Background: an optimization exercise with open tools, aiming at a short achievable clock period and few clock cycles. Do not read the settings as production practice.
In this exercise RTL edits were held to simulation tests only and were not proved equivalent to the original.
The series may have gaps, and a smaller design here may also do less where the tests do not look.

==> design.v <==
module VexRiscv (
  output              iBus_cmd_valid,
  input               iBus_cmd_ready,
  output     [31:0]   iBus_cmd_payload_pc,
  input               iBus_rsp_valid,
  input               iBus_rsp_payload_error,
  input      [31:0]   iBus_rsp_payload_inst,
  input               timerInterrupt,
  input               externalInterrupt,
  input               softwareInterrupt,
  input               debug_bus_cmd_valid,
  output reg          debug_bus_cmd_ready,
  input               debug_bus_cmd_payload_wr,
  input      [7:0]    debug_bus_cmd_payload_address,
  input      [31:0]   debug_bus_cmd_payload_data,
  output reg [31:0]   debug_bus_rsp_data,
  output              debug_resetOut,
  output              dBus_cmd_valid,
  input               dBus_cmd_ready,
  output              dBus_cmd_payload_wr,
  output     [31:0]   dBus_cmd_payload_address,
  output     [31:0]   dBus_cmd_payload_data,
  output     [1:0]    dBus_cmd_payload_size,
  input               dBus_rsp_ready,
  input               dBus_rsp_error,
  input      [31:0]   dBus_rsp_data,
  input               clk,
  input               reset
);
  wire                _zz_VexRiscv_145;
  wire                _zz_VexRiscv_146;
  reg        [31:0]   _zz_VexRiscv_147;
  reg        [31:0]   _zz_VexRiscv_148;
  wire                IBusSimplePlugin_rspJoin_rspBuffer_c_io_push_ready;
  wire                IBusSimplePlugin_rspJoin_rspBuffer_c_io_pop_valid;
  wire                IBusSimplePlugin_rspJoin_rspBuffer_c_io_pop_payload_error;
  wire       [31:0]   IBusSimplePlugin_rspJoin_rspBuffer_c_io_pop_payload_inst;
  wire       [0:0]    IBusSimplePlugin_rspJoin_rspBuffer_c_io_occupancy;
  wire                _zz_VexRiscv_149;
  wire                _zz_VexRiscv_150;
  wire                _zz_VexRiscv_151;
  wire                _zz_VexRiscv_152;
  wire                _zz_VexRiscv_153;
  wire                _zz_VexRiscv_154;
  wire                _zz_VexRiscv_155;
  wire                _zz_VexRiscv_156;
  wire                _zz_VexRiscv_157;
  wire                _zz_VexRiscv_158;
  wire                _zz_VexRiscv_159;
  wire       [1:0]    _zz_VexRiscv_160;
  wire                _zz_VexRiscv_161;
  wire                _zz_VexRiscv_162;
  wire                _zz_VexRiscv_163;
  wire                _zz_VexRiscv_164;
  wire                _zz_VexRiscv_165;
  wire                _zz_VexRiscv_166;
  wire                _zz_VexRiscv_167;
  wire                _zz_VexRiscv_168;
  wire                _zz_VexRiscv_169;
  wire       [5:0]    _zz_VexRiscv_170;
  wire                _zz_VexRiscv_171;
  wire                _zz_VexRiscv_172;
  wire                _zz_VexRiscv_173;
  wire                _zz_VexRiscv_174;
  wire                _zz_VexRiscv_175;
  wire                _zz_VexRiscv_176;
  wire       [4:0]    _zz_VexRiscv_177;
  wire       [1:0]    _zz_VexRiscv_178;
  wire       [1:0]    _zz_VexRiscv_179;
  wire       [1:0]    _zz_VexRiscv_180;
  wire                _zz_VexRiscv_181;
  wire       [0:0]    _zz_VexRiscv_182;
  wire       [0:0]    _zz_VexRiscv_183;
  wire       [0:0]    _zz_VexRiscv_184;
  wire       [0:0]    _zz_VexRiscv_185;
  wire       [0:0]    _zz_VexRiscv_186;
  wire       [0:0]    _zz_VexRiscv_187;
  wire       [2:0]    _zz_VexRiscv_188;
  wire       [31:0]   _zz_VexRiscv_189;
  wire       [0:0]    _zz_VexRiscv_190;
  wire       [0:0]    _zz_VexRiscv_191;
  wire       [0:0]    _zz_VexRiscv_192;
  wire       [0:0]    _zz_VexRiscv_193;
  wire       [0:0]    _zz_VexRiscv_194;
  wire       [0:0]    _zz_VexRiscv_195;
  wire       [1:0]    _zz_VexRiscv_196;
  wire       [1:0]    _zz_VexRiscv_197;
  wire       [2:0]    _zz_VexRiscv_198;
  wire       [31:0]   _zz_VexRiscv_199;
  wire       [2:0]    _zz_VexRiscv_200;
  wire       [31:0]   _zz_VexRiscv_201;
  wire       [31:0]   _zz_VexRiscv_202;
  wire       [11:0]   _zz_VexRiscv_203;
  wire       [11:0]   _zz_VexRiscv_204;
  wire       [2:0]    _zz_VexRiscv_205;
  wire       [0:0]    _zz_VexRiscv_206;
  wire       [2:0]    _zz_VexRiscv_207;
  wire       [0:0]    _zz_VexRiscv_208;
  wire       [2:0]    _zz_VexRiscv_209;
  wire       [0:0]    _zz_VexRiscv_210;
  wire       [2:0]    _zz_VexRiscv_211;
  wire       [0:0]    _zz_VexRiscv_212;
  wire       [2:0]    _zz_VexRiscv_213;
  wire       [0:0]    _zz_VexRiscv_214;
  wire       [2:0]    _zz_VexRiscv_215;
  wire       [4:0]    _zz_VexRiscv_216;
  wire       [11:0]   _zz_VexRiscv_217;
  wire       [11:0]   _zz_VexRiscv_218;
  wire       [31:0]   _zz_VexRiscv_219;
  wire       [31:0]   _zz_VexRiscv_220;
  wire       [31:0]   _zz_VexRiscv_221;
  wire       [31:0]   _zz_VexRiscv_222;
  wire       [31:0]   _zz_VexRiscv_223;
  wire       [31:0]   _zz_VexRiscv_224;
  wire       [31:0]   _zz_VexRiscv_225;
  wire       [31:0]   _zz_VexRiscv_226;
  wire       [32:0]   _zz_VexRiscv_227;
  wire       [19:0]   _zz_VexRiscv_228;
  wire       [11:0]   _zz_VexRiscv_229;
  wire       [11:0]   _zz_VexRiscv_230;
  wire       [0:0]    _zz_VexRiscv_231;
  wire       [0:0]    _zz_VexRiscv_232;
  wire       [0:0]    _zz_VexRiscv_233;
  wire       [0:0]    _zz_VexRiscv_234;
  wire       [0:0]    _zz_VexRiscv_235;
  wire       [0:0]    _zz_VexRiscv_236;
  wire                _zz_VexRiscv_237;
  wire                _zz_VexRiscv_238;
  wire                _zz_VexRiscv_239;
  wire                _zz_VexRiscv_240;
  wire       [6:0]    _zz_VexRiscv_241;
  wire       [4:0]    _zz_VexRiscv_242;
  wire                _zz_VexRiscv_243;
  wire       [4:0]    _zz_VexRiscv_244;
  wire       [31:0]   _zz_VexRiscv_245;
  wire       [31:0]   _zz_VexRiscv_246;
  wire       [31:0]   _zz_VexRiscv_247;
  wire       [31:0]   _zz_VexRiscv_248;
  wire                _zz_VexRiscv_249;
  wire       [1:0]    _zz_VexRiscv_250;
  wire       [1:0]    _zz_VexRiscv_251;
  wire                _zz_VexRiscv_252;
  wire       [0:0]    _zz_VexRiscv_253;
  wire       [20:0]   _zz_VexRiscv_254;
  wire       [31:0]   _zz_VexRiscv_255;
  wire       [31:0]   _zz_VexRiscv_256;
  wire       [31:0]   _zz_VexRiscv_257;
  wire       [31:0]   _zz_VexRiscv_258;
  wire                _zz_VexRiscv_259;
  wire                _zz_VexRiscv_260;
  wire                _zz_VexRiscv_261;
  wire       [0:0]    _zz_VexRiscv_262;
  wire       [0:0]    _zz_VexRiscv_263;
  wire                _zz_VexRiscv_264;
  wire       [0:0]    _zz_VexRiscv_265;
  wire       [17:0]   _zz_VexRiscv_266;
  wire       [31:0]   _zz_VexRiscv_267;
  wire                _zz_VexRiscv_268;
  wire                _zz_VexRiscv_269;
  wire       [0:0]    _zz_VexRiscv_270;
  wire       [0:0]    _zz_VexRiscv_271;
  wire       [0:0]    _zz_VexRiscv_272;
  wire       [0:0]    _zz_VexRiscv_273;
  wire                _zz_VexRiscv_274;
  wire       [0:0]    _zz_VexRiscv_275;
  wire       [14:0]   _zz_VexRiscv_276;
  wire       [31:0]   _zz_VexRiscv_277;
  wire       [31:0]   _zz_VexRiscv_278;
  wire       [0:0]    _zz_VexRiscv_279;
  wire       [0:0]    _zz_VexRiscv_280;
  wire       [0:0]    _zz_VexRiscv_281;
  wire       [0:0]    _zz_VexRiscv_282;
  wire                _zz_VexRiscv_283;
  wire       [0:0]    _zz_VexRiscv_284;
  wire       [11:0]   _zz_VexRiscv_285;
  wire       [31:0]   _zz_VexRiscv_286;
  wire                _zz_VexRiscv_287;
  wire                _zz_VexRiscv_288;
  wire       [0:0]    _zz_VexRiscv_289;
  wire       [0:0]    _zz_VexRiscv_290;
  wire       [0:0]    _zz_VexRiscv_291;
  wire       [0:0]    _zz_VexRiscv_292;
  wire                _zz_VexRiscv_293;
  wire       [0:0]    _zz_VexRiscv_294;
  wire       [7:0]    _zz_VexRiscv_295;
  wire       [31:0]   _zz_VexRiscv_296;
  wire       [31:0]   _zz_VexRiscv_297;
  wire       [31:0]   _zz_VexRiscv_298;
  wire       [31:0]   _zz_VexRiscv_299;
  wire       [31:0]   _zz_VexRiscv_300;
  wire       [5:0]    _zz_VexRiscv_301;
  wire       [5:0]    _zz_VexRiscv_302;
  wire                _zz_VexRiscv_303;
  wire       [0:0]    _zz_VexRiscv_304;
  wire       [4:0]    _zz_VexRiscv_305;
  wire       [31:0]   _zz_VexRiscv_306;
  wire       [31:0]   _zz_VexRiscv_307;
  wire                _zz_VexRiscv_308;
  wire       [0:0]    _zz_VexRiscv_309;
  wire       [1:0]    _zz_VexRiscv_310;
  wire       [31:0]   _zz_VexRiscv_311;
  wire       [31:0]   _zz_VexRiscv_312;
  wire                _zz_VexRiscv_313;
  wire       [0:0]    _zz_VexRiscv_314;
  wire       [2:0]    _zz_VexRiscv_315;
  wire       [0:0]    _zz_VexRiscv_316;
  wire       [0:0]    _zz_VexRiscv_317;
  wire                _zz_VexRiscv_318;
  wire       [0:0]    _zz_VexRiscv_319;
  wire       [0:0]    _zz_VexRiscv_320;
  wire       [31:0]   _zz_VexRiscv_321;
  wire                _zz_VexRiscv_322;
  wire                _zz_VexRiscv_323;
  wire       [31:0]   _zz_VexRiscv_324;
  wire       [31:0]   _zz_VexRiscv_325;
  wire       [31:0]   _zz_VexRiscv_326;
  wire                _zz_VexRiscv_327;
  wire       [0:0]    _zz_VexRiscv_328;
  wire       [0:0]    _zz_VexRiscv_329;
  wire       [31:0]   _zz_VexRiscv_330;
  wire       [31:0]   _zz_VexRiscv_331;
  wire       [0:0]    _zz_VexRiscv_332;
  wire       [1:0]    _zz_VexRiscv_333;
  wire       [1:0]    _zz_VexRiscv_334;
  wire       [1:0]    _zz_VexRiscv_335;
  wire       [1:0]    _zz_VexRiscv_336;
  wire       [1:0]    _zz_VexRiscv_337;
  wire       [31:0]   _zz_VexRiscv_338;
  wire       [31:0]   _zz_VexRiscv_339;
  wire       [31:0]   _zz_VexRiscv_340;
  wire       [31:0]   _zz_VexRiscv_341;
  wire       [31:0]   _zz_VexRiscv_342;
  wire       [31:0]   _zz_VexRiscv_343;
  wire       [31:0]   _zz_VexRiscv_344;
  wire       [31:0]   _zz_VexRiscv_345;
  wire       [31:0]   _zz_VexRiscv_346;
  wire       [31:0]   _zz_VexRiscv_347;
  wire       [31:0]   memory_MEMORY_READ_DATA;
  wire       [31:0]   execute_BRANCH_CALC;
  wire                execute_BRANCH_DO;
  wire       [31:0]   writeBack_REGFILE_WRITE_DATA;
  wire       [31:0]   execute_REGFILE_WRITE_DATA;
  wire       [1:0]    memory_MEMORY_ADDRESS_LOW;
  wire       [1:0]    execute_MEMORY_ADDRESS_LOW;
  wire                decode_DO_EBREAK;
  wire       [31:0]   decode_SRC2;
  wire       [31:0]   decode_SRC1;
  wire                decode_SRC2_FORCE_ZERO;
  wire       [1:0] decode_BRANCH_CTRL;
  wire       [1:0] _zz_VexRiscv_1;
  wire       [1:0] _zz_VexRiscv_2;
  wire       [1:0] _zz_VexRiscv_3;
  wire       [1:0] decode_SHIFT_CTRL;
  wire       [1:0] _zz_VexRiscv_4;
  wire       [1:0] _zz_VexRiscv_5;
  wire       [1:0] _zz_VexRiscv_6;
  wire       [1:0] decode_ALU_BITWISE_CTRL;
  wire       [1:0] _zz_VexRiscv_7;
  wire       [1:0] _zz_VexRiscv_8;
  wire       [1:0] _zz_VexRiscv_9;
  wire                decode_SRC_LESS_UNSIGNED;
  wire       [1:0] decode_ALU_CTRL;
  wire       [1:0] _zz_VexRiscv_10;
  wire       [1:0] _zz_VexRiscv_11;
  wire       [1:0] _zz_VexRiscv_12;
  wire       [1:0] _zz_VexRiscv_13;
  wire       [1:0] _zz_VexRiscv_14;
  wire       [1:0] _zz_VexRiscv_15;
  wire       [1:0] _zz_VexRiscv_16;
  wire       [1:0] decode_ENV_CTRL;
  wire       [1:0] _zz_VexRiscv_17;
  wire       [1:0] _zz_VexRiscv_18;
  wire       [1:0] _zz_VexRiscv_19;
  wire                decode_IS_CSR;
  wire                decode_MEMORY_STORE;
  wire                execute_BYPASSABLE_MEMORY_STAGE;
  wire                decode_BYPASSABLE_MEMORY_STAGE;
  wire                decode_BYPASSABLE_EXECUTE_STAGE;
  wire                decode_MEMORY_ENABLE;
  wire                decode_CSR_READ_OPCODE;
  wire                decode_CSR_WRITE_OPCODE;
  wire       [31:0]   writeBack_FORMAL_PC_NEXT;
  wire       [31:0]   memory_FORMAL_PC_NEXT;
  wire       [31:0]   execute_FORMAL_PC_NEXT;
  wire       [31:0]   decode_FORMAL_PC_NEXT;
  wire       [31:0]   memory_PC;
  wire                execute_DO_EBREAK;
  wire                decode_IS_EBREAK;
  wire       [31:0]   memory_BRANCH_CALC;
  wire                memory_BRANCH_DO;
  wire       [31:0]   execute_PC;
  wire       [31:0]   execute_RS1;
  wire       [1:0] execute_BRANCH_CTRL;
  wire       [1:0] _zz_VexRiscv_20;
  wire                decode_RS2_USE;
  wire                decode_RS1_USE;
  wire                execute_REGFILE_WRITE_VALID;
  wire                execute_BYPASSABLE_EXECUTE_STAGE;
  wire       [31:0]   _zz_VexRiscv_21;
  wire                memory_REGFILE_WRITE_VALID;
  wire       [31:0]   memory_INSTRUCTION;
  wire                memory_BYPASSABLE_MEMORY_STAGE;
  wire                writeBack_REGFILE_WRITE_VALID;
  reg        [31:0]   decode_RS2;
  reg        [31:0]   decode_RS1;
  wire       [31:0]   memory_REGFILE_WRITE_DATA;
  wire       [1:0] execute_SHIFT_CTRL;
  wire       [1:0] _zz_VexRiscv_22;
  wire                execute_SRC_LESS_UNSIGNED;
  wire                execute_SRC2_FORCE_ZERO;
  wire                execute_SRC_USE_SUB_LESS;
  wire       [31:0]   _zz_VexRiscv_23;
  wire       [31:0]   _zz_VexRiscv_24;
  wire       [1:0] decode_SRC2_CTRL;
  wire       [1:0] _zz_VexRiscv_25;
  wire       [31:0]   _zz_VexRiscv_26;
  wire       [1:0] decode_SRC1_CTRL;
  wire       [1:0] _zz_VexRiscv_27;
  wire                decode_SRC_USE_SUB_LESS;
  wire                decode_SRC_ADD_ZERO;
  wire       [31:0]   execute_SRC_ADD_SUB;
  wire                execute_SRC_LESS;
  wire       [1:0] execute_ALU_CTRL;
  wire       [1:0] _zz_VexRiscv_28;
  wire       [31:0]   execute_SRC2;
  wire       [1:0] execute_ALU_BITWISE_CTRL;
  wire       [1:0] _zz_VexRiscv_29;
  wire       [31:0]   _zz_VexRiscv_30;
  wire                _zz_VexRiscv_31;
  reg                 _zz_VexRiscv_32;
  wire       [31:0]   decode_INSTRUCTION_ANTICIPATED;
  reg                 decode_REGFILE_WRITE_VALID;
  wire       [1:0] _zz_VexRiscv_33;
  wire       [1:0] _zz_VexRiscv_34;
  wire       [1:0] _zz_VexRiscv_35;
  wire       [1:0] _zz_VexRiscv_36;
  wire       [1:0] _zz_VexRiscv_37;
  wire       [1:0] _zz_VexRiscv_38;
  wire       [1:0] _zz_VexRiscv_39;
  reg        [31:0]   _zz_VexRiscv_40;
  wire       [31:0]   execute_SRC1;
  wire                execute_CSR_READ_OPCODE;
  wire                execute_CSR_WRITE_OPCODE;
  wire                execute_IS_CSR;
  wire       [1:0] memory_ENV_CTRL;
  wire       [1:0] _zz_VexRiscv_41;
  wire       [1:0] execute_ENV_CTRL;
  wire       [1:0] _zz_VexRiscv_42;
  wire       [1:0] writeBack_ENV_CTRL;
  wire       [1:0] _zz_VexRiscv_43;
  wire                writeBack_MEMORY_STORE;
  reg        [31:0]   _zz_VexRiscv_44;
  wire                writeBack_MEMORY_ENABLE;
  wire       [1:0]    writeBack_MEMORY_ADDRESS_LOW;
  wire       [31:0]   writeBack_MEMORY_READ_DATA;
  wire                memory_MEMORY_STORE;
  wire                memory_MEMORY_ENABLE;
  wire       [31:0]   execute_SRC_ADD;
  wire       [31:0]   execute_RS2;
  wire       [31:0]   execute_INSTRUCTION;
  wire                execute_MEMORY_STORE;
  wire                execute_MEMORY_ENABLE;
  wire                execute_ALIGNEMENT_FAULT;
  reg        [31:0]   _zz_VexRiscv_45;
  wire       [31:0]   decode_PC;
  wire       [31:0]   decode_INSTRUCTION;
  wire                decode_IS_RVC;
  wire       [31:0]   writeBack_PC;
  wire       [31:0]   writeBack_INSTRUCTION;
  reg                 decode_arbitration_haltItself;
  reg                 decode_arbitration_haltByOther;
  reg                 decode_arbitration_removeIt;
  wire                decode_arbitration_flushIt;
  wire                decode_arbitration_flushNext;
  reg                 decode_arbitration_isValid;
  wire                decode_arbitration_isStuck;
  wire                decode_arbitration_isStuckByOthers;
  wire                decode_arbitration_isFlushed;
  wire                decode_arbitration_isMoving;
  wire                decode_arbitration_isFiring;
  reg                 execute_arbitration_haltItself;
  reg                 execute_arbitration_haltByOther;
  reg                 execute_arbitration_removeIt;
  reg                 execute_arbitration_flushIt;
  reg                 execute_arbitration_flushNext;
  reg                 execute_arbitration_isValid;
  wire                execute_arbitration_isStuck;
  wire                execute_arbitration_isStuckByOthers;
  wire                execute_arbitration_isFlushed;
  wire                execute_arbitration_isMoving;
  wire                execute_arbitration_isFiring;
  reg                 memory_arbitration_haltItself;
  wire                memory_arbitration_haltByOther;
  reg                 memory_arbitration_removeIt;
  wire                memory_arbitration_flushIt;
  reg                 memory_arbitration_flushNext;
  reg                 memory_arbitration_isValid;
  wire                memory_arbitration_isStuck;
  wire                memory_arbitration_isStuckByOthers;
  wire                memory_arbitration_isFlushed;
  wire                memory_arbitration_isMoving;
  wire                memory_arbitration_isFiring;
  wire                writeBack_arbitration_haltItself;
  wire                writeBack_arbitration_haltByOther;
  reg                 writeBack_arbitration_removeIt;
  wire                writeBack_arbitration_flushIt;
  reg                 writeBack_arbitration_flushNext;
  reg                 writeBack_arbitration_isValid;
  wire                writeBack_arbitration_isStuck;
  wire                writeBack_arbitration_isStuckByOthers;
  wire                writeBack_arbitration_isFlushed;
  wire                writeBack_arbitration_isMoving;
  wire                writeBack_arbitration_isFiring;
  wire       [31:0]   lastStageInstruction ;
  wire       [31:0]   lastStagePc ;
  wire                lastStageIsValid ;
  wire                lastStageIsFiring ;
  reg                 IBusSimplePlugin_fetcherHalt;
  reg                 IBusSimplePlugin_incomingInstruction;
  wire                IBusSimplePlugin_pcValids_0;
  wire                IBusSimplePlugin_pcValids_1;
  wire                IBusSimplePlugin_pcValids_2;
  wire                IBusSimplePlugin_pcValids_3;
  wire                CsrPlugin_inWfi ;
  reg                 CsrPlugin_thirdPartyWake;
  reg                 CsrPlugin_jumpInterface_valid;
  reg        [31:0]   CsrPlugin_jumpInterface_payload;
  wire                CsrPlugin_exceptionPendings_0;
  wire                CsrPlugin_exceptionPendings_1;
  wire                CsrPlugin_exceptionPendings_2;
  wire                CsrPlugin_exceptionPendings_3;
  wire                contextSwitching;
  reg        [1:0]    CsrPlugin_privilege;
  reg                 CsrPlugin_forceMachineWire;
  reg                 CsrPlugin_selfException_valid;
  reg        [3:0]    CsrPlugin_selfException_payload_code;
  wire       [31:0]   CsrPlugin_selfException_payload_badAddr;
  reg                 CsrPlugin_allowInterrupts;
  reg                 CsrPlugin_allowException;
  reg                 CsrPlugin_allowEbreakException;
  wire                BranchPlugin_jumpInterface_valid;
  wire       [31:0]   BranchPlugin_jumpInterface_payload;
  reg                 IBusSimplePlugin_injectionPort_valid;
  reg                 IBusSimplePlugin_injectionPort_ready;
  wire       [31:0]   IBusSimplePlugin_injectionPort_payload;
  wire                IBusSimplePlugin_externalFlush;
  wire                IBusSimplePlugin_jump_pcLoad_valid;
  wire       [31:0]   IBusSimplePlugin_jump_pcLoad_payload;
  wire       [1:0]    _zz_VexRiscv_46;
  wire                IBusSimplePlugin_fetchPc_output_valid;
  wire                IBusSimplePlugin_fetchPc_output_ready;
  wire       [31:0]   IBusSimplePlugin_fetchPc_output_payload;
  reg        [31:0]   IBusSimplePlugin_fetchPc_pcReg ;
  reg                 IBusSimplePlugin_fetchPc_correction;
  reg                 IBusSimplePlugin_fetchPc_correctionReg;
  wire                IBusSimplePlugin_fetchPc_corrected;
  reg                 IBusSimplePlugin_fetchPc_pcRegPropagate;
  reg                 IBusSimplePlugin_fetchPc_booted;
  reg                 IBusSimplePlugin_fetchPc_inc;
  reg        [31:0]   IBusSimplePlugin_fetchPc_pc;
  reg                 IBusSimplePlugin_fetchPc_flushed;
  reg                 IBusSimplePlugin_decodePc_flushed;
  reg        [31:0]   IBusSimplePlugin_decodePc_pcReg ;
  wire       [31:0]   IBusSimplePlugin_decodePc_pcPlus;
  reg                 IBusSimplePlugin_decodePc_injectedDecode;
  wire                IBusSimplePlugin_iBusRsp_redoFetch;
  wire                IBusSimplePlugin_iBusRsp_stages_0_input_valid;
  wire                IBusSimplePlugin_iBusRsp_stages_0_input_ready;
  wire       [31:0]   IBusSimplePlugin_iBusRsp_stages_0_input_payload;
  wire                IBusSimplePlugin_iBusRsp_stages_0_output_valid;
  wire                IBusSimplePlugin_iBusRsp_stages_0_output_ready;
  wire       [31:0]   IBusSimplePlugin_iBusRsp_stages_0_output_payload;
  reg                 IBusSimplePlugin_iBusRsp_stages_0_halt;
  wire                IBusSimplePlugin_iBusRsp_stages_1_input_valid;
  wire                IBusSimplePlugin_iBusRsp_stages_1_input_ready;
  wire       [31:0]   IBusSimplePlugin_iBusRsp_stages_1_input_payload;
  wire                IBusSimplePlugin_iBusRsp_stages_1_output_valid;
  wire                IBusSimplePlugin_iBusRsp_stages_1_output_ready;
  wire       [31:0]   IBusSimplePlugin_iBusRsp_stages_1_output_payload;
  wire                IBusSimplePlugin_iBusRsp_stages_1_halt;
  wire                _zz_VexRiscv_47;
  wire                _zz_VexRiscv_48;
  wire                IBusSimplePlugin_iBusRsp_flush;
  wire                _zz_VexRiscv_49;
  wire                _zz_VexRiscv_50;
  reg                 _zz_VexRiscv_51;
  reg                 IBusSimplePlugin_iBusRsp_readyForError;
  wire                IBusSimplePlugin_iBusRsp_output_valid;
  wire                IBusSimplePlugin_iBusRsp_output_ready;
  wire       [31:0]   IBusSimplePlugin_iBusRsp_output_payload_pc;
  wire                IBusSimplePlugin_iBusRsp_output_payload_rsp_error;
  wire       [31:0]   IBusSimplePlugin_iBusRsp_output_payload_rsp_inst;
  wire                IBusSimplePlugin_iBusRsp_output_payload_isRvc;
  wire                IBusSimplePlugin_decompressor_input_valid;
  wire                IBusSimplePlugin_decompressor_input_ready;
  wire       [31:0]   IBusSimplePlugin_decompressor_input_payload_pc;
  wire                IBusSimplePlugin_decompressor_input_payload_rsp_error;
  wire       [31:0]   IBusSimplePlugin_decompressor_input_payload_rsp_inst;
  wire                IBusSimplePlugin_decompressor_input_payload_isRvc;
  wire                IBusSimplePlugin_decompressor_output_valid;
  wire                IBusSimplePlugin_decompressor_output_ready;
  wire       [31:0]   IBusSimplePlugin_decompressor_output_payload_pc;
  wire                IBusSimplePlugin_decompressor_output_payload_rsp_error;
  wire       [31:0]   IBusSimplePlugin_decompressor_output_payload_rsp_inst;
  wire                IBusSimplePlugin_decompressor_output_payload_isRvc;
  wire                IBusSimplePlugin_decompressor_flushNext;
  wire                IBusSimplePlugin_decompressor_consumeCurrent;
  reg                 IBusSimplePlugin_decompressor_bufferValid;
  reg        [15:0]   IBusSimplePlugin_decompressor_bufferData;
  wire                IBusSimplePlugin_decompressor_isInputLowRvc;
  wire                IBusSimplePlugin_decompressor_isInputHighRvc;
  reg                 IBusSimplePlugin_decompressor_throw2BytesReg;
  wire                IBusSimplePlugin_decompressor_throw2Bytes;
  wire                IBusSimplePlugin_decompressor_unaligned;
  reg                 IBusSimplePlugin_decompressor_bufferValidLatch;
  reg                 IBusSimplePlugin_decompressor_throw2BytesLatch;
  wire                IBusSimplePlugin_decompressor_bufferValidPatched;
  wire                IBusSimplePlugin_decompressor_throw2BytesPatched;
  wire       [31:0]   IBusSimplePlugin_decompressor_raw;
  wire                IBusSimplePlugin_decompressor_isRvc;
  wire       [15:0]   _zz_VexRiscv_52;
  reg        [31:0]   IBusSimplePlugin_decompressor_decompressed;
  wire       [4:0]    _zz_VexRiscv_53;
  wire       [4:0]    _zz_VexRiscv_54;
  wire       [11:0]   _zz_VexRiscv_55;
  wire                _zz_VexRiscv_56;
  reg        [11:0]   _zz_VexRiscv_57;
  wire                _zz_VexRiscv_58;
  reg        [9:0]    _zz_VexRiscv_59;
  wire       [20:0]   _zz_VexRiscv_60;
  wire                _zz_VexRiscv_61;
  reg        [14:0]   _zz_VexRiscv_62;
  wire                _zz_VexRiscv_63;
  reg        [2:0]    _zz_VexRiscv_64;
  wire                _zz_VexRiscv_65;
  reg        [9:0]    _zz_VexRiscv_66;
  wire       [20:0]   _zz_VexRiscv_67;
  wire                _zz_VexRiscv_68;
  reg        [4:0]    _zz_VexRiscv_69;
  wire       [12:0]   _zz_VexRiscv_70;
  wire       [4:0]    _zz_VexRiscv_71;
  wire       [4:0]    _zz_VexRiscv_72;
  wire       [4:0]    _zz_VexRiscv_73;
  wire                _zz_VexRiscv_74;
  reg        [2:0]    _zz_VexRiscv_75;
  reg        [2:0]    _zz_VexRiscv_76;
  wire                _zz_VexRiscv_77;
  reg        [6:0]    _zz_VexRiscv_78;
  wire                IBusSimplePlugin_decompressor_bufferFill;
  wire                IBusSimplePlugin_injector_decodeInput_valid;
  wire                IBusSimplePlugin_injector_decodeInput_ready;
  wire       [31:0]   IBusSimplePlugin_injector_decodeInput_payload_pc;
  wire                IBusSimplePlugin_injector_decodeInput_payload_rsp_error;
  wire       [31:0]   IBusSimplePlugin_injector_decodeInput_payload_rsp_inst;
  wire                IBusSimplePlugin_injector_decodeInput_payload_isRvc;
  reg                 _zz_VexRiscv_79;
  reg        [31:0]   _zz_VexRiscv_80;
  reg                 _zz_VexRiscv_81;
  reg        [31:0]   _zz_VexRiscv_82;
  reg                 _zz_VexRiscv_83;
  reg                 IBusSimplePlugin_injector_nextPcCalc_valids_0;
  reg                 IBusSimplePlugin_injector_nextPcCalc_valids_1;
  reg                 IBusSimplePlugin_injector_nextPcCalc_valids_2;
  reg                 IBusSimplePlugin_injector_nextPcCalc_valids_3;
  reg        [31:0]   IBusSimplePlugin_injector_formal_rawInDecode;
  wire                IBusSimplePlugin_cmd_valid;
  wire                IBusSimplePlugin_cmd_ready;
  wire       [31:0]   IBusSimplePlugin_cmd_payload_pc;
  wire                IBusSimplePlugin_pending_inc;
  wire                IBusSimplePlugin_pending_dec;
  reg        [2:0]    IBusSimplePlugin_pending_value;
  wire       [2:0]    IBusSimplePlugin_pending_next;
  wire                IBusSimplePlugin_cmdFork_canEmit;
  wire                IBusSimplePlugin_rspJoin_rspBuffer_output_valid;
  wire                IBusSimplePlugin_rspJoin_rspBuffer_output_ready;
  wire                IBusSimplePlugin_rspJoin_rspBuffer_output_payload_error;
  wire       [31:0]   IBusSimplePlugin_rspJoin_rspBuffer_output_payload_inst;
  reg        [2:0]    IBusSimplePlugin_rspJoin_rspBuffer_discardCounter;
  wire                IBusSimplePlugin_rspJoin_rspBuffer_flush;
  wire       [31:0]   IBusSimplePlugin_rspJoin_fetchRsp_pc;
  reg                 IBusSimplePlugin_rspJoin_fetchRsp_rsp_error;
  wire       [31:0]   IBusSimplePlugin_rspJoin_fetchRsp_rsp_inst;
  wire                IBusSimplePlugin_rspJoin_fetchRsp_isRvc;
  wire                IBusSimplePlugin_rspJoin_join_valid;
  wire                IBusSimplePlugin_rspJoin_join_ready;
  wire       [31:0]   IBusSimplePlugin_rspJoin_join_payload_pc;
  wire                IBusSimplePlugin_rspJoin_join_payload_rsp_error;
  wire       [31:0]   IBusSimplePlugin_rspJoin_join_payload_rsp_inst;
  wire                IBusSimplePlugin_rspJoin_join_payload_isRvc;
  wire                IBusSimplePlugin_rspJoin_exceptionDetected;
  wire                _zz_VexRiscv_84;
  wire                _zz_VexRiscv_85;
  reg                 execute_DBusSimplePlugin_skipCmd;
  reg        [31:0]   _zz_VexRiscv_86;
  reg        [3:0]    _zz_VexRiscv_87;
  wire       [3:0]    execute_DBusSimplePlugin_formalMask;
  reg        [31:0]   writeBack_DBusSimplePlugin_rspShifted;
  wire                _zz_VexRiscv_88;
  reg        [31:0]   _zz_VexRiscv_89;
  wire                _zz_VexRiscv_90;
  reg        [31:0]   _zz_VexRiscv_91;
  reg        [31:0]   writeBack_DBusSimplePlugin_rspFormated;
  wire       [1:0]    CsrPlugin_misa_base;
  wire       [25:0]   CsrPlugin_misa_extensions;
  wire       [1:0]    CsrPlugin_mtvec_mode;
  wire       [29:0]   CsrPlugin_mtvec_base;
  reg        [31:0]   CsrPlugin_mepc;
  reg                 CsrPlugin_mstatus_MIE;
  reg                 CsrPlugin_mstatus_MPIE;
  reg        [1:0]    CsrPlugin_mstatus_MPP;
  reg                 CsrPlugin_mip_MEIP;
  reg                 CsrPlugin_mip_MTIP;
  reg                 CsrPlugin_mip_MSIP;
  reg                 CsrPlugin_mie_MEIE;
  reg                 CsrPlugin_mie_MTIE;
  reg                 CsrPlugin_mie_MSIE;
  reg                 CsrPlugin_mcause_interrupt;
  reg        [3:0]    CsrPlugin_mcause_exceptionCode;
  reg        [31:0]   CsrPlugin_mtval;
  reg        [63:0]   CsrPlugin_mcycle;
  reg        [63:0]   CsrPlugin_minstret;
  wire                _zz_VexRiscv_92;
  wire                _zz_VexRiscv_93;
  wire                _zz_VexRiscv_94;
  wire                CsrPlugin_exceptionPortCtrl_exceptionValids_decode;
  reg                 CsrPlugin_exceptionPortCtrl_exceptionValids_execute;
  reg                 CsrPlugin_exceptionPortCtrl_exceptionValids_memory;
  reg                 CsrPlugin_exceptionPortCtrl_exceptionValids_writeBack;
  wire                CsrPlugin_exceptionPortCtrl_exceptionValidsRegs_decode;
  reg                 CsrPlugin_exceptionPortCtrl_exceptionValidsRegs_execute;
  reg                 CsrPlugin_exceptionPortCtrl_exceptionValidsRegs_memory;
  reg                 CsrPlugin_exceptionPortCtrl_exceptionValidsRegs_writeBack;
  reg        [3:0]    CsrPlugin_exceptionPortCtrl_exceptionContext_code;
  reg        [31:0]   CsrPlugin_exceptionPortCtrl_exceptionContext_badAddr;
  wire       [1:0]    CsrPlugin_exceptionPortCtrl_exceptionTargetPrivilegeUncapped;
  wire       [1:0]    CsrPlugin_exceptionPortCtrl_exceptionTargetPrivilege;
  reg                 CsrPlugin_interrupt_valid;
  reg        [3:0]    CsrPlugin_interrupt_code ;
  reg        [1:0]    CsrPlugin_interrupt_targetPrivilege;
  wire                CsrPlugin_exception;
  wire                CsrPlugin_lastStageWasWfi;
  reg                 CsrPlugin_pipelineLiberator_pcValids_0;
  reg                 CsrPlugin_pipelineLiberator_pcValids_1;
  reg                 CsrPlugin_pipelineLiberator_pcValids_2;
  wire                CsrPlugin_pipelineLiberator_active;
  reg                 CsrPlugin_pipelineLiberator_done;
  wire                CsrPlugin_interruptJump ;
  reg                 CsrPlugin_hadException ;
  reg        [1:0]    CsrPlugin_targetPrivilege;
  reg        [3:0]    CsrPlugin_trapCause;
  reg        [1:0]    CsrPlugin_xtvec_mode;
  reg        [29:0]   CsrPlugin_xtvec_base;
  reg                 execute_CsrPlugin_wfiWake;
  wire                execute_CsrPlugin_blockedBySideEffects;
  reg                 execute_CsrPlugin_illegalAccess;
  reg                 execute_CsrPlugin_illegalInstruction;
  wire       [31:0]   execute_CsrPlugin_readData;
  reg                 execute_CsrPlugin_writeInstruction;
  reg                 execute_CsrPlugin_readInstruction;
  wire                execute_CsrPlugin_writeEnable;
  wire                execute_CsrPlugin_readEnable;
  wire       [31:0]   execute_CsrPlugin_readToWriteData;
  reg        [31:0]   execute_CsrPlugin_writeData;
  wire       [11:0]   execute_CsrPlugin_csrAddress;
  wire       [26:0]   _zz_VexRiscv_95;
  wire                _zz_VexRiscv_96;
  wire                _zz_VexRiscv_97;
  wire                _zz_VexRiscv_98;
  wire                _zz_VexRiscv_99;
  wire                _zz_VexRiscv_100;
  wire                _zz_VexRiscv_101;
  wire       [1:0] _zz_VexRiscv_102;
  wire       [1:0] _zz_VexRiscv_103;
  wire       [1:0] _zz_VexRiscv_104;
  wire       [1:0] _zz_VexRiscv_105;
  wire       [1:0] _zz_VexRiscv_106;
  wire       [1:0] _zz_VexRiscv_107;
  wire       [1:0] _zz_VexRiscv_108;
  wire       [4:0]    decode_RegFilePlugin_regFileReadAddress1;
  wire       [4:0]    decode_RegFilePlugin_regFileReadAddress2;
  wire       [31:0]   decode_RegFilePlugin_rs1Data;
  wire       [31:0]   decode_RegFilePlugin_rs2Data;
  reg                 lastStageRegFileWrite_valid ;
  reg        [4:0]    lastStageRegFileWrite_payload_address ;
  reg        [31:0]   lastStageRegFileWrite_payload_data ;
  reg                 _zz_VexRiscv_109;
  reg        [31:0]   execute_IntAluPlugin_bitwise;
  reg        [31:0]   _zz_VexRiscv_110;
  reg        [31:0]   _zz_VexRiscv_111;
  wire                _zz_VexRiscv_112;
  reg        [19:0]   _zz_VexRiscv_113;
  wire                _zz_VexRiscv_114;
  reg        [19:0]   _zz_VexRiscv_115;
  reg        [31:0]   _zz_VexRiscv_116;
  reg        [31:0]   execute_SrcPlugin_addSub;
  wire                execute_SrcPlugin_less;
  reg                 execute_LightShifterPlugin_isActive;
  wire                execute_LightShifterPlugin_isShift;
  reg        [4:0]    execute_LightShifterPlugin_amplitudeReg;
  wire       [4:0]    execute_LightShifterPlugin_amplitude;
  wire       [31:0]   execute_LightShifterPlugin_shiftInput;
  wire                execute_LightShifterPlugin_done;
  reg        [31:0]   _zz_VexRiscv_117;
  reg                 HazardSimplePlugin_src0Hazard;
  reg                 HazardSimplePlugin_src1Hazard;
  wire                HazardSimplePlugin_writeBackWrites_valid;
  wire       [4:0]    HazardSimplePlugin_writeBackWrites_payload_address;
  wire       [31:0]   HazardSimplePlugin_writeBackWrites_payload_data;
  reg                 HazardSimplePlugin_writeBackBuffer_valid;
  reg        [4:0]    HazardSimplePlugin_writeBackBuffer_payload_address;
  reg        [31:0]   HazardSimplePlugin_writeBackBuffer_payload_data;
  wire                HazardSimplePlugin_addr0Match;
  wire                HazardSimplePlugin_addr1Match;
  wire                _zz_VexRiscv_118;
  wire                _zz_VexRiscv_119;
  wire                _zz_VexRiscv_120;
  wire                _zz_VexRiscv_121;
  wire                _zz_VexRiscv_122;
  wire                _zz_VexRiscv_123;
  wire                execute_BranchPlugin_eq;
  wire       [2:0]    _zz_VexRiscv_124;
  reg                 _zz_VexRiscv_125;
  reg                 _zz_VexRiscv_126;
  wire       [31:0]   execute_BranchPlugin_branch_src1;
  wire                _zz_VexRiscv_127;
  reg        [10:0]   _zz_VexRiscv_128;
  wire                _zz_VexRiscv_129;
  reg        [19:0]   _zz_VexRiscv_130;
  wire                _zz_VexRiscv_131;
  reg        [18:0]   _zz_VexRiscv_132;
  reg        [31:0]   _zz_VexRiscv_133;
  wire       [31:0]   execute_BranchPlugin_branch_src2;
  wire       [31:0]   execute_BranchPlugin_branchAdder;
  reg                 DebugPlugin_firstCycle;
  reg                 DebugPlugin_secondCycle;
  reg                 DebugPlugin_resetIt;
  reg                 DebugPlugin_haltIt;
  reg                 DebugPlugin_stepIt;
  reg                 DebugPlugin_isPipBusy;
  reg                 DebugPlugin_godmode;
  reg                 DebugPlugin_haltedByBreak;
  reg                 DebugPlugin_debugUsed ;
  reg                 DebugPlugin_disableEbreak;
  wire                DebugPlugin_allowEBreak;
  reg        [31:0]   DebugPlugin_busReadDataReg;
  reg                 _zz_VexRiscv_134;
  reg                 _zz_VexRiscv_135;
  reg                 DebugPlugin_resetIt_regNext;
  reg        [31:0]   decode_to_execute_PC;
  reg        [31:0]   execute_to_memory_PC;
  reg        [31:0]   memory_to_writeBack_PC;
  reg        [31:0]   decode_to_execute_INSTRUCTION;
  reg        [31:0]   execute_to_memory_INSTRUCTION;
  reg        [31:0]   memory_to_writeBack_INSTRUCTION;
  reg        [31:0]   decode_to_execute_FORMAL_PC_NEXT;
  reg        [31:0]   execute_to_memory_FORMAL_PC_NEXT;
  reg        [31:0]   memory_to_writeBack_FORMAL_PC_NEXT;
  reg                 decode_to_execute_CSR_WRITE_OPCODE;
  reg                 decode_to_execute_CSR_READ_OPCODE;
  reg                 decode_to_execute_SRC_USE_SUB_LESS;
  reg                 decode_to_execute_MEMORY_ENABLE;
  reg                 execute_to_memory_MEMORY_ENABLE;
  reg                 memory_to_writeBack_MEMORY_ENABLE;
  reg                 decode_to_execute_REGFILE_WRITE_VALID;
  reg                 execute_to_memory_REGFILE_WRITE_VALID;
  reg                 memory_to_writeBack_REGFILE_WRITE_VALID;
  reg                 decode_to_execute_BYPASSABLE_EXECUTE_STAGE;
  reg                 decode_to_execute_BYPASSABLE_MEMORY_STAGE;
  reg                 execute_to_memory_BYPASSABLE_MEMORY_STAGE;
  reg                 decode_to_execute_MEMORY_STORE;
  reg                 execute_to_memory_MEMORY_STORE;
  reg                 memory_to_writeBack_MEMORY_STORE;
  reg                 decode_to_execute_IS_CSR;
  reg        [1:0] decode_to_execute_ENV_CTRL;
  reg        [1:0] execute_to_memory_ENV_CTRL;
  reg        [1:0] memory_to_writeBack_ENV_CTRL;
  reg        [1:0] decode_to_execute_ALU_CTRL;
  reg                 decode_to_execute_SRC_LESS_UNSIGNED;
  reg        [1:0] decode_to_execute_ALU_BITWISE_CTRL;
  reg        [1:0] decode_to_execute_SHIFT_CTRL;
  reg        [1:0] decode_to_execute_BRANCH_CTRL;
  reg        [31:0]   decode_to_execute_RS1;
  reg        [31:0]   decode_to_execute_RS2;
  reg                 decode_to_execute_SRC2_FORCE_ZERO;
  reg        [31:0]   decode_to_execute_SRC1;
  reg        [31:0]   decode_to_execute_SRC2;
  reg                 decode_to_execute_DO_EBREAK;
  reg        [1:0]    execute_to_memory_MEMORY_ADDRESS_LOW;
  reg        [1:0]    memory_to_writeBack_MEMORY_ADDRESS_LOW;
  reg        [31:0]   execute_to_memory_REGFILE_WRITE_DATA;
  reg        [31:0]   memory_to_writeBack_REGFILE_WRITE_DATA;
  reg                 execute_to_memory_BRANCH_DO;
  reg        [31:0]   execute_to_memory_BRANCH_CALC;
  reg        [31:0]   memory_to_writeBack_MEMORY_READ_DATA;
  reg        [2:0]    _zz_VexRiscv_136;
  reg                 execute_CsrPlugin_csr_768;
  reg                 execute_CsrPlugin_csr_836;
  reg                 execute_CsrPlugin_csr_772;
  reg                 execute_CsrPlugin_csr_833;
  reg                 execute_CsrPlugin_csr_834;
  reg                 execute_CsrPlugin_csr_835;
  reg                 execute_CsrPlugin_csr_3072;
  reg                 execute_CsrPlugin_csr_3200;
  reg        [31:0]   _zz_VexRiscv_137;
  reg        [31:0]   _zz_VexRiscv_138;
  reg        [31:0]   _zz_VexRiscv_139;
  reg        [31:0]   _zz_VexRiscv_140;
  reg        [31:0]   _zz_VexRiscv_141;
  reg        [31:0]   _zz_VexRiscv_142;
  reg        [31:0]   _zz_VexRiscv_143;
  reg        [31:0]   _zz_VexRiscv_144;
  reg [31:0] RegFilePlugin_regFile [0:31] ;
  assign _zz_VexRiscv_149 = (writeBack_arbitration_isValid && writeBack_REGFILE_WRITE_VALID);
  assign _zz_VexRiscv_150 = 1'b1;
  assign _zz_VexRiscv_151 = (memory_arbitration_isValid && memory_REGFILE_WRITE_VALID);
  assign _zz_VexRiscv_152 = (execute_arbitration_isValid && execute_REGFILE_WRITE_VALID);
  assign _zz_VexRiscv_153 = (execute_arbitration_isValid && execute_IS_CSR);
  assign _zz_VexRiscv_154 = ((execute_arbitration_isValid && execute_LightShifterPlugin_isShift) && (execute_SRC2[4 : 0] != 5'h0));
  assign _zz_VexRiscv_155 = (execute_arbitration_isValid && execute_DO_EBREAK);
  assign _zz_VexRiscv_156 = (({writeBack_arbitration_isValid,memory_arbitration_isValid} != 2'b00) == 1'b0);
  assign _zz_VexRiscv_157 = (CsrPlugin_hadException || CsrPlugin_interruptJump);
  assign _zz_VexRiscv_158 = (writeBack_arbitration_isValid && (writeBack_ENV_CTRL == 2'b01));
  assign _zz_VexRiscv_159 = (DebugPlugin_stepIt && IBusSimplePlugin_incomingInstruction);
  assign _zz_VexRiscv_160 = writeBack_INSTRUCTION[29 : 28];
  assign _zz_VexRiscv_161 = (IBusSimplePlugin_jump_pcLoad_valid && ((! decode_arbitration_isStuck) || decode_arbitration_removeIt));
  assign _zz_VexRiscv_162 = (CsrPlugin_privilege < execute_CsrPlugin_csrAddress[9 : 8]);
  assign _zz_VexRiscv_163 = ((execute_arbitration_isValid && (execute_ENV_CTRL == 2'b10)) && CsrPlugin_allowEbreakException);
  assign _zz_VexRiscv_164 = (writeBack_arbitration_isValid && writeBack_REGFILE_WRITE_VALID);
  assign _zz_VexRiscv_165 = (1'b0 || (! 1'b1));
  assign _zz_VexRiscv_166 = (memory_arbitration_isValid && memory_REGFILE_WRITE_VALID);
  assign _zz_VexRiscv_167 = (1'b0 || (! memory_BYPASSABLE_MEMORY_STAGE));
  assign _zz_VexRiscv_168 = (execute_arbitration_isValid && execute_REGFILE_WRITE_VALID);
  assign _zz_VexRiscv_169 = (1'b0 || (! execute_BYPASSABLE_EXECUTE_STAGE));
  assign _zz_VexRiscv_170 = debug_bus_cmd_payload_address[7 : 2];
  assign _zz_VexRiscv_171 = (IBusSimplePlugin_decompressor_output_ready && IBusSimplePlugin_decompressor_input_valid);
  assign _zz_VexRiscv_172 = (CsrPlugin_mstatus_MIE || (CsrPlugin_privilege < 2'b11));
  assign _zz_VexRiscv_173 = ((_zz_VexRiscv_92 && 1'b1) && (! 1'b0));
  assign _zz_VexRiscv_174 = ((_zz_VexRiscv_93 && 1'b1) && (! 1'b0));
  assign _zz_VexRiscv_175 = ((_zz_VexRiscv_94 && 1'b1) && (! 1'b0));
  assign _zz_VexRiscv_176 = (! execute_arbitration_isStuckByOthers);
  assign _zz_VexRiscv_177 = {_zz_VexRiscv_52[1 : 0],_zz_VexRiscv_52[15 : 13]};
  assign _zz_VexRiscv_178 = _zz_VexRiscv_52[6 : 5];
  assign _zz_VexRiscv_179 = _zz_VexRiscv_52[11 : 10];
  assign _zz_VexRiscv_180 = writeBack_INSTRUCTION[13 : 12];
  assign _zz_VexRiscv_181 = execute_INSTRUCTION[13];
  assign _zz_VexRiscv_182 = _zz_VexRiscv_95[19 : 19];
  assign _zz_VexRiscv_183 = _zz_VexRiscv_95[12 : 12];
  assign _zz_VexRiscv_184 = _zz_VexRiscv_95[10 : 10];
  assign _zz_VexRiscv_185 = _zz_VexRiscv_95[9 : 9];
  assign _zz_VexRiscv_186 = _zz_VexRiscv_95[8 : 8];
  assign _zz_VexRiscv_187 = _zz_VexRiscv_95[3 : 3];
  assign _zz_VexRiscv_188 = (decode_IS_RVC ? 3'b010 : 3'b100);
  assign _zz_VexRiscv_189 = {29'd0, _zz_VexRiscv_188};
  assign _zz_VexRiscv_190 = _zz_VexRiscv_95[16 : 16];
  assign _zz_VexRiscv_191 = _zz_VexRiscv_95[11 : 11];
  assign _zz_VexRiscv_192 = _zz_VexRiscv_95[4 : 4];
  assign _zz_VexRiscv_193 = _zz_VexRiscv_95[2 : 2];
  assign _zz_VexRiscv_194 = _zz_VexRiscv_95[22 : 22];
  assign _zz_VexRiscv_195 = _zz_VexRiscv_95[7 : 7];
  assign _zz_VexRiscv_196 = (_zz_VexRiscv_46 & (~ _zz_VexRiscv_197));
  assign _zz_VexRiscv_197 = (_zz_VexRiscv_46 - 2'b01);
  assign _zz_VexRiscv_198 = {IBusSimplePlugin_fetchPc_inc,2'b00};
  assign _zz_VexRiscv_199 = {29'd0, _zz_VexRiscv_198};
  assign _zz_VexRiscv_200 = (decode_IS_RVC ? 3'b010 : 3'b100);
  assign _zz_VexRiscv_201 = {29'd0, _zz_VexRiscv_200};
  assign _zz_VexRiscv_202 = {{_zz_VexRiscv_62,_zz_VexRiscv_52[6 : 2]},12'h0};
  assign _zz_VexRiscv_203 = {{{4'b0000,_zz_VexRiscv_52[8 : 7]},_zz_VexRiscv_52[12 : 9]},2'b00};
  assign _zz_VexRiscv_204 = {{{4'b0000,_zz_VexRiscv_52[8 : 7]},_zz_VexRiscv_52[12 : 9]},2'b00};
  assign _zz_VexRiscv_205 = (IBusSimplePlugin_pending_value + _zz_VexRiscv_207);
  assign _zz_VexRiscv_206 = IBusSimplePlugin_pending_inc;
  assign _zz_VexRiscv_207 = {2'd0, _zz_VexRiscv_206};
  assign _zz_VexRiscv_208 = IBusSimplePlugin_pending_dec;
  assign _zz_VexRiscv_209 = {2'd0, _zz_VexRiscv_208};
  assign _zz_VexRiscv_210 = (IBusSimplePlugin_rspJoin_rspBuffer_c_io_pop_valid && (IBusSimplePlugin_rspJoin_rspBuffer_discardCounter != 3'b000));
  assign _zz_VexRiscv_211 = {2'd0, _zz_VexRiscv_210};
  assign _zz_VexRiscv_212 = IBusSimplePlugin_pending_dec;
  assign _zz_VexRiscv_213 = {2'd0, _zz_VexRiscv_212};
  assign _zz_VexRiscv_214 = execute_SRC_LESS;
  assign _zz_VexRiscv_215 = (decode_IS_RVC ? 3'b010 : 3'b100);
  assign _zz_VexRiscv_216 = decode_INSTRUCTION[19 : 15];
  assign _zz_VexRiscv_217 = decode_INSTRUCTION[31 : 20];
  assign _zz_VexRiscv_218 = {decode_INSTRUCTION[31 : 25],decode_INSTRUCTION[11 : 7]};
  assign _zz_VexRiscv_219 = ($signed(_zz_VexRiscv_220) + $signed(_zz_VexRiscv_223));
  assign _zz_VexRiscv_220 = ($signed(_zz_VexRiscv_221) + $signed(_zz_VexRiscv_222));
  assign _zz_VexRiscv_221 = execute_SRC1;
  assign _zz_VexRiscv_222 = (execute_SRC_USE_SUB_LESS ? (~ execute_SRC2) : execute_SRC2);
  assign _zz_VexRiscv_223 = (execute_SRC_USE_SUB_LESS ? _zz_VexRiscv_224 : _zz_VexRiscv_225);
  assign _zz_VexRiscv_224 = 32'h00000001;
  assign _zz_VexRiscv_225 = 32'h0;
  assign _zz_VexRiscv_226 = (_zz_VexRiscv_227 >>> 1);
  assign _zz_VexRiscv_227 = {((execute_SHIFT_CTRL == 2'b11) && execute_LightShifterPlugin_shiftInput[31]),execute_LightShifterPlugin_shiftInput};
  assign _zz_VexRiscv_228 = {{{execute_INSTRUCTION[31],execute_INSTRUCTION[19 : 12]},execute_INSTRUCTION[20]},execute_INSTRUCTION[30 : 21]};
  assign _zz_VexRiscv_229 = execute_INSTRUCTION[31 : 20];
  assign _zz_VexRiscv_230 = {{{execute_INSTRUCTION[31],execute_INSTRUCTION[7]},execute_INSTRUCTION[30 : 25]},execute_INSTRUCTION[11 : 8]};
  assign _zz_VexRiscv_231 = execute_CsrPlugin_writeData[7 : 7];
  assign _zz_VexRiscv_232 = execute_CsrPlugin_writeData[3 : 3];
  assign _zz_VexRiscv_233 = execute_CsrPlugin_writeData[3 : 3];
  assign _zz_VexRiscv_234 = execute_CsrPlugin_writeData[11 : 11];
  assign _zz_VexRiscv_235 = execute_CsrPlugin_writeData[7 : 7];
  assign _zz_VexRiscv_236 = execute_CsrPlugin_writeData[3 : 3];
  assign _zz_VexRiscv_237 = 1'b1;
  assign _zz_VexRiscv_238 = 1'b1;
  assign _zz_VexRiscv_239 = (_zz_VexRiscv_52[11 : 10] == 2'b01);
  assign _zz_VexRiscv_240 = ((_zz_VexRiscv_52[11 : 10] == 2'b11) && (_zz_VexRiscv_52[6 : 5] == 2'b00));
  assign _zz_VexRiscv_241 = 7'h0;
  assign _zz_VexRiscv_242 = _zz_VexRiscv_52[6 : 2];
  assign _zz_VexRiscv_243 = _zz_VexRiscv_52[12];
  assign _zz_VexRiscv_244 = _zz_VexRiscv_52[11 : 7];
  assign _zz_VexRiscv_245 = (decode_INSTRUCTION & 32'h0000001c);
  assign _zz_VexRiscv_246 = 32'h00000004;
  assign _zz_VexRiscv_247 = (decode_INSTRUCTION & 32'h00000058);
  assign _zz_VexRiscv_248 = 32'h00000040;
  assign _zz_VexRiscv_249 = ((decode_INSTRUCTION & 32'h00007054) == 32'h00005010);
  assign _zz_VexRiscv_250 = {(_zz_VexRiscv_255 == _zz_VexRiscv_256),(_zz_VexRiscv_257 == _zz_VexRiscv_258)};
  assign _zz_VexRiscv_251 = 2'b00;
  assign _zz_VexRiscv_252 = ({_zz_VexRiscv_259,_zz_VexRiscv_260} != 2'b00);
  assign _zz_VexRiscv_253 = (_zz_VexRiscv_261 != 1'b0);
  assign _zz_VexRiscv_254 = {(_zz_VexRiscv_262 != _zz_VexRiscv_263),{_zz_VexRiscv_264,{_zz_VexRiscv_265,_zz_VexRiscv_266}}};
  assign _zz_VexRiscv_255 = (decode_INSTRUCTION & 32'h40003054);
  assign _zz_VexRiscv_256 = 32'h40001010;
  assign _zz_VexRiscv_257 = (decode_INSTRUCTION & 32'h00007054);
  assign _zz_VexRiscv_258 = 32'h00001010;
  assign _zz_VexRiscv_259 = ((decode_INSTRUCTION & 32'h00000064) == 32'h00000024);
  assign _zz_VexRiscv_260 = ((decode_INSTRUCTION & 32'h00003054) == 32'h00001010);
  assign _zz_VexRiscv_261 = ((decode_INSTRUCTION & 32'h00001000) == 32'h00001000);
  assign _zz_VexRiscv_262 = ((decode_INSTRUCTION & _zz_VexRiscv_267) == 32'h00002000);
  assign _zz_VexRiscv_263 = 1'b0;
  assign _zz_VexRiscv_264 = ({_zz_VexRiscv_268,_zz_VexRiscv_269} != 2'b00);
  assign _zz_VexRiscv_265 = ({_zz_VexRiscv_270,_zz_VexRiscv_271} != 2'b00);
  assign _zz_VexRiscv_266 = {(_zz_VexRiscv_272 != _zz_VexRiscv_273),{_zz_VexRiscv_274,{_zz_VexRiscv_275,_zz_VexRiscv_276}}};
  assign _zz_VexRiscv_267 = 32'h00003000;
  assign _zz_VexRiscv_268 = ((decode_INSTRUCTION & 32'h00002010) == 32'h00002000);
  assign _zz_VexRiscv_269 = ((decode_INSTRUCTION & 32'h00005000) == 32'h00001000);
  assign _zz_VexRiscv_270 = ((decode_INSTRUCTION & _zz_VexRiscv_277) == 32'h00006000);
  assign _zz_VexRiscv_271 = ((decode_INSTRUCTION & _zz_VexRiscv_278) == 32'h00004000);
  assign _zz_VexRiscv_272 = _zz_VexRiscv_97;
  assign _zz_VexRiscv_273 = 1'b0;
  assign _zz_VexRiscv_274 = (_zz_VexRiscv_101 != 1'b0);
  assign _zz_VexRiscv_275 = ({_zz_VexRiscv_279,_zz_VexRiscv_280} != 2'b00);
  assign _zz_VexRiscv_276 = {(_zz_VexRiscv_281 != _zz_VexRiscv_282),{_zz_VexRiscv_283,{_zz_VexRiscv_284,_zz_VexRiscv_285}}};
  assign _zz_VexRiscv_277 = 32'h00006004;
  assign _zz_VexRiscv_278 = 32'h00005004;
  assign _zz_VexRiscv_279 = ((decode_INSTRUCTION & 32'h00000050) == 32'h00000040);
  assign _zz_VexRiscv_280 = ((decode_INSTRUCTION & 32'h00003040) == 32'h00000040);
  assign _zz_VexRiscv_281 = _zz_VexRiscv_101;
  assign _zz_VexRiscv_282 = 1'b0;
  assign _zz_VexRiscv_283 = (((decode_INSTRUCTION & _zz_VexRiscv_286) == 32'h00000050) != 1'b0);
  assign _zz_VexRiscv_284 = ({_zz_VexRiscv_287,_zz_VexRiscv_288} != 2'b00);
  assign _zz_VexRiscv_285 = {({_zz_VexRiscv_289,_zz_VexRiscv_290} != 2'b00),{(_zz_VexRiscv_291 != _zz_VexRiscv_292),{_zz_VexRiscv_293,{_zz_VexRiscv_294,_zz_VexRiscv_295}}}};
  assign _zz_VexRiscv_286 = 32'h00103050;
  assign _zz_VexRiscv_287 = ((decode_INSTRUCTION & 32'h00001050) == 32'h00001050);
  assign _zz_VexRiscv_288 = ((decode_INSTRUCTION & 32'h00002050) == 32'h00002050);
  assign _zz_VexRiscv_289 = ((decode_INSTRUCTION & _zz_VexRiscv_296) == 32'h00000020);
  assign _zz_VexRiscv_290 = ((decode_INSTRUCTION & _zz_VexRiscv_297) == 32'h00000020);
  assign _zz_VexRiscv_291 = ((decode_INSTRUCTION & _zz_VexRiscv_298) == 32'h00000020);
  assign _zz_VexRiscv_292 = 1'b0;
  assign _zz_VexRiscv_293 = ((_zz_VexRiscv_299 == _zz_VexRiscv_300) != 1'b0);
  assign _zz_VexRiscv_294 = (_zz_VexRiscv_99 != 1'b0);
  assign _zz_VexRiscv_295 = {(_zz_VexRiscv_301 != _zz_VexRiscv_302),{_zz_VexRiscv_303,{_zz_VexRiscv_304,_zz_VexRiscv_305}}};
  assign _zz_VexRiscv_296 = 32'h00000034;
  assign _zz_VexRiscv_297 = 32'h00000064;
  assign _zz_VexRiscv_298 = 32'h00000020;
  assign _zz_VexRiscv_299 = (decode_INSTRUCTION & 32'h00000010);
  assign _zz_VexRiscv_300 = 32'h00000010;
  assign _zz_VexRiscv_301 = {_zz_VexRiscv_100,{(_zz_VexRiscv_306 == _zz_VexRiscv_307),{_zz_VexRiscv_308,{_zz_VexRiscv_309,_zz_VexRiscv_310}}}};
  assign _zz_VexRiscv_302 = 6'h0;
  assign _zz_VexRiscv_303 = ({_zz_VexRiscv_98,(_zz_VexRiscv_311 == _zz_VexRiscv_312)} != 2'b00);
  assign _zz_VexRiscv_304 = ({_zz_VexRiscv_98,_zz_VexRiscv_313} != 2'b00);
  assign _zz_VexRiscv_305 = {({_zz_VexRiscv_314,_zz_VexRiscv_315} != 4'b0000),{(_zz_VexRiscv_316 != _zz_VexRiscv_317),{_zz_VexRiscv_318,{_zz_VexRiscv_319,_zz_VexRiscv_320}}}};
  assign _zz_VexRiscv_306 = (decode_INSTRUCTION & 32'h00001010);
  assign _zz_VexRiscv_307 = 32'h00001010;
  assign _zz_VexRiscv_308 = ((decode_INSTRUCTION & _zz_VexRiscv_321) == 32'h00002010);
  assign _zz_VexRiscv_309 = _zz_VexRiscv_99;
  assign _zz_VexRiscv_310 = {_zz_VexRiscv_322,_zz_VexRiscv_323};
  assign _zz_VexRiscv_311 = (decode_INSTRUCTION & 32'h00000070);
  assign _zz_VexRiscv_312 = 32'h00000020;
  assign _zz_VexRiscv_313 = ((decode_INSTRUCTION & _zz_VexRiscv_324) == 32'h0);
  assign _zz_VexRiscv_314 = (_zz_VexRiscv_325 == _zz_VexRiscv_326);
  assign _zz_VexRiscv_315 = {_zz_VexRiscv_327,{_zz_VexRiscv_328,_zz_VexRiscv_329}};
  assign _zz_VexRiscv_316 = (_zz_VexRiscv_330 == _zz_VexRiscv_331);
  assign _zz_VexRiscv_317 = 1'b0;
  assign _zz_VexRiscv_318 = ({_zz_VexRiscv_332,_zz_VexRiscv_333} != 3'b000);
  assign _zz_VexRiscv_319 = (_zz_VexRiscv_334 != _zz_VexRiscv_335);
  assign _zz_VexRiscv_320 = (_zz_VexRiscv_336 != _zz_VexRiscv_337);
  assign _zz_VexRiscv_321 = 32'h00002010;
  assign _zz_VexRiscv_322 = ((decode_INSTRUCTION & 32'h0000000c) == 32'h00000004);
  assign _zz_VexRiscv_323 = ((decode_INSTRUCTION & 32'h00000028) == 32'h0);
  assign _zz_VexRiscv_324 = 32'h00000020;
  assign _zz_VexRiscv_325 = (decode_INSTRUCTION & 32'h00000044);
  assign _zz_VexRiscv_326 = 32'h0;
  assign _zz_VexRiscv_327 = ((decode_INSTRUCTION & 32'h00000018) == 32'h0);
  assign _zz_VexRiscv_328 = _zz_VexRiscv_97;
  assign _zz_VexRiscv_329 = ((decode_INSTRUCTION & _zz_VexRiscv_338) == 32'h00001000);
  assign _zz_VexRiscv_330 = (decode_INSTRUCTION & 32'h00000058);
  assign _zz_VexRiscv_331 = 32'h0;
  assign _zz_VexRiscv_332 = ((decode_INSTRUCTION & _zz_VexRiscv_339) == 32'h00000040);
  assign _zz_VexRiscv_333 = {(_zz_VexRiscv_340 == _zz_VexRiscv_341),(_zz_VexRiscv_342 == _zz_VexRiscv_343)};
  assign _zz_VexRiscv_334 = {(_zz_VexRiscv_344 == _zz_VexRiscv_345),_zz_VexRiscv_96};
  assign _zz_VexRiscv_335 = 2'b00;
  assign _zz_VexRiscv_336 = {(_zz_VexRiscv_346 == _zz_VexRiscv_347),_zz_VexRiscv_96};
  assign _zz_VexRiscv_337 = 2'b00;
  assign _zz_VexRiscv_338 = 32'h00005004;
  assign _zz_VexRiscv_339 = 32'h00000044;
  assign _zz_VexRiscv_340 = (decode_INSTRUCTION & 32'h00002014);
  assign _zz_VexRiscv_341 = 32'h00002010;
  assign _zz_VexRiscv_342 = (decode_INSTRUCTION & 32'h40004034);
  assign _zz_VexRiscv_343 = 32'h40000030;
  assign _zz_VexRiscv_344 = (decode_INSTRUCTION & 32'h00000014);
  assign _zz_VexRiscv_345 = 32'h00000004;
  assign _zz_VexRiscv_346 = (decode_INSTRUCTION & 32'h00000044);
  assign _zz_VexRiscv_347 = 32'h00000004;
  always @ (posedge clk) begin
    if(_zz_VexRiscv_237) begin
      _zz_VexRiscv_147 <= RegFilePlugin_regFile[decode_RegFilePlugin_regFileReadAddress1];
    end
  end
  always @ (posedge clk) begin
    if(_zz_VexRiscv_238) begin
      _zz_VexRiscv_148 <= RegFilePlugin_regFile[decode_RegFilePlugin_regFileReadAddress2];
    end
  end
  always @ (posedge clk) begin
    if(_zz_VexRiscv_32) begin
      RegFilePlugin_regFile[lastStageRegFileWrite_payload_address] <= lastStageRegFileWrite_payload_data;
    end
  end
  StreamFifoLowLatency IBusSimplePlugin_rspJoin_rspBuffer_c (
    .io_push_valid            (iBus_rsp_valid                                                  ),  
    .io_push_ready            (IBusSimplePlugin_rspJoin_rspBuffer_c_io_push_ready              ),  
    .io_push_payload_error    (iBus_rsp_payload_error                                          ),  
    .io_push_payload_inst     (iBus_rsp_payload_inst[31:0]                                     ),  
    .io_pop_valid             (IBusSimplePlugin_rspJoin_rspBuffer_c_io_pop_valid               ),  
    .io_pop_ready             (_zz_VexRiscv_145                                                ),  
    .io_pop_payload_error     (IBusSimplePlugin_rspJoin_rspBuffer_c_io_pop_payload_error       ),  
    .io_pop_payload_inst      (IBusSimplePlugin_rspJoin_rspBuffer_c_io_pop_payload_inst[31:0]  ),  
    .io_flush                 (_zz_VexRiscv_146                                                ),  
    .io_occupancy             (IBusSimplePlugin_rspJoin_rspBuffer_c_io_occupancy               ),  
    .clk                      (clk                                                             ),  
    .reset                    (reset                                                           )   
  );
  assign memory_MEMORY_READ_DATA = dBus_rsp_data;
  assign execute_BRANCH_CALC = {execute_BranchPlugin_branchAdder[31 : 1],1'b0};
  assign execute_BRANCH_DO = _zz_VexRiscv_126;
  assign writeBack_REGFILE_WRITE_DATA = memory_to_writeBack_REGFILE_WRITE_DATA;
  assign execute_REGFILE_WRITE_DATA = _zz_VexRiscv_110;
  assign memory_MEMORY_ADDRESS_LOW = execute_to_memory_MEMORY_ADDRESS_LOW;
  assign execute_MEMORY_ADDRESS_LOW = dBus_cmd_payload_address[1 : 0];
  assign decode_DO_EBREAK = (((! DebugPlugin_haltIt) && (decode_IS_EBREAK || 1'b0)) && DebugPlugin_allowEBreak);
  assign decode_SRC2 = _zz_VexRiscv_116;
  assign decode_SRC1 = _zz_VexRiscv_111;
  assign decode_SRC2_FORCE_ZERO = (decode_SRC_ADD_ZERO && (! decode_SRC_USE_SUB_LESS));
  assign decode_BRANCH_CTRL = _zz_VexRiscv_1;
  assign _zz_VexRiscv_2 = _zz_VexRiscv_3;
  assign decode_SHIFT_CTRL = _zz_VexRiscv_4;
  assign _zz_VexRiscv_5 = _zz_VexRiscv_6;
  assign decode_ALU_BITWISE_CTRL = _zz_VexRiscv_7;
  assign _zz_VexRiscv_8 = _zz_VexRiscv_9;
  assign decode_SRC_LESS_UNSIGNED = _zz_VexRiscv_182[0];
  assign decode_ALU_CTRL = _zz_VexRiscv_10;
  assign _zz_VexRiscv_11 = _zz_VexRiscv_12;
  assign _zz_VexRiscv_13 = _zz_VexRiscv_14;
  assign _zz_VexRiscv_15 = _zz_VexRiscv_16;
  assign decode_ENV_CTRL = _zz_VexRiscv_17;
  assign _zz_VexRiscv_18 = _zz_VexRiscv_19;
  assign decode_IS_CSR = _zz_VexRiscv_183[0];
  assign decode_MEMORY_STORE = _zz_VexRiscv_184[0];
  assign execute_BYPASSABLE_MEMORY_STAGE = decode_to_execute_BYPASSABLE_MEMORY_STAGE;
  assign decode_BYPASSABLE_MEMORY_STAGE = _zz_VexRiscv_185[0];
  assign decode_BYPASSABLE_EXECUTE_STAGE = _zz_VexRiscv_186[0];
  assign decode_MEMORY_ENABLE = _zz_VexRiscv_187[0];
  assign decode_CSR_READ_OPCODE = (decode_INSTRUCTION[13 : 7] != 7'h20);
  assign decode_CSR_WRITE_OPCODE = (! (((decode_INSTRUCTION[14 : 13] == 2'b01) && (decode_INSTRUCTION[19 : 15] == 5'h0)) || ((decode_INSTRUCTION[14 : 13] == 2'b11) && (decode_INSTRUCTION[19 : 15] == 5'h0))));
  assign writeBack_FORMAL_PC_NEXT = memory_to_writeBack_FORMAL_PC_NEXT;
  assign memory_FORMAL_PC_NEXT = execute_to_memory_FORMAL_PC_NEXT;
  assign execute_FORMAL_PC_NEXT = decode_to_execute_FORMAL_PC_NEXT;
  assign decode_FORMAL_PC_NEXT = (decode_PC + _zz_VexRiscv_189);
  assign memory_PC = execute_to_memory_PC;
  assign execute_DO_EBREAK = decode_to_execute_DO_EBREAK;
  assign decode_IS_EBREAK = _zz_VexRiscv_190[0];
  assign memory_BRANCH_CALC = execute_to_memory_BRANCH_CALC;
  assign memory_BRANCH_DO = execute_to_memory_BRANCH_DO;
  assign execute_PC = decode_to_execute_PC;
  assign execute_RS1 = decode_to_execute_RS1;
  assign execute_BRANCH_CTRL = _zz_VexRiscv_20;
  assign decode_RS2_USE = _zz_VexRiscv_191[0];
  assign decode_RS1_USE = _zz_VexRiscv_192[0];
  assign execute_REGFILE_WRITE_VALID = decode_to_execute_REGFILE_WRITE_VALID;
  assign execute_BYPASSABLE_EXECUTE_STAGE = decode_to_execute_BYPASSABLE_EXECUTE_STAGE;
  assign _zz_VexRiscv_21 = memory_REGFILE_WRITE_DATA;
  assign memory_REGFILE_WRITE_VALID = execute_to_memory_REGFILE_WRITE_VALID;
  assign memory_INSTRUCTION = execute_to_memory_INSTRUCTION;
  assign memory_BYPASSABLE_MEMORY_STAGE = execute_to_memory_BYPASSABLE_MEMORY_STAGE;
  assign writeBack_REGFILE_WRITE_VALID = memory_to_writeBack_REGFILE_WRITE_VALID;
  always @ (*) begin
    decode_RS2 = decode_RegFilePlugin_rs2Data;
    if(HazardSimplePlugin_writeBackBuffer_valid)begin
      if(HazardSimplePlugin_addr1Match)begin
        decode_RS2 = HazardSimplePlugin_writeBackBuffer_payload_data;
      end
    end
    if(_zz_VexRiscv_149)begin
      if(_zz_VexRiscv_150)begin
        if(_zz_VexRiscv_119)begin
          decode_RS2 = _zz_VexRiscv_44;
        end
      end
    end
    if(_zz_VexRiscv_151)begin
      if(memory_BYPASSABLE_MEMORY_STAGE)begin
        if(_zz_VexRiscv_121)begin
          decode_RS2 = _zz_VexRiscv_21;
        end
      end
    end
    if(_zz_VexRiscv_152)begin
      if(execute_BYPASSABLE_EXECUTE_STAGE)begin
        if(_zz_VexRiscv_123)begin
          decode_RS2 = _zz_VexRiscv_40;
        end
      end
    end
  end
  always @ (*) begin
    decode_RS1 = decode_RegFilePlugin_rs1Data;
    if(HazardSimplePlugin_writeBackBuffer_valid)begin
      if(HazardSimplePlugin_addr0Match)begin
        decode_RS1 = HazardSimplePlugin_writeBackBuffer_payload_data;
      end
    end
    if(_zz_VexRiscv_149)begin
      if(_zz_VexRiscv_150)begin
        if(_zz_VexRiscv_118)begin
          decode_RS1 = _zz_VexRiscv_44;
        end
      end
    end
    if(_zz_VexRiscv_151)begin
      if(memory_BYPASSABLE_MEMORY_STAGE)begin
        if(_zz_VexRiscv_120)begin
          decode_RS1 = _zz_VexRiscv_21;
        end
      end
    end
    if(_zz_VexRiscv_152)begin
      if(execute_BYPASSABLE_EXECUTE_STAGE)begin
        if(_zz_VexRiscv_122)begin
          decode_RS1 = _zz_VexRiscv_40;
        end
      end
    end
  end
  assign memory_REGFILE_WRITE_DATA = execute_to_memory_REGFILE_WRITE_DATA;
  assign execute_SHIFT_CTRL = _zz_VexRiscv_22;
  assign execute_SRC_LESS_UNSIGNED = decode_to_execute_SRC_LESS_UNSIGNED;
  assign execute_SRC2_FORCE_ZERO = decode_to_execute_SRC2_FORCE_ZERO;
  assign execute_SRC_USE_SUB_LESS = decode_to_execute_SRC_USE_SUB_LESS;
  assign _zz_VexRiscv_23 = decode_PC;
  assign _zz_VexRiscv_24 = decode_RS2;
  assign decode_SRC2_CTRL = _zz_VexRiscv_25;
  assign _zz_VexRiscv_26 = decode_RS1;
  assign decode_SRC1_CTRL = _zz_VexRiscv_27;
  assign decode_SRC_USE_SUB_LESS = _zz_VexRiscv_193[0];
  assign decode_SRC_ADD_ZERO = _zz_VexRiscv_194[0];
  assign execute_SRC_ADD_SUB = execute_SrcPlugin_addSub;
  assign execute_SRC_LESS = execute_SrcPlugin_less;
  assign execute_ALU_CTRL = _zz_VexRiscv_28;
  assign execute_SRC2 = decode_to_execute_SRC2;
  assign execute_ALU_BITWISE_CTRL = _zz_VexRiscv_29;
  assign _zz_VexRiscv_30 = writeBack_INSTRUCTION;
  assign _zz_VexRiscv_31 = writeBack_REGFILE_WRITE_VALID;
  always @ (*) begin
    _zz_VexRiscv_32 = 1'b0;
    if(lastStageRegFileWrite_valid)begin
      _zz_VexRiscv_32 = 1'b1;
    end
  end
  assign decode_INSTRUCTION_ANTICIPATED = (decode_arbitration_isStuck ? decode_INSTRUCTION : IBusSimplePlugin_decompressor_output_payload_rsp_inst);
  always @ (*) begin
    decode_REGFILE_WRITE_VALID = _zz_VexRiscv_195[0];
    if((decode_INSTRUCTION[11 : 7] == 5'h0))begin
      decode_REGFILE_WRITE_VALID = 1'b0;
    end
  end
  always @ (*) begin
    _zz_VexRiscv_40 = execute_REGFILE_WRITE_DATA;
    if(_zz_VexRiscv_153)begin
      _zz_VexRiscv_40 = execute_CsrPlugin_readData;
    end
    if(_zz_VexRiscv_154)begin
      _zz_VexRiscv_40 = _zz_VexRiscv_117;
    end
  end
  assign execute_SRC1 = decode_to_execute_SRC1;
  assign execute_CSR_READ_OPCODE = decode_to_execute_CSR_READ_OPCODE;
  assign execute_CSR_WRITE_OPCODE = decode_to_execute_CSR_WRITE_OPCODE;
  assign execute_IS_CSR = decode_to_execute_IS_CSR;
  assign memory_ENV_CTRL = _zz_VexRiscv_41;
  assign execute_ENV_CTRL = _zz_VexRiscv_42;
  assign writeBack_ENV_CTRL = _zz_VexRiscv_43;
  assign writeBack_MEMORY_STORE = memory_to_writeBack_MEMORY_STORE;
  always @ (*) begin
    _zz_VexRiscv_44 = writeBack_REGFILE_WRITE_DATA;
    if((writeBack_arbitration_isValid && writeBack_MEMORY_ENABLE))begin
      _zz_VexRiscv_44 = writeBack_DBusSimplePlugin_rspFormated;
    end
  end
  assign writeBack_MEMORY_ENABLE = memory_to_writeBack_MEMORY_ENABLE;
  assign writeBack_MEMORY_ADDRESS_LOW = memory_to_writeBack_MEMORY_ADDRESS_LOW;
  assign writeBack_MEMORY_READ_DATA = memory_to_writeBack_MEMORY_READ_DATA;
  assign memory_MEMORY_STORE = execute_to_memory_MEMORY_STORE;
  assign memory_MEMORY_ENABLE = execute_to_memory_MEMORY_ENABLE;
  assign execute_SRC_ADD = execute_SrcPlugin_addSub;
  assign execute_RS2 = decode_to_execute_RS2;
  assign execute_INSTRUCTION = decode_to_execute_INSTRUCTION;
  assign execute_MEMORY_STORE = decode_to_execute_MEMORY_STORE;
  assign execute_MEMORY_ENABLE = decode_to_execute_MEMORY_ENABLE;
  assign execute_ALIGNEMENT_FAULT = 1'b0;
  always @ (*) begin
    _zz_VexRiscv_45 = memory_FORMAL_PC_NEXT;
    if(BranchPlugin_jumpInterface_valid)begin
      _zz_VexRiscv_45 = BranchPlugin_jumpInterface_payload;
    end
  end
  assign decode_PC = IBusSimplePlugin_decodePc_pcReg;
  assign decode_INSTRUCTION = IBusSimplePlugin_injector_decodeInput_payload_rsp_inst;
  assign decode_IS_RVC = IBusSimplePlugin_injector_decodeInput_payload_isRvc;
  assign writeBack_PC = memory_to_writeBack_PC;
  assign writeBack_INSTRUCTION = memory_to_writeBack_INSTRUCTION;
  always @ (*) begin
    decode_arbitration_haltItself = 1'b0;
    case(_zz_VexRiscv_136)
      3'b010 : begin
        decode_arbitration_haltItself = 1'b1;
      end
      default : begin
      end
    endcase
  end
  always @ (*) begin
    decode_arbitration_haltByOther = 1'b0;
    if(CsrPlugin_pipelineLiberator_active)begin
      decode_arbitration_haltByOther = 1'b1;
    end
    if(({(writeBack_arbitration_isValid && (writeBack_ENV_CTRL == 2'b01)),{(memory_arbitration_isValid && (memory_ENV_CTRL == 2'b01)),(execute_arbitration_isValid && (execute_ENV_CTRL == 2'b01))}} != 3'b000))begin
      decode_arbitration_haltByOther = 1'b1;
    end
    if((decode_arbitration_isValid && (HazardSimplePlugin_src0Hazard || HazardSimplePlugin_src1Hazard)))begin
      decode_arbitration_haltByOther = 1'b1;
    end
  end
  always @ (*) begin
    decode_arbitration_removeIt = 1'b0;
    if(decode_arbitration_isFlushed)begin
      decode_arbitration_removeIt = 1'b1;
    end
  end
  assign decode_arbitration_flushIt = 1'b0;
  assign decode_arbitration_flushNext = 1'b0;
  always @ (*) begin
    execute_arbitration_haltItself = 1'b0;
    if(((((execute_arbitration_isValid && execute_MEMORY_ENABLE) && (! dBus_cmd_ready)) && (! execute_DBusSimplePlugin_skipCmd)) && (! _zz_VexRiscv_85)))begin
      execute_arbitration_haltItself = 1'b1;
    end
    if(_zz_VexRiscv_153)begin
      if(execute_CsrPlugin_blockedBySideEffects)begin
        execute_arbitration_haltItself = 1'b1;
      end
    end
    if(_zz_VexRiscv_154)begin
      if((! execute_LightShifterPlugin_done))begin
        execute_arbitration_haltItself = 1'b1;
      end
    end
  end
  always @ (*) begin
    execute_arbitration_haltByOther = 1'b0;
    if(_zz_VexRiscv_155)begin
      execute_arbitration_haltByOther = 1'b1;
    end
  end
  always @ (*) begin
    execute_arbitration_removeIt = 1'b0;
    if(CsrPlugin_selfException_valid)begin
      execute_arbitration_removeIt = 1'b1;
    end
    if(execute_arbitration_isFlushed)begin
      execute_arbitration_removeIt = 1'b1;
    end
  end
  always @ (*) begin
    execute_arbitration_flushIt = 1'b0;
    if(_zz_VexRiscv_155)begin
      if(_zz_VexRiscv_156)begin
        execute_arbitration_flushIt = 1'b1;
      end
    end
  end
  always @ (*) begin
    execute_arbitration_flushNext = 1'b0;
    if(CsrPlugin_selfException_valid)begin
      execute_arbitration_flushNext = 1'b1;
    end
    if(_zz_VexRiscv_155)begin
      if(_zz_VexRiscv_156)begin
        execute_arbitration_flushNext = 1'b1;
      end
    end
    if(_zz_VexRiscv_135)begin
      execute_arbitration_flushNext = 1'b1;
    end
  end
  always @ (*) begin
    memory_arbitration_haltItself = 1'b0;
    if((((memory_arbitration_isValid && memory_MEMORY_ENABLE) && (! memory_MEMORY_STORE)) && ((! dBus_rsp_ready) || 1'b0)))begin
      memory_arbitration_haltItself = 1'b1;
    end
  end
  assign memory_arbitration_haltByOther = 1'b0;
  always @ (*) begin
    memory_arbitration_removeIt = 1'b0;
    if(memory_arbitration_isFlushed)begin
      memory_arbitration_removeIt = 1'b1;
    end
  end
  assign memory_arbitration_flushIt = 1'b0;
  always @ (*) begin
    memory_arbitration_flushNext = 1'b0;
    if(BranchPlugin_jumpInterface_valid)begin
      memory_arbitration_flushNext = 1'b1;
    end
  end
  assign writeBack_arbitration_haltItself = 1'b0;
  assign writeBack_arbitration_haltByOther = 1'b0;
  always @ (*) begin
    writeBack_arbitration_removeIt = 1'b0;
    if(writeBack_arbitration_isFlushed)begin
      writeBack_arbitration_removeIt = 1'b1;
    end
  end
  assign writeBack_arbitration_flushIt = 1'b0;
  always @ (*) begin
    writeBack_arbitration_flushNext = 1'b0;
    if(_zz_VexRiscv_157)begin
      writeBack_arbitration_flushNext = 1'b1;
    end
    if(_zz_VexRiscv_158)begin
      writeBack_arbitration_flushNext = 1'b1;
    end
  end
  assign lastStageInstruction = writeBack_INSTRUCTION;
  assign lastStagePc = writeBack_PC;
  assign lastStageIsValid = writeBack_arbitration_isValid;
  assign lastStageIsFiring = writeBack_arbitration_isFiring;
  always @ (*) begin
    IBusSimplePlugin_fetcherHalt = 1'b0;
    if(({CsrPlugin_exceptionPortCtrl_exceptionValids_writeBack,{CsrPlugin_exceptionPortCtrl_exceptionValids_memory,{CsrPlugin_exceptionPortCtrl_exceptionValids_execute,CsrPlugin_exceptionPortCtrl_exceptionValids_decode}}} != 4'b0000))begin
      IBusSimplePlugin_fetcherHalt = 1'b1;
    end
    if(_zz_VexRiscv_157)begin
      IBusSimplePlugin_fetcherHalt = 1'b1;
    end
    if(_zz_VexRiscv_158)begin
      IBusSimplePlugin_fetcherHalt = 1'b1;
    end
    if(_zz_VexRiscv_155)begin
      if(_zz_VexRiscv_156)begin
        IBusSimplePlugin_fetcherHalt = 1'b1;
      end
    end
    if(DebugPlugin_haltIt)begin
      IBusSimplePlugin_fetcherHalt = 1'b1;
    end
    if(_zz_VexRiscv_159)begin
      IBusSimplePlugin_fetcherHalt = 1'b1;
    end
  end
  always @ (*) begin
    IBusSimplePlugin_incomingInstruction = 1'b0;
    if(IBusSimplePlugin_iBusRsp_stages_1_input_valid)begin
      IBusSimplePlugin_incomingInstruction = 1'b1;
    end
    if(IBusSimplePlugin_injector_decodeInput_valid)begin
      IBusSimplePlugin_incomingInstruction = 1'b1;
    end
  end
  assign CsrPlugin_inWfi = 1'b0;
  always @ (*) begin
    CsrPlugin_thirdPartyWake = 1'b0;
    if(DebugPlugin_haltIt)begin
      CsrPlugin_thirdPartyWake = 1'b1;
    end
  end
  always @ (*) begin
    CsrPlugin_jumpInterface_valid = 1'b0;
    if(_zz_VexRiscv_157)begin
      CsrPlugin_jumpInterface_valid = 1'b1;
    end
    if(_zz_VexRiscv_158)begin
      CsrPlugin_jumpInterface_valid = 1'b1;
    end
  end
  always @ (*) begin
    CsrPlugin_jumpInterface_payload = 32'bxxxxxxxxxxxxxxxxxxxxxxxxxxxxxxxx;
    if(_zz_VexRiscv_157)begin
      CsrPlugin_jumpInterface_payload = {CsrPlugin_xtvec_base,2'b00};
    end
    if(_zz_VexRiscv_158)begin
      case(_zz_VexRiscv_160)
        2'b11 : begin
          CsrPlugin_jumpInterface_payload = CsrPlugin_mepc;
        end
        default : begin
        end
      endcase
    end
  end
  always @ (*) begin
    CsrPlugin_forceMachineWire = 1'b0;
    if(DebugPlugin_godmode)begin
      CsrPlugin_forceMachineWire = 1'b1;
    end
  end
  always @ (*) begin
    CsrPlugin_allowInterrupts = 1'b1;
    if((DebugPlugin_haltIt || DebugPlugin_stepIt))begin
      CsrPlugin_allowInterrupts = 1'b0;
    end
  end
  always @ (*) begin
    CsrPlugin_allowException = 1'b1;
    if(DebugPlugin_godmode)begin
      CsrPlugin_allowException = 1'b0;
    end
  end
  always @ (*) begin
    CsrPlugin_allowEbreakException = 1'b1;
    if(DebugPlugin_allowEBreak)begin
      CsrPlugin_allowEbreakException = 1'b0;
    end
  end
  assign IBusSimplePlugin_externalFlush = ({writeBack_arbitration_flushNext,{memory_arbitration_flushNext,{execute_arbitration_flushNext,decode_arbitration_flushNext}}} != 4'b0000);
  assign IBusSimplePlugin_jump_pcLoad_valid = ({BranchPlugin_jumpInterface_valid,CsrPlugin_jumpInterface_valid} != 2'b00);
  assign _zz_VexRiscv_46 = {BranchPlugin_jumpInterface_valid,CsrPlugin_jumpInterface_valid};
  assign IBusSimplePlugin_jump_pcLoad_payload = (_zz_VexRiscv_196[0] ? CsrPlugin_jumpInterface_payload : BranchPlugin_jumpInterface_payload);
  always @ (*) begin
    IBusSimplePlugin_fetchPc_correction = 1'b0;
    if(IBusSimplePlugin_jump_pcLoad_valid)begin
      IBusSimplePlugin_fetchPc_correction = 1'b1;
    end
  end
  assign IBusSimplePlugin_fetchPc_corrected = (IBusSimplePlugin_fetchPc_correction || IBusSimplePlugin_fetchPc_correctionReg);
  always @ (*) begin
    IBusSimplePlugin_fetchPc_pcRegPropagate = 1'b0;
    if(IBusSimplePlugin_iBusRsp_stages_1_input_ready)begin
      IBusSimplePlugin_fetchPc_pcRegPropagate = 1'b1;
    end
  end
  always @ (*) begin
    IBusSimplePlugin_fetchPc_pc = (IBusSimplePlugin_fetchPc_pcReg + _zz_VexRiscv_199);
    if(IBusSimplePlugin_fetchPc_inc)begin
      IBusSimplePlugin_fetchPc_pc[1] = 1'b0;
    end
    if(IBusSimplePlugin_jump_pcLoad_valid)begin
      IBusSimplePlugin_fetchPc_pc = IBusSimplePlugin_jump_pcLoad_payload;
    end
    IBusSimplePlugin_fetchPc_pc[0] = 1'b0;
  end
  always @ (*) begin
    IBusSimplePlugin_fetchPc_flushed = 1'b0;
    if(IBusSimplePlugin_jump_pcLoad_valid)begin
      IBusSimplePlugin_fetchPc_flushed = 1'b1;
    end
  end
  assign IBusSimplePlugin_fetchPc_output_valid = ((! IBusSimplePlugin_fetcherHalt) && IBusSimplePlugin_fetchPc_booted);
  assign IBusSimplePlugin_fetchPc_output_payload = IBusSimplePlugin_fetchPc_pc;
  always @ (*) begin
    IBusSimplePlugin_decodePc_flushed = 1'b0;
    if(_zz_VexRiscv_161)begin
      IBusSimplePlugin_decodePc_flushed = 1'b1;
    end
  end
  assign IBusSimplePlugin_decodePc_pcPlus = (IBusSimplePlugin_decodePc_pcReg + _zz_VexRiscv_201);
  always @ (*) begin
    IBusSimplePlugin_decodePc_injectedDecode = 1'b0;
    if((_zz_VexRiscv_136 != 3'b000))begin
      IBusSimplePlugin_decodePc_injectedDecode = 1'b1;
    end
  end
  assign IBusSimplePlugin_iBusRsp_redoFetch = 1'b0;
  assign IBusSimplePlugin_iBusRsp_stages_0_input_valid = IBusSimplePlugin_fetchPc_output_valid;
  assign IBusSimplePlugin_fetchPc_output_ready = IBusSimplePlugin_iBusRsp_stages_0_input_ready;
  assign IBusSimplePlugin_iBusRsp_stages_0_input_payload = IBusSimplePlugin_fetchPc_output_payload;
  always @ (*) begin
    IBusSimplePlugin_iBusRsp_stages_0_halt = 1'b0;
    if((IBusSimplePlugin_iBusRsp_stages_0_input_valid && ((! IBusSimplePlugin_cmdFork_canEmit) || (! IBusSimplePlugin_cmd_ready))))begin
      IBusSimplePlugin_iBusRsp_stages_0_halt = 1'b1;
    end
  end
  assign _zz_VexRiscv_47 = (! IBusSimplePlugin_iBusRsp_stages_0_halt);
  assign IBusSimplePlugin_iBusRsp_stages_0_input_ready = (IBusSimplePlugin_iBusRsp_stages_0_output_ready && _zz_VexRiscv_47);
  assign IBusSimplePlugin_iBusRsp_stages_0_output_valid = (IBusSimplePlugin_iBusRsp_stages_0_input_valid && _zz_VexRiscv_47);
  assign IBusSimplePlugin_iBusRsp_stages_0_output_payload = IBusSimplePlugin_iBusRsp_stages_0_input_payload;
  assign IBusSimplePlugin_iBusRsp_stages_1_halt = 1'b0;
  assign _zz_VexRiscv_48 = (! IBusSimplePlugin_iBusRsp_stages_1_halt);
  assign IBusSimplePlugin_iBusRsp_stages_1_input_ready = (IBusSimplePlugin_iBusRsp_stages_1_output_ready && _zz_VexRiscv_48);
  assign IBusSimplePlugin_iBusRsp_stages_1_output_valid = (IBusSimplePlugin_iBusRsp_stages_1_input_valid && _zz_VexRiscv_48);
  assign IBusSimplePlugin_iBusRsp_stages_1_output_payload = IBusSimplePlugin_iBusRsp_stages_1_input_payload;
  assign IBusSimplePlugin_iBusRsp_flush = (IBusSimplePlugin_externalFlush || IBusSimplePlugin_iBusRsp_redoFetch);
  assign IBusSimplePlugin_iBusRsp_stages_0_output_ready = _zz_VexRiscv_49;
  assign _zz_VexRiscv_49 = ((1'b0 && (! _zz_VexRiscv_50)) || IBusSimplePlugin_iBusRsp_stages_1_input_ready);
  assign _zz_VexRiscv_50 = _zz_VexRiscv_51;
  assign IBusSimplePlugin_iBusRsp_stages_1_input_valid = _zz_VexRiscv_50;
  assign IBusSimplePlugin_iBusRsp_stages_1_input_payload = IBusSimplePlugin_fetchPc_pcReg;
  always @ (*) begin
    IBusSimplePlugin_iBusRsp_readyForError = 1'b1;
    if(IBusSimplePlugin_injector_decodeInput_valid)begin
      IBusSimplePlugin_iBusRsp_readyForError = 1'b0;
    end
  end
  assign IBusSimplePlugin_decompressor_input_valid = (IBusSimplePlugin_iBusRsp_output_valid && (! IBusSimplePlugin_iBusRsp_redoFetch));
  assign IBusSimplePlugin_decompressor_input_payload_pc = IBusSimplePlugin_iBusRsp_output_payload_pc;
  assign IBusSimplePlugin_decompressor_input_payload_rsp_error = IBusSimplePlugin_iBusRsp_output_payload_rsp_error;
  assign IBusSimplePlugin_decompressor_input_payload_rsp_inst = IBusSimplePlugin_iBusRsp_output_payload_rsp_inst;
  assign IBusSimplePlugin_decompressor_input_payload_isRvc = IBusSimplePlugin_iBusRsp_output_payload_isRvc;
  assign IBusSimplePlugin_iBusRsp_output_ready = IBusSimplePlugin_decompressor_input_ready;
  assign IBusSimplePlugin_decompressor_flushNext = 1'b0;
  assign IBusSimplePlugin_decompressor_consumeCurrent = 1'b0;
  assign IBusSimplePlugin_decompressor_isInputLowRvc = (IBusSimplePlugin_decompressor_input_payload_rsp_inst[1 : 0] != 2'b11);
  assign IBusSimplePlugin_decompressor_isInputHighRvc = (IBusSimplePlugin_decompressor_input_payload_rsp_inst[17 : 16] != 2'b11);
  assign IBusSimplePlugin_decompressor_throw2Bytes = (IBusSimplePlugin_decompressor_throw2BytesReg || IBusSimplePlugin_decompressor_input_payload_pc[1]);
  assign IBusSimplePlugin_decompressor_unaligned = (IBusSimplePlugin_decompressor_throw2Bytes || IBusSimplePlugin_decompressor_bufferValid);
  assign IBusSimplePlugin_decompressor_bufferValidPatched = (IBusSimplePlugin_decompressor_input_valid ? IBusSimplePlugin_decompressor_bufferValid : IBusSimplePlugin_decompressor_bufferValidLatch);
  assign IBusSimplePlugin_decompressor_throw2BytesPatched = (IBusSimplePlugin_decompressor_input_valid ? IBusSimplePlugin_decompressor_throw2Bytes : IBusSimplePlugin_decompressor_throw2BytesLatch);
  assign IBusSimplePlugin_decompressor_raw = (IBusSimplePlugin_decompressor_bufferValidPatched ? {IBusSimplePlugin_decompressor_input_payload_rsp_inst[15 : 0],IBusSimplePlugin_decompressor_bufferData} : {IBusSimplePlugin_decompressor_input_payload_rsp_inst[31 : 16],(IBusSimplePlugin_decompressor_throw2BytesPatched ? IBusSimplePlugin_decompressor_input_payload_rsp_inst[31 : 16] : IBusSimplePlugin_decompressor_input_payload_rsp_inst[15 : 0])});
  assign IBusSimplePlugin_decompressor_isRvc = (IBusSimplePlugin_decompressor_raw[1 : 0] != 2'b11);
  assign _zz_VexRiscv_52 = IBusSimplePlugin_decompressor_raw[15 : 0];
  always @ (*) begin
    IBusSimplePlugin_decompressor_decompressed = 32'bxxxxxxxxxxxxxxxxxxxxxxxxxxxxxxxx;
    case(_zz_VexRiscv_177)
      5'h0 : begin
        IBusSimplePlugin_decompressor_decompressed = {{{{{{{{{2'b00,_zz_VexRiscv_52[10 : 7]},_zz_VexRiscv_52[12 : 11]},_zz_VexRiscv_52[5]},_zz_VexRiscv_52[6]},2'b00},5'h02},3'b000},_zz_VexRiscv_54},7'h13};
      end
      5'h02 : begin
        IBusSimplePlugin_decompressor_decompressed = {{{{_zz_VexRiscv_55,_zz_VexRiscv_53},3'b010},_zz_VexRiscv_54},7'h03};
      end
      5'h06 : begin
        IBusSimplePlugin_decompressor_decompressed = {{{{{_zz_VexRiscv_55[11 : 5],_zz_VexRiscv_54},_zz_VexRiscv_53},3'b010},_zz_VexRiscv_55[4 : 0]},7'h23};
      end
      5'h08 : begin
        IBusSimplePlugin_decompressor_decompressed = {{{{_zz_VexRiscv_57,_zz_VexRiscv_52[11 : 7]},3'b000},_zz_VexRiscv_52[11 : 7]},7'h13};
      end
      5'h09 : begin
        IBusSimplePlugin_decompressor_decompressed = {{{{{_zz_VexRiscv_60[20],_zz_VexRiscv_60[10 : 1]},_zz_VexRiscv_60[11]},_zz_VexRiscv_60[19 : 12]},_zz_VexRiscv_72},7'h6f};
      end
      5'h0a : begin
        IBusSimplePlugin_decompressor_decompressed = {{{{_zz_VexRiscv_57,5'h0},3'b000},_zz_VexRiscv_52[11 : 7]},7'h13};
      end
      5'h0b : begin
        IBusSimplePlugin_decompressor_decompressed = ((_zz_VexRiscv_52[11 : 7] == 5'h02) ? {{{{{{{{{_zz_VexRiscv_64,_zz_VexRiscv_52[4 : 3]},_zz_VexRiscv_52[5]},_zz_VexRiscv_52[2]},_zz_VexRiscv_52[6]},4'b0000},_zz_VexRiscv_52[11 : 7]},3'b000},_zz_VexRiscv_52[11 : 7]},7'h13} : {{_zz_VexRiscv_202[31 : 12],_zz_VexRiscv_52[11 : 7]},7'h37});
      end
      5'h0c : begin
        IBusSimplePlugin_decompressor_decompressed = {{{{{((_zz_VexRiscv_52[11 : 10] == 2'b10) ? _zz_VexRiscv_78 : {{1'b0,(_zz_VexRiscv_239 || _zz_VexRiscv_240)},5'h0}),(((! _zz_VexRiscv_52[11]) || _zz_VexRiscv_74) ? _zz_VexRiscv_52[6 : 2] : _zz_VexRiscv_54)},_zz_VexRiscv_53},_zz_VexRiscv_76},_zz_VexRiscv_53},(_zz_VexRiscv_74 ? 7'h13 : 7'h33)};
      end
      5'h0d : begin
        IBusSimplePlugin_decompressor_decompressed = {{{{{_zz_VexRiscv_67[20],_zz_VexRiscv_67[10 : 1]},_zz_VexRiscv_67[11]},_zz_VexRiscv_67[19 : 12]},_zz_VexRiscv_71},7'h6f};
      end
      5'h0e : begin
        IBusSimplePlugin_decompressor_decompressed = {{{{{{{_zz_VexRiscv_70[12],_zz_VexRiscv_70[10 : 5]},_zz_VexRiscv_71},_zz_VexRiscv_53},3'b000},_zz_VexRiscv_70[4 : 1]},_zz_VexRiscv_70[11]},7'h63};
      end
      5'h0f : begin
        IBusSimplePlugin_decompressor_decompressed = {{{{{{{_zz_VexRiscv_70[12],_zz_VexRiscv_70[10 : 5]},_zz_VexRiscv_71},_zz_VexRiscv_53},3'b001},_zz_VexRiscv_70[4 : 1]},_zz_VexRiscv_70[11]},7'h63};
      end
      5'h10 : begin
        IBusSimplePlugin_decompressor_decompressed = {{{{{7'h0,_zz_VexRiscv_52[6 : 2]},_zz_VexRiscv_52[11 : 7]},3'b001},_zz_VexRiscv_52[11 : 7]},7'h13};
      end
      5'h12 : begin
        IBusSimplePlugin_decompressor_decompressed = {{{{{{{{4'b0000,_zz_VexRiscv_52[3 : 2]},_zz_VexRiscv_52[12]},_zz_VexRiscv_52[6 : 4]},2'b00},_zz_VexRiscv_73},3'b010},_zz_VexRiscv_52[11 : 7]},7'h03};
      end
      5'h14 : begin
        IBusSimplePlugin_decompressor_decompressed = ((_zz_VexRiscv_52[12 : 2] == 11'h400) ? 32'h00100073 : ((_zz_VexRiscv_52[6 : 2] == 5'h0) ? {{{{12'h0,_zz_VexRiscv_52[11 : 7]},3'b000},(_zz_VexRiscv_52[12] ? _zz_VexRiscv_72 : _zz_VexRiscv_71)},7'h67} : {{{{{_zz_VexRiscv_241,_zz_VexRiscv_242},(_zz_VexRiscv_243 ? _zz_VexRiscv_244 : _zz_VexRiscv_71)},3'b000},_zz_VexRiscv_52[11 : 7]},7'h33}));
      end
      5'h16 : begin
        IBusSimplePlugin_decompressor_decompressed = {{{{{_zz_VexRiscv_203[11 : 5],_zz_VexRiscv_52[6 : 2]},_zz_VexRiscv_73},3'b010},_zz_VexRiscv_204[4 : 0]},7'h23};
      end
      default : begin
      end
    endcase
  end
  assign _zz_VexRiscv_53 = {2'b01,_zz_VexRiscv_52[9 : 7]};
  assign _zz_VexRiscv_54 = {2'b01,_zz_VexRiscv_52[4 : 2]};
  assign _zz_VexRiscv_55 = {{{{5'h0,_zz_VexRiscv_52[5]},_zz_VexRiscv_52[12 : 10]},_zz_VexRiscv_52[6]},2'b00};
  assign _zz_VexRiscv_56 = _zz_VexRiscv_52[12];
  always @ (*) begin
    _zz_VexRiscv_57[11] = _zz_VexRiscv_56;
    _zz_VexRiscv_57[10] = _zz_VexRiscv_56;
    _zz_VexRiscv_57[9] = _zz_VexRiscv_56;
    _zz_VexRiscv_57[8] = _zz_VexRiscv_56;
    _zz_VexRiscv_57[7] = _zz_VexRiscv_56;
    _zz_VexRiscv_57[6] = _zz_VexRiscv_56;
    _zz_VexRiscv_57[5] = _zz_VexRiscv_56;
    _zz_VexRiscv_57[4 : 0] = _zz_VexRiscv_52[6 : 2];
  end
  assign _zz_VexRiscv_58 = _zz_VexRiscv_52[12];
  always @ (*) begin
    _zz_VexRiscv_59[9] = _zz_VexRiscv_58;
    _zz_VexRiscv_59[8] = _zz_VexRiscv_58;
    _zz_VexRiscv_59[7] = _zz_VexRiscv_58;
    _zz_VexRiscv_59[6] = _zz_VexRiscv_58;
    _zz_VexRiscv_59[5] = _zz_VexRiscv_58;
    _zz_VexRiscv_59[4] = _zz_VexRiscv_58;
    _zz_VexRiscv_59[3] = _zz_VexRiscv_58;
    _zz_VexRiscv_59[2] = _zz_VexRiscv_58;
    _zz_VexRiscv_59[1] = _zz_VexRiscv_58;
    _zz_VexRiscv_59[0] = _zz_VexRiscv_58;
  end
  assign _zz_VexRiscv_60 = {{{{{{{{_zz_VexRiscv_59,_zz_VexRiscv_52[8]},_zz_VexRiscv_52[10 : 9]},_zz_VexRiscv_52[6]},_zz_VexRiscv_52[7]},_zz_VexRiscv_52[2]},_zz_VexRiscv_52[11]},_zz_VexRiscv_52[5 : 3]},1'b0};
  assign _zz_VexRiscv_61 = _zz_VexRiscv_52[12];
  always @ (*) begin
    _zz_VexRiscv_62[14] = _zz_VexRiscv_61;
    _zz_VexRiscv_62[13] = _zz_VexRiscv_61;
    _zz_VexRiscv_62[12] = _zz_VexRiscv_61;
    _zz_VexRiscv_62[11] = _zz_VexRiscv_61;
    _zz_VexRiscv_62[10] = _zz_VexRiscv_61;
    _zz_VexRiscv_62[9] = _zz_VexRiscv_61;
    _zz_VexRiscv_62[8] = _zz_VexRiscv_61;
    _zz_VexRiscv_62[7] = _zz_VexRiscv_61;
    _zz_VexRiscv_62[6] = _zz_VexRiscv_61;
    _zz_VexRiscv_62[5] = _zz_VexRiscv_61;
    _zz_VexRiscv_62[4] = _zz_VexRiscv_61;
    _zz_VexRiscv_62[3] = _zz_VexRiscv_61;
    _zz_VexRiscv_62[2] = _zz_VexRiscv_61;
    _zz_VexRiscv_62[1] = _zz_VexRiscv_61;
    _zz_VexRiscv_62[0] = _zz_VexRiscv_61;
  end
  assign _zz_VexRiscv_63 = _zz_VexRiscv_52[12];
  always @ (*) begin
    _zz_VexRiscv_64[2] = _zz_VexRiscv_63;
    _zz_VexRiscv_64[1] = _zz_VexRiscv_63;
    _zz_VexRiscv_64[0] = _zz_VexRiscv_63;
  end
  assign _zz_VexRiscv_65 = _zz_VexRiscv_52[12];
  always @ (*) begin
    _zz_VexRiscv_66[9] = _zz_VexRiscv_65;
    _zz_VexRiscv_66[8] = _zz_VexRiscv_65;
    _zz_VexRiscv_66[7] = _zz_VexRiscv_65;
    _zz_VexRiscv_66[6] = _zz_VexRiscv_65;
    _zz_VexRiscv_66[5] = _zz_VexRiscv_65;
    _zz_VexRiscv_66[4] = _zz_VexRiscv_65;
    _zz_VexRiscv_66[3] = _zz_VexRiscv_65;
    _zz_VexRiscv_66[2] = _zz_VexRiscv_65;
    _zz_VexRiscv_66[1] = _zz_VexRiscv_65;
    _zz_VexRiscv_66[0] = _zz_VexRiscv_65;
  end
  assign _zz_VexRiscv_67 = {{{{{{{{_zz_VexRiscv_66,_zz_VexRiscv_52[8]},_zz_VexRiscv_52[10 : 9]},_zz_VexRiscv_52[6]},_zz_VexRiscv_52[7]},_zz_VexRiscv_52[2]},_zz_VexRiscv_52[11]},_zz_VexRiscv_52[5 : 3]},1'b0};
  assign _zz_VexRiscv_68 = _zz_VexRiscv_52[12];
  always @ (*) begin
    _zz_VexRiscv_69[4] = _zz_VexRiscv_68;
    _zz_VexRiscv_69[3] = _zz_VexRiscv_68;
    _zz_VexRiscv_69[2] = _zz_VexRiscv_68;
    _zz_VexRiscv_69[1] = _zz_VexRiscv_68;
    _zz_VexRiscv_69[0] = _zz_VexRiscv_68;
  end
  assign _zz_VexRiscv_70 = {{{{{_zz_VexRiscv_69,_zz_VexRiscv_52[6 : 5]},_zz_VexRiscv_52[2]},_zz_VexRiscv_52[11 : 10]},_zz_VexRiscv_52[4 : 3]},1'b0};
  assign _zz_VexRiscv_71 = 5'h0;
  assign _zz_VexRiscv_72 = 5'h01;
  assign _zz_VexRiscv_73 = 5'h02;
  assign _zz_VexRiscv_74 = (_zz_VexRiscv_52[11 : 10] != 2'b11);
  always @ (*) begin
    case(_zz_VexRiscv_178)
      2'b00 : begin
        _zz_VexRiscv_75 = 3'b000;
      end
      2'b01 : begin
        _zz_VexRiscv_75 = 3'b100;
      end
      2'b10 : begin
        _zz_VexRiscv_75 = 3'b110;
      end
      default : begin
        _zz_VexRiscv_75 = 3'b111;
      end
    endcase
  end
  always @ (*) begin
    case(_zz_VexRiscv_179)
      2'b00 : begin
        _zz_VexRiscv_76 = 3'b101;
      end
      2'b01 : begin
        _zz_VexRiscv_76 = 3'b101;
      end
      2'b10 : begin
        _zz_VexRiscv_76 = 3'b111;
      end
      default : begin
        _zz_VexRiscv_76 = _zz_VexRiscv_75;
      end
    endcase
  end
  assign _zz_VexRiscv_77 = _zz_VexRiscv_52[12];
  always @ (*) begin
    _zz_VexRiscv_78[6] = _zz_VexRiscv_77;
    _zz_VexRiscv_78[5] = _zz_VexRiscv_77;
    _zz_VexRiscv_78[4] = _zz_VexRiscv_77;
    _zz_VexRiscv_78[3] = _zz_VexRiscv_77;
    _zz_VexRiscv_78[2] = _zz_VexRiscv_77;
    _zz_VexRiscv_78[1] = _zz_VexRiscv_77;
    _zz_VexRiscv_78[0] = _zz_VexRiscv_77;
  end
  assign IBusSimplePlugin_decompressor_output_valid = (IBusSimplePlugin_decompressor_input_valid && (! ((IBusSimplePlugin_decompressor_throw2Bytes && (! IBusSimplePlugin_decompressor_bufferValid)) && (! IBusSimplePlugin_decompressor_isInputHighRvc))));
  assign IBusSimplePlugin_decompressor_output_payload_pc = IBusSimplePlugin_decompressor_input_payload_pc;
  assign IBusSimplePlugin_decompressor_output_payload_isRvc = IBusSimplePlugin_decompressor_isRvc;
  assign IBusSimplePlugin_decompressor_output_payload_rsp_inst = (IBusSimplePlugin_decompressor_isRvc ? IBusSimplePlugin_decompressor_decompressed : IBusSimplePlugin_decompressor_raw);
  assign IBusSimplePlugin_decompressor_input_ready = (IBusSimplePlugin_decompressor_output_ready && (((! IBusSimplePlugin_iBusRsp_stages_1_input_valid) || IBusSimplePlugin_decompressor_flushNext) || ((! (IBusSimplePlugin_decompressor_bufferValid && IBusSimplePlugin_decompressor_isInputHighRvc)) && (! (((! IBusSimplePlugin_decompressor_unaligned) && IBusSimplePlugin_decompressor_isInputLowRvc) && IBusSimplePlugin_decompressor_isInputHighRvc)))));
  assign IBusSimplePlugin_decompressor_bufferFill = (((((! IBusSimplePlugin_decompressor_unaligned) && IBusSimplePlugin_decompressor_isInputLowRvc) && (! IBusSimplePlugin_decompressor_isInputHighRvc)) || (IBusSimplePlugin_decompressor_bufferValid && (! IBusSimplePlugin_decompressor_isInputHighRvc))) || ((IBusSimplePlugin_decompressor_throw2Bytes && (! IBusSimplePlugin_decompressor_isRvc)) && (! IBusSimplePlugin_decompressor_isInputHighRvc)));
  assign IBusSimplePlugin_decompressor_output_ready = ((1'b0 && (! IBusSimplePlugin_injector_decodeInput_valid)) || IBusSimplePlugin_injector_decodeInput_ready);
  assign IBusSimplePlugin_injector_decodeInput_valid = _zz_VexRiscv_79;
  assign IBusSimplePlugin_injector_decodeInput_payload_pc = _zz_VexRiscv_80;
  assign IBusSimplePlugin_injector_decodeInput_payload_rsp_error = _zz_VexRiscv_81;
  assign IBusSimplePlugin_injector_decodeInput_payload_rsp_inst = _zz_VexRiscv_82;
  assign IBusSimplePlugin_injector_decodeInput_payload_isRvc = _zz_VexRiscv_83;
  assign IBusSimplePlugin_pcValids_0 = IBusSimplePlugin_injector_nextPcCalc_valids_0;
  assign IBusSimplePlugin_pcValids_1 = IBusSimplePlugin_injector_nextPcCalc_valids_1;
  assign IBusSimplePlugin_pcValids_2 = IBusSimplePlugin_injector_nextPcCalc_valids_2;
  assign IBusSimplePlugin_pcValids_3 = IBusSimplePlugin_injector_nextPcCalc_valids_3;
  assign IBusSimplePlugin_injector_decodeInput_ready = (! decode_arbitration_isStuck);
  always @ (*) begin
    decode_arbitration_isValid = IBusSimplePlugin_injector_decodeInput_valid;
    case(_zz_VexRiscv_136)
      3'b010 : begin
        decode_arbitration_isValid = 1'b1;
      end
      3'b011 : begin
        decode_arbitration_isValid = 1'b1;
      end
      default : begin
      end
    endcase
  end
  assign iBus_cmd_valid = IBusSimplePlugin_cmd_valid;
  assign IBusSimplePlugin_cmd_ready = iBus_cmd_ready;
  assign iBus_cmd_payload_pc = IBusSimplePlugin_cmd_payload_pc;
  assign IBusSimplePlugin_pending_next = (_zz_VexRiscv_205 - _zz_VexRiscv_209);
  assign IBusSimplePlugin_cmdFork_canEmit = (IBusSimplePlugin_iBusRsp_stages_0_output_ready && (IBusSimplePlugin_pending_value != 3'b111));
  assign IBusSimplePlugin_cmd_valid = (IBusSimplePlugin_iBusRsp_stages_0_input_valid && IBusSimplePlugin_cmdFork_canEmit);
  assign IBusSimplePlugin_pending_inc = (IBusSimplePlugin_cmd_valid && IBusSimplePlugin_cmd_ready);
  assign IBusSimplePlugin_cmd_payload_pc = {IBusSimplePlugin_iBusRsp_stages_0_input_payload[31 : 2],2'b00};
  assign IBusSimplePlugin_rspJoin_rspBuffer_flush = ((IBusSimplePlugin_rspJoin_rspBuffer_discardCounter != 3'b000) || IBusSimplePlugin_iBusRsp_flush);
  assign IBusSimplePlugin_rspJoin_rspBuffer_output_valid = (IBusSimplePlugin_rspJoin_rspBuffer_c_io_pop_valid && (IBusSimplePlugin_rspJoin_rspBuffer_discardCounter == 3'b000));
  assign IBusSimplePlugin_rspJoin_rspBuffer_output_payload_error = IBusSimplePlugin_rspJoin_rspBuffer_c_io_pop_payload_error;
  assign IBusSimplePlugin_rspJoin_rspBuffer_output_payload_inst = IBusSimplePlugin_rspJoin_rspBuffer_c_io_pop_payload_inst;
  assign _zz_VexRiscv_145 = (IBusSimplePlugin_rspJoin_rspBuffer_output_ready || IBusSimplePlugin_rspJoin_rspBuffer_flush);
  assign IBusSimplePlugin_pending_dec = (IBusSimplePlugin_rspJoin_rspBuffer_c_io_pop_valid && _zz_VexRiscv_145);
  assign IBusSimplePlugin_rspJoin_fetchRsp_pc = IBusSimplePlugin_iBusRsp_stages_1_output_payload;
  always @ (*) begin
    IBusSimplePlugin_rspJoin_fetchRsp_rsp_error = IBusSimplePlugin_rspJoin_rspBuffer_output_payload_error;
    if((! IBusSimplePlugin_rspJoin_rspBuffer_output_valid))begin
      IBusSimplePlugin_rspJoin_fetchRsp_rsp_error = 1'b0;
    end
  end
  assign IBusSimplePlugin_rspJoin_fetchRsp_rsp_inst = IBusSimplePlugin_rspJoin_rspBuffer_output_payload_inst;
  assign IBusSimplePlugin_rspJoin_exceptionDetected = 1'b0;
  assign IBusSimplePlugin_rspJoin_join_valid = (IBusSimplePlugin_iBusRsp_stages_1_output_valid && IBusSimplePlugin_rspJoin_rspBuffer_output_valid);
  assign IBusSimplePlugin_rspJoin_join_payload_pc = IBusSimplePlugin_rspJoin_fetchRsp_pc;
  assign IBusSimplePlugin_rspJoin_join_payload_rsp_error = IBusSimplePlugin_rspJoin_fetchRsp_rsp_error;
  assign IBusSimplePlugin_rspJoin_join_payload_rsp_inst = IBusSimplePlugin_rspJoin_fetchRsp_rsp_inst;
  assign IBusSimplePlugin_rspJoin_join_payload_isRvc = IBusSimplePlugin_rspJoin_fetchRsp_isRvc;
  assign IBusSimplePlugin_iBusRsp_stages_1_output_ready = (IBusSimplePlugin_iBusRsp_stages_1_output_valid ? (IBusSimplePlugin_rspJoin_join_valid && IBusSimplePlugin_rspJoin_join_ready) : IBusSimplePlugin_rspJoin_join_ready);
  assign IBusSimplePlugin_rspJoin_rspBuffer_output_ready = (IBusSimplePlugin_rspJoin_join_valid && IBusSimplePlugin_rspJoin_join_ready);
  assign _zz_VexRiscv_84 = (! IBusSimplePlugin_rspJoin_exceptionDetected);
  assign IBusSimplePlugin_rspJoin_join_ready = (IBusSimplePlugin_iBusRsp_output_ready && _zz_VexRiscv_84);
  assign IBusSimplePlugin_iBusRsp_output_valid = (IBusSimplePlugin_rspJoin_join_valid && _zz_VexRiscv_84);
  assign IBusSimplePlugin_iBusRsp_output_payload_pc = IBusSimplePlugin_rspJoin_join_payload_pc;
  assign IBusSimplePlugin_iBusRsp_output_payload_rsp_error = IBusSimplePlugin_rspJoin_join_payload_rsp_error;
  assign IBusSimplePlugin_iBusRsp_output_payload_rsp_inst = IBusSimplePlugin_rspJoin_join_payload_rsp_inst;
  assign IBusSimplePlugin_iBusRsp_output_payload_isRvc = IBusSimplePlugin_rspJoin_join_payload_isRvc;
  assign _zz_VexRiscv_85 = 1'b0;
  always @ (*) begin
    execute_DBusSimplePlugin_skipCmd = 1'b0;
    if(execute_ALIGNEMENT_FAULT)begin
      execute_DBusSimplePlugin_skipCmd = 1'b1;
    end
  end
  assign dBus_cmd_valid = (((((execute_arbitration_isValid && execute_MEMORY_ENABLE) && (! execute_arbitration_isStuckByOthers)) && (! execute_arbitration_isFlushed)) && (! execute_DBusSimplePlugin_skipCmd)) && (! _zz_VexRiscv_85));
  assign dBus_cmd_payload_wr = execute_MEMORY_STORE;
  assign dBus_cmd_payload_size = execute_INSTRUCTION[13 : 12];
  always @ (*) begin
    case(dBus_cmd_payload_size)
      2'b00 : begin
        _zz_VexRiscv_86 = {{{execute_RS2[7 : 0],execute_RS2[7 : 0]},execute_RS2[7 : 0]},execute_RS2[7 : 0]};
      end
      2'b01 : begin
        _zz_VexRiscv_86 = {execute_RS2[15 : 0],execute_RS2[15 : 0]};
      end
      default : begin
        _zz_VexRiscv_86 = execute_RS2[31 : 0];
      end
    endcase
  end
  assign dBus_cmd_payload_data = _zz_VexRiscv_86;
  always @ (*) begin
    case(dBus_cmd_payload_size)
      2'b00 : begin
        _zz_VexRiscv_87 = 4'b0001;
      end
      2'b01 : begin
        _zz_VexRiscv_87 = 4'b0011;
      end
      default : begin
        _zz_VexRiscv_87 = 4'b1111;
      end
    endcase
  end
  assign execute_DBusSimplePlugin_formalMask = (_zz_VexRiscv_87 <<< dBus_cmd_payload_address[1 : 0]);
  assign dBus_cmd_payload_address = execute_SRC_ADD;
  always @ (*) begin
    writeBack_DBusSimplePlugin_rspShifted = writeBack_MEMORY_READ_DATA;
    case(writeBack_MEMORY_ADDRESS_LOW)
      2'b01 : begin
        writeBack_DBusSimplePlugin_rspShifted[7 : 0] = writeBack_MEMORY_READ_DATA[15 : 8];
      end
      2'b10 : begin
        writeBack_DBusSimplePlugin_rspShifted[15 : 0] = writeBack_MEMORY_READ_DATA[31 : 16];
      end
      2'b11 : begin
        writeBack_DBusSimplePlugin_rspShifted[7 : 0] = writeBack_MEMORY_READ_DATA[31 : 24];
      end
      default : begin
      end
    endcase
  end
  assign _zz_VexRiscv_88 = (writeBack_DBusSimplePlugin_rspShifted[7] && (! writeBack_INSTRUCTION[14]));
  always @ (*) begin
    _zz_VexRiscv_89[31] = _zz_VexRiscv_88;
    _zz_VexRiscv_89[30] = _zz_VexRiscv_88;
    _zz_VexRiscv_89[29] = _zz_VexRiscv_88;
    _zz_VexRiscv_89[28] = _zz_VexRiscv_88;
    _zz_VexRiscv_89[27] = _zz_VexRiscv_88;
    _zz_VexRiscv_89[26] = _zz_VexRiscv_88;
    _zz_VexRiscv_89[25] = _zz_VexRiscv_88;
    _zz_VexRiscv_89[24] = _zz_VexRiscv_88;
    _zz_VexRiscv_89[23] = _zz_VexRiscv_88;
    _zz_VexRiscv_89[22] = _zz_VexRiscv_88;
    _zz_VexRiscv_89[21] = _zz_VexRiscv_88;
    _zz_VexRiscv_89[20] = _zz_VexRiscv_88;
    _zz_VexRiscv_89[19] = _zz_VexRiscv_88;
    _zz_VexRiscv_89[18] = _zz_VexRiscv_88;
    _zz_VexRiscv_89[17] = _zz_VexRiscv_88;
    _zz_VexRiscv_89[16] = _zz_VexRiscv_88;
    _zz_VexRiscv_89[15] = _zz_VexRiscv_88;
    _zz_VexRiscv_89[14] = _zz_VexRiscv_88;
    _zz_VexRiscv_89[13] = _zz_VexRiscv_88;
    _zz_VexRiscv_89[12] = _zz_VexRiscv_88;
    _zz_VexRiscv_89[11] = _zz_VexRiscv_88;
    _zz_VexRiscv_89[10] = _zz_VexRiscv_88;
    _zz_VexRiscv_89[9] = _zz_VexRiscv_88;
    _zz_VexRiscv_89[8] = _zz_VexRiscv_88;
    _zz_VexRiscv_89[7 : 0] = writeBack_DBusSimplePlugin_rspShifted[7 : 0];
  end
  assign _zz_VexRiscv_90 = (writeBack_DBusSimplePlugin_rspShifted[15] && (! writeBack_INSTRUCTION[14]));
  always @ (*) begin
    _zz_VexRiscv_91[31] = _zz_VexRiscv_90;
    _zz_VexRiscv_91[30] = _zz_VexRiscv_90;
    _zz_VexRiscv_91[29] = _zz_VexRiscv_90;
    _zz_VexRiscv_91[28] = _zz_VexRiscv_90;
    _zz_VexRiscv_91[27] = _zz_VexRiscv_90;
    _zz_VexRiscv_91[26] = _zz_VexRiscv_90;
    _zz_VexRiscv_91[25] = _zz_VexRiscv_90;
    _zz_VexRiscv_91[24] = _zz_VexRiscv_90;
    _zz_VexRiscv_91[23] = _zz_VexRiscv_90;
    _zz_VexRiscv_91[22] = _zz_VexRiscv_90;
    _zz_VexRiscv_91[21] = _zz_VexRiscv_90;
    _zz_VexRiscv_91[20] = _zz_VexRiscv_90;
    _zz_VexRiscv_91[19] = _zz_VexRiscv_90;
    _zz_VexRiscv_91[18] = _zz_VexRiscv_90;
    _zz_VexRiscv_91[17] = _zz_VexRiscv_90;
    _zz_VexRiscv_91[16] = _zz_VexRiscv_90;
    _zz_VexRiscv_91[15 : 0] = writeBack_DBusSimplePlugin_rspShifted[15 : 0];
  end
  always @ (*) begin
    case(_zz_VexRiscv_180)
      2'b00 : begin
        writeBack_DBusSimplePlugin_rspFormated = _zz_VexRiscv_89;
      end
      2'b01 : begin
        writeBack_DBusSimplePlugin_rspFormated = _zz_VexRiscv_91;
      end
      default : begin
        writeBack_DBusSimplePlugin_rspFormated = writeBack_DBusSimplePlugin_rspShifted;
      end
    endcase
  end
  always @ (*) begin
    CsrPlugin_privilege = 2'b11;
    if(CsrPlugin_forceMachineWire)begin
      CsrPlugin_privilege = 2'b11;
    end
  end
  assign CsrPlugin_misa_base = 2'b01;
  assign CsrPlugin_misa_extensions = 26'h0000042;
  assign CsrPlugin_mtvec_mode = 2'b00;
  assign CsrPlugin_mtvec_base = 30'h00000008;
  assign _zz_VexRiscv_92 = (CsrPlugin_mip_MTIP && CsrPlugin_mie_MTIE);
  assign _zz_VexRiscv_93 = (CsrPlugin_mip_MSIP && CsrPlugin_mie_MSIE);
  assign _zz_VexRiscv_94 = (CsrPlugin_mip_MEIP && CsrPlugin_mie_MEIE);
  assign CsrPlugin_exceptionPortCtrl_exceptionValidsRegs_decode = 1'b0;
  assign CsrPlugin_exceptionPortCtrl_exceptionTargetPrivilegeUncapped = 2'b11;
  assign CsrPlugin_exceptionPortCtrl_exceptionTargetPrivilege = ((CsrPlugin_privilege < CsrPlugin_exceptionPortCtrl_exceptionTargetPrivilegeUncapped) ? CsrPlugin_exceptionPortCtrl_exceptionTargetPrivilegeUncapped : CsrPlugin_privilege);
  assign CsrPlugin_exceptionPortCtrl_exceptionValids_decode = CsrPlugin_exceptionPortCtrl_exceptionValidsRegs_decode;
  always @ (*) begin
    CsrPlugin_exceptionPortCtrl_exceptionValids_execute = CsrPlugin_exceptionPortCtrl_exceptionValidsRegs_execute;
    if(CsrPlugin_selfException_valid)begin
      CsrPlugin_exceptionPortCtrl_exceptionValids_execute = 1'b1;
    end
    if(execute_arbitration_isFlushed)begin
      CsrPlugin_exceptionPortCtrl_exceptionValids_execute = 1'b0;
    end
  end
  always @ (*) begin
    CsrPlugin_exceptionPortCtrl_exceptionValids_memory = CsrPlugin_exceptionPortCtrl_exceptionValidsRegs_memory;
    if(memory_arbitration_isFlushed)begin
      CsrPlugin_exceptionPortCtrl_exceptionValids_memory = 1'b0;
    end
  end
  always @ (*) begin
    CsrPlugin_exceptionPortCtrl_exceptionValids_writeBack = CsrPlugin_exceptionPortCtrl_exceptionValidsRegs_writeBack;
    if(writeBack_arbitration_isFlushed)begin
      CsrPlugin_exceptionPortCtrl_exceptionValids_writeBack = 1'b0;
    end
  end
  assign CsrPlugin_exceptionPendings_0 = CsrPlugin_exceptionPortCtrl_exceptionValidsRegs_decode;
  assign CsrPlugin_exceptionPendings_1 = CsrPlugin_exceptionPortCtrl_exceptionValidsRegs_execute;
  assign CsrPlugin_exceptionPendings_2 = CsrPlugin_exceptionPortCtrl_exceptionValidsRegs_memory;
  assign CsrPlugin_exceptionPendings_3 = CsrPlugin_exceptionPortCtrl_exceptionValidsRegs_writeBack;
  assign CsrPlugin_exception = (CsrPlugin_exceptionPortCtrl_exceptionValids_writeBack && CsrPlugin_allowException);
  assign CsrPlugin_lastStageWasWfi = 1'b0;
  assign CsrPlugin_pipelineLiberator_active = ((CsrPlugin_interrupt_valid && CsrPlugin_allowInterrupts) && decode_arbitration_isValid);
  always @ (*) begin
    CsrPlugin_pipelineLiberator_done = CsrPlugin_pipelineLiberator_pcValids_2;
    if(({CsrPlugin_exceptionPortCtrl_exceptionValidsRegs_writeBack,{CsrPlugin_exceptionPortCtrl_exceptionValidsRegs_memory,CsrPlugin_exceptionPortCtrl_exceptionValidsRegs_execute}} != 3'b000))begin
      CsrPlugin_pipelineLiberator_done = 1'b0;
    end
    if(CsrPlugin_hadException)begin
      CsrPlugin_pipelineLiberator_done = 1'b0;
    end
  end
  assign CsrPlugin_interruptJump = ((CsrPlugin_interrupt_valid && CsrPlugin_pipelineLiberator_done) && CsrPlugin_allowInterrupts);
  always @ (*) begin
    CsrPlugin_targetPrivilege = CsrPlugin_interrupt_targetPrivilege;
    if(CsrPlugin_hadException)begin
      CsrPlugin_targetPrivilege = CsrPlugin_exceptionPortCtrl_exceptionTargetPrivilege;
    end
  end
  always @ (*) begin
    CsrPlugin_trapCause = CsrPlugin_interrupt_code;
    if(CsrPlugin_hadException)begin
      CsrPlugin_trapCause = CsrPlugin_exceptionPortCtrl_exceptionContext_code;
    end
  end
  always @ (*) begin
    CsrPlugin_xtvec_mode = 2'bxx;
    case(CsrPlugin_targetPrivilege)
      2'b11 : begin
        CsrPlugin_xtvec_mode = CsrPlugin_mtvec_mode;
      end
      default : begin
      end
    endcase
  end
  always @ (*) begin
    CsrPlugin_xtvec_base = 30'bxxxxxxxxxxxxxxxxxxxxxxxxxxxxxx;
    case(CsrPlugin_targetPrivilege)
      2'b11 : begin
        CsrPlugin_xtvec_base = CsrPlugin_mtvec_base;
      end
      default : begin
      end
    endcase
  end
  assign contextSwitching = CsrPlugin_jumpInterface_valid;
  assign execute_CsrPlugin_blockedBySideEffects = (({writeBack_arbitration_isValid,memory_arbitration_isValid} != 2'b00) || 1'b0);
  always @ (*) begin
    execute_CsrPlugin_illegalAccess = 1'b1;
    if(execute_CsrPlugin_csr_768)begin
      execute_CsrPlugin_illegalAccess = 1'b0;
    end
    if(execute_CsrPlugin_csr_836)begin
      execute_CsrPlugin_illegalAccess = 1'b0;
    end
    if(execute_CsrPlugin_csr_772)begin
      execute_CsrPlugin_illegalAccess = 1'b0;
    end
    if(execute_CsrPlugin_csr_833)begin
      execute_CsrPlugin_illegalAccess = 1'b0;
    end
    if(execute_CsrPlugin_csr_834)begin
      if(execute_CSR_READ_OPCODE)begin
        execute_CsrPlugin_illegalAccess = 1'b0;
      end
    end
    if(execute_CsrPlugin_csr_835)begin
      if(execute_CSR_READ_OPCODE)begin
        execute_CsrPlugin_illegalAccess = 1'b0;
      end
    end
    if(execute_CsrPlugin_csr_3072)begin
      if(execute_CSR_READ_OPCODE)begin
        execute_CsrPlugin_illegalAccess = 1'b0;
      end
    end
    if(execute_CsrPlugin_csr_3200)begin
      if(execute_CSR_READ_OPCODE)begin
        execute_CsrPlugin_illegalAccess = 1'b0;
      end
    end
    if(_zz_VexRiscv_162)begin
      execute_CsrPlugin_illegalAccess = 1'b1;
    end
    if(((! execute_arbitration_isValid) || (! execute_IS_CSR)))begin
      execute_CsrPlugin_illegalAccess = 1'b0;
    end
  end
  always @ (*) begin
    execute_CsrPlugin_illegalInstruction = 1'b0;
    if((execute_arbitration_isValid && (execute_ENV_CTRL == 2'b01)))begin
      if((CsrPlugin_privilege < execute_INSTRUCTION[29 : 28]))begin
        execute_CsrPlugin_illegalInstruction = 1'b1;
      end
    end
  end
  always @ (*) begin
    CsrPlugin_selfException_valid = 1'b0;
    if(_zz_VexRiscv_163)begin
      CsrPlugin_selfException_valid = 1'b1;
    end
  end
  always @ (*) begin
    CsrPlugin_selfException_payload_code = 4'bxxxx;
    if(_zz_VexRiscv_163)begin
      CsrPlugin_selfException_payload_code = 4'b0011;
    end
  end
  assign CsrPlugin_selfException_payload_badAddr = execute_INSTRUCTION;
  always @ (*) begin
    execute_CsrPlugin_writeInstruction = ((execute_arbitration_isValid && execute_IS_CSR) && execute_CSR_WRITE_OPCODE);
    if(_zz_VexRiscv_162)begin
      execute_CsrPlugin_writeInstruction = 1'b0;
    end
  end
  always @ (*) begin
    execute_CsrPlugin_readInstruction = ((execute_arbitration_isValid && execute_IS_CSR) && execute_CSR_READ_OPCODE);
    if(_zz_VexRiscv_162)begin
      execute_CsrPlugin_readInstruction = 1'b0;
    end
  end
  assign execute_CsrPlugin_writeEnable = (execute_CsrPlugin_writeInstruction && (! execute_arbitration_isStuck));
  assign execute_CsrPlugin_readEnable = (execute_CsrPlugin_readInstruction && (! execute_arbitration_isStuck));
  assign execute_CsrPlugin_readToWriteData = execute_CsrPlugin_readData;
  always @ (*) begin
    case(_zz_VexRiscv_181)
      1'b0 : begin
        execute_CsrPlugin_writeData = execute_SRC1;
      end
      default : begin
        execute_CsrPlugin_writeData = (execute_INSTRUCTION[12] ? (execute_CsrPlugin_readToWriteData & (~ execute_SRC1)) : (execute_CsrPlugin_readToWriteData | execute_SRC1));
      end
    endcase
  end
  assign execute_CsrPlugin_csrAddress = execute_INSTRUCTION[31 : 20];
  assign _zz_VexRiscv_96 = ((decode_INSTRUCTION & 32'h00004050) == 32'h00004050);
  assign _zz_VexRiscv_97 = ((decode_INSTRUCTION & 32'h00006004) == 32'h00002000);
  assign _zz_VexRiscv_98 = ((decode_INSTRUCTION & 32'h00000004) == 32'h00000004);
  assign _zz_VexRiscv_99 = ((decode_INSTRUCTION & 32'h00000050) == 32'h00000010);
  assign _zz_VexRiscv_100 = ((decode_INSTRUCTION & 32'h00000048) == 32'h00000048);
  assign _zz_VexRiscv_101 = ((decode_INSTRUCTION & 32'h10003050) == 32'h00000050);
  assign _zz_VexRiscv_95 = {({_zz_VexRiscv_100,(_zz_VexRiscv_245 == _zz_VexRiscv_246)} != 2'b00),{((_zz_VexRiscv_247 == _zz_VexRiscv_248) != 1'b0),{(_zz_VexRiscv_249 != 1'b0),{(_zz_VexRiscv_250 != _zz_VexRiscv_251),{_zz_VexRiscv_252,{_zz_VexRiscv_253,_zz_VexRiscv_254}}}}}};
  assign _zz_VexRiscv_102 = _zz_VexRiscv_95[1 : 0];
  assign _zz_VexRiscv_39 = _zz_VexRiscv_102;
  assign _zz_VexRiscv_103 = _zz_VexRiscv_95[6 : 5];
  assign _zz_VexRiscv_38 = _zz_VexRiscv_103;
  assign _zz_VexRiscv_104 = _zz_VexRiscv_95[14 : 13];
  assign _zz_VexRiscv_37 = _zz_VexRiscv_104;
  assign _zz_VexRiscv_105 = _zz_VexRiscv_95[18 : 17];
  assign _zz_VexRiscv_36 = _zz_VexRiscv_105;
  assign _zz_VexRiscv_106 = _zz_VexRiscv_95[21 : 20];
  assign _zz_VexRiscv_35 = _zz_VexRiscv_106;
  assign _zz_VexRiscv_107 = _zz_VexRiscv_95[24 : 23];
  assign _zz_VexRiscv_34 = _zz_VexRiscv_107;
  assign _zz_VexRiscv_108 = _zz_VexRiscv_95[26 : 25];
  assign _zz_VexRiscv_33 = _zz_VexRiscv_108;
  assign decode_RegFilePlugin_regFileReadAddress1 = decode_INSTRUCTION_ANTICIPATED[19 : 15];
  assign decode_RegFilePlugin_regFileReadAddress2 = decode_INSTRUCTION_ANTICIPATED[24 : 20];
  assign decode_RegFilePlugin_rs1Data = _zz_VexRiscv_147;
  assign decode_RegFilePlugin_rs2Data = _zz_VexRiscv_148;
  always @ (*) begin
    lastStageRegFileWrite_valid = (_zz_VexRiscv_31 && writeBack_arbitration_isFiring);
    if(_zz_VexRiscv_109)begin
      lastStageRegFileWrite_valid = 1'b1;
    end
  end
  always @ (*) begin
    lastStageRegFileWrite_payload_address = _zz_VexRiscv_30[11 : 7];
    if(_zz_VexRiscv_109)begin
      lastStageRegFileWrite_payload_address = 5'h0;
    end
  end
  always @ (*) begin
    lastStageRegFileWrite_payload_data = _zz_VexRiscv_44;
    if(_zz_VexRiscv_109)begin
      lastStageRegFileWrite_payload_data = 32'h0;
    end
  end
  always @ (*) begin
    case(execute_ALU_BITWISE_CTRL)
      2'b10 : begin
        execute_IntAluPlugin_bitwise = (execute_SRC1 & execute_SRC2);
      end
      2'b01 : begin
        execute_IntAluPlugin_bitwise = (execute_SRC1 | execute_SRC2);
      end
      default : begin
        execute_IntAluPlugin_bitwise = (execute_SRC1 ^ execute_SRC2);
      end
    endcase
  end
  always @ (*) begin
    case(execute_ALU_CTRL)
      2'b10 : begin
        _zz_VexRiscv_110 = execute_IntAluPlugin_bitwise;
      end
      2'b01 : begin
        _zz_VexRiscv_110 = {31'd0, _zz_VexRiscv_214};
      end
      default : begin
        _zz_VexRiscv_110 = execute_SRC_ADD_SUB;
      end
    endcase
  end
  always @ (*) begin
    case(decode_SRC1_CTRL)
      2'b00 : begin
        _zz_VexRiscv_111 = _zz_VexRiscv_26;
      end
      2'b10 : begin
        _zz_VexRiscv_111 = {29'd0, _zz_VexRiscv_215};
      end
      2'b01 : begin
        _zz_VexRiscv_111 = {decode_INSTRUCTION[31 : 12],12'h0};
      end
      default : begin
        _zz_VexRiscv_111 = {27'd0, _zz_VexRiscv_216};
      end
    endcase
  end
  assign _zz_VexRiscv_112 = _zz_VexRiscv_217[11];
  always @ (*) begin
    _zz_VexRiscv_113[19] = _zz_VexRiscv_112;
    _zz_VexRiscv_113[18] = _zz_VexRiscv_112;
    _zz_VexRiscv_113[17] = _zz_VexRiscv_112;
    _zz_VexRiscv_113[16] = _zz_VexRiscv_112;
    _zz_VexRiscv_113[15] = _zz_VexRiscv_112;
    _zz_VexRiscv_113[14] = _zz_VexRiscv_112;
    _zz_VexRiscv_113[13] = _zz_VexRiscv_112;
    _zz_VexRiscv_113[12] = _zz_VexRiscv_112;
    _zz_VexRiscv_113[11] = _zz_VexRiscv_112;
    _zz_VexRiscv_113[10] = _zz_VexRiscv_112;
    _zz_VexRiscv_113[9] = _zz_VexRiscv_112;
    _zz_VexRiscv_113[8] = _zz_VexRiscv_112;
    _zz_VexRiscv_113[7] = _zz_VexRiscv_112;
    _zz_VexRiscv_113[6] = _zz_VexRiscv_112;
    _zz_VexRiscv_113[5] = _zz_VexRiscv_112;
    _zz_VexRiscv_113[4] = _zz_VexRiscv_112;
    _zz_VexRiscv_113[3] = _zz_VexRiscv_112;
    _zz_VexRiscv_113[2] = _zz_VexRiscv_112;
    _zz_VexRiscv_113[1] = _zz_VexRiscv_112;
    _zz_VexRiscv_113[0] = _zz_VexRiscv_112;
  end
  assign _zz_VexRiscv_114 = _zz_VexRiscv_218[11];
  always @ (*) begin
    _zz_VexRiscv_115[19] = _zz_VexRiscv_114;
    _zz_VexRiscv_115[18] = _zz_VexRiscv_114;
    _zz_VexRiscv_115[17] = _zz_VexRiscv_114;
    _zz_VexRiscv_115[16] = _zz_VexRiscv_114;
    _zz_VexRiscv_115[15] = _zz_VexRiscv_114;
    _zz_VexRiscv_115[14] = _zz_VexRiscv_114;
    _zz_VexRiscv_115[13] = _zz_VexRiscv_114;
    _zz_VexRiscv_115[12] = _zz_VexRiscv_114;
    _zz_VexRiscv_115[11] = _zz_VexRiscv_114;
    _zz_VexRiscv_115[10] = _zz_VexRiscv_114;
    _zz_VexRiscv_115[9] = _zz_VexRiscv_114;
    _zz_VexRiscv_115[8] = _zz_VexRiscv_114;
    _zz_VexRiscv_115[7] = _zz_VexRiscv_114;
    _zz_VexRiscv_115[6] = _zz_VexRiscv_114;
    _zz_VexRiscv_115[5] = _zz_VexRiscv_114;
    _zz_VexRiscv_115[4] = _zz_VexRiscv_114;
    _zz_VexRiscv_115[3] = _zz_VexRiscv_114;
    _zz_VexRiscv_115[2] = _zz_VexRiscv_114;
    _zz_VexRiscv_115[1] = _zz_VexRiscv_114;
    _zz_VexRiscv_115[0] = _zz_VexRiscv_114;
  end
  always @ (*) begin
    case(decode_SRC2_CTRL)
      2'b00 : begin
        _zz_VexRiscv_116 = _zz_VexRiscv_24;
      end
      2'b01 : begin
        _zz_VexRiscv_116 = {_zz_VexRiscv_113,decode_INSTRUCTION[31 : 20]};
      end
      2'b10 : begin
        _zz_VexRiscv_116 = {_zz_VexRiscv_115,{decode_INSTRUCTION[31 : 25],decode_INSTRUCTION[11 : 7]}};
      end
      default : begin
        _zz_VexRiscv_116 = _zz_VexRiscv_23;
      end
    endcase
  end
  always @ (*) begin
    execute_SrcPlugin_addSub = _zz_VexRiscv_219;
    if(execute_SRC2_FORCE_ZERO)begin
      execute_SrcPlugin_addSub = execute_SRC1;
    end
  end
  assign execute_SrcPlugin_less = ((execute_SRC1[31] == execute_SRC2[31]) ? execute_SrcPlugin_addSub[31] : (execute_SRC_LESS_UNSIGNED ? execute_SRC2[31] : execute_SRC1[31]));
  assign execute_LightShifterPlugin_isShift = (execute_SHIFT_CTRL != 2'b00);
  assign execute_LightShifterPlugin_amplitude = (execute_LightShifterPlugin_isActive ? execute_LightShifterPlugin_amplitudeReg : execute_SRC2[4 : 0]);
  assign execute_LightShifterPlugin_shiftInput = (execute_LightShifterPlugin_isActive ? memory_REGFILE_WRITE_DATA : execute_SRC1);
  assign execute_LightShifterPlugin_done = (execute_LightShifterPlugin_amplitude[4 : 1] == 4'b0000);
  always @ (*) begin
    case(execute_SHIFT_CTRL)
      2'b01 : begin
        _zz_VexRiscv_117 = (execute_LightShifterPlugin_shiftInput <<< 1);
      end
      default : begin
        _zz_VexRiscv_117 = _zz_VexRiscv_226;
      end
    endcase
  end
  always @ (*) begin
    HazardSimplePlugin_src0Hazard = 1'b0;
    if(_zz_VexRiscv_164)begin
      if(_zz_VexRiscv_165)begin
        if(_zz_VexRiscv_118)begin
          HazardSimplePlugin_src0Hazard = 1'b1;
        end
      end
    end
    if(_zz_VexRiscv_166)begin
      if(_zz_VexRiscv_167)begin
        if(_zz_VexRiscv_120)begin
          HazardSimplePlugin_src0Hazard = 1'b1;
        end
      end
    end
    if(_zz_VexRiscv_168)begin
      if(_zz_VexRiscv_169)begin
        if(_zz_VexRiscv_122)begin
          HazardSimplePlugin_src0Hazard = 1'b1;
        end
      end
    end
    if((! decode_RS1_USE))begin
      HazardSimplePlugin_src0Hazard = 1'b0;
    end
  end
  always @ (*) begin
    HazardSimplePlugin_src1Hazard = 1'b0;
    if(_zz_VexRiscv_164)begin
      if(_zz_VexRiscv_165)begin
        if(_zz_VexRiscv_119)begin
          HazardSimplePlugin_src1Hazard = 1'b1;
        end
      end
    end
    if(_zz_VexRiscv_166)begin
      if(_zz_VexRiscv_167)begin
        if(_zz_VexRiscv_121)begin
          HazardSimplePlugin_src1Hazard = 1'b1;
        end
      end
    end
    if(_zz_VexRiscv_168)begin
      if(_zz_VexRiscv_169)begin
        if(_zz_VexRiscv_123)begin
          HazardSimplePlugin_src1Hazard = 1'b1;
        end
      end
    end
    if((! decode_RS2_USE))begin
      HazardSimplePlugin_src1Hazard = 1'b0;
    end
  end
  assign HazardSimplePlugin_writeBackWrites_valid = (_zz_VexRiscv_31 && writeBack_arbitration_isFiring);
  assign HazardSimplePlugin_writeBackWrites_payload_address = _zz_VexRiscv_30[11 : 7];
  assign HazardSimplePlugin_writeBackWrites_payload_data = _zz_VexRiscv_44;
  assign HazardSimplePlugin_addr0Match = (HazardSimplePlugin_writeBackBuffer_payload_address == decode_INSTRUCTION[19 : 15]);
  assign HazardSimplePlugin_addr1Match = (HazardSimplePlugin_writeBackBuffer_payload_address == decode_INSTRUCTION[24 : 20]);
  assign _zz_VexRiscv_118 = (writeBack_INSTRUCTION[11 : 7] == decode_INSTRUCTION[19 : 15]);
  assign _zz_VexRiscv_119 = (writeBack_INSTRUCTION[11 : 7] == decode_INSTRUCTION[24 : 20]);
  assign _zz_VexRiscv_120 = (memory_INSTRUCTION[11 : 7] == decode_INSTRUCTION[19 : 15]);
  assign _zz_VexRiscv_121 = (memory_INSTRUCTION[11 : 7] == decode_INSTRUCTION[24 : 20]);
  assign _zz_VexRiscv_122 = (execute_INSTRUCTION[11 : 7] == decode_INSTRUCTION[19 : 15]);
  assign _zz_VexRiscv_123 = (execute_INSTRUCTION[11 : 7] == decode_INSTRUCTION[24 : 20]);
  assign execute_BranchPlugin_eq = (execute_SRC1 == execute_SRC2);
  assign _zz_VexRiscv_124 = execute_INSTRUCTION[14 : 12];
  always @ (*) begin
    if((_zz_VexRiscv_124 == 3'b000)) begin
        _zz_VexRiscv_125 = execute_BranchPlugin_eq;
    end else if((_zz_VexRiscv_124 == 3'b001)) begin
        _zz_VexRiscv_125 = (! execute_BranchPlugin_eq);
    end else if((((_zz_VexRiscv_124 & 3'b101) == 3'b101))) begin
        _zz_VexRiscv_125 = (! execute_SRC_LESS);
    end else begin
        _zz_VexRiscv_125 = execute_SRC_LESS;
    end
  end
  always @ (*) begin
    case(execute_BRANCH_CTRL)
      2'b00 : begin
        _zz_VexRiscv_126 = 1'b0;
      end
      2'b10 : begin
        _zz_VexRiscv_126 = 1'b1;
      end
      2'b11 : begin
        _zz_VexRiscv_126 = 1'b1;
      end
      default : begin
        _zz_VexRiscv_126 = _zz_VexRiscv_125;
      end
    endcase
  end
  assign execute_BranchPlugin_branch_src1 = ((execute_BRANCH_CTRL == 2'b11) ? execute_RS1 : execute_PC);
  assign _zz_VexRiscv_127 = _zz_VexRiscv_228[19];
  always @ (*) begin
    _zz_VexRiscv_128[10] = _zz_VexRiscv_127;
    _zz_VexRiscv_128[9] = _zz_VexRiscv_127;
    _zz_VexRiscv_128[8] = _zz_VexRiscv_127;
    _zz_VexRiscv_128[7] = _zz_VexRiscv_127;
    _zz_VexRiscv_128[6] = _zz_VexRiscv_127;
    _zz_VexRiscv_128[5] = _zz_VexRiscv_127;
    _zz_VexRiscv_128[4] = _zz_VexRiscv_127;
    _zz_VexRiscv_128[3] = _zz_VexRiscv_127;
    _zz_VexRiscv_128[2] = _zz_VexRiscv_127;
    _zz_VexRiscv_128[1] = _zz_VexRiscv_127;
    _zz_VexRiscv_128[0] = _zz_VexRiscv_127;
  end
  assign _zz_VexRiscv_129 = _zz_VexRiscv_229[11];
  always @ (*) begin
    _zz_VexRiscv_130[19] = _zz_VexRiscv_129;
    _zz_VexRiscv_130[18] = _zz_VexRiscv_129;
    _zz_VexRiscv_130[17] = _zz_VexRiscv_129;
    _zz_VexRiscv_130[16] = _zz_VexRiscv_129;
    _zz_VexRiscv_130[15] = _zz_VexRiscv_129;
    _zz_VexRiscv_130[14] = _zz_VexRiscv_129;
    _zz_VexRiscv_130[13] = _zz_VexRiscv_129;
    _zz_VexRiscv_130[12] = _zz_VexRiscv_129;
    _zz_VexRiscv_130[11] = _zz_VexRiscv_129;
    _zz_VexRiscv_130[10] = _zz_VexRiscv_129;
    _zz_VexRiscv_130[9] = _zz_VexRiscv_129;
    _zz_VexRiscv_130[8] = _zz_VexRiscv_129;
    _zz_VexRiscv_130[7] = _zz_VexRiscv_129;
    _zz_VexRiscv_130[6] = _zz_VexRiscv_129;
    _zz_VexRiscv_130[5] = _zz_VexRiscv_129;
    _zz_VexRiscv_130[4] = _zz_VexRiscv_129;
    _zz_VexRiscv_130[3] = _zz_VexRiscv_129;
    _zz_VexRiscv_130[2] = _zz_VexRiscv_129;
    _zz_VexRiscv_130[1] = _zz_VexRiscv_129;
    _zz_VexRiscv_130[0] = _zz_VexRiscv_129;
  end
  assign _zz_VexRiscv_131 = _zz_VexRiscv_230[11];
  always @ (*) begin
    _zz_VexRiscv_132[18] = _zz_VexRiscv_131;
    _zz_VexRiscv_132[17] = _zz_VexRiscv_131;
    _zz_VexRiscv_132[16] = _zz_VexRiscv_131;
    _zz_VexRiscv_132[15] = _zz_VexRiscv_131;
    _zz_VexRiscv_132[14] = _zz_VexRiscv_131;
    _zz_VexRiscv_132[13] = _zz_VexRiscv_131;
    _zz_VexRiscv_132[12] = _zz_VexRiscv_131;
    _zz_VexRiscv_132[11] = _zz_VexRiscv_131;
    _zz_VexRiscv_132[10] = _zz_VexRiscv_131;
    _zz_VexRiscv_132[9] = _zz_VexRiscv_131;
    _zz_VexRiscv_132[8] = _zz_VexRiscv_131;
    _zz_VexRiscv_132[7] = _zz_VexRiscv_131;
    _zz_VexRiscv_132[6] = _zz_VexRiscv_131;
    _zz_VexRiscv_132[5] = _zz_VexRiscv_131;
    _zz_VexRiscv_132[4] = _zz_VexRiscv_131;
    _zz_VexRiscv_132[3] = _zz_VexRiscv_131;
    _zz_VexRiscv_132[2] = _zz_VexRiscv_131;
    _zz_VexRiscv_132[1] = _zz_VexRiscv_131;
    _zz_VexRiscv_132[0] = _zz_VexRiscv_131;
  end
  always @ (*) begin
    case(execute_BRANCH_CTRL)
      2'b10 : begin
        _zz_VexRiscv_133 = {{_zz_VexRiscv_128,{{{execute_INSTRUCTION[31],execute_INSTRUCTION[19 : 12]},execute_INSTRUCTION[20]},execute_INSTRUCTION[30 : 21]}},1'b0};
      end
      2'b11 : begin
        _zz_VexRiscv_133 = {_zz_VexRiscv_130,execute_INSTRUCTION[31 : 20]};
      end
      default : begin
        _zz_VexRiscv_133 = {{_zz_VexRiscv_132,{{{execute_INSTRUCTION[31],execute_INSTRUCTION[7]},execute_INSTRUCTION[30 : 25]},execute_INSTRUCTION[11 : 8]}},1'b0};
      end
    endcase
  end
  assign execute_BranchPlugin_branch_src2 = _zz_VexRiscv_133;
  assign execute_BranchPlugin_branchAdder = (execute_BranchPlugin_branch_src1 + execute_BranchPlugin_branch_src2);
  assign BranchPlugin_jumpInterface_valid = ((memory_arbitration_isValid && memory_BRANCH_DO) && (! 1'b0));
  assign BranchPlugin_jumpInterface_payload = memory_BRANCH_CALC;
  assign DebugPlugin_allowEBreak = (DebugPlugin_debugUsed && (! DebugPlugin_disableEbreak));
  always @ (*) begin
    debug_bus_cmd_ready = 1'b1;
    if(debug_bus_cmd_valid)begin
      case(_zz_VexRiscv_170)
        6'h01 : begin
          if(debug_bus_cmd_payload_wr)begin
            debug_bus_cmd_ready = IBusSimplePlugin_injectionPort_ready;
          end
        end
        default : begin
        end
      endcase
    end
  end
  always @ (*) begin
    debug_bus_rsp_data = DebugPlugin_busReadDataReg;
    if((! _zz_VexRiscv_134))begin
      debug_bus_rsp_data[0] = DebugPlugin_resetIt;
      debug_bus_rsp_data[1] = DebugPlugin_haltIt;
      debug_bus_rsp_data[2] = DebugPlugin_isPipBusy;
      debug_bus_rsp_data[3] = DebugPlugin_haltedByBreak;
      debug_bus_rsp_data[4] = DebugPlugin_stepIt;
    end
  end
  always @ (*) begin
    IBusSimplePlugin_injectionPort_valid = 1'b0;
    if(debug_bus_cmd_valid)begin
      case(_zz_VexRiscv_170)
        6'h01 : begin
          if(debug_bus_cmd_payload_wr)begin
            IBusSimplePlugin_injectionPort_valid = 1'b1;
          end
        end
        default : begin
        end
      endcase
    end
  end
  assign IBusSimplePlugin_injectionPort_payload = debug_bus_cmd_payload_data;
  assign debug_resetOut = DebugPlugin_resetIt_regNext;
  assign _zz_VexRiscv_27 = _zz_VexRiscv_39;
  assign _zz_VexRiscv_25 = _zz_VexRiscv_38;
  assign _zz_VexRiscv_19 = decode_ENV_CTRL;
  assign _zz_VexRiscv_16 = execute_ENV_CTRL;
  assign _zz_VexRiscv_14 = memory_ENV_CTRL;
  assign _zz_VexRiscv_17 = _zz_VexRiscv_37;
  assign _zz_VexRiscv_42 = decode_to_execute_ENV_CTRL;
  assign _zz_VexRiscv_41 = execute_to_memory_ENV_CTRL;
  assign _zz_VexRiscv_43 = memory_to_writeBack_ENV_CTRL;
  assign _zz_VexRiscv_12 = decode_ALU_CTRL;
  assign _zz_VexRiscv_10 = _zz_VexRiscv_36;
  assign _zz_VexRiscv_28 = decode_to_execute_ALU_CTRL;
  assign _zz_VexRiscv_9 = decode_ALU_BITWISE_CTRL;
  assign _zz_VexRiscv_7 = _zz_VexRiscv_35;
  assign _zz_VexRiscv_29 = decode_to_execute_ALU_BITWISE_CTRL;
  assign _zz_VexRiscv_6 = decode_SHIFT_CTRL;
  assign _zz_VexRiscv_4 = _zz_VexRiscv_34;
  assign _zz_VexRiscv_22 = decode_to_execute_SHIFT_CTRL;
  assign _zz_VexRiscv_3 = decode_BRANCH_CTRL;
  assign _zz_VexRiscv_1 = _zz_VexRiscv_33;
  assign _zz_VexRiscv_20 = decode_to_execute_BRANCH_CTRL;
  assign decode_arbitration_isFlushed = (({writeBack_arbitration_flushNext,{memory_arbitration_flushNext,execute_arbitration_flushNext}} != 3'b000) || ({writeBack_arbitration_flushIt,{memory_arbitration_flushIt,{execute_arbitration_flushIt,decode_arbitration_flushIt}}} != 4'b0000));
  assign execute_arbitration_isFlushed = (({writeBack_arbitration_flushNext,memory_arbitration_flushNext} != 2'b00) || ({writeBack_arbitration_flushIt,{memory_arbitration_flushIt,execute_arbitration_flushIt}} != 3'b000));
  assign memory_arbitration_isFlushed = ((writeBack_arbitration_flushNext != 1'b0) || ({writeBack_arbitration_flushIt,memory_arbitration_flushIt} != 2'b00));
  assign writeBack_arbitration_isFlushed = (1'b0 || (writeBack_arbitration_flushIt != 1'b0));
  assign decode_arbitration_isStuckByOthers = (decode_arbitration_haltByOther || (((1'b0 || execute_arbitration_isStuck) || memory_arbitration_isStuck) || writeBack_arbitration_isStuck));
  assign decode_arbitration_isStuck = (decode_arbitration_haltItself || decode_arbitration_isStuckByOthers);
  assign decode_arbitration_isMoving = ((! decode_arbitration_isStuck) && (! decode_arbitration_removeIt));
  assign decode_arbitration_isFiring = ((decode_arbitration_isValid && (! decode_arbitration_isStuck)) && (! decode_arbitration_removeIt));
  assign execute_arbitration_isStuckByOthers = (execute_arbitration_haltByOther || ((1'b0 || memory_arbitration_isStuck) || writeBack_arbitration_isStuck));
  assign execute_arbitration_isStuck = (execute_arbitration_haltItself || execute_arbitration_isStuckByOthers);
  assign execute_arbitration_isMoving = ((! execute_arbitration_isStuck) && (! execute_arbitration_removeIt));
  assign execute_arbitration_isFiring = ((execute_arbitration_isValid && (! execute_arbitration_isStuck)) && (! execute_arbitration_removeIt));
  assign memory_arbitration_isStuckByOthers = (memory_arbitration_haltByOther || (1'b0 || writeBack_arbitration_isStuck));
  assign memory_arbitration_isStuck = (memory_arbitration_haltItself || memory_arbitration_isStuckByOthers);
  assign memory_arbitration_isMoving = ((! memory_arbitration_isStuck) && (! memory_arbitration_removeIt));
  assign memory_arbitration_isFiring = ((memory_arbitration_isValid && (! memory_arbitration_isStuck)) && (! memory_arbitration_removeIt));
  assign writeBack_arbitration_isStuckByOthers = (writeBack_arbitration_haltByOther || 1'b0);
  assign writeBack_arbitration_isStuck = (writeBack_arbitration_haltItself || writeBack_arbitration_isStuckByOthers);
  assign writeBack_arbitration_isMoving = ((! writeBack_arbitration_isStuck) && (! writeBack_arbitration_removeIt));
  assign writeBack_arbitration_isFiring = ((writeBack_arbitration_isValid && (! writeBack_arbitration_isStuck)) && (! writeBack_arbitration_removeIt));
  always @ (*) begin
    IBusSimplePlugin_injectionPort_ready = 1'b0;
    case(_zz_VexRiscv_136)
      3'b100 : begin
        IBusSimplePlugin_injectionPort_ready = 1'b1;
      end
      default : begin
      end
    endcase
  end
  always @ (*) begin
    _zz_VexRiscv_137 = 32'h0;
    if(execute_CsrPlugin_csr_768)begin
      _zz_VexRiscv_137[12 : 11] = CsrPlugin_mstatus_MPP;
      _zz_VexRiscv_137[7 : 7] = CsrPlugin_mstatus_MPIE;
      _zz_VexRiscv_137[3 : 3] = CsrPlugin_mstatus_MIE;
    end
  end
  always @ (*) begin
    _zz_VexRiscv_138 = 32'h0;
    if(execute_CsrPlugin_csr_836)begin
      _zz_VexRiscv_138[11 : 11] = CsrPlugin_mip_MEIP;
      _zz_VexRiscv_138[7 : 7] = CsrPlugin_mip_MTIP;
      _zz_VexRiscv_138[3 : 3] = CsrPlugin_mip_MSIP;
    end
  end
  always @ (*) begin
    _zz_VexRiscv_139 = 32'h0;
    if(execute_CsrPlugin_csr_772)begin
      _zz_VexRiscv_139[11 : 11] = CsrPlugin_mie_MEIE;
      _zz_VexRiscv_139[7 : 7] = CsrPlugin_mie_MTIE;
      _zz_VexRiscv_139[3 : 3] = CsrPlugin_mie_MSIE;
    end
  end
  always @ (*) begin
    _zz_VexRiscv_140 = 32'h0;
    if(execute_CsrPlugin_csr_833)begin
      _zz_VexRiscv_140[31 : 0] = CsrPlugin_mepc;
    end
  end
  always @ (*) begin
    _zz_VexRiscv_141 = 32'h0;
    if(execute_CsrPlugin_csr_834)begin
      _zz_VexRiscv_141[31 : 31] = CsrPlugin_mcause_interrupt;
      _zz_VexRiscv_141[3 : 0] = CsrPlugin_mcause_exceptionCode;
    end
  end
  always @ (*) begin
    _zz_VexRiscv_142 = 32'h0;
    if(execute_CsrPlugin_csr_835)begin
      _zz_VexRiscv_142[31 : 0] = CsrPlugin_mtval;
    end
  end
  always @ (*) begin
    _zz_VexRiscv_143 = 32'h0;
    if(execute_CsrPlugin_csr_3072)begin
      _zz_VexRiscv_143[31 : 0] = CsrPlugin_mcycle[31 : 0];
    end
  end
  always @ (*) begin
    _zz_VexRiscv_144 = 32'h0;
    if(execute_CsrPlugin_csr_3200)begin
      _zz_VexRiscv_144[31 : 0] = CsrPlugin_mcycle[63 : 32];
    end
  end
  assign execute_CsrPlugin_readData = (((_zz_VexRiscv_137 | _zz_VexRiscv_138) | (_zz_VexRiscv_139 | _zz_VexRiscv_140)) | ((_zz_VexRiscv_141 | _zz_VexRiscv_142) | (_zz_VexRiscv_143 | _zz_VexRiscv_144)));
  assign _zz_VexRiscv_146 = 1'b0;
  always @ (posedge clk or posedge reset) begin
    if (reset) begin
      IBusSimplePlugin_fetchPc_pcReg <= 32'h0;
      IBusSimplePlugin_fetchPc_correctionReg <= 1'b0;
      IBusSimplePlugin_fetchPc_booted <= 1'b0;
      IBusSimplePlugin_fetchPc_inc <= 1'b0;
      IBusSimplePlugin_decodePc_pcReg <= 32'h0;
      _zz_VexRiscv_51 <= 1'b0;
      IBusSimplePlugin_decompressor_bufferValid <= 1'b0;
      IBusSimplePlugin_decompressor_throw2BytesReg <= 1'b0;
      _zz_VexRiscv_79 <= 1'b0;
      IBusSimplePlugin_injector_nextPcCalc_valids_0 <= 1'b0;
      IBusSimplePlugin_injector_nextPcCalc_valids_1 <= 1'b0;
      IBusSimplePlugin_injector_nextPcCalc_valids_2 <= 1'b0;
      IBusSimplePlugin_injector_nextPcCalc_valids_3 <= 1'b0;
      IBusSimplePlugin_pending_value <= 3'b000;
      IBusSimplePlugin_rspJoin_rspBuffer_discardCounter <= 3'b000;
      CsrPlugin_mstatus_MIE <= 1'b0;
      CsrPlugin_mstatus_MPIE <= 1'b0;
      CsrPlugin_mstatus_MPP <= 2'b11;
      CsrPlugin_mie_MEIE <= 1'b0;
      CsrPlugin_mie_MTIE <= 1'b0;
      CsrPlugin_mie_MSIE <= 1'b0;
      CsrPlugin_exceptionPortCtrl_exceptionValidsRegs_execute <= 1'b0;
      CsrPlugin_exceptionPortCtrl_exceptionValidsRegs_memory <= 1'b0;
      CsrPlugin_exceptionPortCtrl_exceptionValidsRegs_writeBack <= 1'b0;
      CsrPlugin_interrupt_valid <= 1'b0;
      CsrPlugin_pipelineLiberator_pcValids_0 <= 1'b0;
      CsrPlugin_pipelineLiberator_pcValids_1 <= 1'b0;
      CsrPlugin_pipelineLiberator_pcValids_2 <= 1'b0;
      CsrPlugin_hadException <= 1'b0;
      execute_CsrPlugin_wfiWake <= 1'b0;
      _zz_VexRiscv_109 <= 1'b1;
      execute_LightShifterPlugin_isActive <= 1'b0;
      HazardSimplePlugin_writeBackBuffer_valid <= 1'b0;
      DebugPlugin_resetIt <= 1'b0;
      DebugPlugin_haltIt <= 1'b0;
      DebugPlugin_stepIt <= 1'b0;
      DebugPlugin_godmode <= 1'b0;
      DebugPlugin_haltedByBreak <= 1'b0;
      DebugPlugin_debugUsed <= 1'b0;
      DebugPlugin_disableEbreak <= 1'b0;
      _zz_VexRiscv_135 <= 1'b0;
      execute_arbitration_isValid <= 1'b0;
      memory_arbitration_isValid <= 1'b0;
      writeBack_arbitration_isValid <= 1'b0;
      _zz_VexRiscv_136 <= 3'b000;
      CsrPlugin_mcycle <= 64'h0;
    end else begin
      CsrPlugin_mcycle <= (CsrPlugin_mcycle + 64'h0000000000000001);
      if(IBusSimplePlugin_fetchPc_correction)begin
        IBusSimplePlugin_fetchPc_correctionReg <= 1'b1;
      end
      if((IBusSimplePlugin_fetchPc_output_valid && IBusSimplePlugin_fetchPc_output_ready))begin
        IBusSimplePlugin_fetchPc_correctionReg <= 1'b0;
      end
      IBusSimplePlugin_fetchPc_booted <= 1'b1;
      if((IBusSimplePlugin_fetchPc_correction || IBusSimplePlugin_fetchPc_pcRegPropagate))begin
        IBusSimplePlugin_fetchPc_inc <= 1'b0;
      end
      if((IBusSimplePlugin_fetchPc_output_valid && IBusSimplePlugin_fetchPc_output_ready))begin
        IBusSimplePlugin_fetchPc_inc <= 1'b1;
      end
      if(((! IBusSimplePlugin_fetchPc_output_valid) && IBusSimplePlugin_fetchPc_output_ready))begin
        IBusSimplePlugin_fetchPc_inc <= 1'b0;
      end
      if((IBusSimplePlugin_fetchPc_booted && ((IBusSimplePlugin_fetchPc_output_ready || IBusSimplePlugin_fetchPc_correction) || IBusSimplePlugin_fetchPc_pcRegPropagate)))begin
        IBusSimplePlugin_fetchPc_pcReg <= IBusSimplePlugin_fetchPc_pc;
      end
      if((decode_arbitration_isFiring && (! IBusSimplePlugin_decodePc_injectedDecode)))begin
        IBusSimplePlugin_decodePc_pcReg <= IBusSimplePlugin_decodePc_pcPlus;
      end
      if(_zz_VexRiscv_161)begin
        IBusSimplePlugin_decodePc_pcReg <= IBusSimplePlugin_jump_pcLoad_payload;
      end
      if(IBusSimplePlugin_iBusRsp_flush)begin
        _zz_VexRiscv_51 <= 1'b0;
      end
      if(_zz_VexRiscv_49)begin
        _zz_VexRiscv_51 <= (IBusSimplePlugin_iBusRsp_stages_0_output_valid && (! 1'b0));
      end
      if((IBusSimplePlugin_decompressor_output_valid && IBusSimplePlugin_decompressor_output_ready))begin
        IBusSimplePlugin_decompressor_throw2BytesReg <= ((((! IBusSimplePlugin_decompressor_unaligned) && IBusSimplePlugin_decompressor_isInputLowRvc) && IBusSimplePlugin_decompressor_isInputHighRvc) || (IBusSimplePlugin_decompressor_bufferValid && IBusSimplePlugin_decompressor_isInputHighRvc));
      end
      if((IBusSimplePlugin_decompressor_output_ready && IBusSimplePlugin_decompressor_input_valid))begin
        IBusSimplePlugin_decompressor_bufferValid <= 1'b0;
      end
      if(_zz_VexRiscv_171)begin
        if(IBusSimplePlugin_decompressor_bufferFill)begin
          IBusSimplePlugin_decompressor_bufferValid <= 1'b1;
        end
      end
      if((IBusSimplePlugin_externalFlush || IBusSimplePlugin_decompressor_consumeCurrent))begin
        IBusSimplePlugin_decompressor_throw2BytesReg <= 1'b0;
        IBusSimplePlugin_decompressor_bufferValid <= 1'b0;
      end
      if(decode_arbitration_removeIt)begin
        _zz_VexRiscv_79 <= 1'b0;
      end
      if(IBusSimplePlugin_decompressor_output_ready)begin
        _zz_VexRiscv_79 <= (IBusSimplePlugin_decompressor_output_valid && (! IBusSimplePlugin_externalFlush));
      end
      if((! 1'b0))begin
        IBusSimplePlugin_injector_nextPcCalc_valids_0 <= 1'b1;
      end
      if(IBusSimplePlugin_decodePc_flushed)begin
        IBusSimplePlugin_injector_nextPcCalc_valids_0 <= 1'b0;
      end
      if((! execute_arbitration_isStuck))begin
        IBusSimplePlugin_injector_nextPcCalc_valids_1 <= IBusSimplePlugin_injector_nextPcCalc_valids_0;
      end
      if(IBusSimplePlugin_decodePc_flushed)begin
        IBusSimplePlugin_injector_nextPcCalc_valids_1 <= 1'b0;
      end
      if((! memory_arbitration_isStuck))begin
        IBusSimplePlugin_injector_nextPcCalc_valids_2 <= IBusSimplePlugin_injector_nextPcCalc_valids_1;
      end
      if(IBusSimplePlugin_decodePc_flushed)begin
        IBusSimplePlugin_injector_nextPcCalc_valids_2 <= 1'b0;
      end
      if((! writeBack_arbitration_isStuck))begin
        IBusSimplePlugin_injector_nextPcCalc_valids_3 <= IBusSimplePlugin_injector_nextPcCalc_valids_2;
      end
      if(IBusSimplePlugin_decodePc_flushed)begin
        IBusSimplePlugin_injector_nextPcCalc_valids_3 <= 1'b0;
      end
      IBusSimplePlugin_pending_value <= IBusSimplePlugin_pending_next;
      IBusSimplePlugin_rspJoin_rspBuffer_discardCounter <= (IBusSimplePlugin_rspJoin_rspBuffer_discardCounter - _zz_VexRiscv_211);
      if(IBusSimplePlugin_iBusRsp_flush)begin
        IBusSimplePlugin_rspJoin_rspBuffer_discardCounter <= (IBusSimplePlugin_pending_value - _zz_VexRiscv_213);
      end
      if((! execute_arbitration_isStuck))begin
        CsrPlugin_exceptionPortCtrl_exceptionValidsRegs_execute <= 1'b0;
      end else begin
        CsrPlugin_exceptionPortCtrl_exceptionValidsRegs_execute <= CsrPlugin_exceptionPortCtrl_exceptionValids_execute;
      end
      if((! memory_arbitration_isStuck))begin
        CsrPlugin_exceptionPortCtrl_exceptionValidsRegs_memory <= (CsrPlugin_exceptionPortCtrl_exceptionValids_execute && (! execute_arbitration_isStuck));
      end else begin
        CsrPlugin_exceptionPortCtrl_exceptionValidsRegs_memory <= CsrPlugin_exceptionPortCtrl_exceptionValids_memory;
      end
      if((! writeBack_arbitration_isStuck))begin
        CsrPlugin_exceptionPortCtrl_exceptionValidsRegs_writeBack <= (CsrPlugin_exceptionPortCtrl_exceptionValids_memory && (! memory_arbitration_isStuck));
      end else begin
        CsrPlugin_exceptionPortCtrl_exceptionValidsRegs_writeBack <= 1'b0;
      end
      CsrPlugin_interrupt_valid <= 1'b0;
      if(_zz_VexRiscv_172)begin
        if(_zz_VexRiscv_173)begin
          CsrPlugin_interrupt_valid <= 1'b1;
        end
        if(_zz_VexRiscv_174)begin
          CsrPlugin_interrupt_valid <= 1'b1;
        end
        if(_zz_VexRiscv_175)begin
          CsrPlugin_interrupt_valid <= 1'b1;
        end
      end
      if(CsrPlugin_pipelineLiberator_active)begin
        if((! execute_arbitration_isStuck))begin
          CsrPlugin_pipelineLiberator_pcValids_0 <= 1'b1;
        end
        if((! memory_arbitration_isStuck))begin
          CsrPlugin_pipelineLiberator_pcValids_1 <= CsrPlugin_pipelineLiberator_pcValids_0;
        end
        if((! writeBack_arbitration_isStuck))begin
          CsrPlugin_pipelineLiberator_pcValids_2 <= CsrPlugin_pipelineLiberator_pcValids_1;
        end
      end
      if(((! CsrPlugin_pipelineLiberator_active) || decode_arbitration_removeIt))begin
        CsrPlugin_pipelineLiberator_pcValids_0 <= 1'b0;
        CsrPlugin_pipelineLiberator_pcValids_1 <= 1'b0;
        CsrPlugin_pipelineLiberator_pcValids_2 <= 1'b0;
      end
      if(CsrPlugin_interruptJump)begin
        CsrPlugin_interrupt_valid <= 1'b0;
      end
      CsrPlugin_hadException <= CsrPlugin_exception;
      if(_zz_VexRiscv_157)begin
        case(CsrPlugin_targetPrivilege)
          2'b11 : begin
            CsrPlugin_mstatus_MIE <= 1'b0;
            CsrPlugin_mstatus_MPIE <= CsrPlugin_mstatus_MIE;
            CsrPlugin_mstatus_MPP <= CsrPlugin_privilege;
          end
          default : begin
          end
        endcase
      end
      if(_zz_VexRiscv_158)begin
        case(_zz_VexRiscv_160)
          2'b11 : begin
            CsrPlugin_mstatus_MPP <= 2'b00;
            CsrPlugin_mstatus_MIE <= CsrPlugin_mstatus_MPIE;
            CsrPlugin_mstatus_MPIE <= 1'b1;
          end
          default : begin
          end
        endcase
      end
      execute_CsrPlugin_wfiWake <= (({_zz_VexRiscv_94,{_zz_VexRiscv_93,_zz_VexRiscv_92}} != 3'b000) || CsrPlugin_thirdPartyWake);
      _zz_VexRiscv_109 <= 1'b0;
      if(_zz_VexRiscv_154)begin
        if(_zz_VexRiscv_176)begin
          execute_LightShifterPlugin_isActive <= 1'b1;
          if(execute_LightShifterPlugin_done)begin
            execute_LightShifterPlugin_isActive <= 1'b0;
          end
        end
      end
      if(execute_arbitration_removeIt)begin
        execute_LightShifterPlugin_isActive <= 1'b0;
      end
      HazardSimplePlugin_writeBackBuffer_valid <= HazardSimplePlugin_writeBackWrites_valid;
      if((DebugPlugin_haltIt && (! DebugPlugin_isPipBusy)))begin
        DebugPlugin_godmode <= 1'b1;
      end
      if(debug_bus_cmd_valid)begin
        DebugPlugin_debugUsed <= 1'b1;
      end
      if(debug_bus_cmd_valid)begin
        case(_zz_VexRiscv_170)
          6'h0 : begin
            if(debug_bus_cmd_payload_wr)begin
              DebugPlugin_stepIt <= debug_bus_cmd_payload_data[4];
              if(debug_bus_cmd_payload_data[16])begin
                DebugPlugin_resetIt <= 1'b1;
              end
              if(debug_bus_cmd_payload_data[24])begin
                DebugPlugin_resetIt <= 1'b0;
              end
              if(debug_bus_cmd_payload_data[17])begin
                DebugPlugin_haltIt <= 1'b1;
              end
              if(debug_bus_cmd_payload_data[25])begin
                DebugPlugin_haltIt <= 1'b0;
              end
              if(debug_bus_cmd_payload_data[25])begin
                DebugPlugin_haltedByBreak <= 1'b0;
              end
              if(debug_bus_cmd_payload_data[25])begin
                DebugPlugin_godmode <= 1'b0;
              end
              if(debug_bus_cmd_payload_data[18])begin
                DebugPlugin_disableEbreak <= 1'b1;
              end
              if(debug_bus_cmd_payload_data[26])begin
                DebugPlugin_disableEbreak <= 1'b0;
              end
            end
          end
          default : begin
          end
        endcase
      end
      if(_zz_VexRiscv_155)begin
        if(_zz_VexRiscv_156)begin
          DebugPlugin_haltIt <= 1'b1;
          DebugPlugin_haltedByBreak <= 1'b1;
        end
      end
      if(_zz_VexRiscv_159)begin
        if(decode_arbitration_isValid)begin
          DebugPlugin_haltIt <= 1'b1;
        end
      end
      _zz_VexRiscv_135 <= (DebugPlugin_stepIt && decode_arbitration_isFiring);
      if(((! execute_arbitration_isStuck) || execute_arbitration_removeIt))begin
        execute_arbitration_isValid <= 1'b0;
      end
      if(((! decode_arbitration_isStuck) && (! decode_arbitration_removeIt)))begin
        execute_arbitration_isValid <= decode_arbitration_isValid;
      end
      if(((! memory_arbitration_isStuck) || memory_arbitration_removeIt))begin
        memory_arbitration_isValid <= 1'b0;
      end
      if(((! execute_arbitration_isStuck) && (! execute_arbitration_removeIt)))begin
        memory_arbitration_isValid <= execute_arbitration_isValid;
      end
      if(((! writeBack_arbitration_isStuck) || writeBack_arbitration_removeIt))begin
        writeBack_arbitration_isValid <= 1'b0;
      end
      if(((! memory_arbitration_isStuck) && (! memory_arbitration_removeIt)))begin
        writeBack_arbitration_isValid <= memory_arbitration_isValid;
      end
      case(_zz_VexRiscv_136)
        3'b000 : begin
          if(IBusSimplePlugin_injectionPort_valid)begin
            _zz_VexRiscv_136 <= 3'b001;
          end
        end
        3'b001 : begin
          _zz_VexRiscv_136 <= 3'b010;
        end
        3'b010 : begin
          _zz_VexRiscv_136 <= 3'b011;
        end
        3'b011 : begin
          if((! decode_arbitration_isStuck))begin
            _zz_VexRiscv_136 <= 3'b100;
          end
        end
        3'b100 : begin
          _zz_VexRiscv_136 <= 3'b000;
        end
        default : begin
        end
      endcase
      if(execute_CsrPlugin_csr_768)begin
        if(execute_CsrPlugin_writeEnable)begin
          CsrPlugin_mstatus_MPP <= execute_CsrPlugin_writeData[12 : 11];
          CsrPlugin_mstatus_MPIE <= _zz_VexRiscv_231[0];
          CsrPlugin_mstatus_MIE <= _zz_VexRiscv_232[0];
        end
      end
      if(execute_CsrPlugin_csr_772)begin
        if(execute_CsrPlugin_writeEnable)begin
          CsrPlugin_mie_MEIE <= _zz_VexRiscv_234[0];
          CsrPlugin_mie_MTIE <= _zz_VexRiscv_235[0];
          CsrPlugin_mie_MSIE <= _zz_VexRiscv_236[0];
        end
      end
    end
  end
  always @ (posedge clk) begin
    if(IBusSimplePlugin_decompressor_input_valid)begin
      IBusSimplePlugin_decompressor_bufferValidLatch <= IBusSimplePlugin_decompressor_bufferValid;
    end
    if(IBusSimplePlugin_decompressor_input_valid)begin
      IBusSimplePlugin_decompressor_throw2BytesLatch <= IBusSimplePlugin_decompressor_throw2Bytes;
    end
    if(_zz_VexRiscv_171)begin
      IBusSimplePlugin_decompressor_bufferData <= IBusSimplePlugin_decompressor_input_payload_rsp_inst[31 : 16];
    end
    if(IBusSimplePlugin_decompressor_output_ready)begin
      _zz_VexRiscv_80 <= IBusSimplePlugin_decompressor_output_payload_pc;
      _zz_VexRiscv_81 <= IBusSimplePlugin_decompressor_output_payload_rsp_error;
      _zz_VexRiscv_82 <= IBusSimplePlugin_decompressor_output_payload_rsp_inst;
      _zz_VexRiscv_83 <= IBusSimplePlugin_decompressor_output_payload_isRvc;
    end
    if(IBusSimplePlugin_injector_decodeInput_ready)begin
      IBusSimplePlugin_injector_formal_rawInDecode <= IBusSimplePlugin_decompressor_raw;
    end
    CsrPlugin_mip_MEIP <= externalInterrupt;
    CsrPlugin_mip_MTIP <= timerInterrupt;
    CsrPlugin_mip_MSIP <= softwareInterrupt;
    if(writeBack_arbitration_isFiring)begin
      CsrPlugin_minstret <= (CsrPlugin_minstret + 64'h0000000000000001);
    end
    if(CsrPlugin_selfException_valid)begin
      CsrPlugin_exceptionPortCtrl_exceptionContext_code <= CsrPlugin_selfException_payload_code;
      CsrPlugin_exceptionPortCtrl_exceptionContext_badAddr <= CsrPlugin_selfException_payload_badAddr;
    end
    if(_zz_VexRiscv_172)begin
      if(_zz_VexRiscv_173)begin
        CsrPlugin_interrupt_code <= 4'b0111;
        CsrPlugin_interrupt_targetPrivilege <= 2'b11;
      end
      if(_zz_VexRiscv_174)begin
        CsrPlugin_interrupt_code <= 4'b0011;
        CsrPlugin_interrupt_targetPrivilege <= 2'b11;
      end
      if(_zz_VexRiscv_175)begin
        CsrPlugin_interrupt_code <= 4'b1011;
        CsrPlugin_interrupt_targetPrivilege <= 2'b11;
      end
    end
    if(_zz_VexRiscv_157)begin
      case(CsrPlugin_targetPrivilege)
        2'b11 : begin
          CsrPlugin_mcause_interrupt <= (! CsrPlugin_hadException);
          CsrPlugin_mcause_exceptionCode <= CsrPlugin_trapCause;
          CsrPlugin_mepc <= writeBack_PC;
          if(CsrPlugin_hadException)begin
            CsrPlugin_mtval <= CsrPlugin_exceptionPortCtrl_exceptionContext_badAddr;
          end
        end
        default : begin
        end
      endcase
    end
    if(_zz_VexRiscv_154)begin
      if(_zz_VexRiscv_176)begin
        execute_LightShifterPlugin_amplitudeReg <= (execute_LightShifterPlugin_amplitude - 5'h01);
      end
    end
    HazardSimplePlugin_writeBackBuffer_payload_address <= HazardSimplePlugin_writeBackWrites_payload_address;
    HazardSimplePlugin_writeBackBuffer_payload_data <= HazardSimplePlugin_writeBackWrites_payload_data;
    DebugPlugin_firstCycle <= 1'b0;
    if(debug_bus_cmd_ready)begin
      DebugPlugin_firstCycle <= 1'b1;
    end
    DebugPlugin_secondCycle <= DebugPlugin_firstCycle;
    DebugPlugin_isPipBusy <= (({writeBack_arbitration_isValid,{memory_arbitration_isValid,{execute_arbitration_isValid,decode_arbitration_isValid}}} != 4'b0000) || IBusSimplePlugin_incomingInstruction);
    if(writeBack_arbitration_isValid)begin
      DebugPlugin_busReadDataReg <= _zz_VexRiscv_44;
    end
    _zz_VexRiscv_134 <= debug_bus_cmd_payload_address[2];
    if(_zz_VexRiscv_155)begin
      DebugPlugin_busReadDataReg <= execute_PC;
    end
    DebugPlugin_resetIt_regNext <= DebugPlugin_resetIt;
    if((! execute_arbitration_isStuck))begin
      decode_to_execute_PC <= _zz_VexRiscv_23;
    end
    if((! memory_arbitration_isStuck))begin
      execute_to_memory_PC <= execute_PC;
    end
    if(((! writeBack_arbitration_isStuck) && (! CsrPlugin_exceptionPortCtrl_exceptionValids_writeBack)))begin
      memory_to_writeBack_PC <= memory_PC;
    end
    if((! execute_arbitration_isStuck))begin
      decode_to_execute_INSTRUCTION <= decode_INSTRUCTION;
    end
    if((! memory_arbitration_isStuck))begin
      execute_to_memory_INSTRUCTION <= execute_INSTRUCTION;
    end
    if((! writeBack_arbitration_isStuck))begin
      memory_to_writeBack_INSTRUCTION <= memory_INSTRUCTION;
    end
    if((! execute_arbitration_isStuck))begin
      decode_to_execute_FORMAL_PC_NEXT <= decode_FORMAL_PC_NEXT;
    end
    if((! memory_arbitration_isStuck))begin
      execute_to_memory_FORMAL_PC_NEXT <= execute_FORMAL_PC_NEXT;
    end
    if((! writeBack_arbitration_isStuck))begin
      memory_to_writeBack_FORMAL_PC_NEXT <= _zz_VexRiscv_45;
    end
    if((! execute_arbitration_isStuck))begin
      decode_to_execute_CSR_WRITE_OPCODE <= decode_CSR_WRITE_OPCODE;
    end
    if((! execute_arbitration_isStuck))begin
      decode_to_execute_CSR_READ_OPCODE <= decode_CSR_READ_OPCODE;
    end
    if((! execute_arbitration_isStuck))begin
      decode_to_execute_SRC_USE_SUB_LESS <= decode_SRC_USE_SUB_LESS;
    end
    if((! execute_arbitration_isStuck))begin
      decode_to_execute_MEMORY_ENABLE <= decode_MEMORY_ENABLE;
    end
    if((! memory_arbitration_isStuck))begin
      execute_to_memory_MEMORY_ENABLE <= execute_MEMORY_ENABLE;
    end
    if((! writeBack_arbitration_isStuck))begin
      memory_to_writeBack_MEMORY_ENABLE <= memory_MEMORY_ENABLE;
    end
    if((! execute_arbitration_isStuck))begin
      decode_to_execute_REGFILE_WRITE_VALID <= decode_REGFILE_WRITE_VALID;
    end
    if((! memory_arbitration_isStuck))begin
      execute_to_memory_REGFILE_WRITE_VALID <= execute_REGFILE_WRITE_VALID;
    end
    if((! writeBack_arbitration_isStuck))begin
      memory_to_writeBack_REGFILE_WRITE_VALID <= memory_REGFILE_WRITE_VALID;
    end
    if((! execute_arbitration_isStuck))begin
      decode_to_execute_BYPASSABLE_EXECUTE_STAGE <= decode_BYPASSABLE_EXECUTE_STAGE;
    end
    if((! execute_arbitration_isStuck))begin
      decode_to_execute_BYPASSABLE_MEMORY_STAGE <= decode_BYPASSABLE_MEMORY_STAGE;
    end
    if((! memory_arbitration_isStuck))begin
      execute_to_memory_BYPASSABLE_MEMORY_STAGE <= execute_BYPASSABLE_MEMORY_STAGE;
    end
    if((! execute_arbitration_isStuck))begin
      decode_to_execute_MEMORY_STORE <= decode_MEMORY_STORE;
    end
    if((! memory_arbitration_isStuck))begin
      execute_to_memory_MEMORY_STORE <= execute_MEMORY_STORE;
    end
    if((! writeBack_arbitration_isStuck))begin
      memory_to_writeBack_MEMORY_STORE <= memory_MEMORY_STORE;
    end
    if((! execute_arbitration_isStuck))begin
      decode_to_execute_IS_CSR <= decode_IS_CSR;
    end
    if((! execute_arbitration_isStuck))begin
      decode_to_execute_ENV_CTRL <= _zz_VexRiscv_18;
    end
    if((! memory_arbitration_isStuck))begin
      execute_to_memory_ENV_CTRL <= _zz_VexRiscv_15;
    end
    if((! writeBack_arbitration_isStuck))begin
      memory_to_writeBack_ENV_CTRL <= _zz_VexRiscv_13;
    end
    if((! execute_arbitration_isStuck))begin
      decode_to_execute_ALU_CTRL <= _zz_VexRiscv_11;
    end
    if((! execute_arbitration_isStuck))begin
      decode_to_execute_SRC_LESS_UNSIGNED <= decode_SRC_LESS_UNSIGNED;
    end
    if((! execute_arbitration_isStuck))begin
      decode_to_execute_ALU_BITWISE_CTRL <= _zz_VexRiscv_8;
    end
    if((! execute_arbitration_isStuck))begin
      decode_to_execute_SHIFT_CTRL <= _zz_VexRiscv_5;
    end
    if((! execute_arbitration_isStuck))begin
      decode_to_execute_BRANCH_CTRL <= _zz_VexRiscv_2;
    end
    if((! execute_arbitration_isStuck))begin
      decode_to_execute_RS1 <= _zz_VexRiscv_26;
    end
    if((! execute_arbitration_isStuck))begin
      decode_to_execute_RS2 <= _zz_VexRiscv_24;
    end
    if((! execute_arbitration_isStuck))begin
      decode_to_execute_SRC2_FORCE_ZERO <= decode_SRC2_FORCE_ZERO;
    end
    if((! execute_arbitration_isStuck))begin
      decode_to_execute_SRC1 <= decode_SRC1;
    end
    if((! execute_arbitration_isStuck))begin
      decode_to_execute_SRC2 <= decode_SRC2;
    end
    if((! execute_arbitration_isStuck))begin
      decode_to_execute_DO_EBREAK <= decode_DO_EBREAK;
    end
    if((! memory_arbitration_isStuck))begin
      execute_to_memory_MEMORY_ADDRESS_LOW <= execute_MEMORY_ADDRESS_LOW;
    end
    if((! writeBack_arbitration_isStuck))begin
      memory_to_writeBack_MEMORY_ADDRESS_LOW <= memory_MEMORY_ADDRESS_LOW;
    end
    if(((! memory_arbitration_isStuck) && (! execute_arbitration_isStuckByOthers)))begin
      execute_to_memory_REGFILE_WRITE_DATA <= _zz_VexRiscv_40;
    end
    if((! writeBack_arbitration_isStuck))begin
      memory_to_writeBack_REGFILE_WRITE_DATA <= _zz_VexRiscv_21;
    end
    if((! memory_arbitration_isStuck))begin
      execute_to_memory_BRANCH_DO <= execute_BRANCH_DO;
    end
    if((! memory_arbitration_isStuck))begin
      execute_to_memory_BRANCH_CALC <= execute_BRANCH_CALC;
    end
    if((! writeBack_arbitration_isStuck))begin
      memory_to_writeBack_MEMORY_READ_DATA <= memory_MEMORY_READ_DATA;
    end
    if((_zz_VexRiscv_136 != 3'b000))begin
      _zz_VexRiscv_82 <= IBusSimplePlugin_injectionPort_payload;
    end
    if((! execute_arbitration_isStuck))begin
      execute_CsrPlugin_csr_768 <= (decode_INSTRUCTION[31 : 20] == 12'h300);
    end
    if((! execute_arbitration_isStuck))begin
      execute_CsrPlugin_csr_836 <= (decode_INSTRUCTION[31 : 20] == 12'h344);
    end
    if((! execute_arbitration_isStuck))begin
      execute_CsrPlugin_csr_772 <= (decode_INSTRUCTION[31 : 20] == 12'h304);
    end
    if((! execute_arbitration_isStuck))begin
      execute_CsrPlugin_csr_833 <= (decode_INSTRUCTION[31 : 20] == 12'h341);
    end
    if((! execute_arbitration_isStuck))begin
      execute_CsrPlugin_csr_834 <= (decode_INSTRUCTION[31 : 20] == 12'h342);
    end
    if((! execute_arbitration_isStuck))begin
      execute_CsrPlugin_csr_835 <= (decode_INSTRUCTION[31 : 20] == 12'h343);
    end
    if((! execute_arbitration_isStuck))begin
      execute_CsrPlugin_csr_3072 <= (decode_INSTRUCTION[31 : 20] == 12'hc00);
    end
    if((! execute_arbitration_isStuck))begin
      execute_CsrPlugin_csr_3200 <= (decode_INSTRUCTION[31 : 20] == 12'hc80);
    end
    if(execute_CsrPlugin_csr_836)begin
      if(execute_CsrPlugin_writeEnable)begin
        CsrPlugin_mip_MSIP <= _zz_VexRiscv_233[0];
      end
    end
    if(execute_CsrPlugin_csr_833)begin
      if(execute_CsrPlugin_writeEnable)begin
        CsrPlugin_mepc <= execute_CsrPlugin_writeData[31 : 0];
      end
    end
  end
endmodule
module StreamFifoLowLatency (
  input               io_push_valid,
  output              io_push_ready,
  input               io_push_payload_error,
  input      [31:0]   io_push_payload_inst,
  output reg          io_pop_valid,
  input               io_pop_ready,
  output reg          io_pop_payload_error,
  output reg [31:0]   io_pop_payload_inst,
  input               io_flush,
  output     [0:0]    io_occupancy,
  input               clk,
  input               reset
);
  wire                _zz_StreamFifoLowLatency_4;
  wire       [0:0]    _zz_StreamFifoLowLatency_5;
  reg                 _zz_StreamFifoLowLatency_1;
  reg                 pushPtr_willIncrement;
  reg                 pushPtr_willClear;
  wire                pushPtr_willOverflowIfInc;
  wire                pushPtr_willOverflow;
  reg                 popPtr_willIncrement;
  reg                 popPtr_willClear;
  wire                popPtr_willOverflowIfInc;
  wire                popPtr_willOverflow;
  wire                ptrMatch;
  reg                 risingOccupancy;
  wire                empty;
  wire                full;
  wire                pushing;
  wire                popping;
  wire       [32:0]   _zz_StreamFifoLowLatency_2;
  reg        [32:0]   _zz_StreamFifoLowLatency_3;
  assign _zz_StreamFifoLowLatency_4 = (! empty);
  assign _zz_StreamFifoLowLatency_5 = _zz_StreamFifoLowLatency_2[0 : 0];
  always @ (*) begin
    _zz_StreamFifoLowLatency_1 = 1'b0;
    if(pushing)begin
      _zz_StreamFifoLowLatency_1 = 1'b1;
    end
  end
  always @ (*) begin
    pushPtr_willIncrement = 1'b0;
    if(pushing)begin
      pushPtr_willIncrement = 1'b1;
    end
  end
  always @ (*) begin
    pushPtr_willClear = 1'b0;
    if(io_flush)begin
      pushPtr_willClear = 1'b1;
    end
  end
  assign pushPtr_willOverflowIfInc = 1'b1;
  assign pushPtr_willOverflow = (pushPtr_willOverflowIfInc && pushPtr_willIncrement);
  always @ (*) begin
    popPtr_willIncrement = 1'b0;
    if(popping)begin
      popPtr_willIncrement = 1'b1;
    end
  end
  always @ (*) begin
    popPtr_willClear = 1'b0;
    if(io_flush)begin
      popPtr_willClear = 1'b1;
    end
  end
  assign popPtr_willOverflowIfInc = 1'b1;
  assign popPtr_willOverflow = (popPtr_willOverflowIfInc && popPtr_willIncrement);
  assign ptrMatch = 1'b1;
  assign empty = (ptrMatch && (! risingOccupancy));
  assign full = (ptrMatch && risingOccupancy);
  assign pushing = (io_push_valid && io_push_ready);
  assign popping = (io_pop_valid && io_pop_ready);
  assign io_push_ready = (! full);
  always @ (*) begin
    if(_zz_StreamFifoLowLatency_4)begin
      io_pop_valid = 1'b1;
    end else begin
      io_pop_valid = io_push_valid;
    end
  end
  assign _zz_StreamFifoLowLatency_2 = _zz_StreamFifoLowLatency_3;
  always @ (*) begin
    if(_zz_StreamFifoLowLatency_4)begin
      io_pop_payload_error = _zz_StreamFifoLowLatency_5[0];
    end else begin
      io_pop_payload_error = io_push_payload_error;
    end
  end
  always @ (*) begin
    if(_zz_StreamFifoLowLatency_4)begin
      io_pop_payload_inst = _zz_StreamFifoLowLatency_2[32 : 1];
    end else begin
      io_pop_payload_inst = io_push_payload_inst;
    end
  end
  assign io_occupancy = (risingOccupancy && ptrMatch);
  always @ (posedge clk or posedge reset) begin
    if (reset) begin
      risingOccupancy <= 1'b0;
    end else begin
      if((pushing != popping))begin
        risingOccupancy <= pushing;
      end
      if(io_flush)begin
        risingOccupancy <= 1'b0;
      end
    end
  end
  always @ (posedge clk) begin
    if(_zz_StreamFifoLowLatency_1)begin
      _zz_StreamFifoLowLatency_3 <= {io_push_payload_inst,io_push_payload_error};
    end
  end
endmodule
module vexriscv_core (
  input               clk,
  input               reset,
  output              iBus_cmd_valid,
  input               iBus_cmd_ready,
  output     [31:0]   iBus_cmd_payload_pc,
  input               iBus_rsp_valid,
  input      [31:0]   iBus_rsp_payload_inst,
  output              dBus_cmd_valid,
  input               dBus_cmd_ready,
  output              dBus_cmd_payload_wr,
  output     [31:0]   dBus_cmd_payload_address,
  output     [31:0]   dBus_cmd_payload_data,
  output     [1:0]    dBus_cmd_payload_size,
  input               dBus_rsp_ready,
  input      [31:0]   dBus_rsp_data
);
  wire          debug_bus_cmd_ready;
  wire [31:0]   debug_bus_rsp_data;
  wire          debug_resetOut;
  VexRiscv cpu (
    .iBus_cmd_valid                (iBus_cmd_valid),
    .iBus_cmd_ready                (iBus_cmd_ready),
    .iBus_cmd_payload_pc           (iBus_cmd_payload_pc),
    .iBus_rsp_valid                (iBus_rsp_valid),
    .iBus_rsp_payload_error        (1'b0),
    .iBus_rsp_payload_inst         (iBus_rsp_payload_inst),
    .timerInterrupt                (1'b0),
    .externalInterrupt             (1'b0),
    .softwareInterrupt             (1'b0),
    .debug_bus_cmd_valid           (1'b0),
    .debug_bus_cmd_ready           (debug_bus_cmd_ready),
    .debug_bus_cmd_payload_wr      (1'b0),
    .debug_bus_cmd_payload_address (8'h00),
    .debug_bus_cmd_payload_data    (32'h00000000),
    .debug_bus_rsp_data            (debug_bus_rsp_data),
    .debug_resetOut                (debug_resetOut),
    .dBus_cmd_valid                (dBus_cmd_valid),
    .dBus_cmd_ready                (dBus_cmd_ready),
    .dBus_cmd_payload_wr           (dBus_cmd_payload_wr),
    .dBus_cmd_payload_address      (dBus_cmd_payload_address),
    .dBus_cmd_payload_data         (dBus_cmd_payload_data),
    .dBus_cmd_payload_size         (dBus_cmd_payload_size),
    .dBus_rsp_ready                (dBus_rsp_ready),
    .dBus_rsp_error                (1'b0),
    .dBus_rsp_data                 (dBus_rsp_data),
    .clk                           (clk),
    .reset                         (reset)
  );
endmodule
==> run.sh <==
#!/bin/bash
# synth_recipe.tcl (not shown) runs the flow's synth.tcl, then flattens the netlist and writes it again
# the make line also repeats each setting of config.mk as NAME=value (left out here)
make -C /OpenROAD-flow-scripts/flow DESIGN_CONFIG=/design/flow/config.mk WORK_HOME=/design/flow/orfs CLKGATE_MAP_FILE= SYNTH_SCRIPT=/design/flow/synth_recipe.tcl finish
==> config.mk <==
export PLATFORM = sky130hd
export DESIGN_NAME = vexriscv_core
export DESIGN_NICKNAME = vexriscv_core
export VERILOG_FILES = /design/flow/design.v
export SDC_FILE = /design/flow/constraint.sdc
export NUM_CORES = 4
export LEC_CHECK = 0
export CAP_MARGIN = 30
export CORE_MARGIN = 2
export CORE_UTILIZATION = 30
export PLACE_DENSITY = 0.5
export SLEW_MARGIN = 40
==> constraint.sdc <==
create_clock -name core_clock -period 10.0 [get_ports {clk}]
set_input_delay 2.0000 -clock core_clock [delete_from_list [all_inputs] [get_ports {clk}]]
set_output_delay 2.0000 -clock core_clock [all_outputs]
set_load 0.01 [all_outputs]
run_1/registers.png
(1 px per µm)
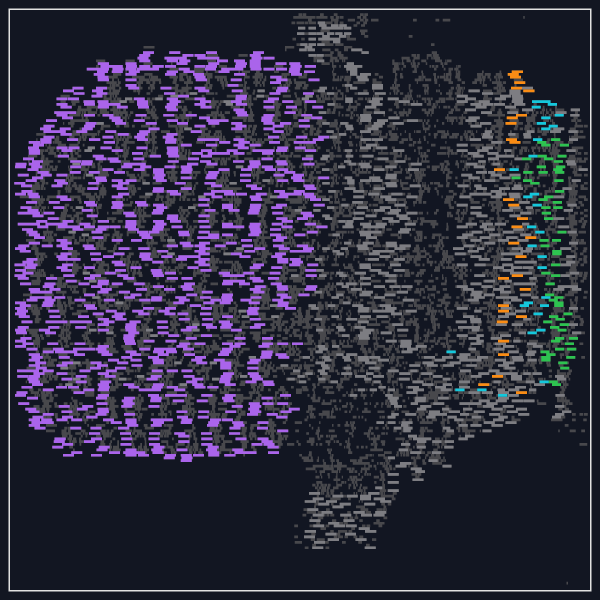
purple -> cpu.RegFilePlugin_regFile  # flops 1,024
cyan -> cpu.IBusSimplePlugin_decodePc_pcReg  # flops 32
green -> cpu.CsrPlugin_mcycle  # flops 64
orange -> cpu.execute_to_memory_BRANCH_CALC  # flops 31
not colored = 767
sequential fraction of total cell area: 0.476
Layout Utilization: 0.345

run_1/gate_families.png
(1.5 px per µm)
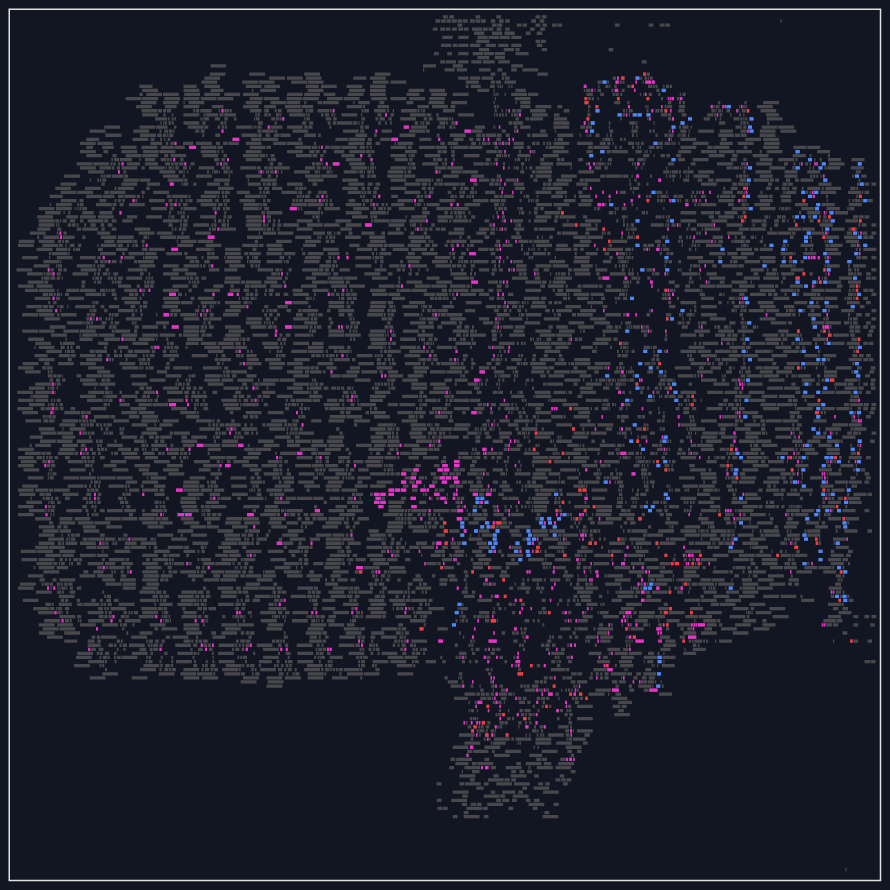
magenta -> NOR gates  # cells 733, most used nor2_1
red -> AND and OR gates  # cells 146, most used and3_1
blue -> XOR/XNOR gates  # cells 252, most used xor2_1
final non-filler cell total: 13,100
most common cell after layout, fill and taps aside: edfxtp_1

==> summary.txt, run 1 <==
GRT
  • Initial antenna violation count: 23
  • Vias in the first global route: around 76,000
  • Met1 global-route usage: 0.330
  • Pin count of the biggest net entering global routing: 135
  • Total track usage: 0.243
  • Grt peak-use layer: met2
  • Final global-route overflow total: 0

Clocking
  • CTS tree: done
  • Root Buffer Master: clkbuf_16
  • Clk latency of the worst-skew pair: 0.92 ns
  • Num Clock Sinks: 1,918
  • H-tree depth: 4
  • Bufs on Longest Clock Path: 4
  • Cts repair resizes: 0
  • Setup bufs post-CTS: 0

Job
  • Reported max-cap violation count: 0

Layout
  • Largest Register: cpu.RegFilePlugin_regFile
  • Fraction of area in multi-input gates: 0.366
  • Biggest regs: cpu.RegFilePlugin_regFile x1024, cpu.CsrPlugin_mcycle x64
  • Commonest cells after routing, fill and taps aside: 1,506 x edfxtp_1, 664 x a21oi_1, 538 x nand2_1
  • Clock buffer count: roughly 290
  • Signal buf overhead: 0.0384
  • P&R area growth vs syn: 14.6%
  • Largest class: flip-flops and latches
  • Number of fill cells in the layout: ~32,000
  • Inverters: between 200 and 300
  • NumNets Final: 8,718
  • Multi-input logic area: 41,800 µm²
  • Reg area: 54,300 µm²
  • Layout clock area frac: 0.0611
  • ANT cells: 13
  • Share of cells above drive strength 1: 0.131

Floorplanning
  • Initial Util: 0.301
  • Die Span X: around 580 µm
  • Die area: 336,000 µm²
  • Rows: 211
  • Tap cells: roughly 4,400

Routing
  • DR WL met3: approximately 44,000 µm
  • M1 wire length: 172,000 µm
  • Metal2 WL: 188,000 µm
  • Avg WL per Cell: roughly 33 µm
  • Vias/cell: slightly above 6
  • Drt drc: 0
  • TritonRoute pass-1 iters: 7
  • Routed wire length: 426,000 µm
  • Max Used Layer: met5
  • DRT iter0 DRCs: 11,100

Setup path
  • Worst Setup End Kind: primary output
  • R2R depth: 16
  • CP startpoint kind: flip-flop
  • R2R setup slack: between 3 and 4 ns
  • Worst Setup SP: cpu.decode_to_execute_SRC_USE_SUB_LESS$_DFFE_PN_
  • Slowest cell on the critical path: a2111oi_1
  • Worst-path cell chain: buf_4 > xor2_1 > fa_1 > a21o_1 > a21oi_1 > o21bai_1 > a2111oi_1 > o31ai_1 > buf_4 > a21oi_1 > o211ai_1 > and2_1 > xnor2_1 > o21ai_1 > clkdlybuf4s50_1
  • RR Endpoint: cpu._zz_VexRiscv_147[27]$_DFF_P_
  • Crit path kind: flip-flop to primary output
  • Largest stage delay on the critical path: about 0.68 ns
  • Maximum net fanout on the critical path: 31
  • Delay-heaviest family, CP: compound AO/OA/AOI/OAI gates

STA
  • Max Transition Viols Final: 0
  • Final setup vio count: 0
  • Fin crit share: 0.854
  • Slew @ Worst Pin: 0.995 ns
  • Fin Clk Skew: 0.0733 ns
  • Unrepaired setup endpoints after global routing: no
  • Fmax: 117 MHz
  • Final WS setup: 1.46 ns
  • Setup TNS: 0 ns
  • Hold slack: 0.340 ns
  • Relative slew slack: 0.329

Placed design
  • Placed Cells: 12,700
  • I/O Buffers: ~170
  • Dpl hpwl: 272,000 µm
  • Setup WS pre-CTS: 1.77 ns

Logic synthesis
  • Commonest cells post-synth: 1,506 x edfxtp_1, 672 x a21oi_1, 543 x nand2_1
  • Post-synthesis mux area share: 0.0960
  • Asr flop ratio synth: 0.0855
  • Most frequent cell after synthesis: edfxtp_1
  • Main combinational cell family by area after synthesis: compound AO/OA/AOI/OAI gates
  • Sequential area share after synthesis: 0.546
  • Synth warn: 2
  • Synth area leader: edfxtp_1
  • Post-synthesis simple-gate area fraction: 0.0897
  • Complex-gate fraction of the synthesized area: 0.184
  • #FFs+latches synth: 1,918
  • Dominant synthesized flop cell: edfxtp_1
  • Cell Area, Synth: 99,500 µm²
  • Cell variety after synth: 105
  • Xor/xnor share of the synthesized area: 0.0222
  • Post-synth EDFFs: 1,506

Worst hold path
  • Hold path startpoint: cpu.execute_to_memory_INSTRUCTION[13]$_DFFE_PN_
  • Worst min path class: flip-flop to flip-flop
  • Worst hold path depth: 0

Status
  • Status: no timing/DRC/antenna violations
Testbench counts for the RTL of run 1, summed over its fixed seeds: cycles 308,386.
run_1/layout.png
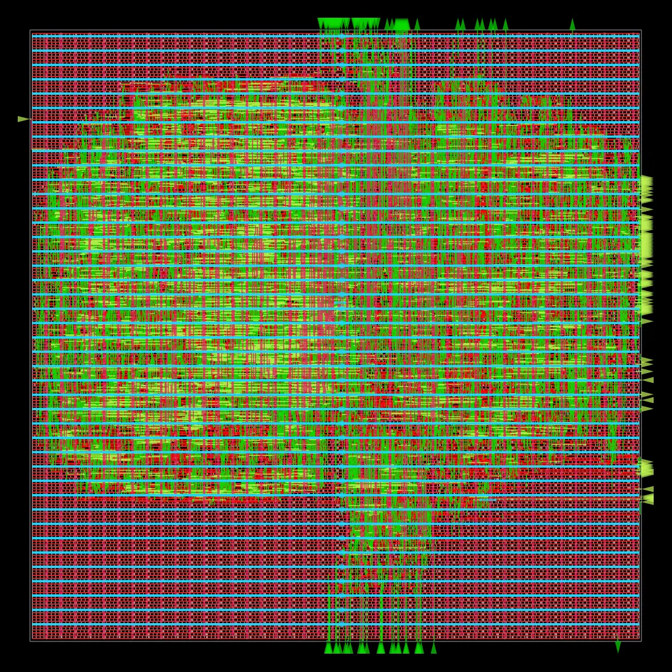
die span in y: 580 µm
Design Area, Final: 114,000 µm²
number of top-level pins: 171

run_1/metal_stack.png
(1 px per µm) Two of the layers only.
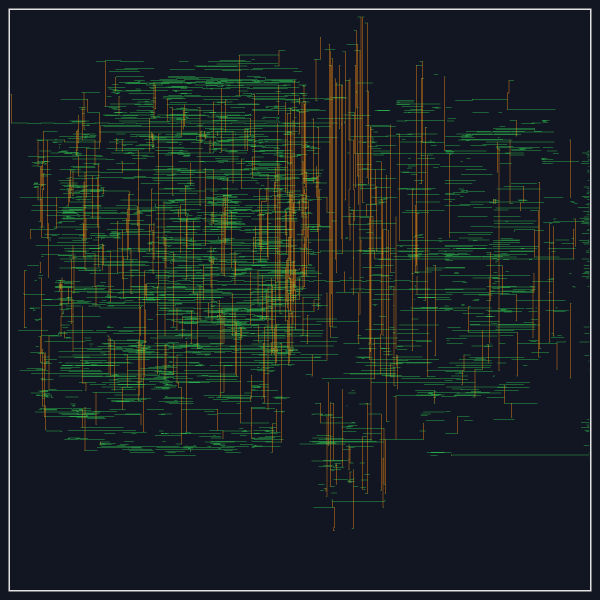

==> run 2: a larger rewrite; changed files in full <==
==> design.v <==
module VexRiscv (
  input               clk,
  input               reset,
  output              iBus_cmd_valid,
  input               iBus_cmd_ready,
  output     [31:0]   iBus_cmd_payload_pc,
  input               iBus_rsp_valid,
  input      [31:0]   iBus_rsp_payload_inst,
  output              dBus_cmd_valid,
  input               dBus_cmd_ready,
  output              dBus_cmd_payload_wr,
  output     [31:0]   dBus_cmd_payload_address,
  output     [31:0]   dBus_cmd_payload_data,
  output     [1:0]    dBus_cmd_payload_size,
  input               dBus_rsp_ready,
  input      [31:0]   dBus_rsp_data
);
  localparam BI = 5;               
  localparam NB = 1 << BI;
  localparam TW = 10;              
  localparam R_ADD  = 4'd0;
  localparam R_SLT  = 4'd1;
  localparam R_SLTU = 4'd2;
  localparam R_XOR  = 4'd3;
  localparam R_OR   = 4'd4;
  localparam R_AND  = 4'd5;
  localparam R_SLL  = 4'd6;
  localparam R_SRL  = 4'd7;
  localparam R_SRA  = 4'd8;
  localparam R_LINK = 4'd9;
  localparam R_CSR  = 4'd10;
  function [31:0] cexp;
    input [15:0] c;
    reg [4:0] rdp, rs2p;
    begin
      rdp  = {2'b01, c[4:2]};
      rs2p = {2'b01, c[9:7]};
      cexp = 32'h0;
      case ({c[15:13], c[1:0]})
        5'b000_00: cexp = {2'b0, c[10:7], c[12:11], c[5], c[6], 2'b00, 5'd2, 3'b000, rdp, 7'h13};            
        5'b010_00: cexp = {5'b0, c[5], c[12:10], c[6], 2'b00, rs2p, 3'b010, rdp, 7'h03};                     
        5'b110_00: cexp = {5'b0, c[5], c[12], rdp, rs2p, 3'b010, c[11:10], c[6], 2'b00, 7'h23};              
        5'b000_01: cexp = {{7{c[12]}}, c[6:2], c[11:7], 3'b000, c[11:7], 7'h13};                               
        5'b001_01: cexp = {c[12], c[8], c[10:9], c[6], c[7], c[2], c[11], c[5:3], {9{c[12]}}, 5'd1, 7'h6F};   
        5'b010_01: cexp = {{7{c[12]}}, c[6:2], 5'd0, 3'b000, c[11:7], 7'h13};                                  
        5'b011_01: begin
          if (c[11:7] == 5'd2)
            cexp = {{3{c[12]}}, c[4:3], c[5], c[2], c[6], 4'b0, 5'd2, 3'b000, 5'd2, 7'h13};                    
          else
            cexp = {{15{c[12]}}, c[6:2], c[11:7], 7'h37};                                                      
        end
        5'b100_01: begin
          case (c[11:10])
            2'b00: cexp = {7'b0000000, c[6:2], rs2p, 3'b101, rs2p, 7'h13};                                     
            2'b01: cexp = {7'b0100000, c[6:2], rs2p, 3'b101, rs2p, 7'h13};                                     
            2'b10: cexp = {{7{c[12]}}, c[6:2], rs2p, 3'b111, rs2p, 7'h13};                                     
            default: begin
              case (c[6:5])
                2'b00: cexp = {7'b0100000, rdp, rs2p, 3'b000, rs2p, 7'h33};                                    
                2'b01: cexp = {7'b0000000, rdp, rs2p, 3'b100, rs2p, 7'h33};                                    
                2'b10: cexp = {7'b0000000, rdp, rs2p, 3'b110, rs2p, 7'h33};                                    
                default: cexp = {7'b0000000, rdp, rs2p, 3'b111, rs2p, 7'h33};                                  
              endcase
            end
          endcase
        end
        5'b101_01: cexp = {c[12], c[8], c[10:9], c[6], c[7], c[2], c[11], c[5:3], {9{c[12]}}, 5'd0, 7'h6F};   
        5'b110_01: cexp = {{4{c[12]}}, c[6:5], c[2], 5'd0, rs2p, 3'b000, c[11:10], c[4:3], c[12], 7'h63};     
        5'b111_01: cexp = {{4{c[12]}}, c[6:5], c[2], 5'd0, rs2p, 3'b001, c[11:10], c[4:3], c[12], 7'h63};     
        5'b000_10: cexp = {7'b0000000, c[6:2], c[11:7], 3'b001, c[11:7], 7'h13};                               
        5'b010_10: cexp = {4'b0, c[3:2], c[12], c[6:4], 2'b00, 5'd2, 3'b010, c[11:7], 7'h03};                 
        5'b110_10: cexp = {4'b0, c[8:7], c[12], c[6:2], 5'd2, 3'b010, c[11:9], 2'b00, 7'h23};                 
        5'b100_10: begin
          if (c[12] == 1'b0) begin
            if (c[6:2] == 5'd0) cexp = {12'b0, c[11:7], 3'b000, 5'd0, 7'h67};                                  
            else                cexp = {7'b0, c[6:2], 5'd0, 3'b000, c[11:7], 7'h33};                           
          end else begin
            if (c[11:2] == 10'd0)    cexp = 32'h00100073;                                                      
            else if (c[6:2] == 5'd0) cexp = {12'b0, c[11:7], 3'b000, 5'd1, 7'h67};                             
            else                     cexp = {7'b0, c[6:2], c[11:7], 3'b000, c[11:7], 7'h33};                   
          end
        end
        default: cexp = 32'h00000013;
      endcase
    end
  endfunction
  wire        flush;               
  wire [31:1] rpc;                 
  wire        hold_w, hold_m, hold_e;
  reg  [NB-1:0] btb_v;
  reg  [TW-1:0] btb_tag [0:NB-1];
  reg           btb_e   [0:NB-1];
  reg  [1:0]    btb_ctr [0:NB-1];
  reg  [31:1]   btb_tgt [0:NB-1];
  wire          btb_we;
  wire [BI-1:0] btb_widx;
  wire          btb_wv;
  wire [TW-1:0] btb_wtag;
  wire          btb_we_e;
  wire [1:0]    btb_wctr;
  wire [31:1]   btb_wtgt;
  reg  [31:2] f_pc;
  reg         f_start;             
  reg         f_valid;
  reg  [4:0]  f_live;              
  reg  [4:0]  f_drop;              
  reg  [1:0]  mq_h, mq_t;
  reg         mq_start [0:3];
  reg         mq_hit   [0:3];
  reg         mq_e     [0:3];
  reg  [1:0]  mq_ctr   [0:3];
  reg  [31:1] mq_tgt   [0:3];
  localparam QN = 10;
  localparam QW = 50;
  reg  [QN*QW-1:0] qv;
  reg  [3:0]       q_cnt;
  wire [BI-1:0] f_idx = f_pc[BI+1:2];
  reg           bu_we;
  reg  [BI-1:0] bu_idx;
  reg           bu_v;
  reg  [TW-1:0] bu_tag;
  reg           bu_e;
  reg  [1:0]    bu_ctr;
  reg  [31:1]   bu_tgt;
  wire f_hit  = btb_v[f_idx] && (btb_tag[f_idx] == f_pc[BI+1+TW:BI+2]) && !(!btb_e[f_idx] && f_start) &&
                !(bu_we && (bu_idx == f_idx));
  wire f_take = f_hit && btb_ctr[f_idx][1];
  wire f_acc   = f_valid && iBus_cmd_ready;
  wire r_stale = (f_drop != 5'd0);
  wire r_live  = iBus_rsp_valid && !r_stale;
  assign iBus_cmd_valid      = f_valid;
  assign iBus_cmd_payload_pc = {f_pc, 2'b00};
  wire        m_st  = mq_start[mq_h];
  wire        m_ht  = mq_hit[mq_h];
  wire        m_e   = mq_e[mq_h];
  wire [1:0]  m_ct  = mq_ctr[mq_h];
  wire [31:1] m_tg  = mq_tgt[mq_h];
  wire        m_end = (m_ht && m_ct[1]) ? m_e : 1'b1;
  wire        push  = r_live && !flush;
  wire [1:0]  npush = !push ? 2'd0 : ((m_st || !m_end) ? 2'd1 : 2'd2);
  wire [15:0] p0_hw = m_st ? iBus_rsp_payload_inst[31:16] : iBus_rsp_payload_inst[15:0];
  wire        p0_bh = m_ht && (m_e == m_st);
  wire [15:0] p1_hw = iBus_rsp_payload_inst[31:16];
  wire        p1_bh = m_ht && m_e;
  wire [QW-1:0] qe0 = qv[0 +: QW];
  wire [QW-1:0] qe1 = qv[QW +: QW];
  wire [15:0] hw0 = qe0[15:0];
  wire [15:0] hw1 = qe1[15:0];
  wire        is16 = (hw0[1:0] != 2'b11);
  wire        d_avail = (q_cnt != 4'd0) && (is16 || (q_cnt >= 4'd2));
  wire        d_take;              
  wire        d_go;                
  wire [1:0]  npop = d_take ? (is16 ? 2'd1 : 2'd2) : 2'd0;
  wire [4:0] tot_next  = f_live + f_drop + {4'd0, f_acc} - {4'd0, iBus_rsp_valid};
  wire [4:0] live_next = flush ? 5'd0 : (f_live + {4'd0, f_acc} - {4'd0, r_live});
  wire [4:0] drop_next = flush ? tot_next : (f_drop - {4'd0, (iBus_rsp_valid && r_stale)});
  wire [3:0] qcnt_next = flush ? 4'd0 : (q_cnt + {2'd0, npush} - {2'd0, npop});
  wire [4:0] live_nf   = f_live + {4'd0, f_acc} - {4'd0, r_live};
  wire [6:0] room      = {3'd0, q_cnt} + {5'd0, npush} + {1'b0, live_nf, 1'b0};
  wire       valid_next = (flush || ((room <= QN - 2) && (live_nf < 5'd3))) && (tot_next < 5'd14);
  wire [QW-1:0] pe0 = {m_tg, m_ct, p0_bh, p0_hw};
  wire [QW-1:0] pe1 = {m_tg, m_ct, p1_bh, p1_hw};
  reg  [QN*QW-1:0] qv_n;
  integer qi, qb;
  reg [QW-1:0] c0, c1, c2;
  always @(*) begin
    for (qi = 0; qi < QN; qi = qi + 1) begin
      qb = q_cnt;
      c0 = (qi < qb) ? qv[qi*QW +: QW] : (qi == qb) ? pe0 : pe1;
      c1 = (qi < qb - 1) ? qv[((qi+1 < QN) ? qi+1 : qi)*QW +: QW] : (qi == qb - 1) ? pe0 : pe1;
      c2 = (qi < qb - 2) ? qv[((qi+2 < QN) ? qi+2 : qi)*QW +: QW] : (qi == qb - 2) ? pe0 : pe1;
      qv_n[qi*QW +: QW] = (npop == 2'd0) ? c0 : (npop == 2'd1) ? c1 : c2;
    end
  end
  always @(posedge clk or posedge reset) begin
    if (reset) begin
      f_pc    <= 30'd0;
      f_start <= 1'b0;
      f_valid <= 1'b1;
      f_live  <= 5'd0;
      f_drop  <= 5'd0;
      mq_h    <= 2'd0;
      mq_t    <= 2'd0;
      q_cnt   <= 4'd0;
    end else begin
      f_valid <= valid_next;
      f_live  <= live_next;
      f_drop  <= drop_next;
      q_cnt   <= qcnt_next;
      if (flush) begin
        f_pc    <= rpc[31:2];
        f_start <= rpc[1];
        mq_h    <= 2'd0;
        mq_t    <= 2'd0;
      end else begin
        if (f_acc) begin
          f_pc    <= f_take ? btb_tgt[f_idx][31:2] : (f_pc + 30'd1);
          f_start <= f_take ? btb_tgt[f_idx][1] : 1'b0;
          mq_t    <= mq_t + 2'd1;
        end
        if (r_live) mq_h <= mq_h + 2'd1;
      end
    end
  end
  always @(posedge clk) begin
    if (f_acc && !flush) begin
      mq_start[mq_t] <= f_start;
      mq_hit[mq_t]   <= f_hit;
      mq_e[mq_t]     <= btb_e[f_idx];
      mq_ctr[mq_t]   <= btb_ctr[f_idx];
      mq_tgt[mq_t]   <= btb_tgt[f_idx];
    end
    qv <= qv_n;
  end
  reg  [31:1] d_pc;
  wire [31:0] ins = is16 ? cexp(hw0) : {hw1, hw0};
  wire        x_bh  = is16 ? qe0[16]    : qe1[16];
  wire [1:0]  x_bc  = is16 ? qe0[18:17] : qe1[18:17];
  wire [31:1] x_tgt = is16 ? qe0[49:19] : qe1[49:19];
  wire        x_pt  = x_bh && x_bc[1];
  wire        x_bad = !is16 && qe0[16] && qe0[18];
  wire [6:0] op  = ins[6:0];
  wire [4:0] rd  = ins[11:7];
  wire [2:0] f3  = ins[14:12];
  wire [4:0] rs1 = ins[19:15];
  wire [4:0] rs2 = ins[24:20];
  wire       f7b = ins[30];
  wire i_lui   = (op == 7'h37);
  wire i_auipc = (op == 7'h17);
  wire i_jal   = (op == 7'h6F);
  wire i_jalr  = (op == 7'h67);
  wire i_br    = (op == 7'h63);
  wire i_load  = (op == 7'h03);
  wire i_store = (op == 7'h23);
  wire i_opi   = (op == 7'h13);
  wire i_op    = (op == 7'h33);
  wire i_sys   = (op == 7'h73);
  wire i_csr   = i_sys && (f3 != 3'b000);
  wire i_ebrk  = i_sys && (f3 == 3'b000) && (ins[31:20] == 12'h001);
  wire i_mret  = i_sys && (f3 == 3'b000) && (ins[31:20] == 12'h302);
  wire [31:0] imm_i = {{20{ins[31]}}, ins[31:20]};
  wire [31:0] imm_s = {{20{ins[31]}}, ins[31:25], ins[11:7]};
  wire [31:0] imm_b = {{19{ins[31]}}, ins[31], ins[7], ins[30:25], ins[11:8], 1'b0};
  wire [31:0] imm_u = {ins[31:12], 12'b0};
  wire [31:0] imm_j = {{11{ins[31]}}, ins[31], ins[19:12], ins[20], ins[30:21], 1'b0};
  wire use1 = !(i_lui || i_auipc || i_jal || (i_csr && f3[2]));
  wire use2 = i_br || i_store || i_op;
  wire wr_rd = (i_lui || i_auipc || i_jal || i_jalr || i_load || i_opi || i_op || i_csr) && (rd != 5'd0) && !x_bad;
  reg  [31:0] rf [1:31];
  reg         e_valid, e_we, e_load, e_store, e_br, e_jal, e_jalr, e_csr, e_csrw, e_ebrk, e_mret, e_bad;
  reg         e_sub, e_pt, e_bh;
  reg  [1:0]  e_bc;
  reg  [3:0]  e_rsel;
  reg  [4:0]  e_rd;
  reg  [2:0]  e_f3;
  reg  [31:0] e_a, e_b, e_sd;
  reg  [31:1] e_pc, e_nseq, e_boff, e_poff, e_ptgt;
  reg  [BI-1:0] e_eidx;
  reg  [TW-1:0] e_etag;
  reg         e_ehw;
  reg  [7:0]  e_csel;
  reg         m_valid, m_we, m_load, m_mem, m_wr, m_issued, m_sgn;
  reg  [1:0]  m_size;
  reg  [4:0]  m_rd;
  reg  [31:0] m_res, m_sd;
  reg         w_valid, w_we, w_load, w_sgn;
  reg  [1:0]  w_size, w_alo;
  reg  [4:0]  w_rd;
  reg  [31:0] w_res;
  wire [31:0] e_res;
  wire [31:0] ld_sh = dBus_rsp_data >> {w_alo, 3'b000};
  wire [31:0] ld_val = (w_size == 2'd0) ? {{24{w_sgn && ld_sh[7]}}, ld_sh[7:0]} :
                       (w_size == 2'd1) ? {{16{w_sgn && ld_sh[15]}}, ld_sh[15:0]} : dBus_rsp_data;
  wire [31:0] w_val = w_load ? ld_val : w_res;
  reg [31:0] v1, v2;
  always @(*) begin
    if (rs1 == 5'd0)                              v1 = 32'd0;
    else if (e_valid && e_we && (e_rd == rs1))    v1 = e_res;
    else if (m_valid && m_we && (m_rd == rs1))    v1 = m_res;
    else if (w_valid && w_we && (w_rd == rs1))    v1 = w_val;
    else                                          v1 = rf[rs1];
  end
  always @(*) begin
    if (rs2 == 5'd0)                              v2 = 32'd0;
    else if (e_valid && e_we && (e_rd == rs2))    v2 = e_res;
    else if (m_valid && m_we && (m_rd == rs2))    v2 = m_res;
    else if (w_valid && w_we && (w_rd == rs2))    v2 = w_val;
    else                                          v2 = rf[rs2];
  end
  wire haz = (e_valid && e_load && (e_rd != 5'd0) && ((use1 && e_rd == rs1) || (use2 && e_rd == rs2))) ||
             (m_valid && m_load && (m_rd != 5'd0) && ((use1 && m_rd == rs1) || (use2 && m_rd == rs2)));
  assign d_take = d_avail && !haz && !hold_e;
  assign d_go = d_take && !flush;
  wire [31:1] d_p1 = d_pc + 31'd1;
  wire [31:1] d_p2 = d_pc + 31'd2;
  wire [31:1] d_nseq = is16 ? d_p1 : d_p2;
  wire [31:1] d_end  = is16 ? d_pc : d_p1;       
  wire [31:0] d_boff = i_jal ? imm_j : imm_b;
  wire [31:1] d_poff = x_tgt - d_pc;
  wire [31:0] d_a = (i_auipc) ? {d_pc, 1'b0} : i_lui ? 32'd0 : (i_csr && f3[2]) ? {27'd0, rs1} : v1;
  wire [31:0] d_b = (i_op || i_br) ? v2 : i_store ? imm_s : (i_lui || i_auipc) ? imm_u : imm_i;
  reg [3:0] d_rsel;
  always @(*) begin
    d_rsel = R_ADD;
    if (i_op || i_opi) begin
      case (f3)
        3'b010: d_rsel = R_SLT;
        3'b011: d_rsel = R_SLTU;
        3'b100: d_rsel = R_XOR;
        3'b110: d_rsel = R_OR;
        3'b111: d_rsel = R_AND;
        3'b001: d_rsel = R_SLL;
        3'b101: d_rsel = f7b ? R_SRA : R_SRL;
        default: d_rsel = R_ADD;
      endcase
    end
    if (i_jal || i_jalr) d_rsel = R_LINK;
    if (i_csr) d_rsel = R_CSR;
  end
  wire [11:0] csra = ins[31:20];
  wire [7:0]  d_csel = {csra == 12'hC80, csra == 12'hC00, csra == 12'h343, csra == 12'h342,
                        csra == 12'h341, csra == 12'h344, csra == 12'h304, csra == 12'h300};
  always @(posedge clk or posedge reset) begin
    if (reset) begin
      e_valid <= 1'b0;
      d_pc    <= 31'd0;
    end else begin
      if (flush) d_pc <= rpc;
      else if (d_go) d_pc <= x_pt ? x_tgt : d_nseq;
      if (!hold_e) e_valid <= d_go;
    end
  end
  always @(posedge clk) begin
    if (!hold_e) begin
      e_we    <= wr_rd;
      e_load  <= i_load && !x_bad;
      e_store <= i_store && !x_bad;
      e_br    <= i_br && !x_bad;
      e_jal   <= i_jal && !x_bad;
      e_jalr  <= i_jalr && !x_bad;
      e_csr   <= i_csr && !x_bad;
      e_csrw  <= (f3[1:0] == 2'b01) || (rs1 != 5'd0);
      e_ebrk  <= i_ebrk && !x_bad;
      e_mret  <= i_mret && !x_bad;
      e_bad   <= x_bad;
      e_sub   <= i_op && f7b && (f3 == 3'b000);
      e_pt    <= x_pt;
      e_bh    <= x_bh;
      e_bc    <= x_bc;
      e_rsel  <= d_rsel;
      e_rd    <= rd;
      e_f3    <= f3;
      e_a     <= d_a;
      e_b     <= d_b;
      e_sd    <= v2;
      e_pc    <= d_pc;
      e_nseq  <= d_nseq;
      e_boff  <= d_boff[31:1];
      e_poff  <= d_poff;
      e_ptgt  <= x_tgt;
      e_eidx  <= d_end[BI+1:2];
      e_etag  <= d_end[BI+1+TW:BI+2];
      e_ehw   <= d_end[1];
      e_csel  <= d_csel;
    end
  end
  reg         st_mie, st_mpie;
  reg  [1:0]  st_mpp;
  reg         ie_meie, ie_mtie, ie_msie;
  reg  [31:0] mepc, mtval;
  reg         mc_int;
  reg  [3:0]  mc_code;
  reg  [63:0] mcycle;
  wire [31:0] bx   = e_sub ? ~e_b : e_b;
  wire [31:0] sum  = e_a + bx + {31'd0, e_sub};
  wire        c_eq  = (e_a == e_b);
  wire        c_lt  = ($signed(e_a) < $signed(e_b));
  wire        c_ltu = (e_a < e_b);
  wire [31:0] sll  = e_a << e_b[4:0];
  wire [31:0] srl  = e_a >> e_b[4:0];
  wire [31:0] sra  = $signed(e_a) >>> e_b[4:0];
  wire [31:0] csr_r =
      ({32{e_csel[0]}} & {19'd0, st_mpp, 3'd0, st_mpie, 3'd0, st_mie, 3'd0}) |
      ({32{e_csel[1]}} & {20'd0, ie_meie, 3'd0, ie_mtie, 3'd0, ie_msie, 3'd0}) |
      ({32{e_csel[3]}} & mepc) |
      ({32{e_csel[4]}} & {mc_int, 27'd0, mc_code}) |
      ({32{e_csel[5]}} & mtval) |
      ({32{e_csel[6]}} & mcycle[31:0]) |
      ({32{e_csel[7]}} & mcycle[63:32]);
  wire [31:0] csr_w = (e_f3[1:0] == 2'b01) ? e_a : (e_f3[1:0] == 2'b10) ? (csr_r | e_a) : (csr_r & ~e_a);
  reg [31:0] res;
  always @(*) begin
    case (e_rsel)
      R_SLT:  res = {31'd0, c_lt};
      R_SLTU: res = {31'd0, c_ltu};
      R_XOR:  res = e_a ^ e_b;
      R_OR:   res = e_a | e_b;
      R_AND:  res = e_a & e_b;
      R_SLL:  res = sll;
      R_SRL:  res = srl;
      R_SRA:  res = sra;
      R_LINK: res = {e_nseq, 1'b0};
      R_CSR:  res = csr_r;
      default: res = sum;
    endcase
  end
  assign e_res = res;
  reg cond;
  always @(*) begin
    case (e_f3)
      3'b000: cond = c_eq;
      3'b001: cond = !c_eq;
      3'b100: cond = c_lt;
      3'b101: cond = !c_lt;
      3'b110: cond = c_ltu;
      default: cond = !c_ltu;
    endcase
  end
  wire [31:1] e_btgt = e_pc + e_boff;
  wire tgt_ok = (e_poff == e_boff);
  wire [31:0] jr_p  = {e_ptgt, 1'b0};
  wire [31:0] jr_k  = e_a ^ e_b ^ jr_p;
  wire [31:0] jr_g  = (e_a & e_b) | ((e_a ^ e_b) & ~jr_p);
  wire [31:0] jr_c  = {jr_g[30:1], e_a[0] & e_b[0], 1'b0};
  wire jr_ok  = (jr_k[31:1] == jr_c[31:1]);
  wire is_cti = e_br || e_jal || e_jalr;
  wire mis = (e_br && (cond ? !(e_pt && tgt_ok) : e_pt)) ||
             (e_jal && !(e_pt && tgt_ok)) ||
             (e_jalr && !(e_pt && jr_ok)) ||
             (!is_cti && e_pt) || e_ebrk || e_mret || e_bad;
  wire e_fire = e_valid && !hold_e;
  assign flush = e_valid && mis;
  assign rpc = e_bad ? e_pc :
               e_ebrk ? 31'h10 :
               e_mret ? mepc[31:1] :
               e_jalr ? sum[31:1] :
               ((e_br && cond) || e_jal) ? e_btgt : e_nseq;
  assign btb_we   = e_valid && ((e_br && (e_bh || cond)) || e_jal || e_jalr || (!is_cti && e_bh) || e_bad);
  assign btb_widx = e_bad ? e_pc[BI+1:2] : e_eidx;
  assign btb_wv   = is_cti;
  assign btb_wtag = e_etag;
  assign btb_we_e = e_ehw;
  assign btb_wctr = !e_br ? 2'b11 :
                    !e_bh ? 2'b10 :
                    cond ? ((e_bc == 2'b11) ? 2'b11 : e_bc + 2'd1) :
                           ((e_bc == 2'b00) ? 2'b00 : e_bc - 2'd1);
  assign btb_wtgt = e_jalr ? sum[31:1] : e_btgt;
  always @(posedge clk or posedge reset) begin
    if (reset) begin
      btb_v <= {NB{1'b0}};
      bu_we <= 1'b0;
    end else begin
      bu_we <= btb_we;
      if (bu_we) btb_v[bu_idx] <= bu_v;
    end
  end
  always @(posedge clk) begin
    bu_idx <= btb_widx;
    bu_v   <= btb_wv;
    bu_tag <= btb_wtag;
    bu_e   <= btb_we_e;
    bu_ctr <= btb_wctr;
    bu_tgt <= btb_wtgt;
    if (bu_we) begin
      btb_tag[bu_idx] <= bu_tag;
      btb_e[bu_idx]   <= bu_e;
      btb_ctr[bu_idx] <= bu_ctr;
      btb_tgt[bu_idx] <= bu_tgt;
    end
  end
  always @(posedge clk or posedge reset) begin
    if (reset) begin
      st_mie  <= 1'b0;
      st_mpie <= 1'b0;
      st_mpp  <= 2'b11;
      ie_meie <= 1'b0;
      ie_mtie <= 1'b0;
      ie_msie <= 1'b0;
      mcycle  <= 64'd0;
    end else begin
      mcycle <= mcycle + 64'd1;
      if (e_fire) begin
        if (e_csr && e_csrw && e_csel[0]) begin
          st_mpp  <= csr_w[12:11];
          st_mpie <= csr_w[7];
          st_mie  <= csr_w[3];
        end
        if (e_csr && e_csrw && e_csel[1]) begin
          ie_meie <= csr_w[11];
          ie_mtie <= csr_w[7];
          ie_msie <= csr_w[3];
        end
        if (e_ebrk) begin
          st_mie  <= 1'b0;
          st_mpie <= st_mie;
          st_mpp  <= 2'b11;
        end
        if (e_mret) begin
          st_mpp  <= 2'b00;
          st_mie  <= st_mpie;
          st_mpie <= 1'b1;
        end
      end
    end
  end
  always @(posedge clk) begin
    if (e_fire) begin
      if (e_csr && e_csrw && e_csel[3]) mepc <= csr_w;
      if (e_ebrk) begin
        mepc    <= {e_pc, 1'b0};
        mc_int  <= 1'b0;
        mc_code <= 4'd3;
        mtval   <= 32'h00100073;
      end
    end
  end
  wire m_stall = m_valid && m_mem && !m_issued && !dBus_cmd_ready;
  wire w_stall = w_valid && w_load && !dBus_rsp_ready;
  assign hold_w = w_stall;
  assign hold_m = hold_w || m_stall;
  assign hold_e = hold_m;
  assign dBus_cmd_valid           = m_valid && m_mem && !m_issued;
  assign dBus_cmd_payload_wr      = m_wr;
  assign dBus_cmd_payload_address = m_res;
  assign dBus_cmd_payload_data    = m_sd;
  assign dBus_cmd_payload_size    = m_size;
  always @(posedge clk or posedge reset) begin
    if (reset) begin
      m_valid  <= 1'b0;
      m_issued <= 1'b0;
      w_valid  <= 1'b0;
    end else begin
      if (!hold_m) begin
        m_valid  <= e_valid;
        m_issued <= 1'b0;
      end else if (dBus_cmd_valid && dBus_cmd_ready) begin
        m_issued <= 1'b1;
      end
      if (!hold_w) w_valid <= m_valid && !hold_m;
    end
  end
  always @(posedge clk) begin
    if (!hold_m) begin
      m_we   <= e_we;
      m_load <= e_load;
      m_mem  <= e_load || e_store;
      m_wr   <= e_store;
      m_sgn  <= !e_f3[2];
      m_size <= e_f3[1:0];
      m_rd   <= e_rd;
      m_res  <= e_res;
      m_sd   <= (e_f3[1:0] == 2'd0) ? {4{e_sd[7:0]}} : (e_f3[1:0] == 2'd1) ? {2{e_sd[15:0]}} : e_sd;
    end
    if (!hold_w) begin
      w_we   <= m_we;
      w_load <= m_load;
      w_sgn  <= m_sgn;
      w_size <= m_size;
      w_alo  <= m_res[1:0];
      w_rd   <= m_rd;
      w_res  <= m_res;
    end
    if (w_valid && w_we && !hold_w) rf[w_rd] <= w_val;
  end
endmodule
module vexriscv_core (
  input               clk,
  input               reset,
  output              iBus_cmd_valid,
  input               iBus_cmd_ready,
  output     [31:0]   iBus_cmd_payload_pc,
  input               iBus_rsp_valid,
  input      [31:0]   iBus_rsp_payload_inst,
  output              dBus_cmd_valid,
  input               dBus_cmd_ready,
  output              dBus_cmd_payload_wr,
  output     [31:0]   dBus_cmd_payload_address,
  output     [31:0]   dBus_cmd_payload_data,
  output     [1:0]    dBus_cmd_payload_size,
  input               dBus_rsp_ready,
  input      [31:0]   dBus_rsp_data
);
  VexRiscv cpu (
    .clk                           (clk),
    .reset                         (reset),
    .iBus_cmd_valid                (iBus_cmd_valid),
    .iBus_cmd_ready                (iBus_cmd_ready),
    .iBus_cmd_payload_pc           (iBus_cmd_payload_pc),
    .iBus_rsp_valid                (iBus_rsp_valid),
    .iBus_rsp_payload_inst         (iBus_rsp_payload_inst),
    .dBus_cmd_valid                (dBus_cmd_valid),
    .dBus_cmd_ready                (dBus_cmd_ready),
    .dBus_cmd_payload_wr           (dBus_cmd_payload_wr),
    .dBus_cmd_payload_address      (dBus_cmd_payload_address),
    .dBus_cmd_payload_data         (dBus_cmd_payload_data),
    .dBus_cmd_payload_size         (dBus_cmd_payload_size),
    .dBus_rsp_ready                (dBus_rsp_ready),
    .dBus_rsp_data                 (dBus_rsp_data)
  );
endmodule
==> config.mk <==
export PLATFORM = sky130hd
export DESIGN_NAME = vexriscv_core
export DESIGN_NICKNAME = vexriscv_core
export VERILOG_FILES = /design/flow/design.v
export SDC_FILE = /design/flow/constraint.sdc
export NUM_CORES = 4
export LEC_CHECK = 0
export ABC_CLOCK_PERIOD_IN_PS = 4000
export CAP_MARGIN = 30
export CORE_MARGIN = 2
export CORE_UTILIZATION = 30
export PLACE_DENSITY = 0.5
export SETUP_SLACK_MARGIN = 5
export SLEW_MARGIN = 40
run_2/metal_stack.png
(1 px per µm) Two of the layers only.
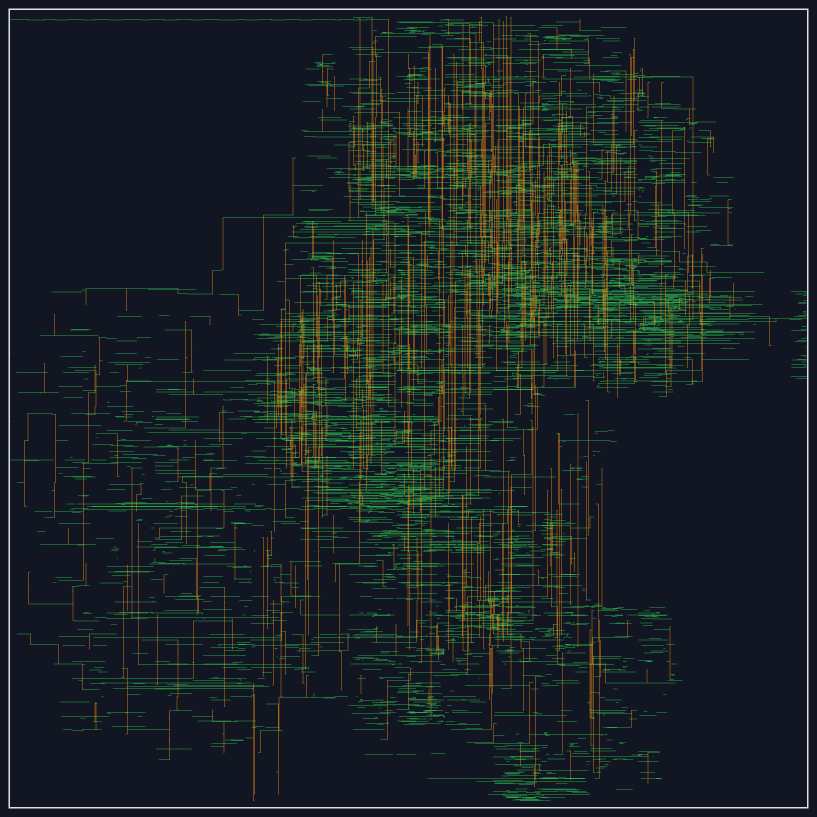
orange -> met4  # wire length 45.1 mm
green -> met3  # wire length 84.2 mm

run_2/layout.png
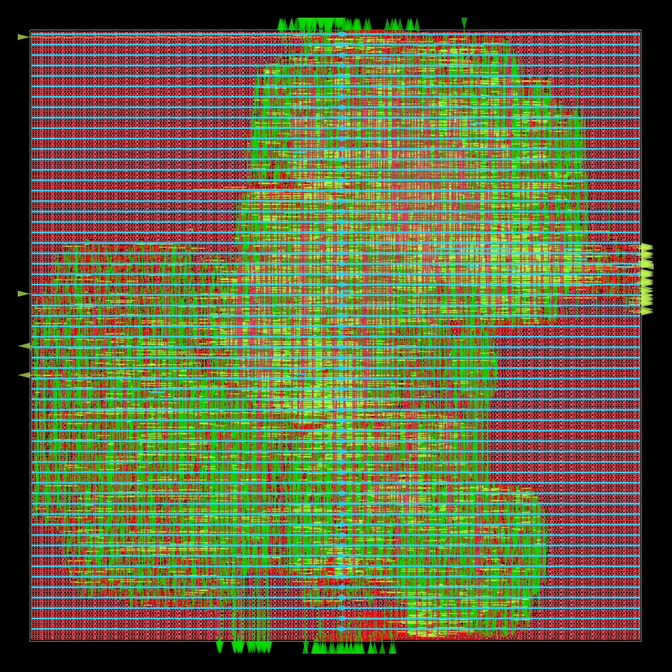
die span in y: 797 µm
Die Span X: 797 µm
Rows: 291

==> summary.txt, run 2 <==
Routing
  • M1 wire length: 329,000 µm (+91%)
  • DR WL met3: 84,200 µm (+93%)
  • DRT iter0 DRCs: 21,800 (+96%)
  • Via count: 147,000
  • Avg WL per Cell: 33.5 µm (+2.8%)
  • Max Used Layer: met5
  • Routed wire length: 825,000 µm (+94%)
  • TritonRoute pass-1 iters: 10 (+3)
  • Vias/cell: 5.98 (-2.4%)
  • Drt drc: 0 (unchanged)
  • Metal2 WL: 366,000 µm (+95%)

GRT
  • Met1 global-route usage: 0.335 (+0.00446)
  • Final global-route overflow total: 0 (unchanged)
  • Grt peak-use layer: met2
  • Pin count of the biggest net entering global routing: 135 (unchanged)
  • Vias in the first global route: 137,000 (+79%)
  • Total track usage: 0.247 (+0.00399)
  • Initial antenna violation count: 61 (+170%)

Layout
  • Final non-filler cell total: 24,600 (+89%)
  • P&R area growth vs syn: 17.2%
  • Inverters: 359 (+25%)
  • Multi-input logic area: 74,700 µm² (+79%)
  • Sequential fraction of total cell area: 0.500 (+0.0233)
  • ANT cells: 34 (+21)
  • Biggest regs: cpu.btb_tgt x992, cpu.rf x992, cpu.qv x500
  • Signal buf overhead: 0.0464 (+0.00794)
  • Commonest cells after routing, fill and taps aside: 3,485 x edfxtp_1, 2,325 x nand2_1, 893 x a21oi_1
  • Reg area: 110,000 µm² (+100%)
  • Largest class: flip-flops and latches
  • Most common cell after layout, fill and taps aside: edfxtp_1
  • NumNets Final: 16,200 (+86%)
  • Design Area, Final: 221,000 µm² (+94%)
  • Clock buffer count: 537 (+86%)
  • Layout Utilization: 0.352 (+0.00721)
  • Number of fill cells in the layout: 60,900 (+89%)
  • Layout clock area frac: 0.0623 (+0.00125)
  • Share of cells above drive strength 1: 0.156 (+0.0253)
  • Fraction of area in multi-input gates: 0.338 (-0.0285)

Clocking
  • H-tree depth: 5 (+1)
  • Clk latency of the worst-skew pair: 1.10 ns (+0.18 ns)
  • Num Clock Sinks: 3,724 (+94%)
  • Bufs on Longest Clock Path: 4 (unchanged)
  • Setup bufs post-CTS: 124 (+124)
  • Cts repair resizes: 284 (+284)
  • Root Buffer Master: clkbuf_16

Logic synthesis
  • Post-synthesis mux area share: 0.0849 (-0.0110)
  • Asr flop ratio synth: 0.0508 (-0.0348)
  • #FFs+latches synth: 3,724 (+94%)
  • Cell Area, Synth: 189,000 µm² (+90%)
  • Synth warn: 1 (-1)
  • Synth area leader: edfxtp_1
  • Commonest cells post-synth: 3,485 x edfxtp_1, 2,355 x nand2_1, 934 x a21oi_1
  • Mean Syn Cell Area: 11.9 µm²
  • Complex-gate fraction of the synthesized area: 0.151 (-0.0325)
  • Cell variety after synth: 116 (+10%)
  • Post-synth EDFFs: 3,485 (+130%)
  • Post-synthesis simple-gate area fraction: 0.106 (+0.0167)
  • Xor/xnor share of the synthesized area: 0.0162 (-0.00603)
  • Sequential area share after synthesis: 0.585 (+0.0394)
  • Main combinational cell family by area after synthesis: compound AO/OA/AOI/OAI gates
  • Dominant synthesized flop cell: edfxtp_1

Setup path
  • Worst-path cell chain: inv_1 > ha_1 > o21bai_1 > a2111oi_4 > a2111oi_4 > nor4_4 > o21a_1 > nor2_1 > o41a_1 > a31oi_4 > buf_12 > and3_4 > xnor2_2 > ha_4 > a21oi_2 > xnor2_1 > buf_4 > ha_4 > a21oi_2 > nor2b_1 > mux2i_1 > o2111ai_1 > a21oi_1
  • Crit path kind: flip-flop to flip-flop
  • R2R depth: 23 (+7)
  • Maximum net fanout on the critical path: 12 (-61%)
  • Worst Setup End Kind: flip-flop
  • CP startpoint kind: flip-flop
  • R2R setup slack: 4.61 ns (+1.21 ns)
  • RR Endpoint: cpu.f_valid$_DFF_PP1_
  • Delay-heaviest family, CP: compound AO/OA/AOI/OAI gates
  • Slowest cell on the critical path: edfxtp_1
  • Largest stage delay on the critical path: 0.87 ns (+0.19 ns)
  • Worst Setup SP: cpu.e_a[1]$_DFFE_PN_

STA
  • Fmax: 185 MHz (+58%)
  • Unrepaired setup endpoints after global routing: yes
  • Fin Clk Skew: 0.187 ns (+0.114 ns)
  • Max Transition Viols Final: 0 (unchanged)
  • Hold slack: 0.470 ns (+0.129 ns)
  • Final setup vio count: 0 (unchanged)
  • Relative slew slack: 0.319 (-0.0105)
  • Final WS setup: 4.61 ns (+3.15 ns)
  • Min cycle time layout: 5.39 ns
  • Fin crit share: 0.539 (-0.315)
  • Slew @ Worst Pin: 1.02 ns (+0.0262 ns)

Worst hold path
  • Worst min path class: flip-flop to flip-flop
  • Worst hold path depth: 0 (unchanged)
  • Hold path startpoint: cpu.m_we$_DFFE_PN_

Placed design
  • Setup WS pre-CTS: 3.44 ns (+1.67 ns)
  • Placed Cells: 23,600 (+86%)
  • I/O Buffers: 168 (unchanged)
  • Dpl hpwl: 510,000 µm (+87%)

Status
  • Status: no timing/DRC/antenna violations

Job
  • Reported max-cap violation count: 0 (unchanged)

Floorplanning
  • Initial Util: 0.301 (-0.000520)
  • Tap cells: 8,350 (+91%)
  • Die area: 635,000 µm² (+89%)
Testbench counts for the RTL of run 2, summed over its fixed seeds: cycles 140,018.
run_2/met2.png
(1 px per µm)
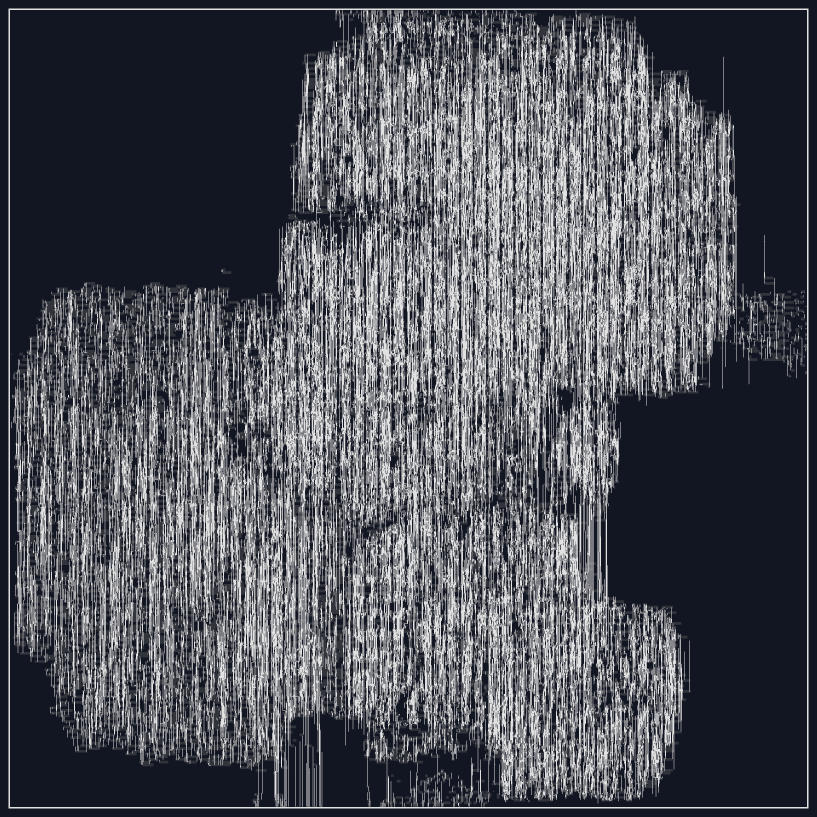

==> run 3: changes to the inputs <==
--- a/design.v
+++ b/design.v
@@ -111,8 +111,8 @@
   reg  [1:0]  mq_ctr   [0:3];
   reg  [31:1] mq_tgt   [0:3];
   localparam QN = 10;
-  localparam QW = 50;
-  reg  [QN*QW-1:0] qv;
+  localparam QW = 60;
+  reg  [QN*QW-1:0] qv;               
   reg  [3:0]       q_cnt;
   wire [BI-1:0] f_idx = f_pc[BI+1:2];
   reg           bu_we;
@@ -137,20 +137,23 @@
   wire [31:1] m_tg  = mq_tgt[mq_h];
   wire        m_end = (m_ht && m_ct[1]) ? m_e : 1'b1;
   wire        push  = r_live && !flush;
-  wire [1:0]  npush = !push ? 2'd0 : ((m_st || !m_end) ? 2'd1 : 2'd2);
+  wire [1:0]  npush = !r_live ? 2'd0 : ((m_st || !m_end) ? 2'd1 : 2'd2);    
   wire [15:0] p0_hw = m_st ? iBus_rsp_payload_inst[31:16] : iBus_rsp_payload_inst[15:0];
   wire        p0_bh = m_ht && (m_e == m_st);
   wire [15:0] p1_hw = iBus_rsp_payload_inst[31:16];
   wire        p1_bh = m_ht && m_e;
+  wire [QW-1:0] pe0, pe1;
   wire [QW-1:0] qe0 = qv[0 +: QW];
   wire [QW-1:0] qe1 = qv[QW +: QW];
-  wire [15:0] hw0 = qe0[15:0];
-  wire [15:0] hw1 = qe1[15:0];
+  wire [QW-1:0] h0 = (q_cnt != 4'd0) ? qe0 : pe0;
+  wire [QW-1:0] h1 = (q_cnt >= 4'd2) ? qe1 : (q_cnt == 4'd1) ? pe0 : pe1;
+  wire [4:0]  q_avail = {1'b0, q_cnt} + {3'd0, npush};
+  wire [15:0] hw0 = h0[15:0];
+  wire [15:0] hw1 = h1[15:0];
   wire        is16 = (hw0[1:0] != 2'b11);
-  wire        d_avail = (q_cnt != 4'd0) && (is16 || (q_cnt >= 4'd2));
-  wire        d_take;              
-  wire        d_go;                
-  wire [1:0]  npop = d_take ? (is16 ? 2'd1 : 2'd2) : 2'd0;
+  wire        i_avail = (q_avail != 5'd0) && (is16 || (q_avail >= 5'd2));
+  wire        i_take;              
+  wire [1:0]  npop = i_take ? (is16 ? 2'd1 : 2'd2) : 2'd0;
   wire [4:0] tot_next  = f_live + f_drop + {4'd0, f_acc} - {4'd0, iBus_rsp_valid};
   wire [4:0] live_next = flush ? 5'd0 : (f_live + {4'd0, f_acc} - {4'd0, r_live});
   wire [4:0] drop_next = flush ? tot_next : (f_drop - {4'd0, (iBus_rsp_valid && r_stale)});
@@ -158,8 +161,10 @@
   wire [4:0] live_nf   = f_live + {4'd0, f_acc} - {4'd0, r_live};
   wire [6:0] room      = {3'd0, q_cnt} + {5'd0, npush} + {1'b0, live_nf, 1'b0};
   wire       valid_next = (flush || ((room <= QN - 2) && (live_nf < 5'd3))) && (tot_next < 5'd14);
-  wire [QW-1:0] pe0 = {m_tg, m_ct, p0_bh, p0_hw};
-  wire [QW-1:0] pe1 = {m_tg, m_ct, p1_bh, p1_hw};
+  wire [31:0] p0_x = cexp(p0_hw);
+  wire [31:0] p1_x = cexp(p1_hw);
+  assign pe0 = {p0_x[24:20], p0_x[19:15], m_tg, m_ct, p0_bh, p0_hw};
+  assign pe1 = {p1_x[24:20], p1_x[19:15], m_tg, m_ct, p1_bh, p1_hw};
   reg  [QN*QW-1:0] qv_n;
   integer qi, qb;
   reg [QW-1:0] c0, c1, c2;
@@ -203,7 +208,7 @@
     end
   end
   always @(posedge clk) begin
-    if (f_acc && !flush) begin
+    if (f_acc) begin
       mq_start[mq_t] <= f_start;
       mq_hit[mq_t]   <= f_hit;
       mq_e[mq_t]     <= btb_e[f_idx];
@@ -212,18 +217,18 @@
     end
     qv <= qv_n;
   end
-  reg  [31:1] d_pc;
+  reg  [31:1] i_pc;
   wire [31:0] ins = is16 ? cexp(hw0) : {hw1, hw0};
-  wire        x_bh  = is16 ? qe0[16]    : qe1[16];
-  wire [1:0]  x_bc  = is16 ? qe0[18:17] : qe1[18:17];
-  wire [31:1] x_tgt = is16 ? qe0[49:19] : qe1[49:19];
+  wire        x_bh  = is16 ? h0[16]    : h1[16];
+  wire [1:0]  x_bc  = is16 ? h0[18:17] : h1[18:17];
+  wire [31:1] x_tgt = is16 ? h0[49:19] : h1[49:19];
   wire        x_pt  = x_bh && x_bc[1];
-  wire        x_bad = !is16 && qe0[16] && qe0[18];
+  wire        x_bad = !is16 && h0[16] && h0[18];
   wire [6:0] op  = ins[6:0];
   wire [4:0] rd  = ins[11:7];
   wire [2:0] f3  = ins[14:12];
-  wire [4:0] rs1 = ins[19:15];
-  wire [4:0] rs2 = ins[24:20];
+  wire [4:0] rs1 = is16 ? h0[54:50] : {hw1[3:0], hw0[15]};
+  wire [4:0] rs2 = is16 ? h0[59:55] : hw1[8:4];
   wire       f7b = ins[30];
   wire i_lui   = (op == 7'h37);
   wire i_auipc = (op == 7'h17);
@@ -246,6 +251,101 @@
   wire use1 = !(i_lui || i_auipc || i_jal || (i_csr && f3[2]));
   wire use2 = i_br || i_store || i_op;
   wire wr_rd = (i_lui || i_auipc || i_jal || i_jalr || i_load || i_opi || i_op || i_csr) && (rd != 5'd0) && !x_bad;
+  wire [31:1] i_p1 = i_pc + 31'd1;
+  wire [31:1] i_p2 = i_pc + 31'd2;
+  wire [31:1] i_nseq = is16 ? i_p1 : i_p2;
+  wire [31:1] i_end  = is16 ? i_pc : i_p1;       
+  wire [31:0] i_boff = i_jal ? imm_j : imm_b;
+  wire [31:1] i_poff0 = h0[49:19] - i_pc;
+  wire [31:1] i_poff1 = h1[49:19] - i_pc;
+  wire [31:1] i_poff = is16 ? i_poff0 : i_poff1;   
+  wire [31:0] i_imm  = i_store ? imm_s : (i_lui || i_auipc) ? imm_u : imm_i;
+  wire [1:0]  i_asel = i_auipc ? 2'd1 : i_lui ? 2'd2 : (i_csr && f3[2]) ? 2'd3 : 2'd0;
+  reg [3:0] i_rsel;
+  always @(*) begin
+    i_rsel = R_ADD;
+    if (i_op || i_opi) begin
+      case (f3)
+        3'b010: i_rsel = R_SLT;
+        3'b011: i_rsel = R_SLTU;
+        3'b100: i_rsel = R_XOR;
+        3'b110: i_rsel = R_OR;
+        3'b111: i_rsel = R_AND;
+        3'b001: i_rsel = R_SLL;
+        3'b101: i_rsel = f7b ? R_SRA : R_SRL;
+        default: i_rsel = R_ADD;
+      endcase
+    end
+    if (i_jal || i_jalr) i_rsel = R_LINK;
+    if (i_csr) i_rsel = R_CSR;
+  end
+  wire [11:0] csra = ins[31:20];
+  wire [7:0]  i_csel = {csra == 12'hC80, csra == 12'hC00, csra == 12'h343, csra == 12'h342,
+                        csra == 12'h341, csra == 12'h344, csra == 12'h304, csra == 12'h300};
+  reg         dd_valid, dd_we, dd_load, dd_store, dd_br, dd_jal, dd_jalr, dd_csr, dd_csrw, dd_ebrk, dd_mret, dd_bad;
+  reg         dd_sub, dd_pt, dd_bh, dd_use1, dd_use2, dd_bimm;
+  reg  [1:0]  dd_bc, dd_asel;
+  reg  [3:0]  dd_rsel;
+  reg  [4:0]  dd_rd, dd_rs1, dd_rs2;
+  reg  [2:0]  dd_f3;
+  reg  [31:0] dd_imm;
+  reg  [31:1] dd_pc, dd_nseq, dd_boff, dd_poff, dd_ptgt;
+  reg  [BI-1:0] dd_eidx;
+  reg  [TW-1:0] dd_etag;
+  reg         dd_ehw;
+  reg  [7:0]  dd_csel;
+  wire d_go_nf;                    
+  wire dd_free = !dd_valid || d_go_nf;
+  assign i_take = i_avail && dd_free;
+  always @(posedge clk or posedge reset) begin
+    if (reset) begin
+      i_pc     <= 31'd0;
+      dd_valid <= 1'b0;
+    end else begin
+      if (flush) i_pc <= rpc;
+      else if (i_take) i_pc <= x_pt ? x_tgt : i_nseq;
+      if (flush) dd_valid <= 1'b0;
+      else if (dd_free) dd_valid <= i_avail;
+    end
+  end
+  always @(posedge clk) begin
+    if (dd_free) begin
+      dd_we    <= wr_rd;
+      dd_load  <= i_load && !x_bad;
+      dd_store <= i_store && !x_bad;
+      dd_br    <= i_br && !x_bad;
+      dd_jal   <= i_jal && !x_bad;
+      dd_jalr  <= i_jalr && !x_bad;
+      dd_csr   <= i_csr && !x_bad;
+      dd_csrw  <= (f3[1:0] == 2'b01) || (rs1 != 5'd0);
+      dd_ebrk  <= i_ebrk && !x_bad;
+      dd_mret  <= i_mret && !x_bad;
+      dd_bad   <= x_bad;
+      dd_sub   <= i_op && f7b && (f3 == 3'b000);
+      dd_pt    <= x_pt;
+      dd_bh    <= x_bh;
+      dd_bc    <= x_bc;
+      dd_use1  <= use1;
+      dd_use2  <= use2;
+      dd_bimm  <= !(i_op || i_br);
+      dd_asel  <= i_asel;
+      dd_rsel  <= i_rsel;
+      dd_rd    <= rd;
+      dd_rs1   <= rs1;
+      dd_rs2   <= rs2;
+      dd_f3    <= f3;
+      dd_imm   <= i_imm;
+      dd_pc    <= i_pc;
+      dd_nseq  <= i_nseq;
+      dd_boff  <= i_boff[31:1];
+      dd_poff  <= i_poff;
+      dd_ptgt  <= x_tgt;
+      dd_eidx  <= i_end[BI+1:2];
+      dd_etag  <= i_end[BI+1+TW:BI+2];
+      dd_ehw   <= i_end[1];
+      dd_csel  <= i_csel;
+    end
+  end
   reg  [31:0] rf [1:31];
   reg         e_valid, e_we, e_load, e_store, e_br, e_jal, e_jalr, e_csr, e_csrw, e_ebrk, e_mret, e_bad;
   reg         e_sub, e_pt, e_bh;
@@ -274,94 +374,64 @@
   wire [31:0] w_val = w_load ? ld_val : w_res;
   reg [31:0] v1, v2;
   always @(*) begin
-    if (rs1 == 5'd0)                              v1 = 32'd0;
-    else if (e_valid && e_we && (e_rd == rs1))    v1 = e_res;
-    else if (m_valid && m_we && (m_rd == rs1))    v1 = m_res;
-    else if (w_valid && w_we && (w_rd == rs1))    v1 = w_val;
-    else                                          v1 = rf[rs1];
-  end
-  always @(*) begin
-    if (rs2 == 5'd0)                              v2 = 32'd0;
-    else if (e_valid && e_we && (e_rd == rs2))    v2 = e_res;
-    else if (m_valid && m_we && (m_rd == rs2))    v2 = m_res;
-    else if (w_valid && w_we && (w_rd == rs2))    v2 = w_val;
-    else                                          v2 = rf[rs2];
+    if (dd_rs1 == 5'd0)                              v1 = 32'd0;
+    else if (e_valid && e_we && (e_rd == dd_rs1))    v1 = e_res;
+    else if (m_valid && m_we && (m_rd == dd_rs1))    v1 = m_res;
+    else if (w_valid && w_we && (w_rd == dd_rs1))    v1 = w_val;
+    else                                             v1 = rf[dd_rs1];
   end
-  wire haz = (e_valid && e_load && (e_rd != 5'd0) && ((use1 && e_rd == rs1) || (use2 && e_rd == rs2))) ||
-             (m_valid && m_load && (m_rd != 5'd0) && ((use1 && m_rd == rs1) || (use2 && m_rd == rs2)));
-  assign d_take = d_avail && !haz && !hold_e;
-  assign d_go = d_take && !flush;
-  wire [31:1] d_p1 = d_pc + 31'd1;
-  wire [31:1] d_p2 = d_pc + 31'd2;
-  wire [31:1] d_nseq = is16 ? d_p1 : d_p2;
-  wire [31:1] d_end  = is16 ? d_pc : d_p1;       
-  wire [31:0] d_boff = i_jal ? imm_j : imm_b;
-  wire [31:1] d_poff = x_tgt - d_pc;
-  wire [31:0] d_a = (i_auipc) ? {d_pc, 1'b0} : i_lui ? 32'd0 : (i_csr && f3[2]) ? {27'd0, rs1} : v1;
-  wire [31:0] d_b = (i_op || i_br) ? v2 : i_store ? imm_s : (i_lui || i_auipc) ? imm_u : imm_i;
-  reg [3:0] d_rsel;
   always @(*) begin
-    d_rsel = R_ADD;
-    if (i_op || i_opi) begin
-      case (f3)
-        3'b010: d_rsel = R_SLT;
-        3'b011: d_rsel = R_SLTU;
-        3'b100: d_rsel = R_XOR;
-        3'b110: d_rsel = R_OR;
-        3'b111: d_rsel = R_AND;
-        3'b001: d_rsel = R_SLL;
-        3'b101: d_rsel = f7b ? R_SRA : R_SRL;
-        default: d_rsel = R_ADD;
-      endcase
-    end
-    if (i_jal || i_jalr) d_rsel = R_LINK;
-    if (i_csr) d_rsel = R_CSR;
+    if (dd_rs2 == 5'd0)                              v2 = 32'd0;
+    else if (e_valid && e_we && (e_rd == dd_rs2))    v2 = e_res;
+    else if (m_valid && m_we && (m_rd == dd_rs2))    v2 = m_res;
+    else if (w_valid && w_we && (w_rd == dd_rs2))    v2 = w_val;
+    else                                             v2 = rf[dd_rs2];
   end
-  wire [11:0] csra = ins[31:20];
-  wire [7:0]  d_csel = {csra == 12'hC80, csra == 12'hC00, csra == 12'h343, csra == 12'h342,
-                        csra == 12'h341, csra == 12'h344, csra == 12'h304, csra == 12'h300};
+  wire haz = (e_valid && e_load && (e_rd != 5'd0) && ((dd_use1 && e_rd == dd_rs1) || (dd_use2 && e_rd == dd_rs2))) ||
+             (m_valid && m_load && (m_rd != 5'd0) && ((dd_use1 && m_rd == dd_rs1) || (dd_use2 && m_rd == dd_rs2)));
+  assign d_go_nf = dd_valid && !haz && !hold_e;
+  wire   d_go    = d_go_nf && !flush;
+  wire [31:0] d_a = (dd_asel == 2'd1) ? {dd_pc, 1'b0} : (dd_asel == 2'd2) ? 32'd0 : (dd_asel == 2'd3) ? {27'd0, dd_rs1} : v1;
+  wire [31:0] d_b = dd_bimm ? dd_imm : v2;
   always @(posedge clk or posedge reset) begin
     if (reset) begin
       e_valid <= 1'b0;
-      d_pc    <= 31'd0;
     end else begin
-      if (flush) d_pc <= rpc;
-      else if (d_go) d_pc <= x_pt ? x_tgt : d_nseq;
       if (!hold_e) e_valid <= d_go;
     end
   end
   always @(posedge clk) begin
     if (!hold_e) begin
-      e_we    <= wr_rd;
-      e_load  <= i_load && !x_bad;
-      e_store <= i_store && !x_bad;
-      e_br    <= i_br && !x_bad;
-      e_jal   <= i_jal && !x_bad;
-      e_jalr  <= i_jalr && !x_bad;
-      e_csr   <= i_csr && !x_bad;
-      e_csrw  <= (f3[1:0] == 2'b01) || (rs1 != 5'd0);
-      e_ebrk  <= i_ebrk && !x_bad;
-      e_mret  <= i_mret && !x_bad;
-      e_bad   <= x_bad;
-      e_sub   <= i_op && f7b && (f3 == 3'b000);
-      e_pt    <= x_pt;
-      e_bh    <= x_bh;
-      e_bc    <= x_bc;
-      e_rsel  <= d_rsel;
-      e_rd    <= rd;
-      e_f3    <= f3;
+      e_we    <= dd_we;
+      e_load  <= dd_load;
+      e_store <= dd_store;
+      e_br    <= dd_br;
+      e_jal   <= dd_jal;
+      e_jalr  <= dd_jalr;
+      e_csr   <= dd_csr;
+      e_csrw  <= dd_csrw;
+      e_ebrk  <= dd_ebrk;
+      e_mret  <= dd_mret;
+      e_bad   <= dd_bad;
+      e_sub   <= dd_sub;
+      e_pt    <= dd_pt;
+      e_bh    <= dd_bh;
+      e_bc    <= dd_bc;
+      e_rsel  <= dd_rsel;
+      e_rd    <= dd_rd;
+      e_f3    <= dd_f3;
       e_a     <= d_a;
       e_b     <= d_b;
       e_sd    <= v2;
-      e_pc    <= d_pc;
-      e_nseq  <= d_nseq;
-      e_boff  <= d_boff[31:1];
-      e_poff  <= d_poff;
-      e_ptgt  <= x_tgt;
-      e_eidx  <= d_end[BI+1:2];
-      e_etag  <= d_end[BI+1+TW:BI+2];
-      e_ehw   <= d_end[1];
-      e_csel  <= d_csel;
+      e_pc    <= dd_pc;
+      e_nseq  <= dd_nseq;
+      e_boff  <= dd_boff;
+      e_poff  <= dd_poff;
+      e_ptgt  <= dd_ptgt;
+      e_eidx  <= dd_eidx;
+      e_etag  <= dd_etag;
+      e_ehw   <= dd_ehw;
+      e_csel  <= dd_csel;
     end
   end
   reg         st_mie, st_mpie;
run_3/met2.png
(1 px per µm)
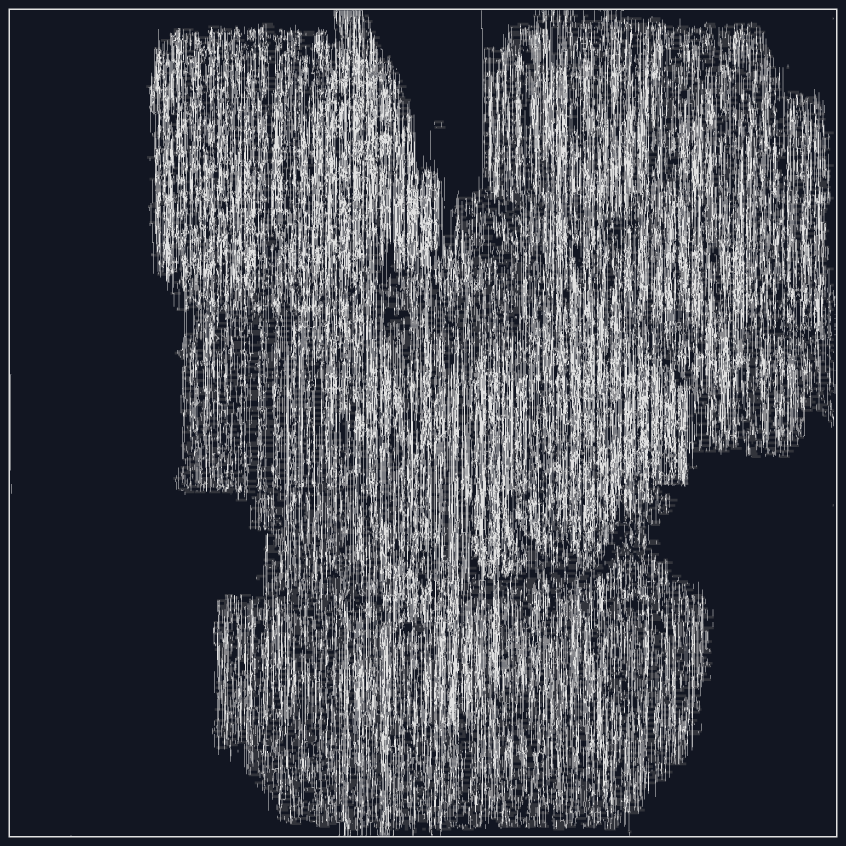
longest straight run = 246 µm
wire length on this layer = 348 mm
nets with wire on the layer = 12,530

==> summary.txt, run 3 <==
Logic synthesis
  • Commonest cells post-synth: 3,826 x edfxtp_1, 1,605 x nand2_1, 1,177 x nor2_1
  • Post-synthesis simple-gate area fraction: 0.0785 (-0.0278)
  • Synth area leader: edfxtp_1
  • Main combinational cell family by area after synthesis: multiplexers
  • Mean Syn Cell Area: 13.3 µm² (+12%)
  • Synth warn: 1 (unchanged)
  • #FFs+latches synth: 4,076 (+9.5%)
  • Xor/xnor share of the synthesized area: 0.0150 (-0.00112)
  • Post-synth EDFFs: 3,826 (+9.8%)

STA
  • Unrepaired setup endpoints after global routing: yes
  • Max Transition Viols Final: 0 (unchanged)
  • Final WS setup: 4.87 ns (+0.260 ns)
  • Fin crit share: 0.513 (-0.0260)
  • Min cycle time layout: 5.13 ns (-0.260 ns)
  • Relative slew slack: 0.363 (+0.0436)
  • Fin Clk Skew: 0.116 ns (-0.0708 ns)
  • Hold slack: 0.412 ns (-0.0578 ns)
  • Fmax: 195 MHz (+5.1%)

Setup path
  • Worst Setup End Kind: flip-flop
  • Maximum net fanout on the critical path: 31 (+19)
  • RR Endpoint: cpu.dd_poff[31]$_DFFE_PN_
  • Worst-path cell chain: clkdlybuf4s50_1 > buf_6 > nand2b_1 > mux2i_1 > nand4_1 > o31ai_2 > buf_4 > a31oi_2 > buf_6 > nand2_1 > o211ai_1 > nand2_1 > or3_1 > or4_1
  • Delay-heaviest family, CP: simple AND/OR/NAND/NOR gates
  • Crit path kind: input pin to flip-flop
  • R2R depth: 22 (-4.3%)
  • R2R setup slack: 4.97 ns (+0.36 ns)
  • Largest stage delay on the critical path: 0.58 ns (-0.29 ns)

Clocking
  • Cts repair resizes: 268 (-5.6%)
  • Bufs on Longest Clock Path: 4 (unchanged)
  • Root Buffer Master: clkbuf_16
  • Clk latency of the worst-skew pair: 1.11 ns (about the same)
  • Num Clock Sinks: 4,076 (+9.5%)
  • H-tree depth: 5 (unchanged)

Routing
  • Drt drc: 0 (unchanged)
  • Routed wire length: 762,000 µm (-7.5%)
  • M1 wire length: 314,000 µm (-4.4%)
  • Avg WL per Cell: 30.9 µm (-7.7%)
  • Via count: 141,000 (-4.6%)
  • Max Used Layer: met5
  • Metal2 WL: 348,000 µm (-5.1%)

Layout
  • Clock buffer count: 556 (+3.5%)
  • Signal buf overhead: 0.0399 (-0.00653)
  • Final non-filler cell total: 24,700 (+0.17%)
  • Number of fill cells in the layout: 64,900 (+6.6%)
  • Commonest cells after routing, fill and taps aside: 3,826 x edfxtp_1, 1,569 x nand2_1, 1,075 x nor2_1
  • Fraction of area in multi-input gates: 0.334 (-0.00364)
  • Biggest regs: cpu.btb_tgt x992, cpu.rf x992, cpu.qv x600
  • Largest class: flip-flops and latches
  • ANT cells: 26 (-24%)
  • Inverters: 328 (-8.6%)
  • Most common cell after layout, fill and taps aside: edfxtp_1
  • Multi-input logic area: 78,900 µm² (+5.6%)
  • Share of cells above drive strength 1: 0.203 (+0.0470)
  • NumNets Final: 15,700 (-3.4%)

Placed design
  • Setup WS pre-CTS: 2.68 ns (-0.752 ns)
  • Dpl hpwl: 495,000 µm (-2.8%)

Worst hold path
  • Hold path startpoint: cpu.dd_nseq[10]$_DFFE_PN_
  • Worst min path class: flip-flop to flip-flop
  • Worst hold path depth: 0 (unchanged)

GRT
  • Initial antenna violation count: 48 (-21%)
  • Pin count of the biggest net entering global routing: 133 (-1.5%)
  • Met1 global-route usage: 0.295 (-0.0393)
  • Final global-route overflow total: 0 (unchanged)

Floorplanning
  • Initial Util: 0.301 (+0.000611)
  • Die span in y: 826 µm (+3.6%)
  • Die Span X: 826 µm (+3.6%)

Job
  • Reported max-cap violation count: 0 (unchanged)

Status
  • Status: no timing/DRC/antenna violations
Testbench counts for the RTL of run 3, summed over its fixed seeds: cycles 139,793.
run_3/registers.png
(1 px per µm)
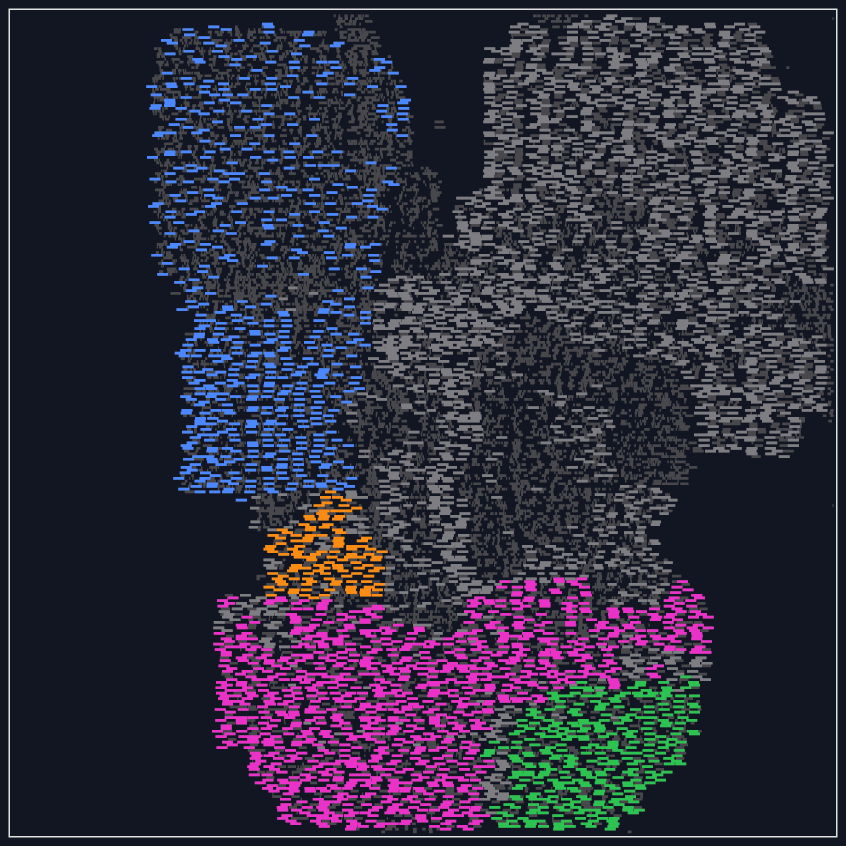
orange -> cpu.mq_tgt  # flops 124
magenta -> cpu.btb_tgt  # flops 992, where bottom middle
green -> cpu.btb_tag  # flops 320
blue -> cpu.qv  # flops 600
sequential fraction of total cell area: 0.512
Layout Utilization: 0.351
Reg area: 121,000 µm²

run_3/layout.png
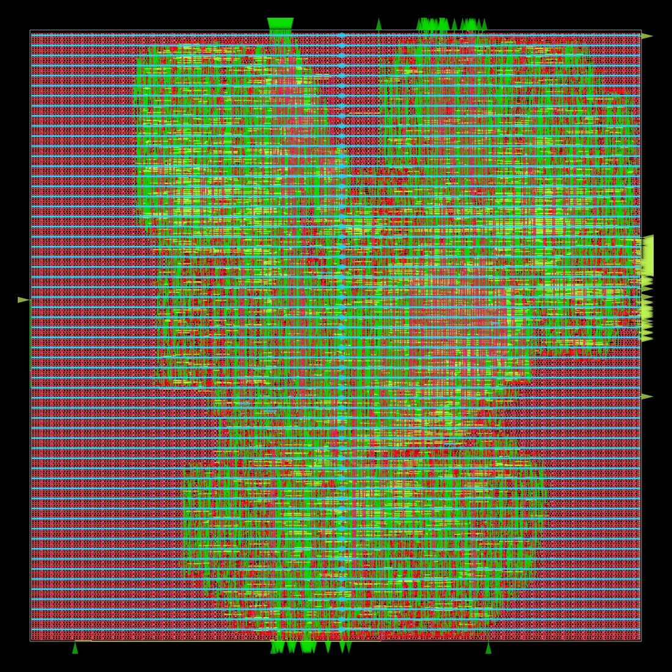

--- run 4: outline of the changes from run 3 ---
design.v: 670 -> 746 lines; modules unchanged: 1
  VexRiscv: edited, 635 -> 711 lines
==> flow/run.sh (new file) <==
#!/bin/bash
set -euo pipefail
bash standard.sh SETUP_SLACK_MARGIN=6 TNS_END_PERCENT=20 finish > standard_make.log 2>&1
==> standard.sh (new file) <==
#!/bin/bash
# synth_recipe.tcl (not shown) runs the flow's synth.tcl, then flattens the netlist and writes it again
# the make line also repeats each setting of config.mk as NAME=value (left out here)
make -C /OpenROAD-flow-scripts/flow DESIGN_CONFIG=/design/flow/config.mk WORK_HOME=/design/flow/orfs CLKGATE_MAP_FILE= SYNTH_SCRIPT=/design/flow/synth_recipe.tcl "${@:-finish}"
--- a/config.mk
+++ b/config.mk
@@ -11,4 +11,3 @@
 export CORE_UTILIZATION = 30
 export PLACE_DENSITY = 0.5
-export SETUP_SLACK_MARGIN = 5
 export SLEW_MARGIN = 40
removed: run.sh
run_4/layout.png
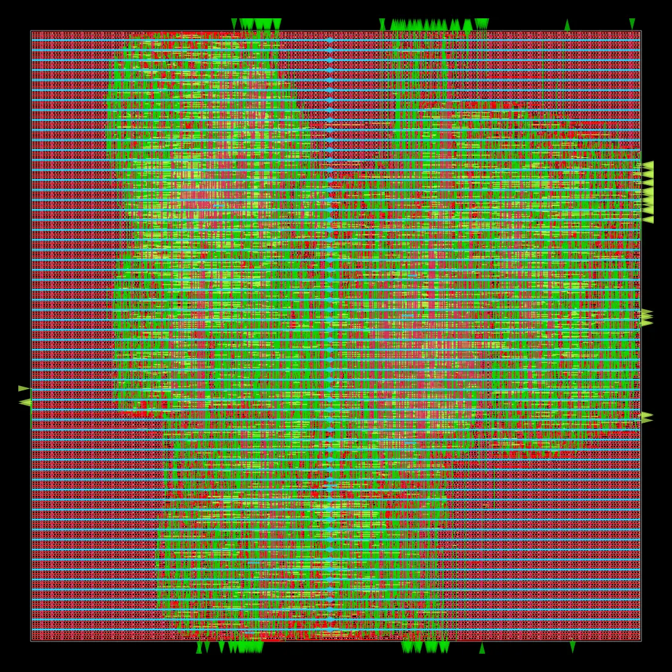
Design Area, Final: 244,000 µm²
Rows: 304

==> summary.txt, run 4 <==
Status
  • Status: no timing/DRC/antenna violations

Logic synthesis
  • Commonest cells post-synth: 3,745 x edfxtp_1, 1,701 x a21oi_1, 1,632 x nand2_1
  • Post-synth EDFFs: 3,745 (-2.1%)
  • #FFs+latches synth: 4,018 (-1.4%)
  • Synth area leader: edfxtp_1

Job
  • Reported max-cap violation count: 0 (unchanged)

Layout
  • Layout Utilization: 0.356 (+0.00528)
  • Biggest regs: cpu.rf x992, cpu.qv x720, cpu.btb_tgt x512
  • Number of fill cells in the layout: 66,200 (+1.9%)
  • Signal buf overhead: 0.0526 (+0.0128)
  • Final non-filler cell total: 26,400 (+6.9%)
  • Reg area: 119,000 µm² (-1.4%)
  • NumNets Final: 17,300 (+10%)
  • Sequential fraction of total cell area: 0.489 (-0.0231)
  • Fraction of area in multi-input gates: 0.346 (+0.0120)

Clocking
  • Root Buffer Master: clkbuf_16
  • Cts repair resizes: 685 (+160%)
  • H-tree depth: 5 (unchanged)
  • Bufs on Longest Clock Path: 4 (unchanged)

GRT
  • Initial antenna violation count: 30 (-38%)
  • Met1 global-route usage: 0.303 (+0.00744)

Worst hold path
  • Worst hold path depth: 0 (unchanged)
  • Worst min path class: flip-flop to flip-flop

Placed design
  • Dpl hpwl: 511,000 µm (+3.2%)
  • Setup WS pre-CTS: 3.64 ns (+0.960 ns)

Setup path
  • Worst-path cell chain: buf_12 > buf_16 > xor2_4 > ha_4 > buf_4 > nand4_1 > o211a_1 > nor3b_4 > a211oi_4 > or3_4 > nor2_2 > o32a_1 > a211oi_2 > buf_4 > o32ai_2 > buf_4 > mux2_4
  • Delay-heaviest family, CP: compound AO/OA/AOI/OAI gates
  • Worst Setup End Kind: flip-flop
  • R2R depth: 17 (-23%)

Routing
  • Drt drc: 0 (unchanged)
  • Metal2 WL: 385,000 µm (+11%)

STA
  • Fmax: 231 MHz (+19%)
  • Relative slew slack: 0.363 (+0.000556)
  • Final WS setup: 5.68 ns (+0.808 ns)
  • Fin crit share: 0.432 (-0.0808)
  • Unrepaired setup endpoints after global routing: yes
  • Hold slack: 0.330 ns (-0.0815 ns)

Floorplanning
  • Die span in y: 832 µm (+0.69%)
  • Initial Util: 0.301 (-0.000843)
Testbench counts for the RTL of run 4, summed over its fixed seeds: cycles 146,027.
run_4/metal_stack.png
(1 px per µm) Two of the layers only.
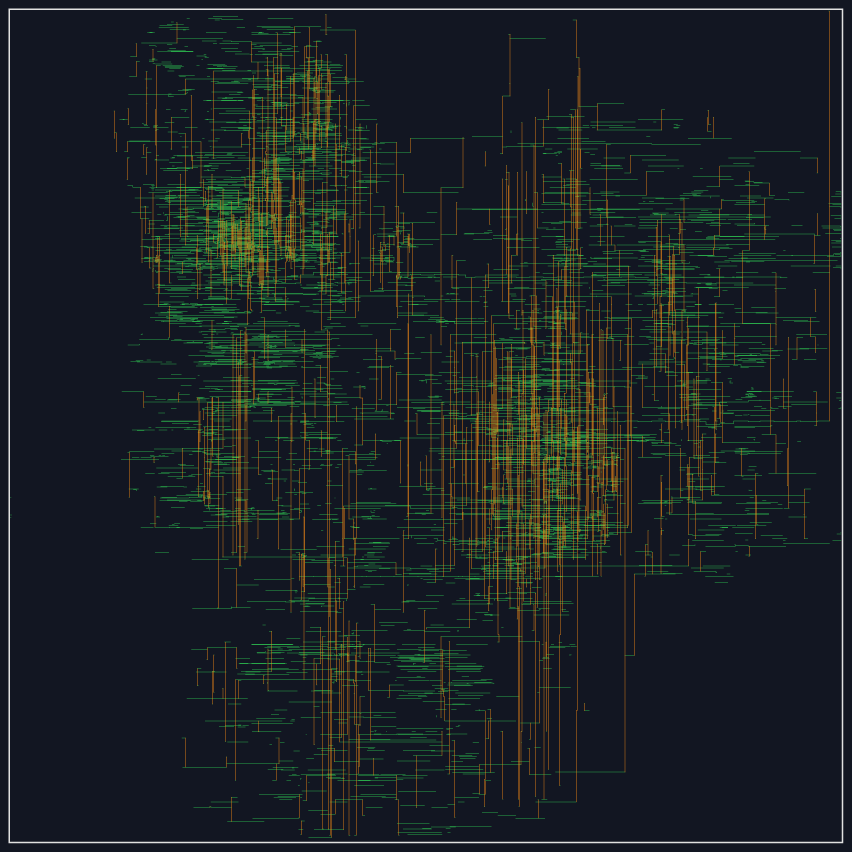
orange -> met4  # wire length 49.1 mm
green -> met3  # wire length 69.5 mm
via count: 153,000
routed wire length: 831,000 µm
Avg WL per Cell: 31.5 µm
total track usage: 0.229

static timing again, ports no longer ideal:
How much do the figures lean on ideal ports? The routed layouts below were timed once more, with nothing changed but the port constraints. Step 1 assumes that a clkbuf_16 drives the clock port and a buf_2 every other input. Step 2, shift: input delay + t, output delay - t, t = (earliest + latest rising clock arrival at the registers) / 2. This alone moves slack from input paths to output paths. Three values: ideal, step 1, step 2; two values: the first two.
run	shift t [ns]	setup WS [ns]	hold WS [ns]	worst register clock-pin slew, ns
run 1	0.988	1.460 / 1.358 / 1.592	0.340 / 0.340 / 0.340	0.07 / 0.07
run 2	1.149	4.609 / 4.609 / 3.994	0.470 / 0.470 / 0.470	0.08 / 0.08
run 3	1.181	4.868 / 4.965 / 3.792	0.412 / 0.412 / 0.412	0.08 / 0.08
run 4	1.191	5.676 / 5.603 / 4.808	0.330 / 0.330 / 0.330	0.08 / 0.08
After both steps setup and hold are still met in every run listed. The setup slack of run 3, which loses most, moves by +0.097 ns with the drivers and by -1.076 ns with both steps.
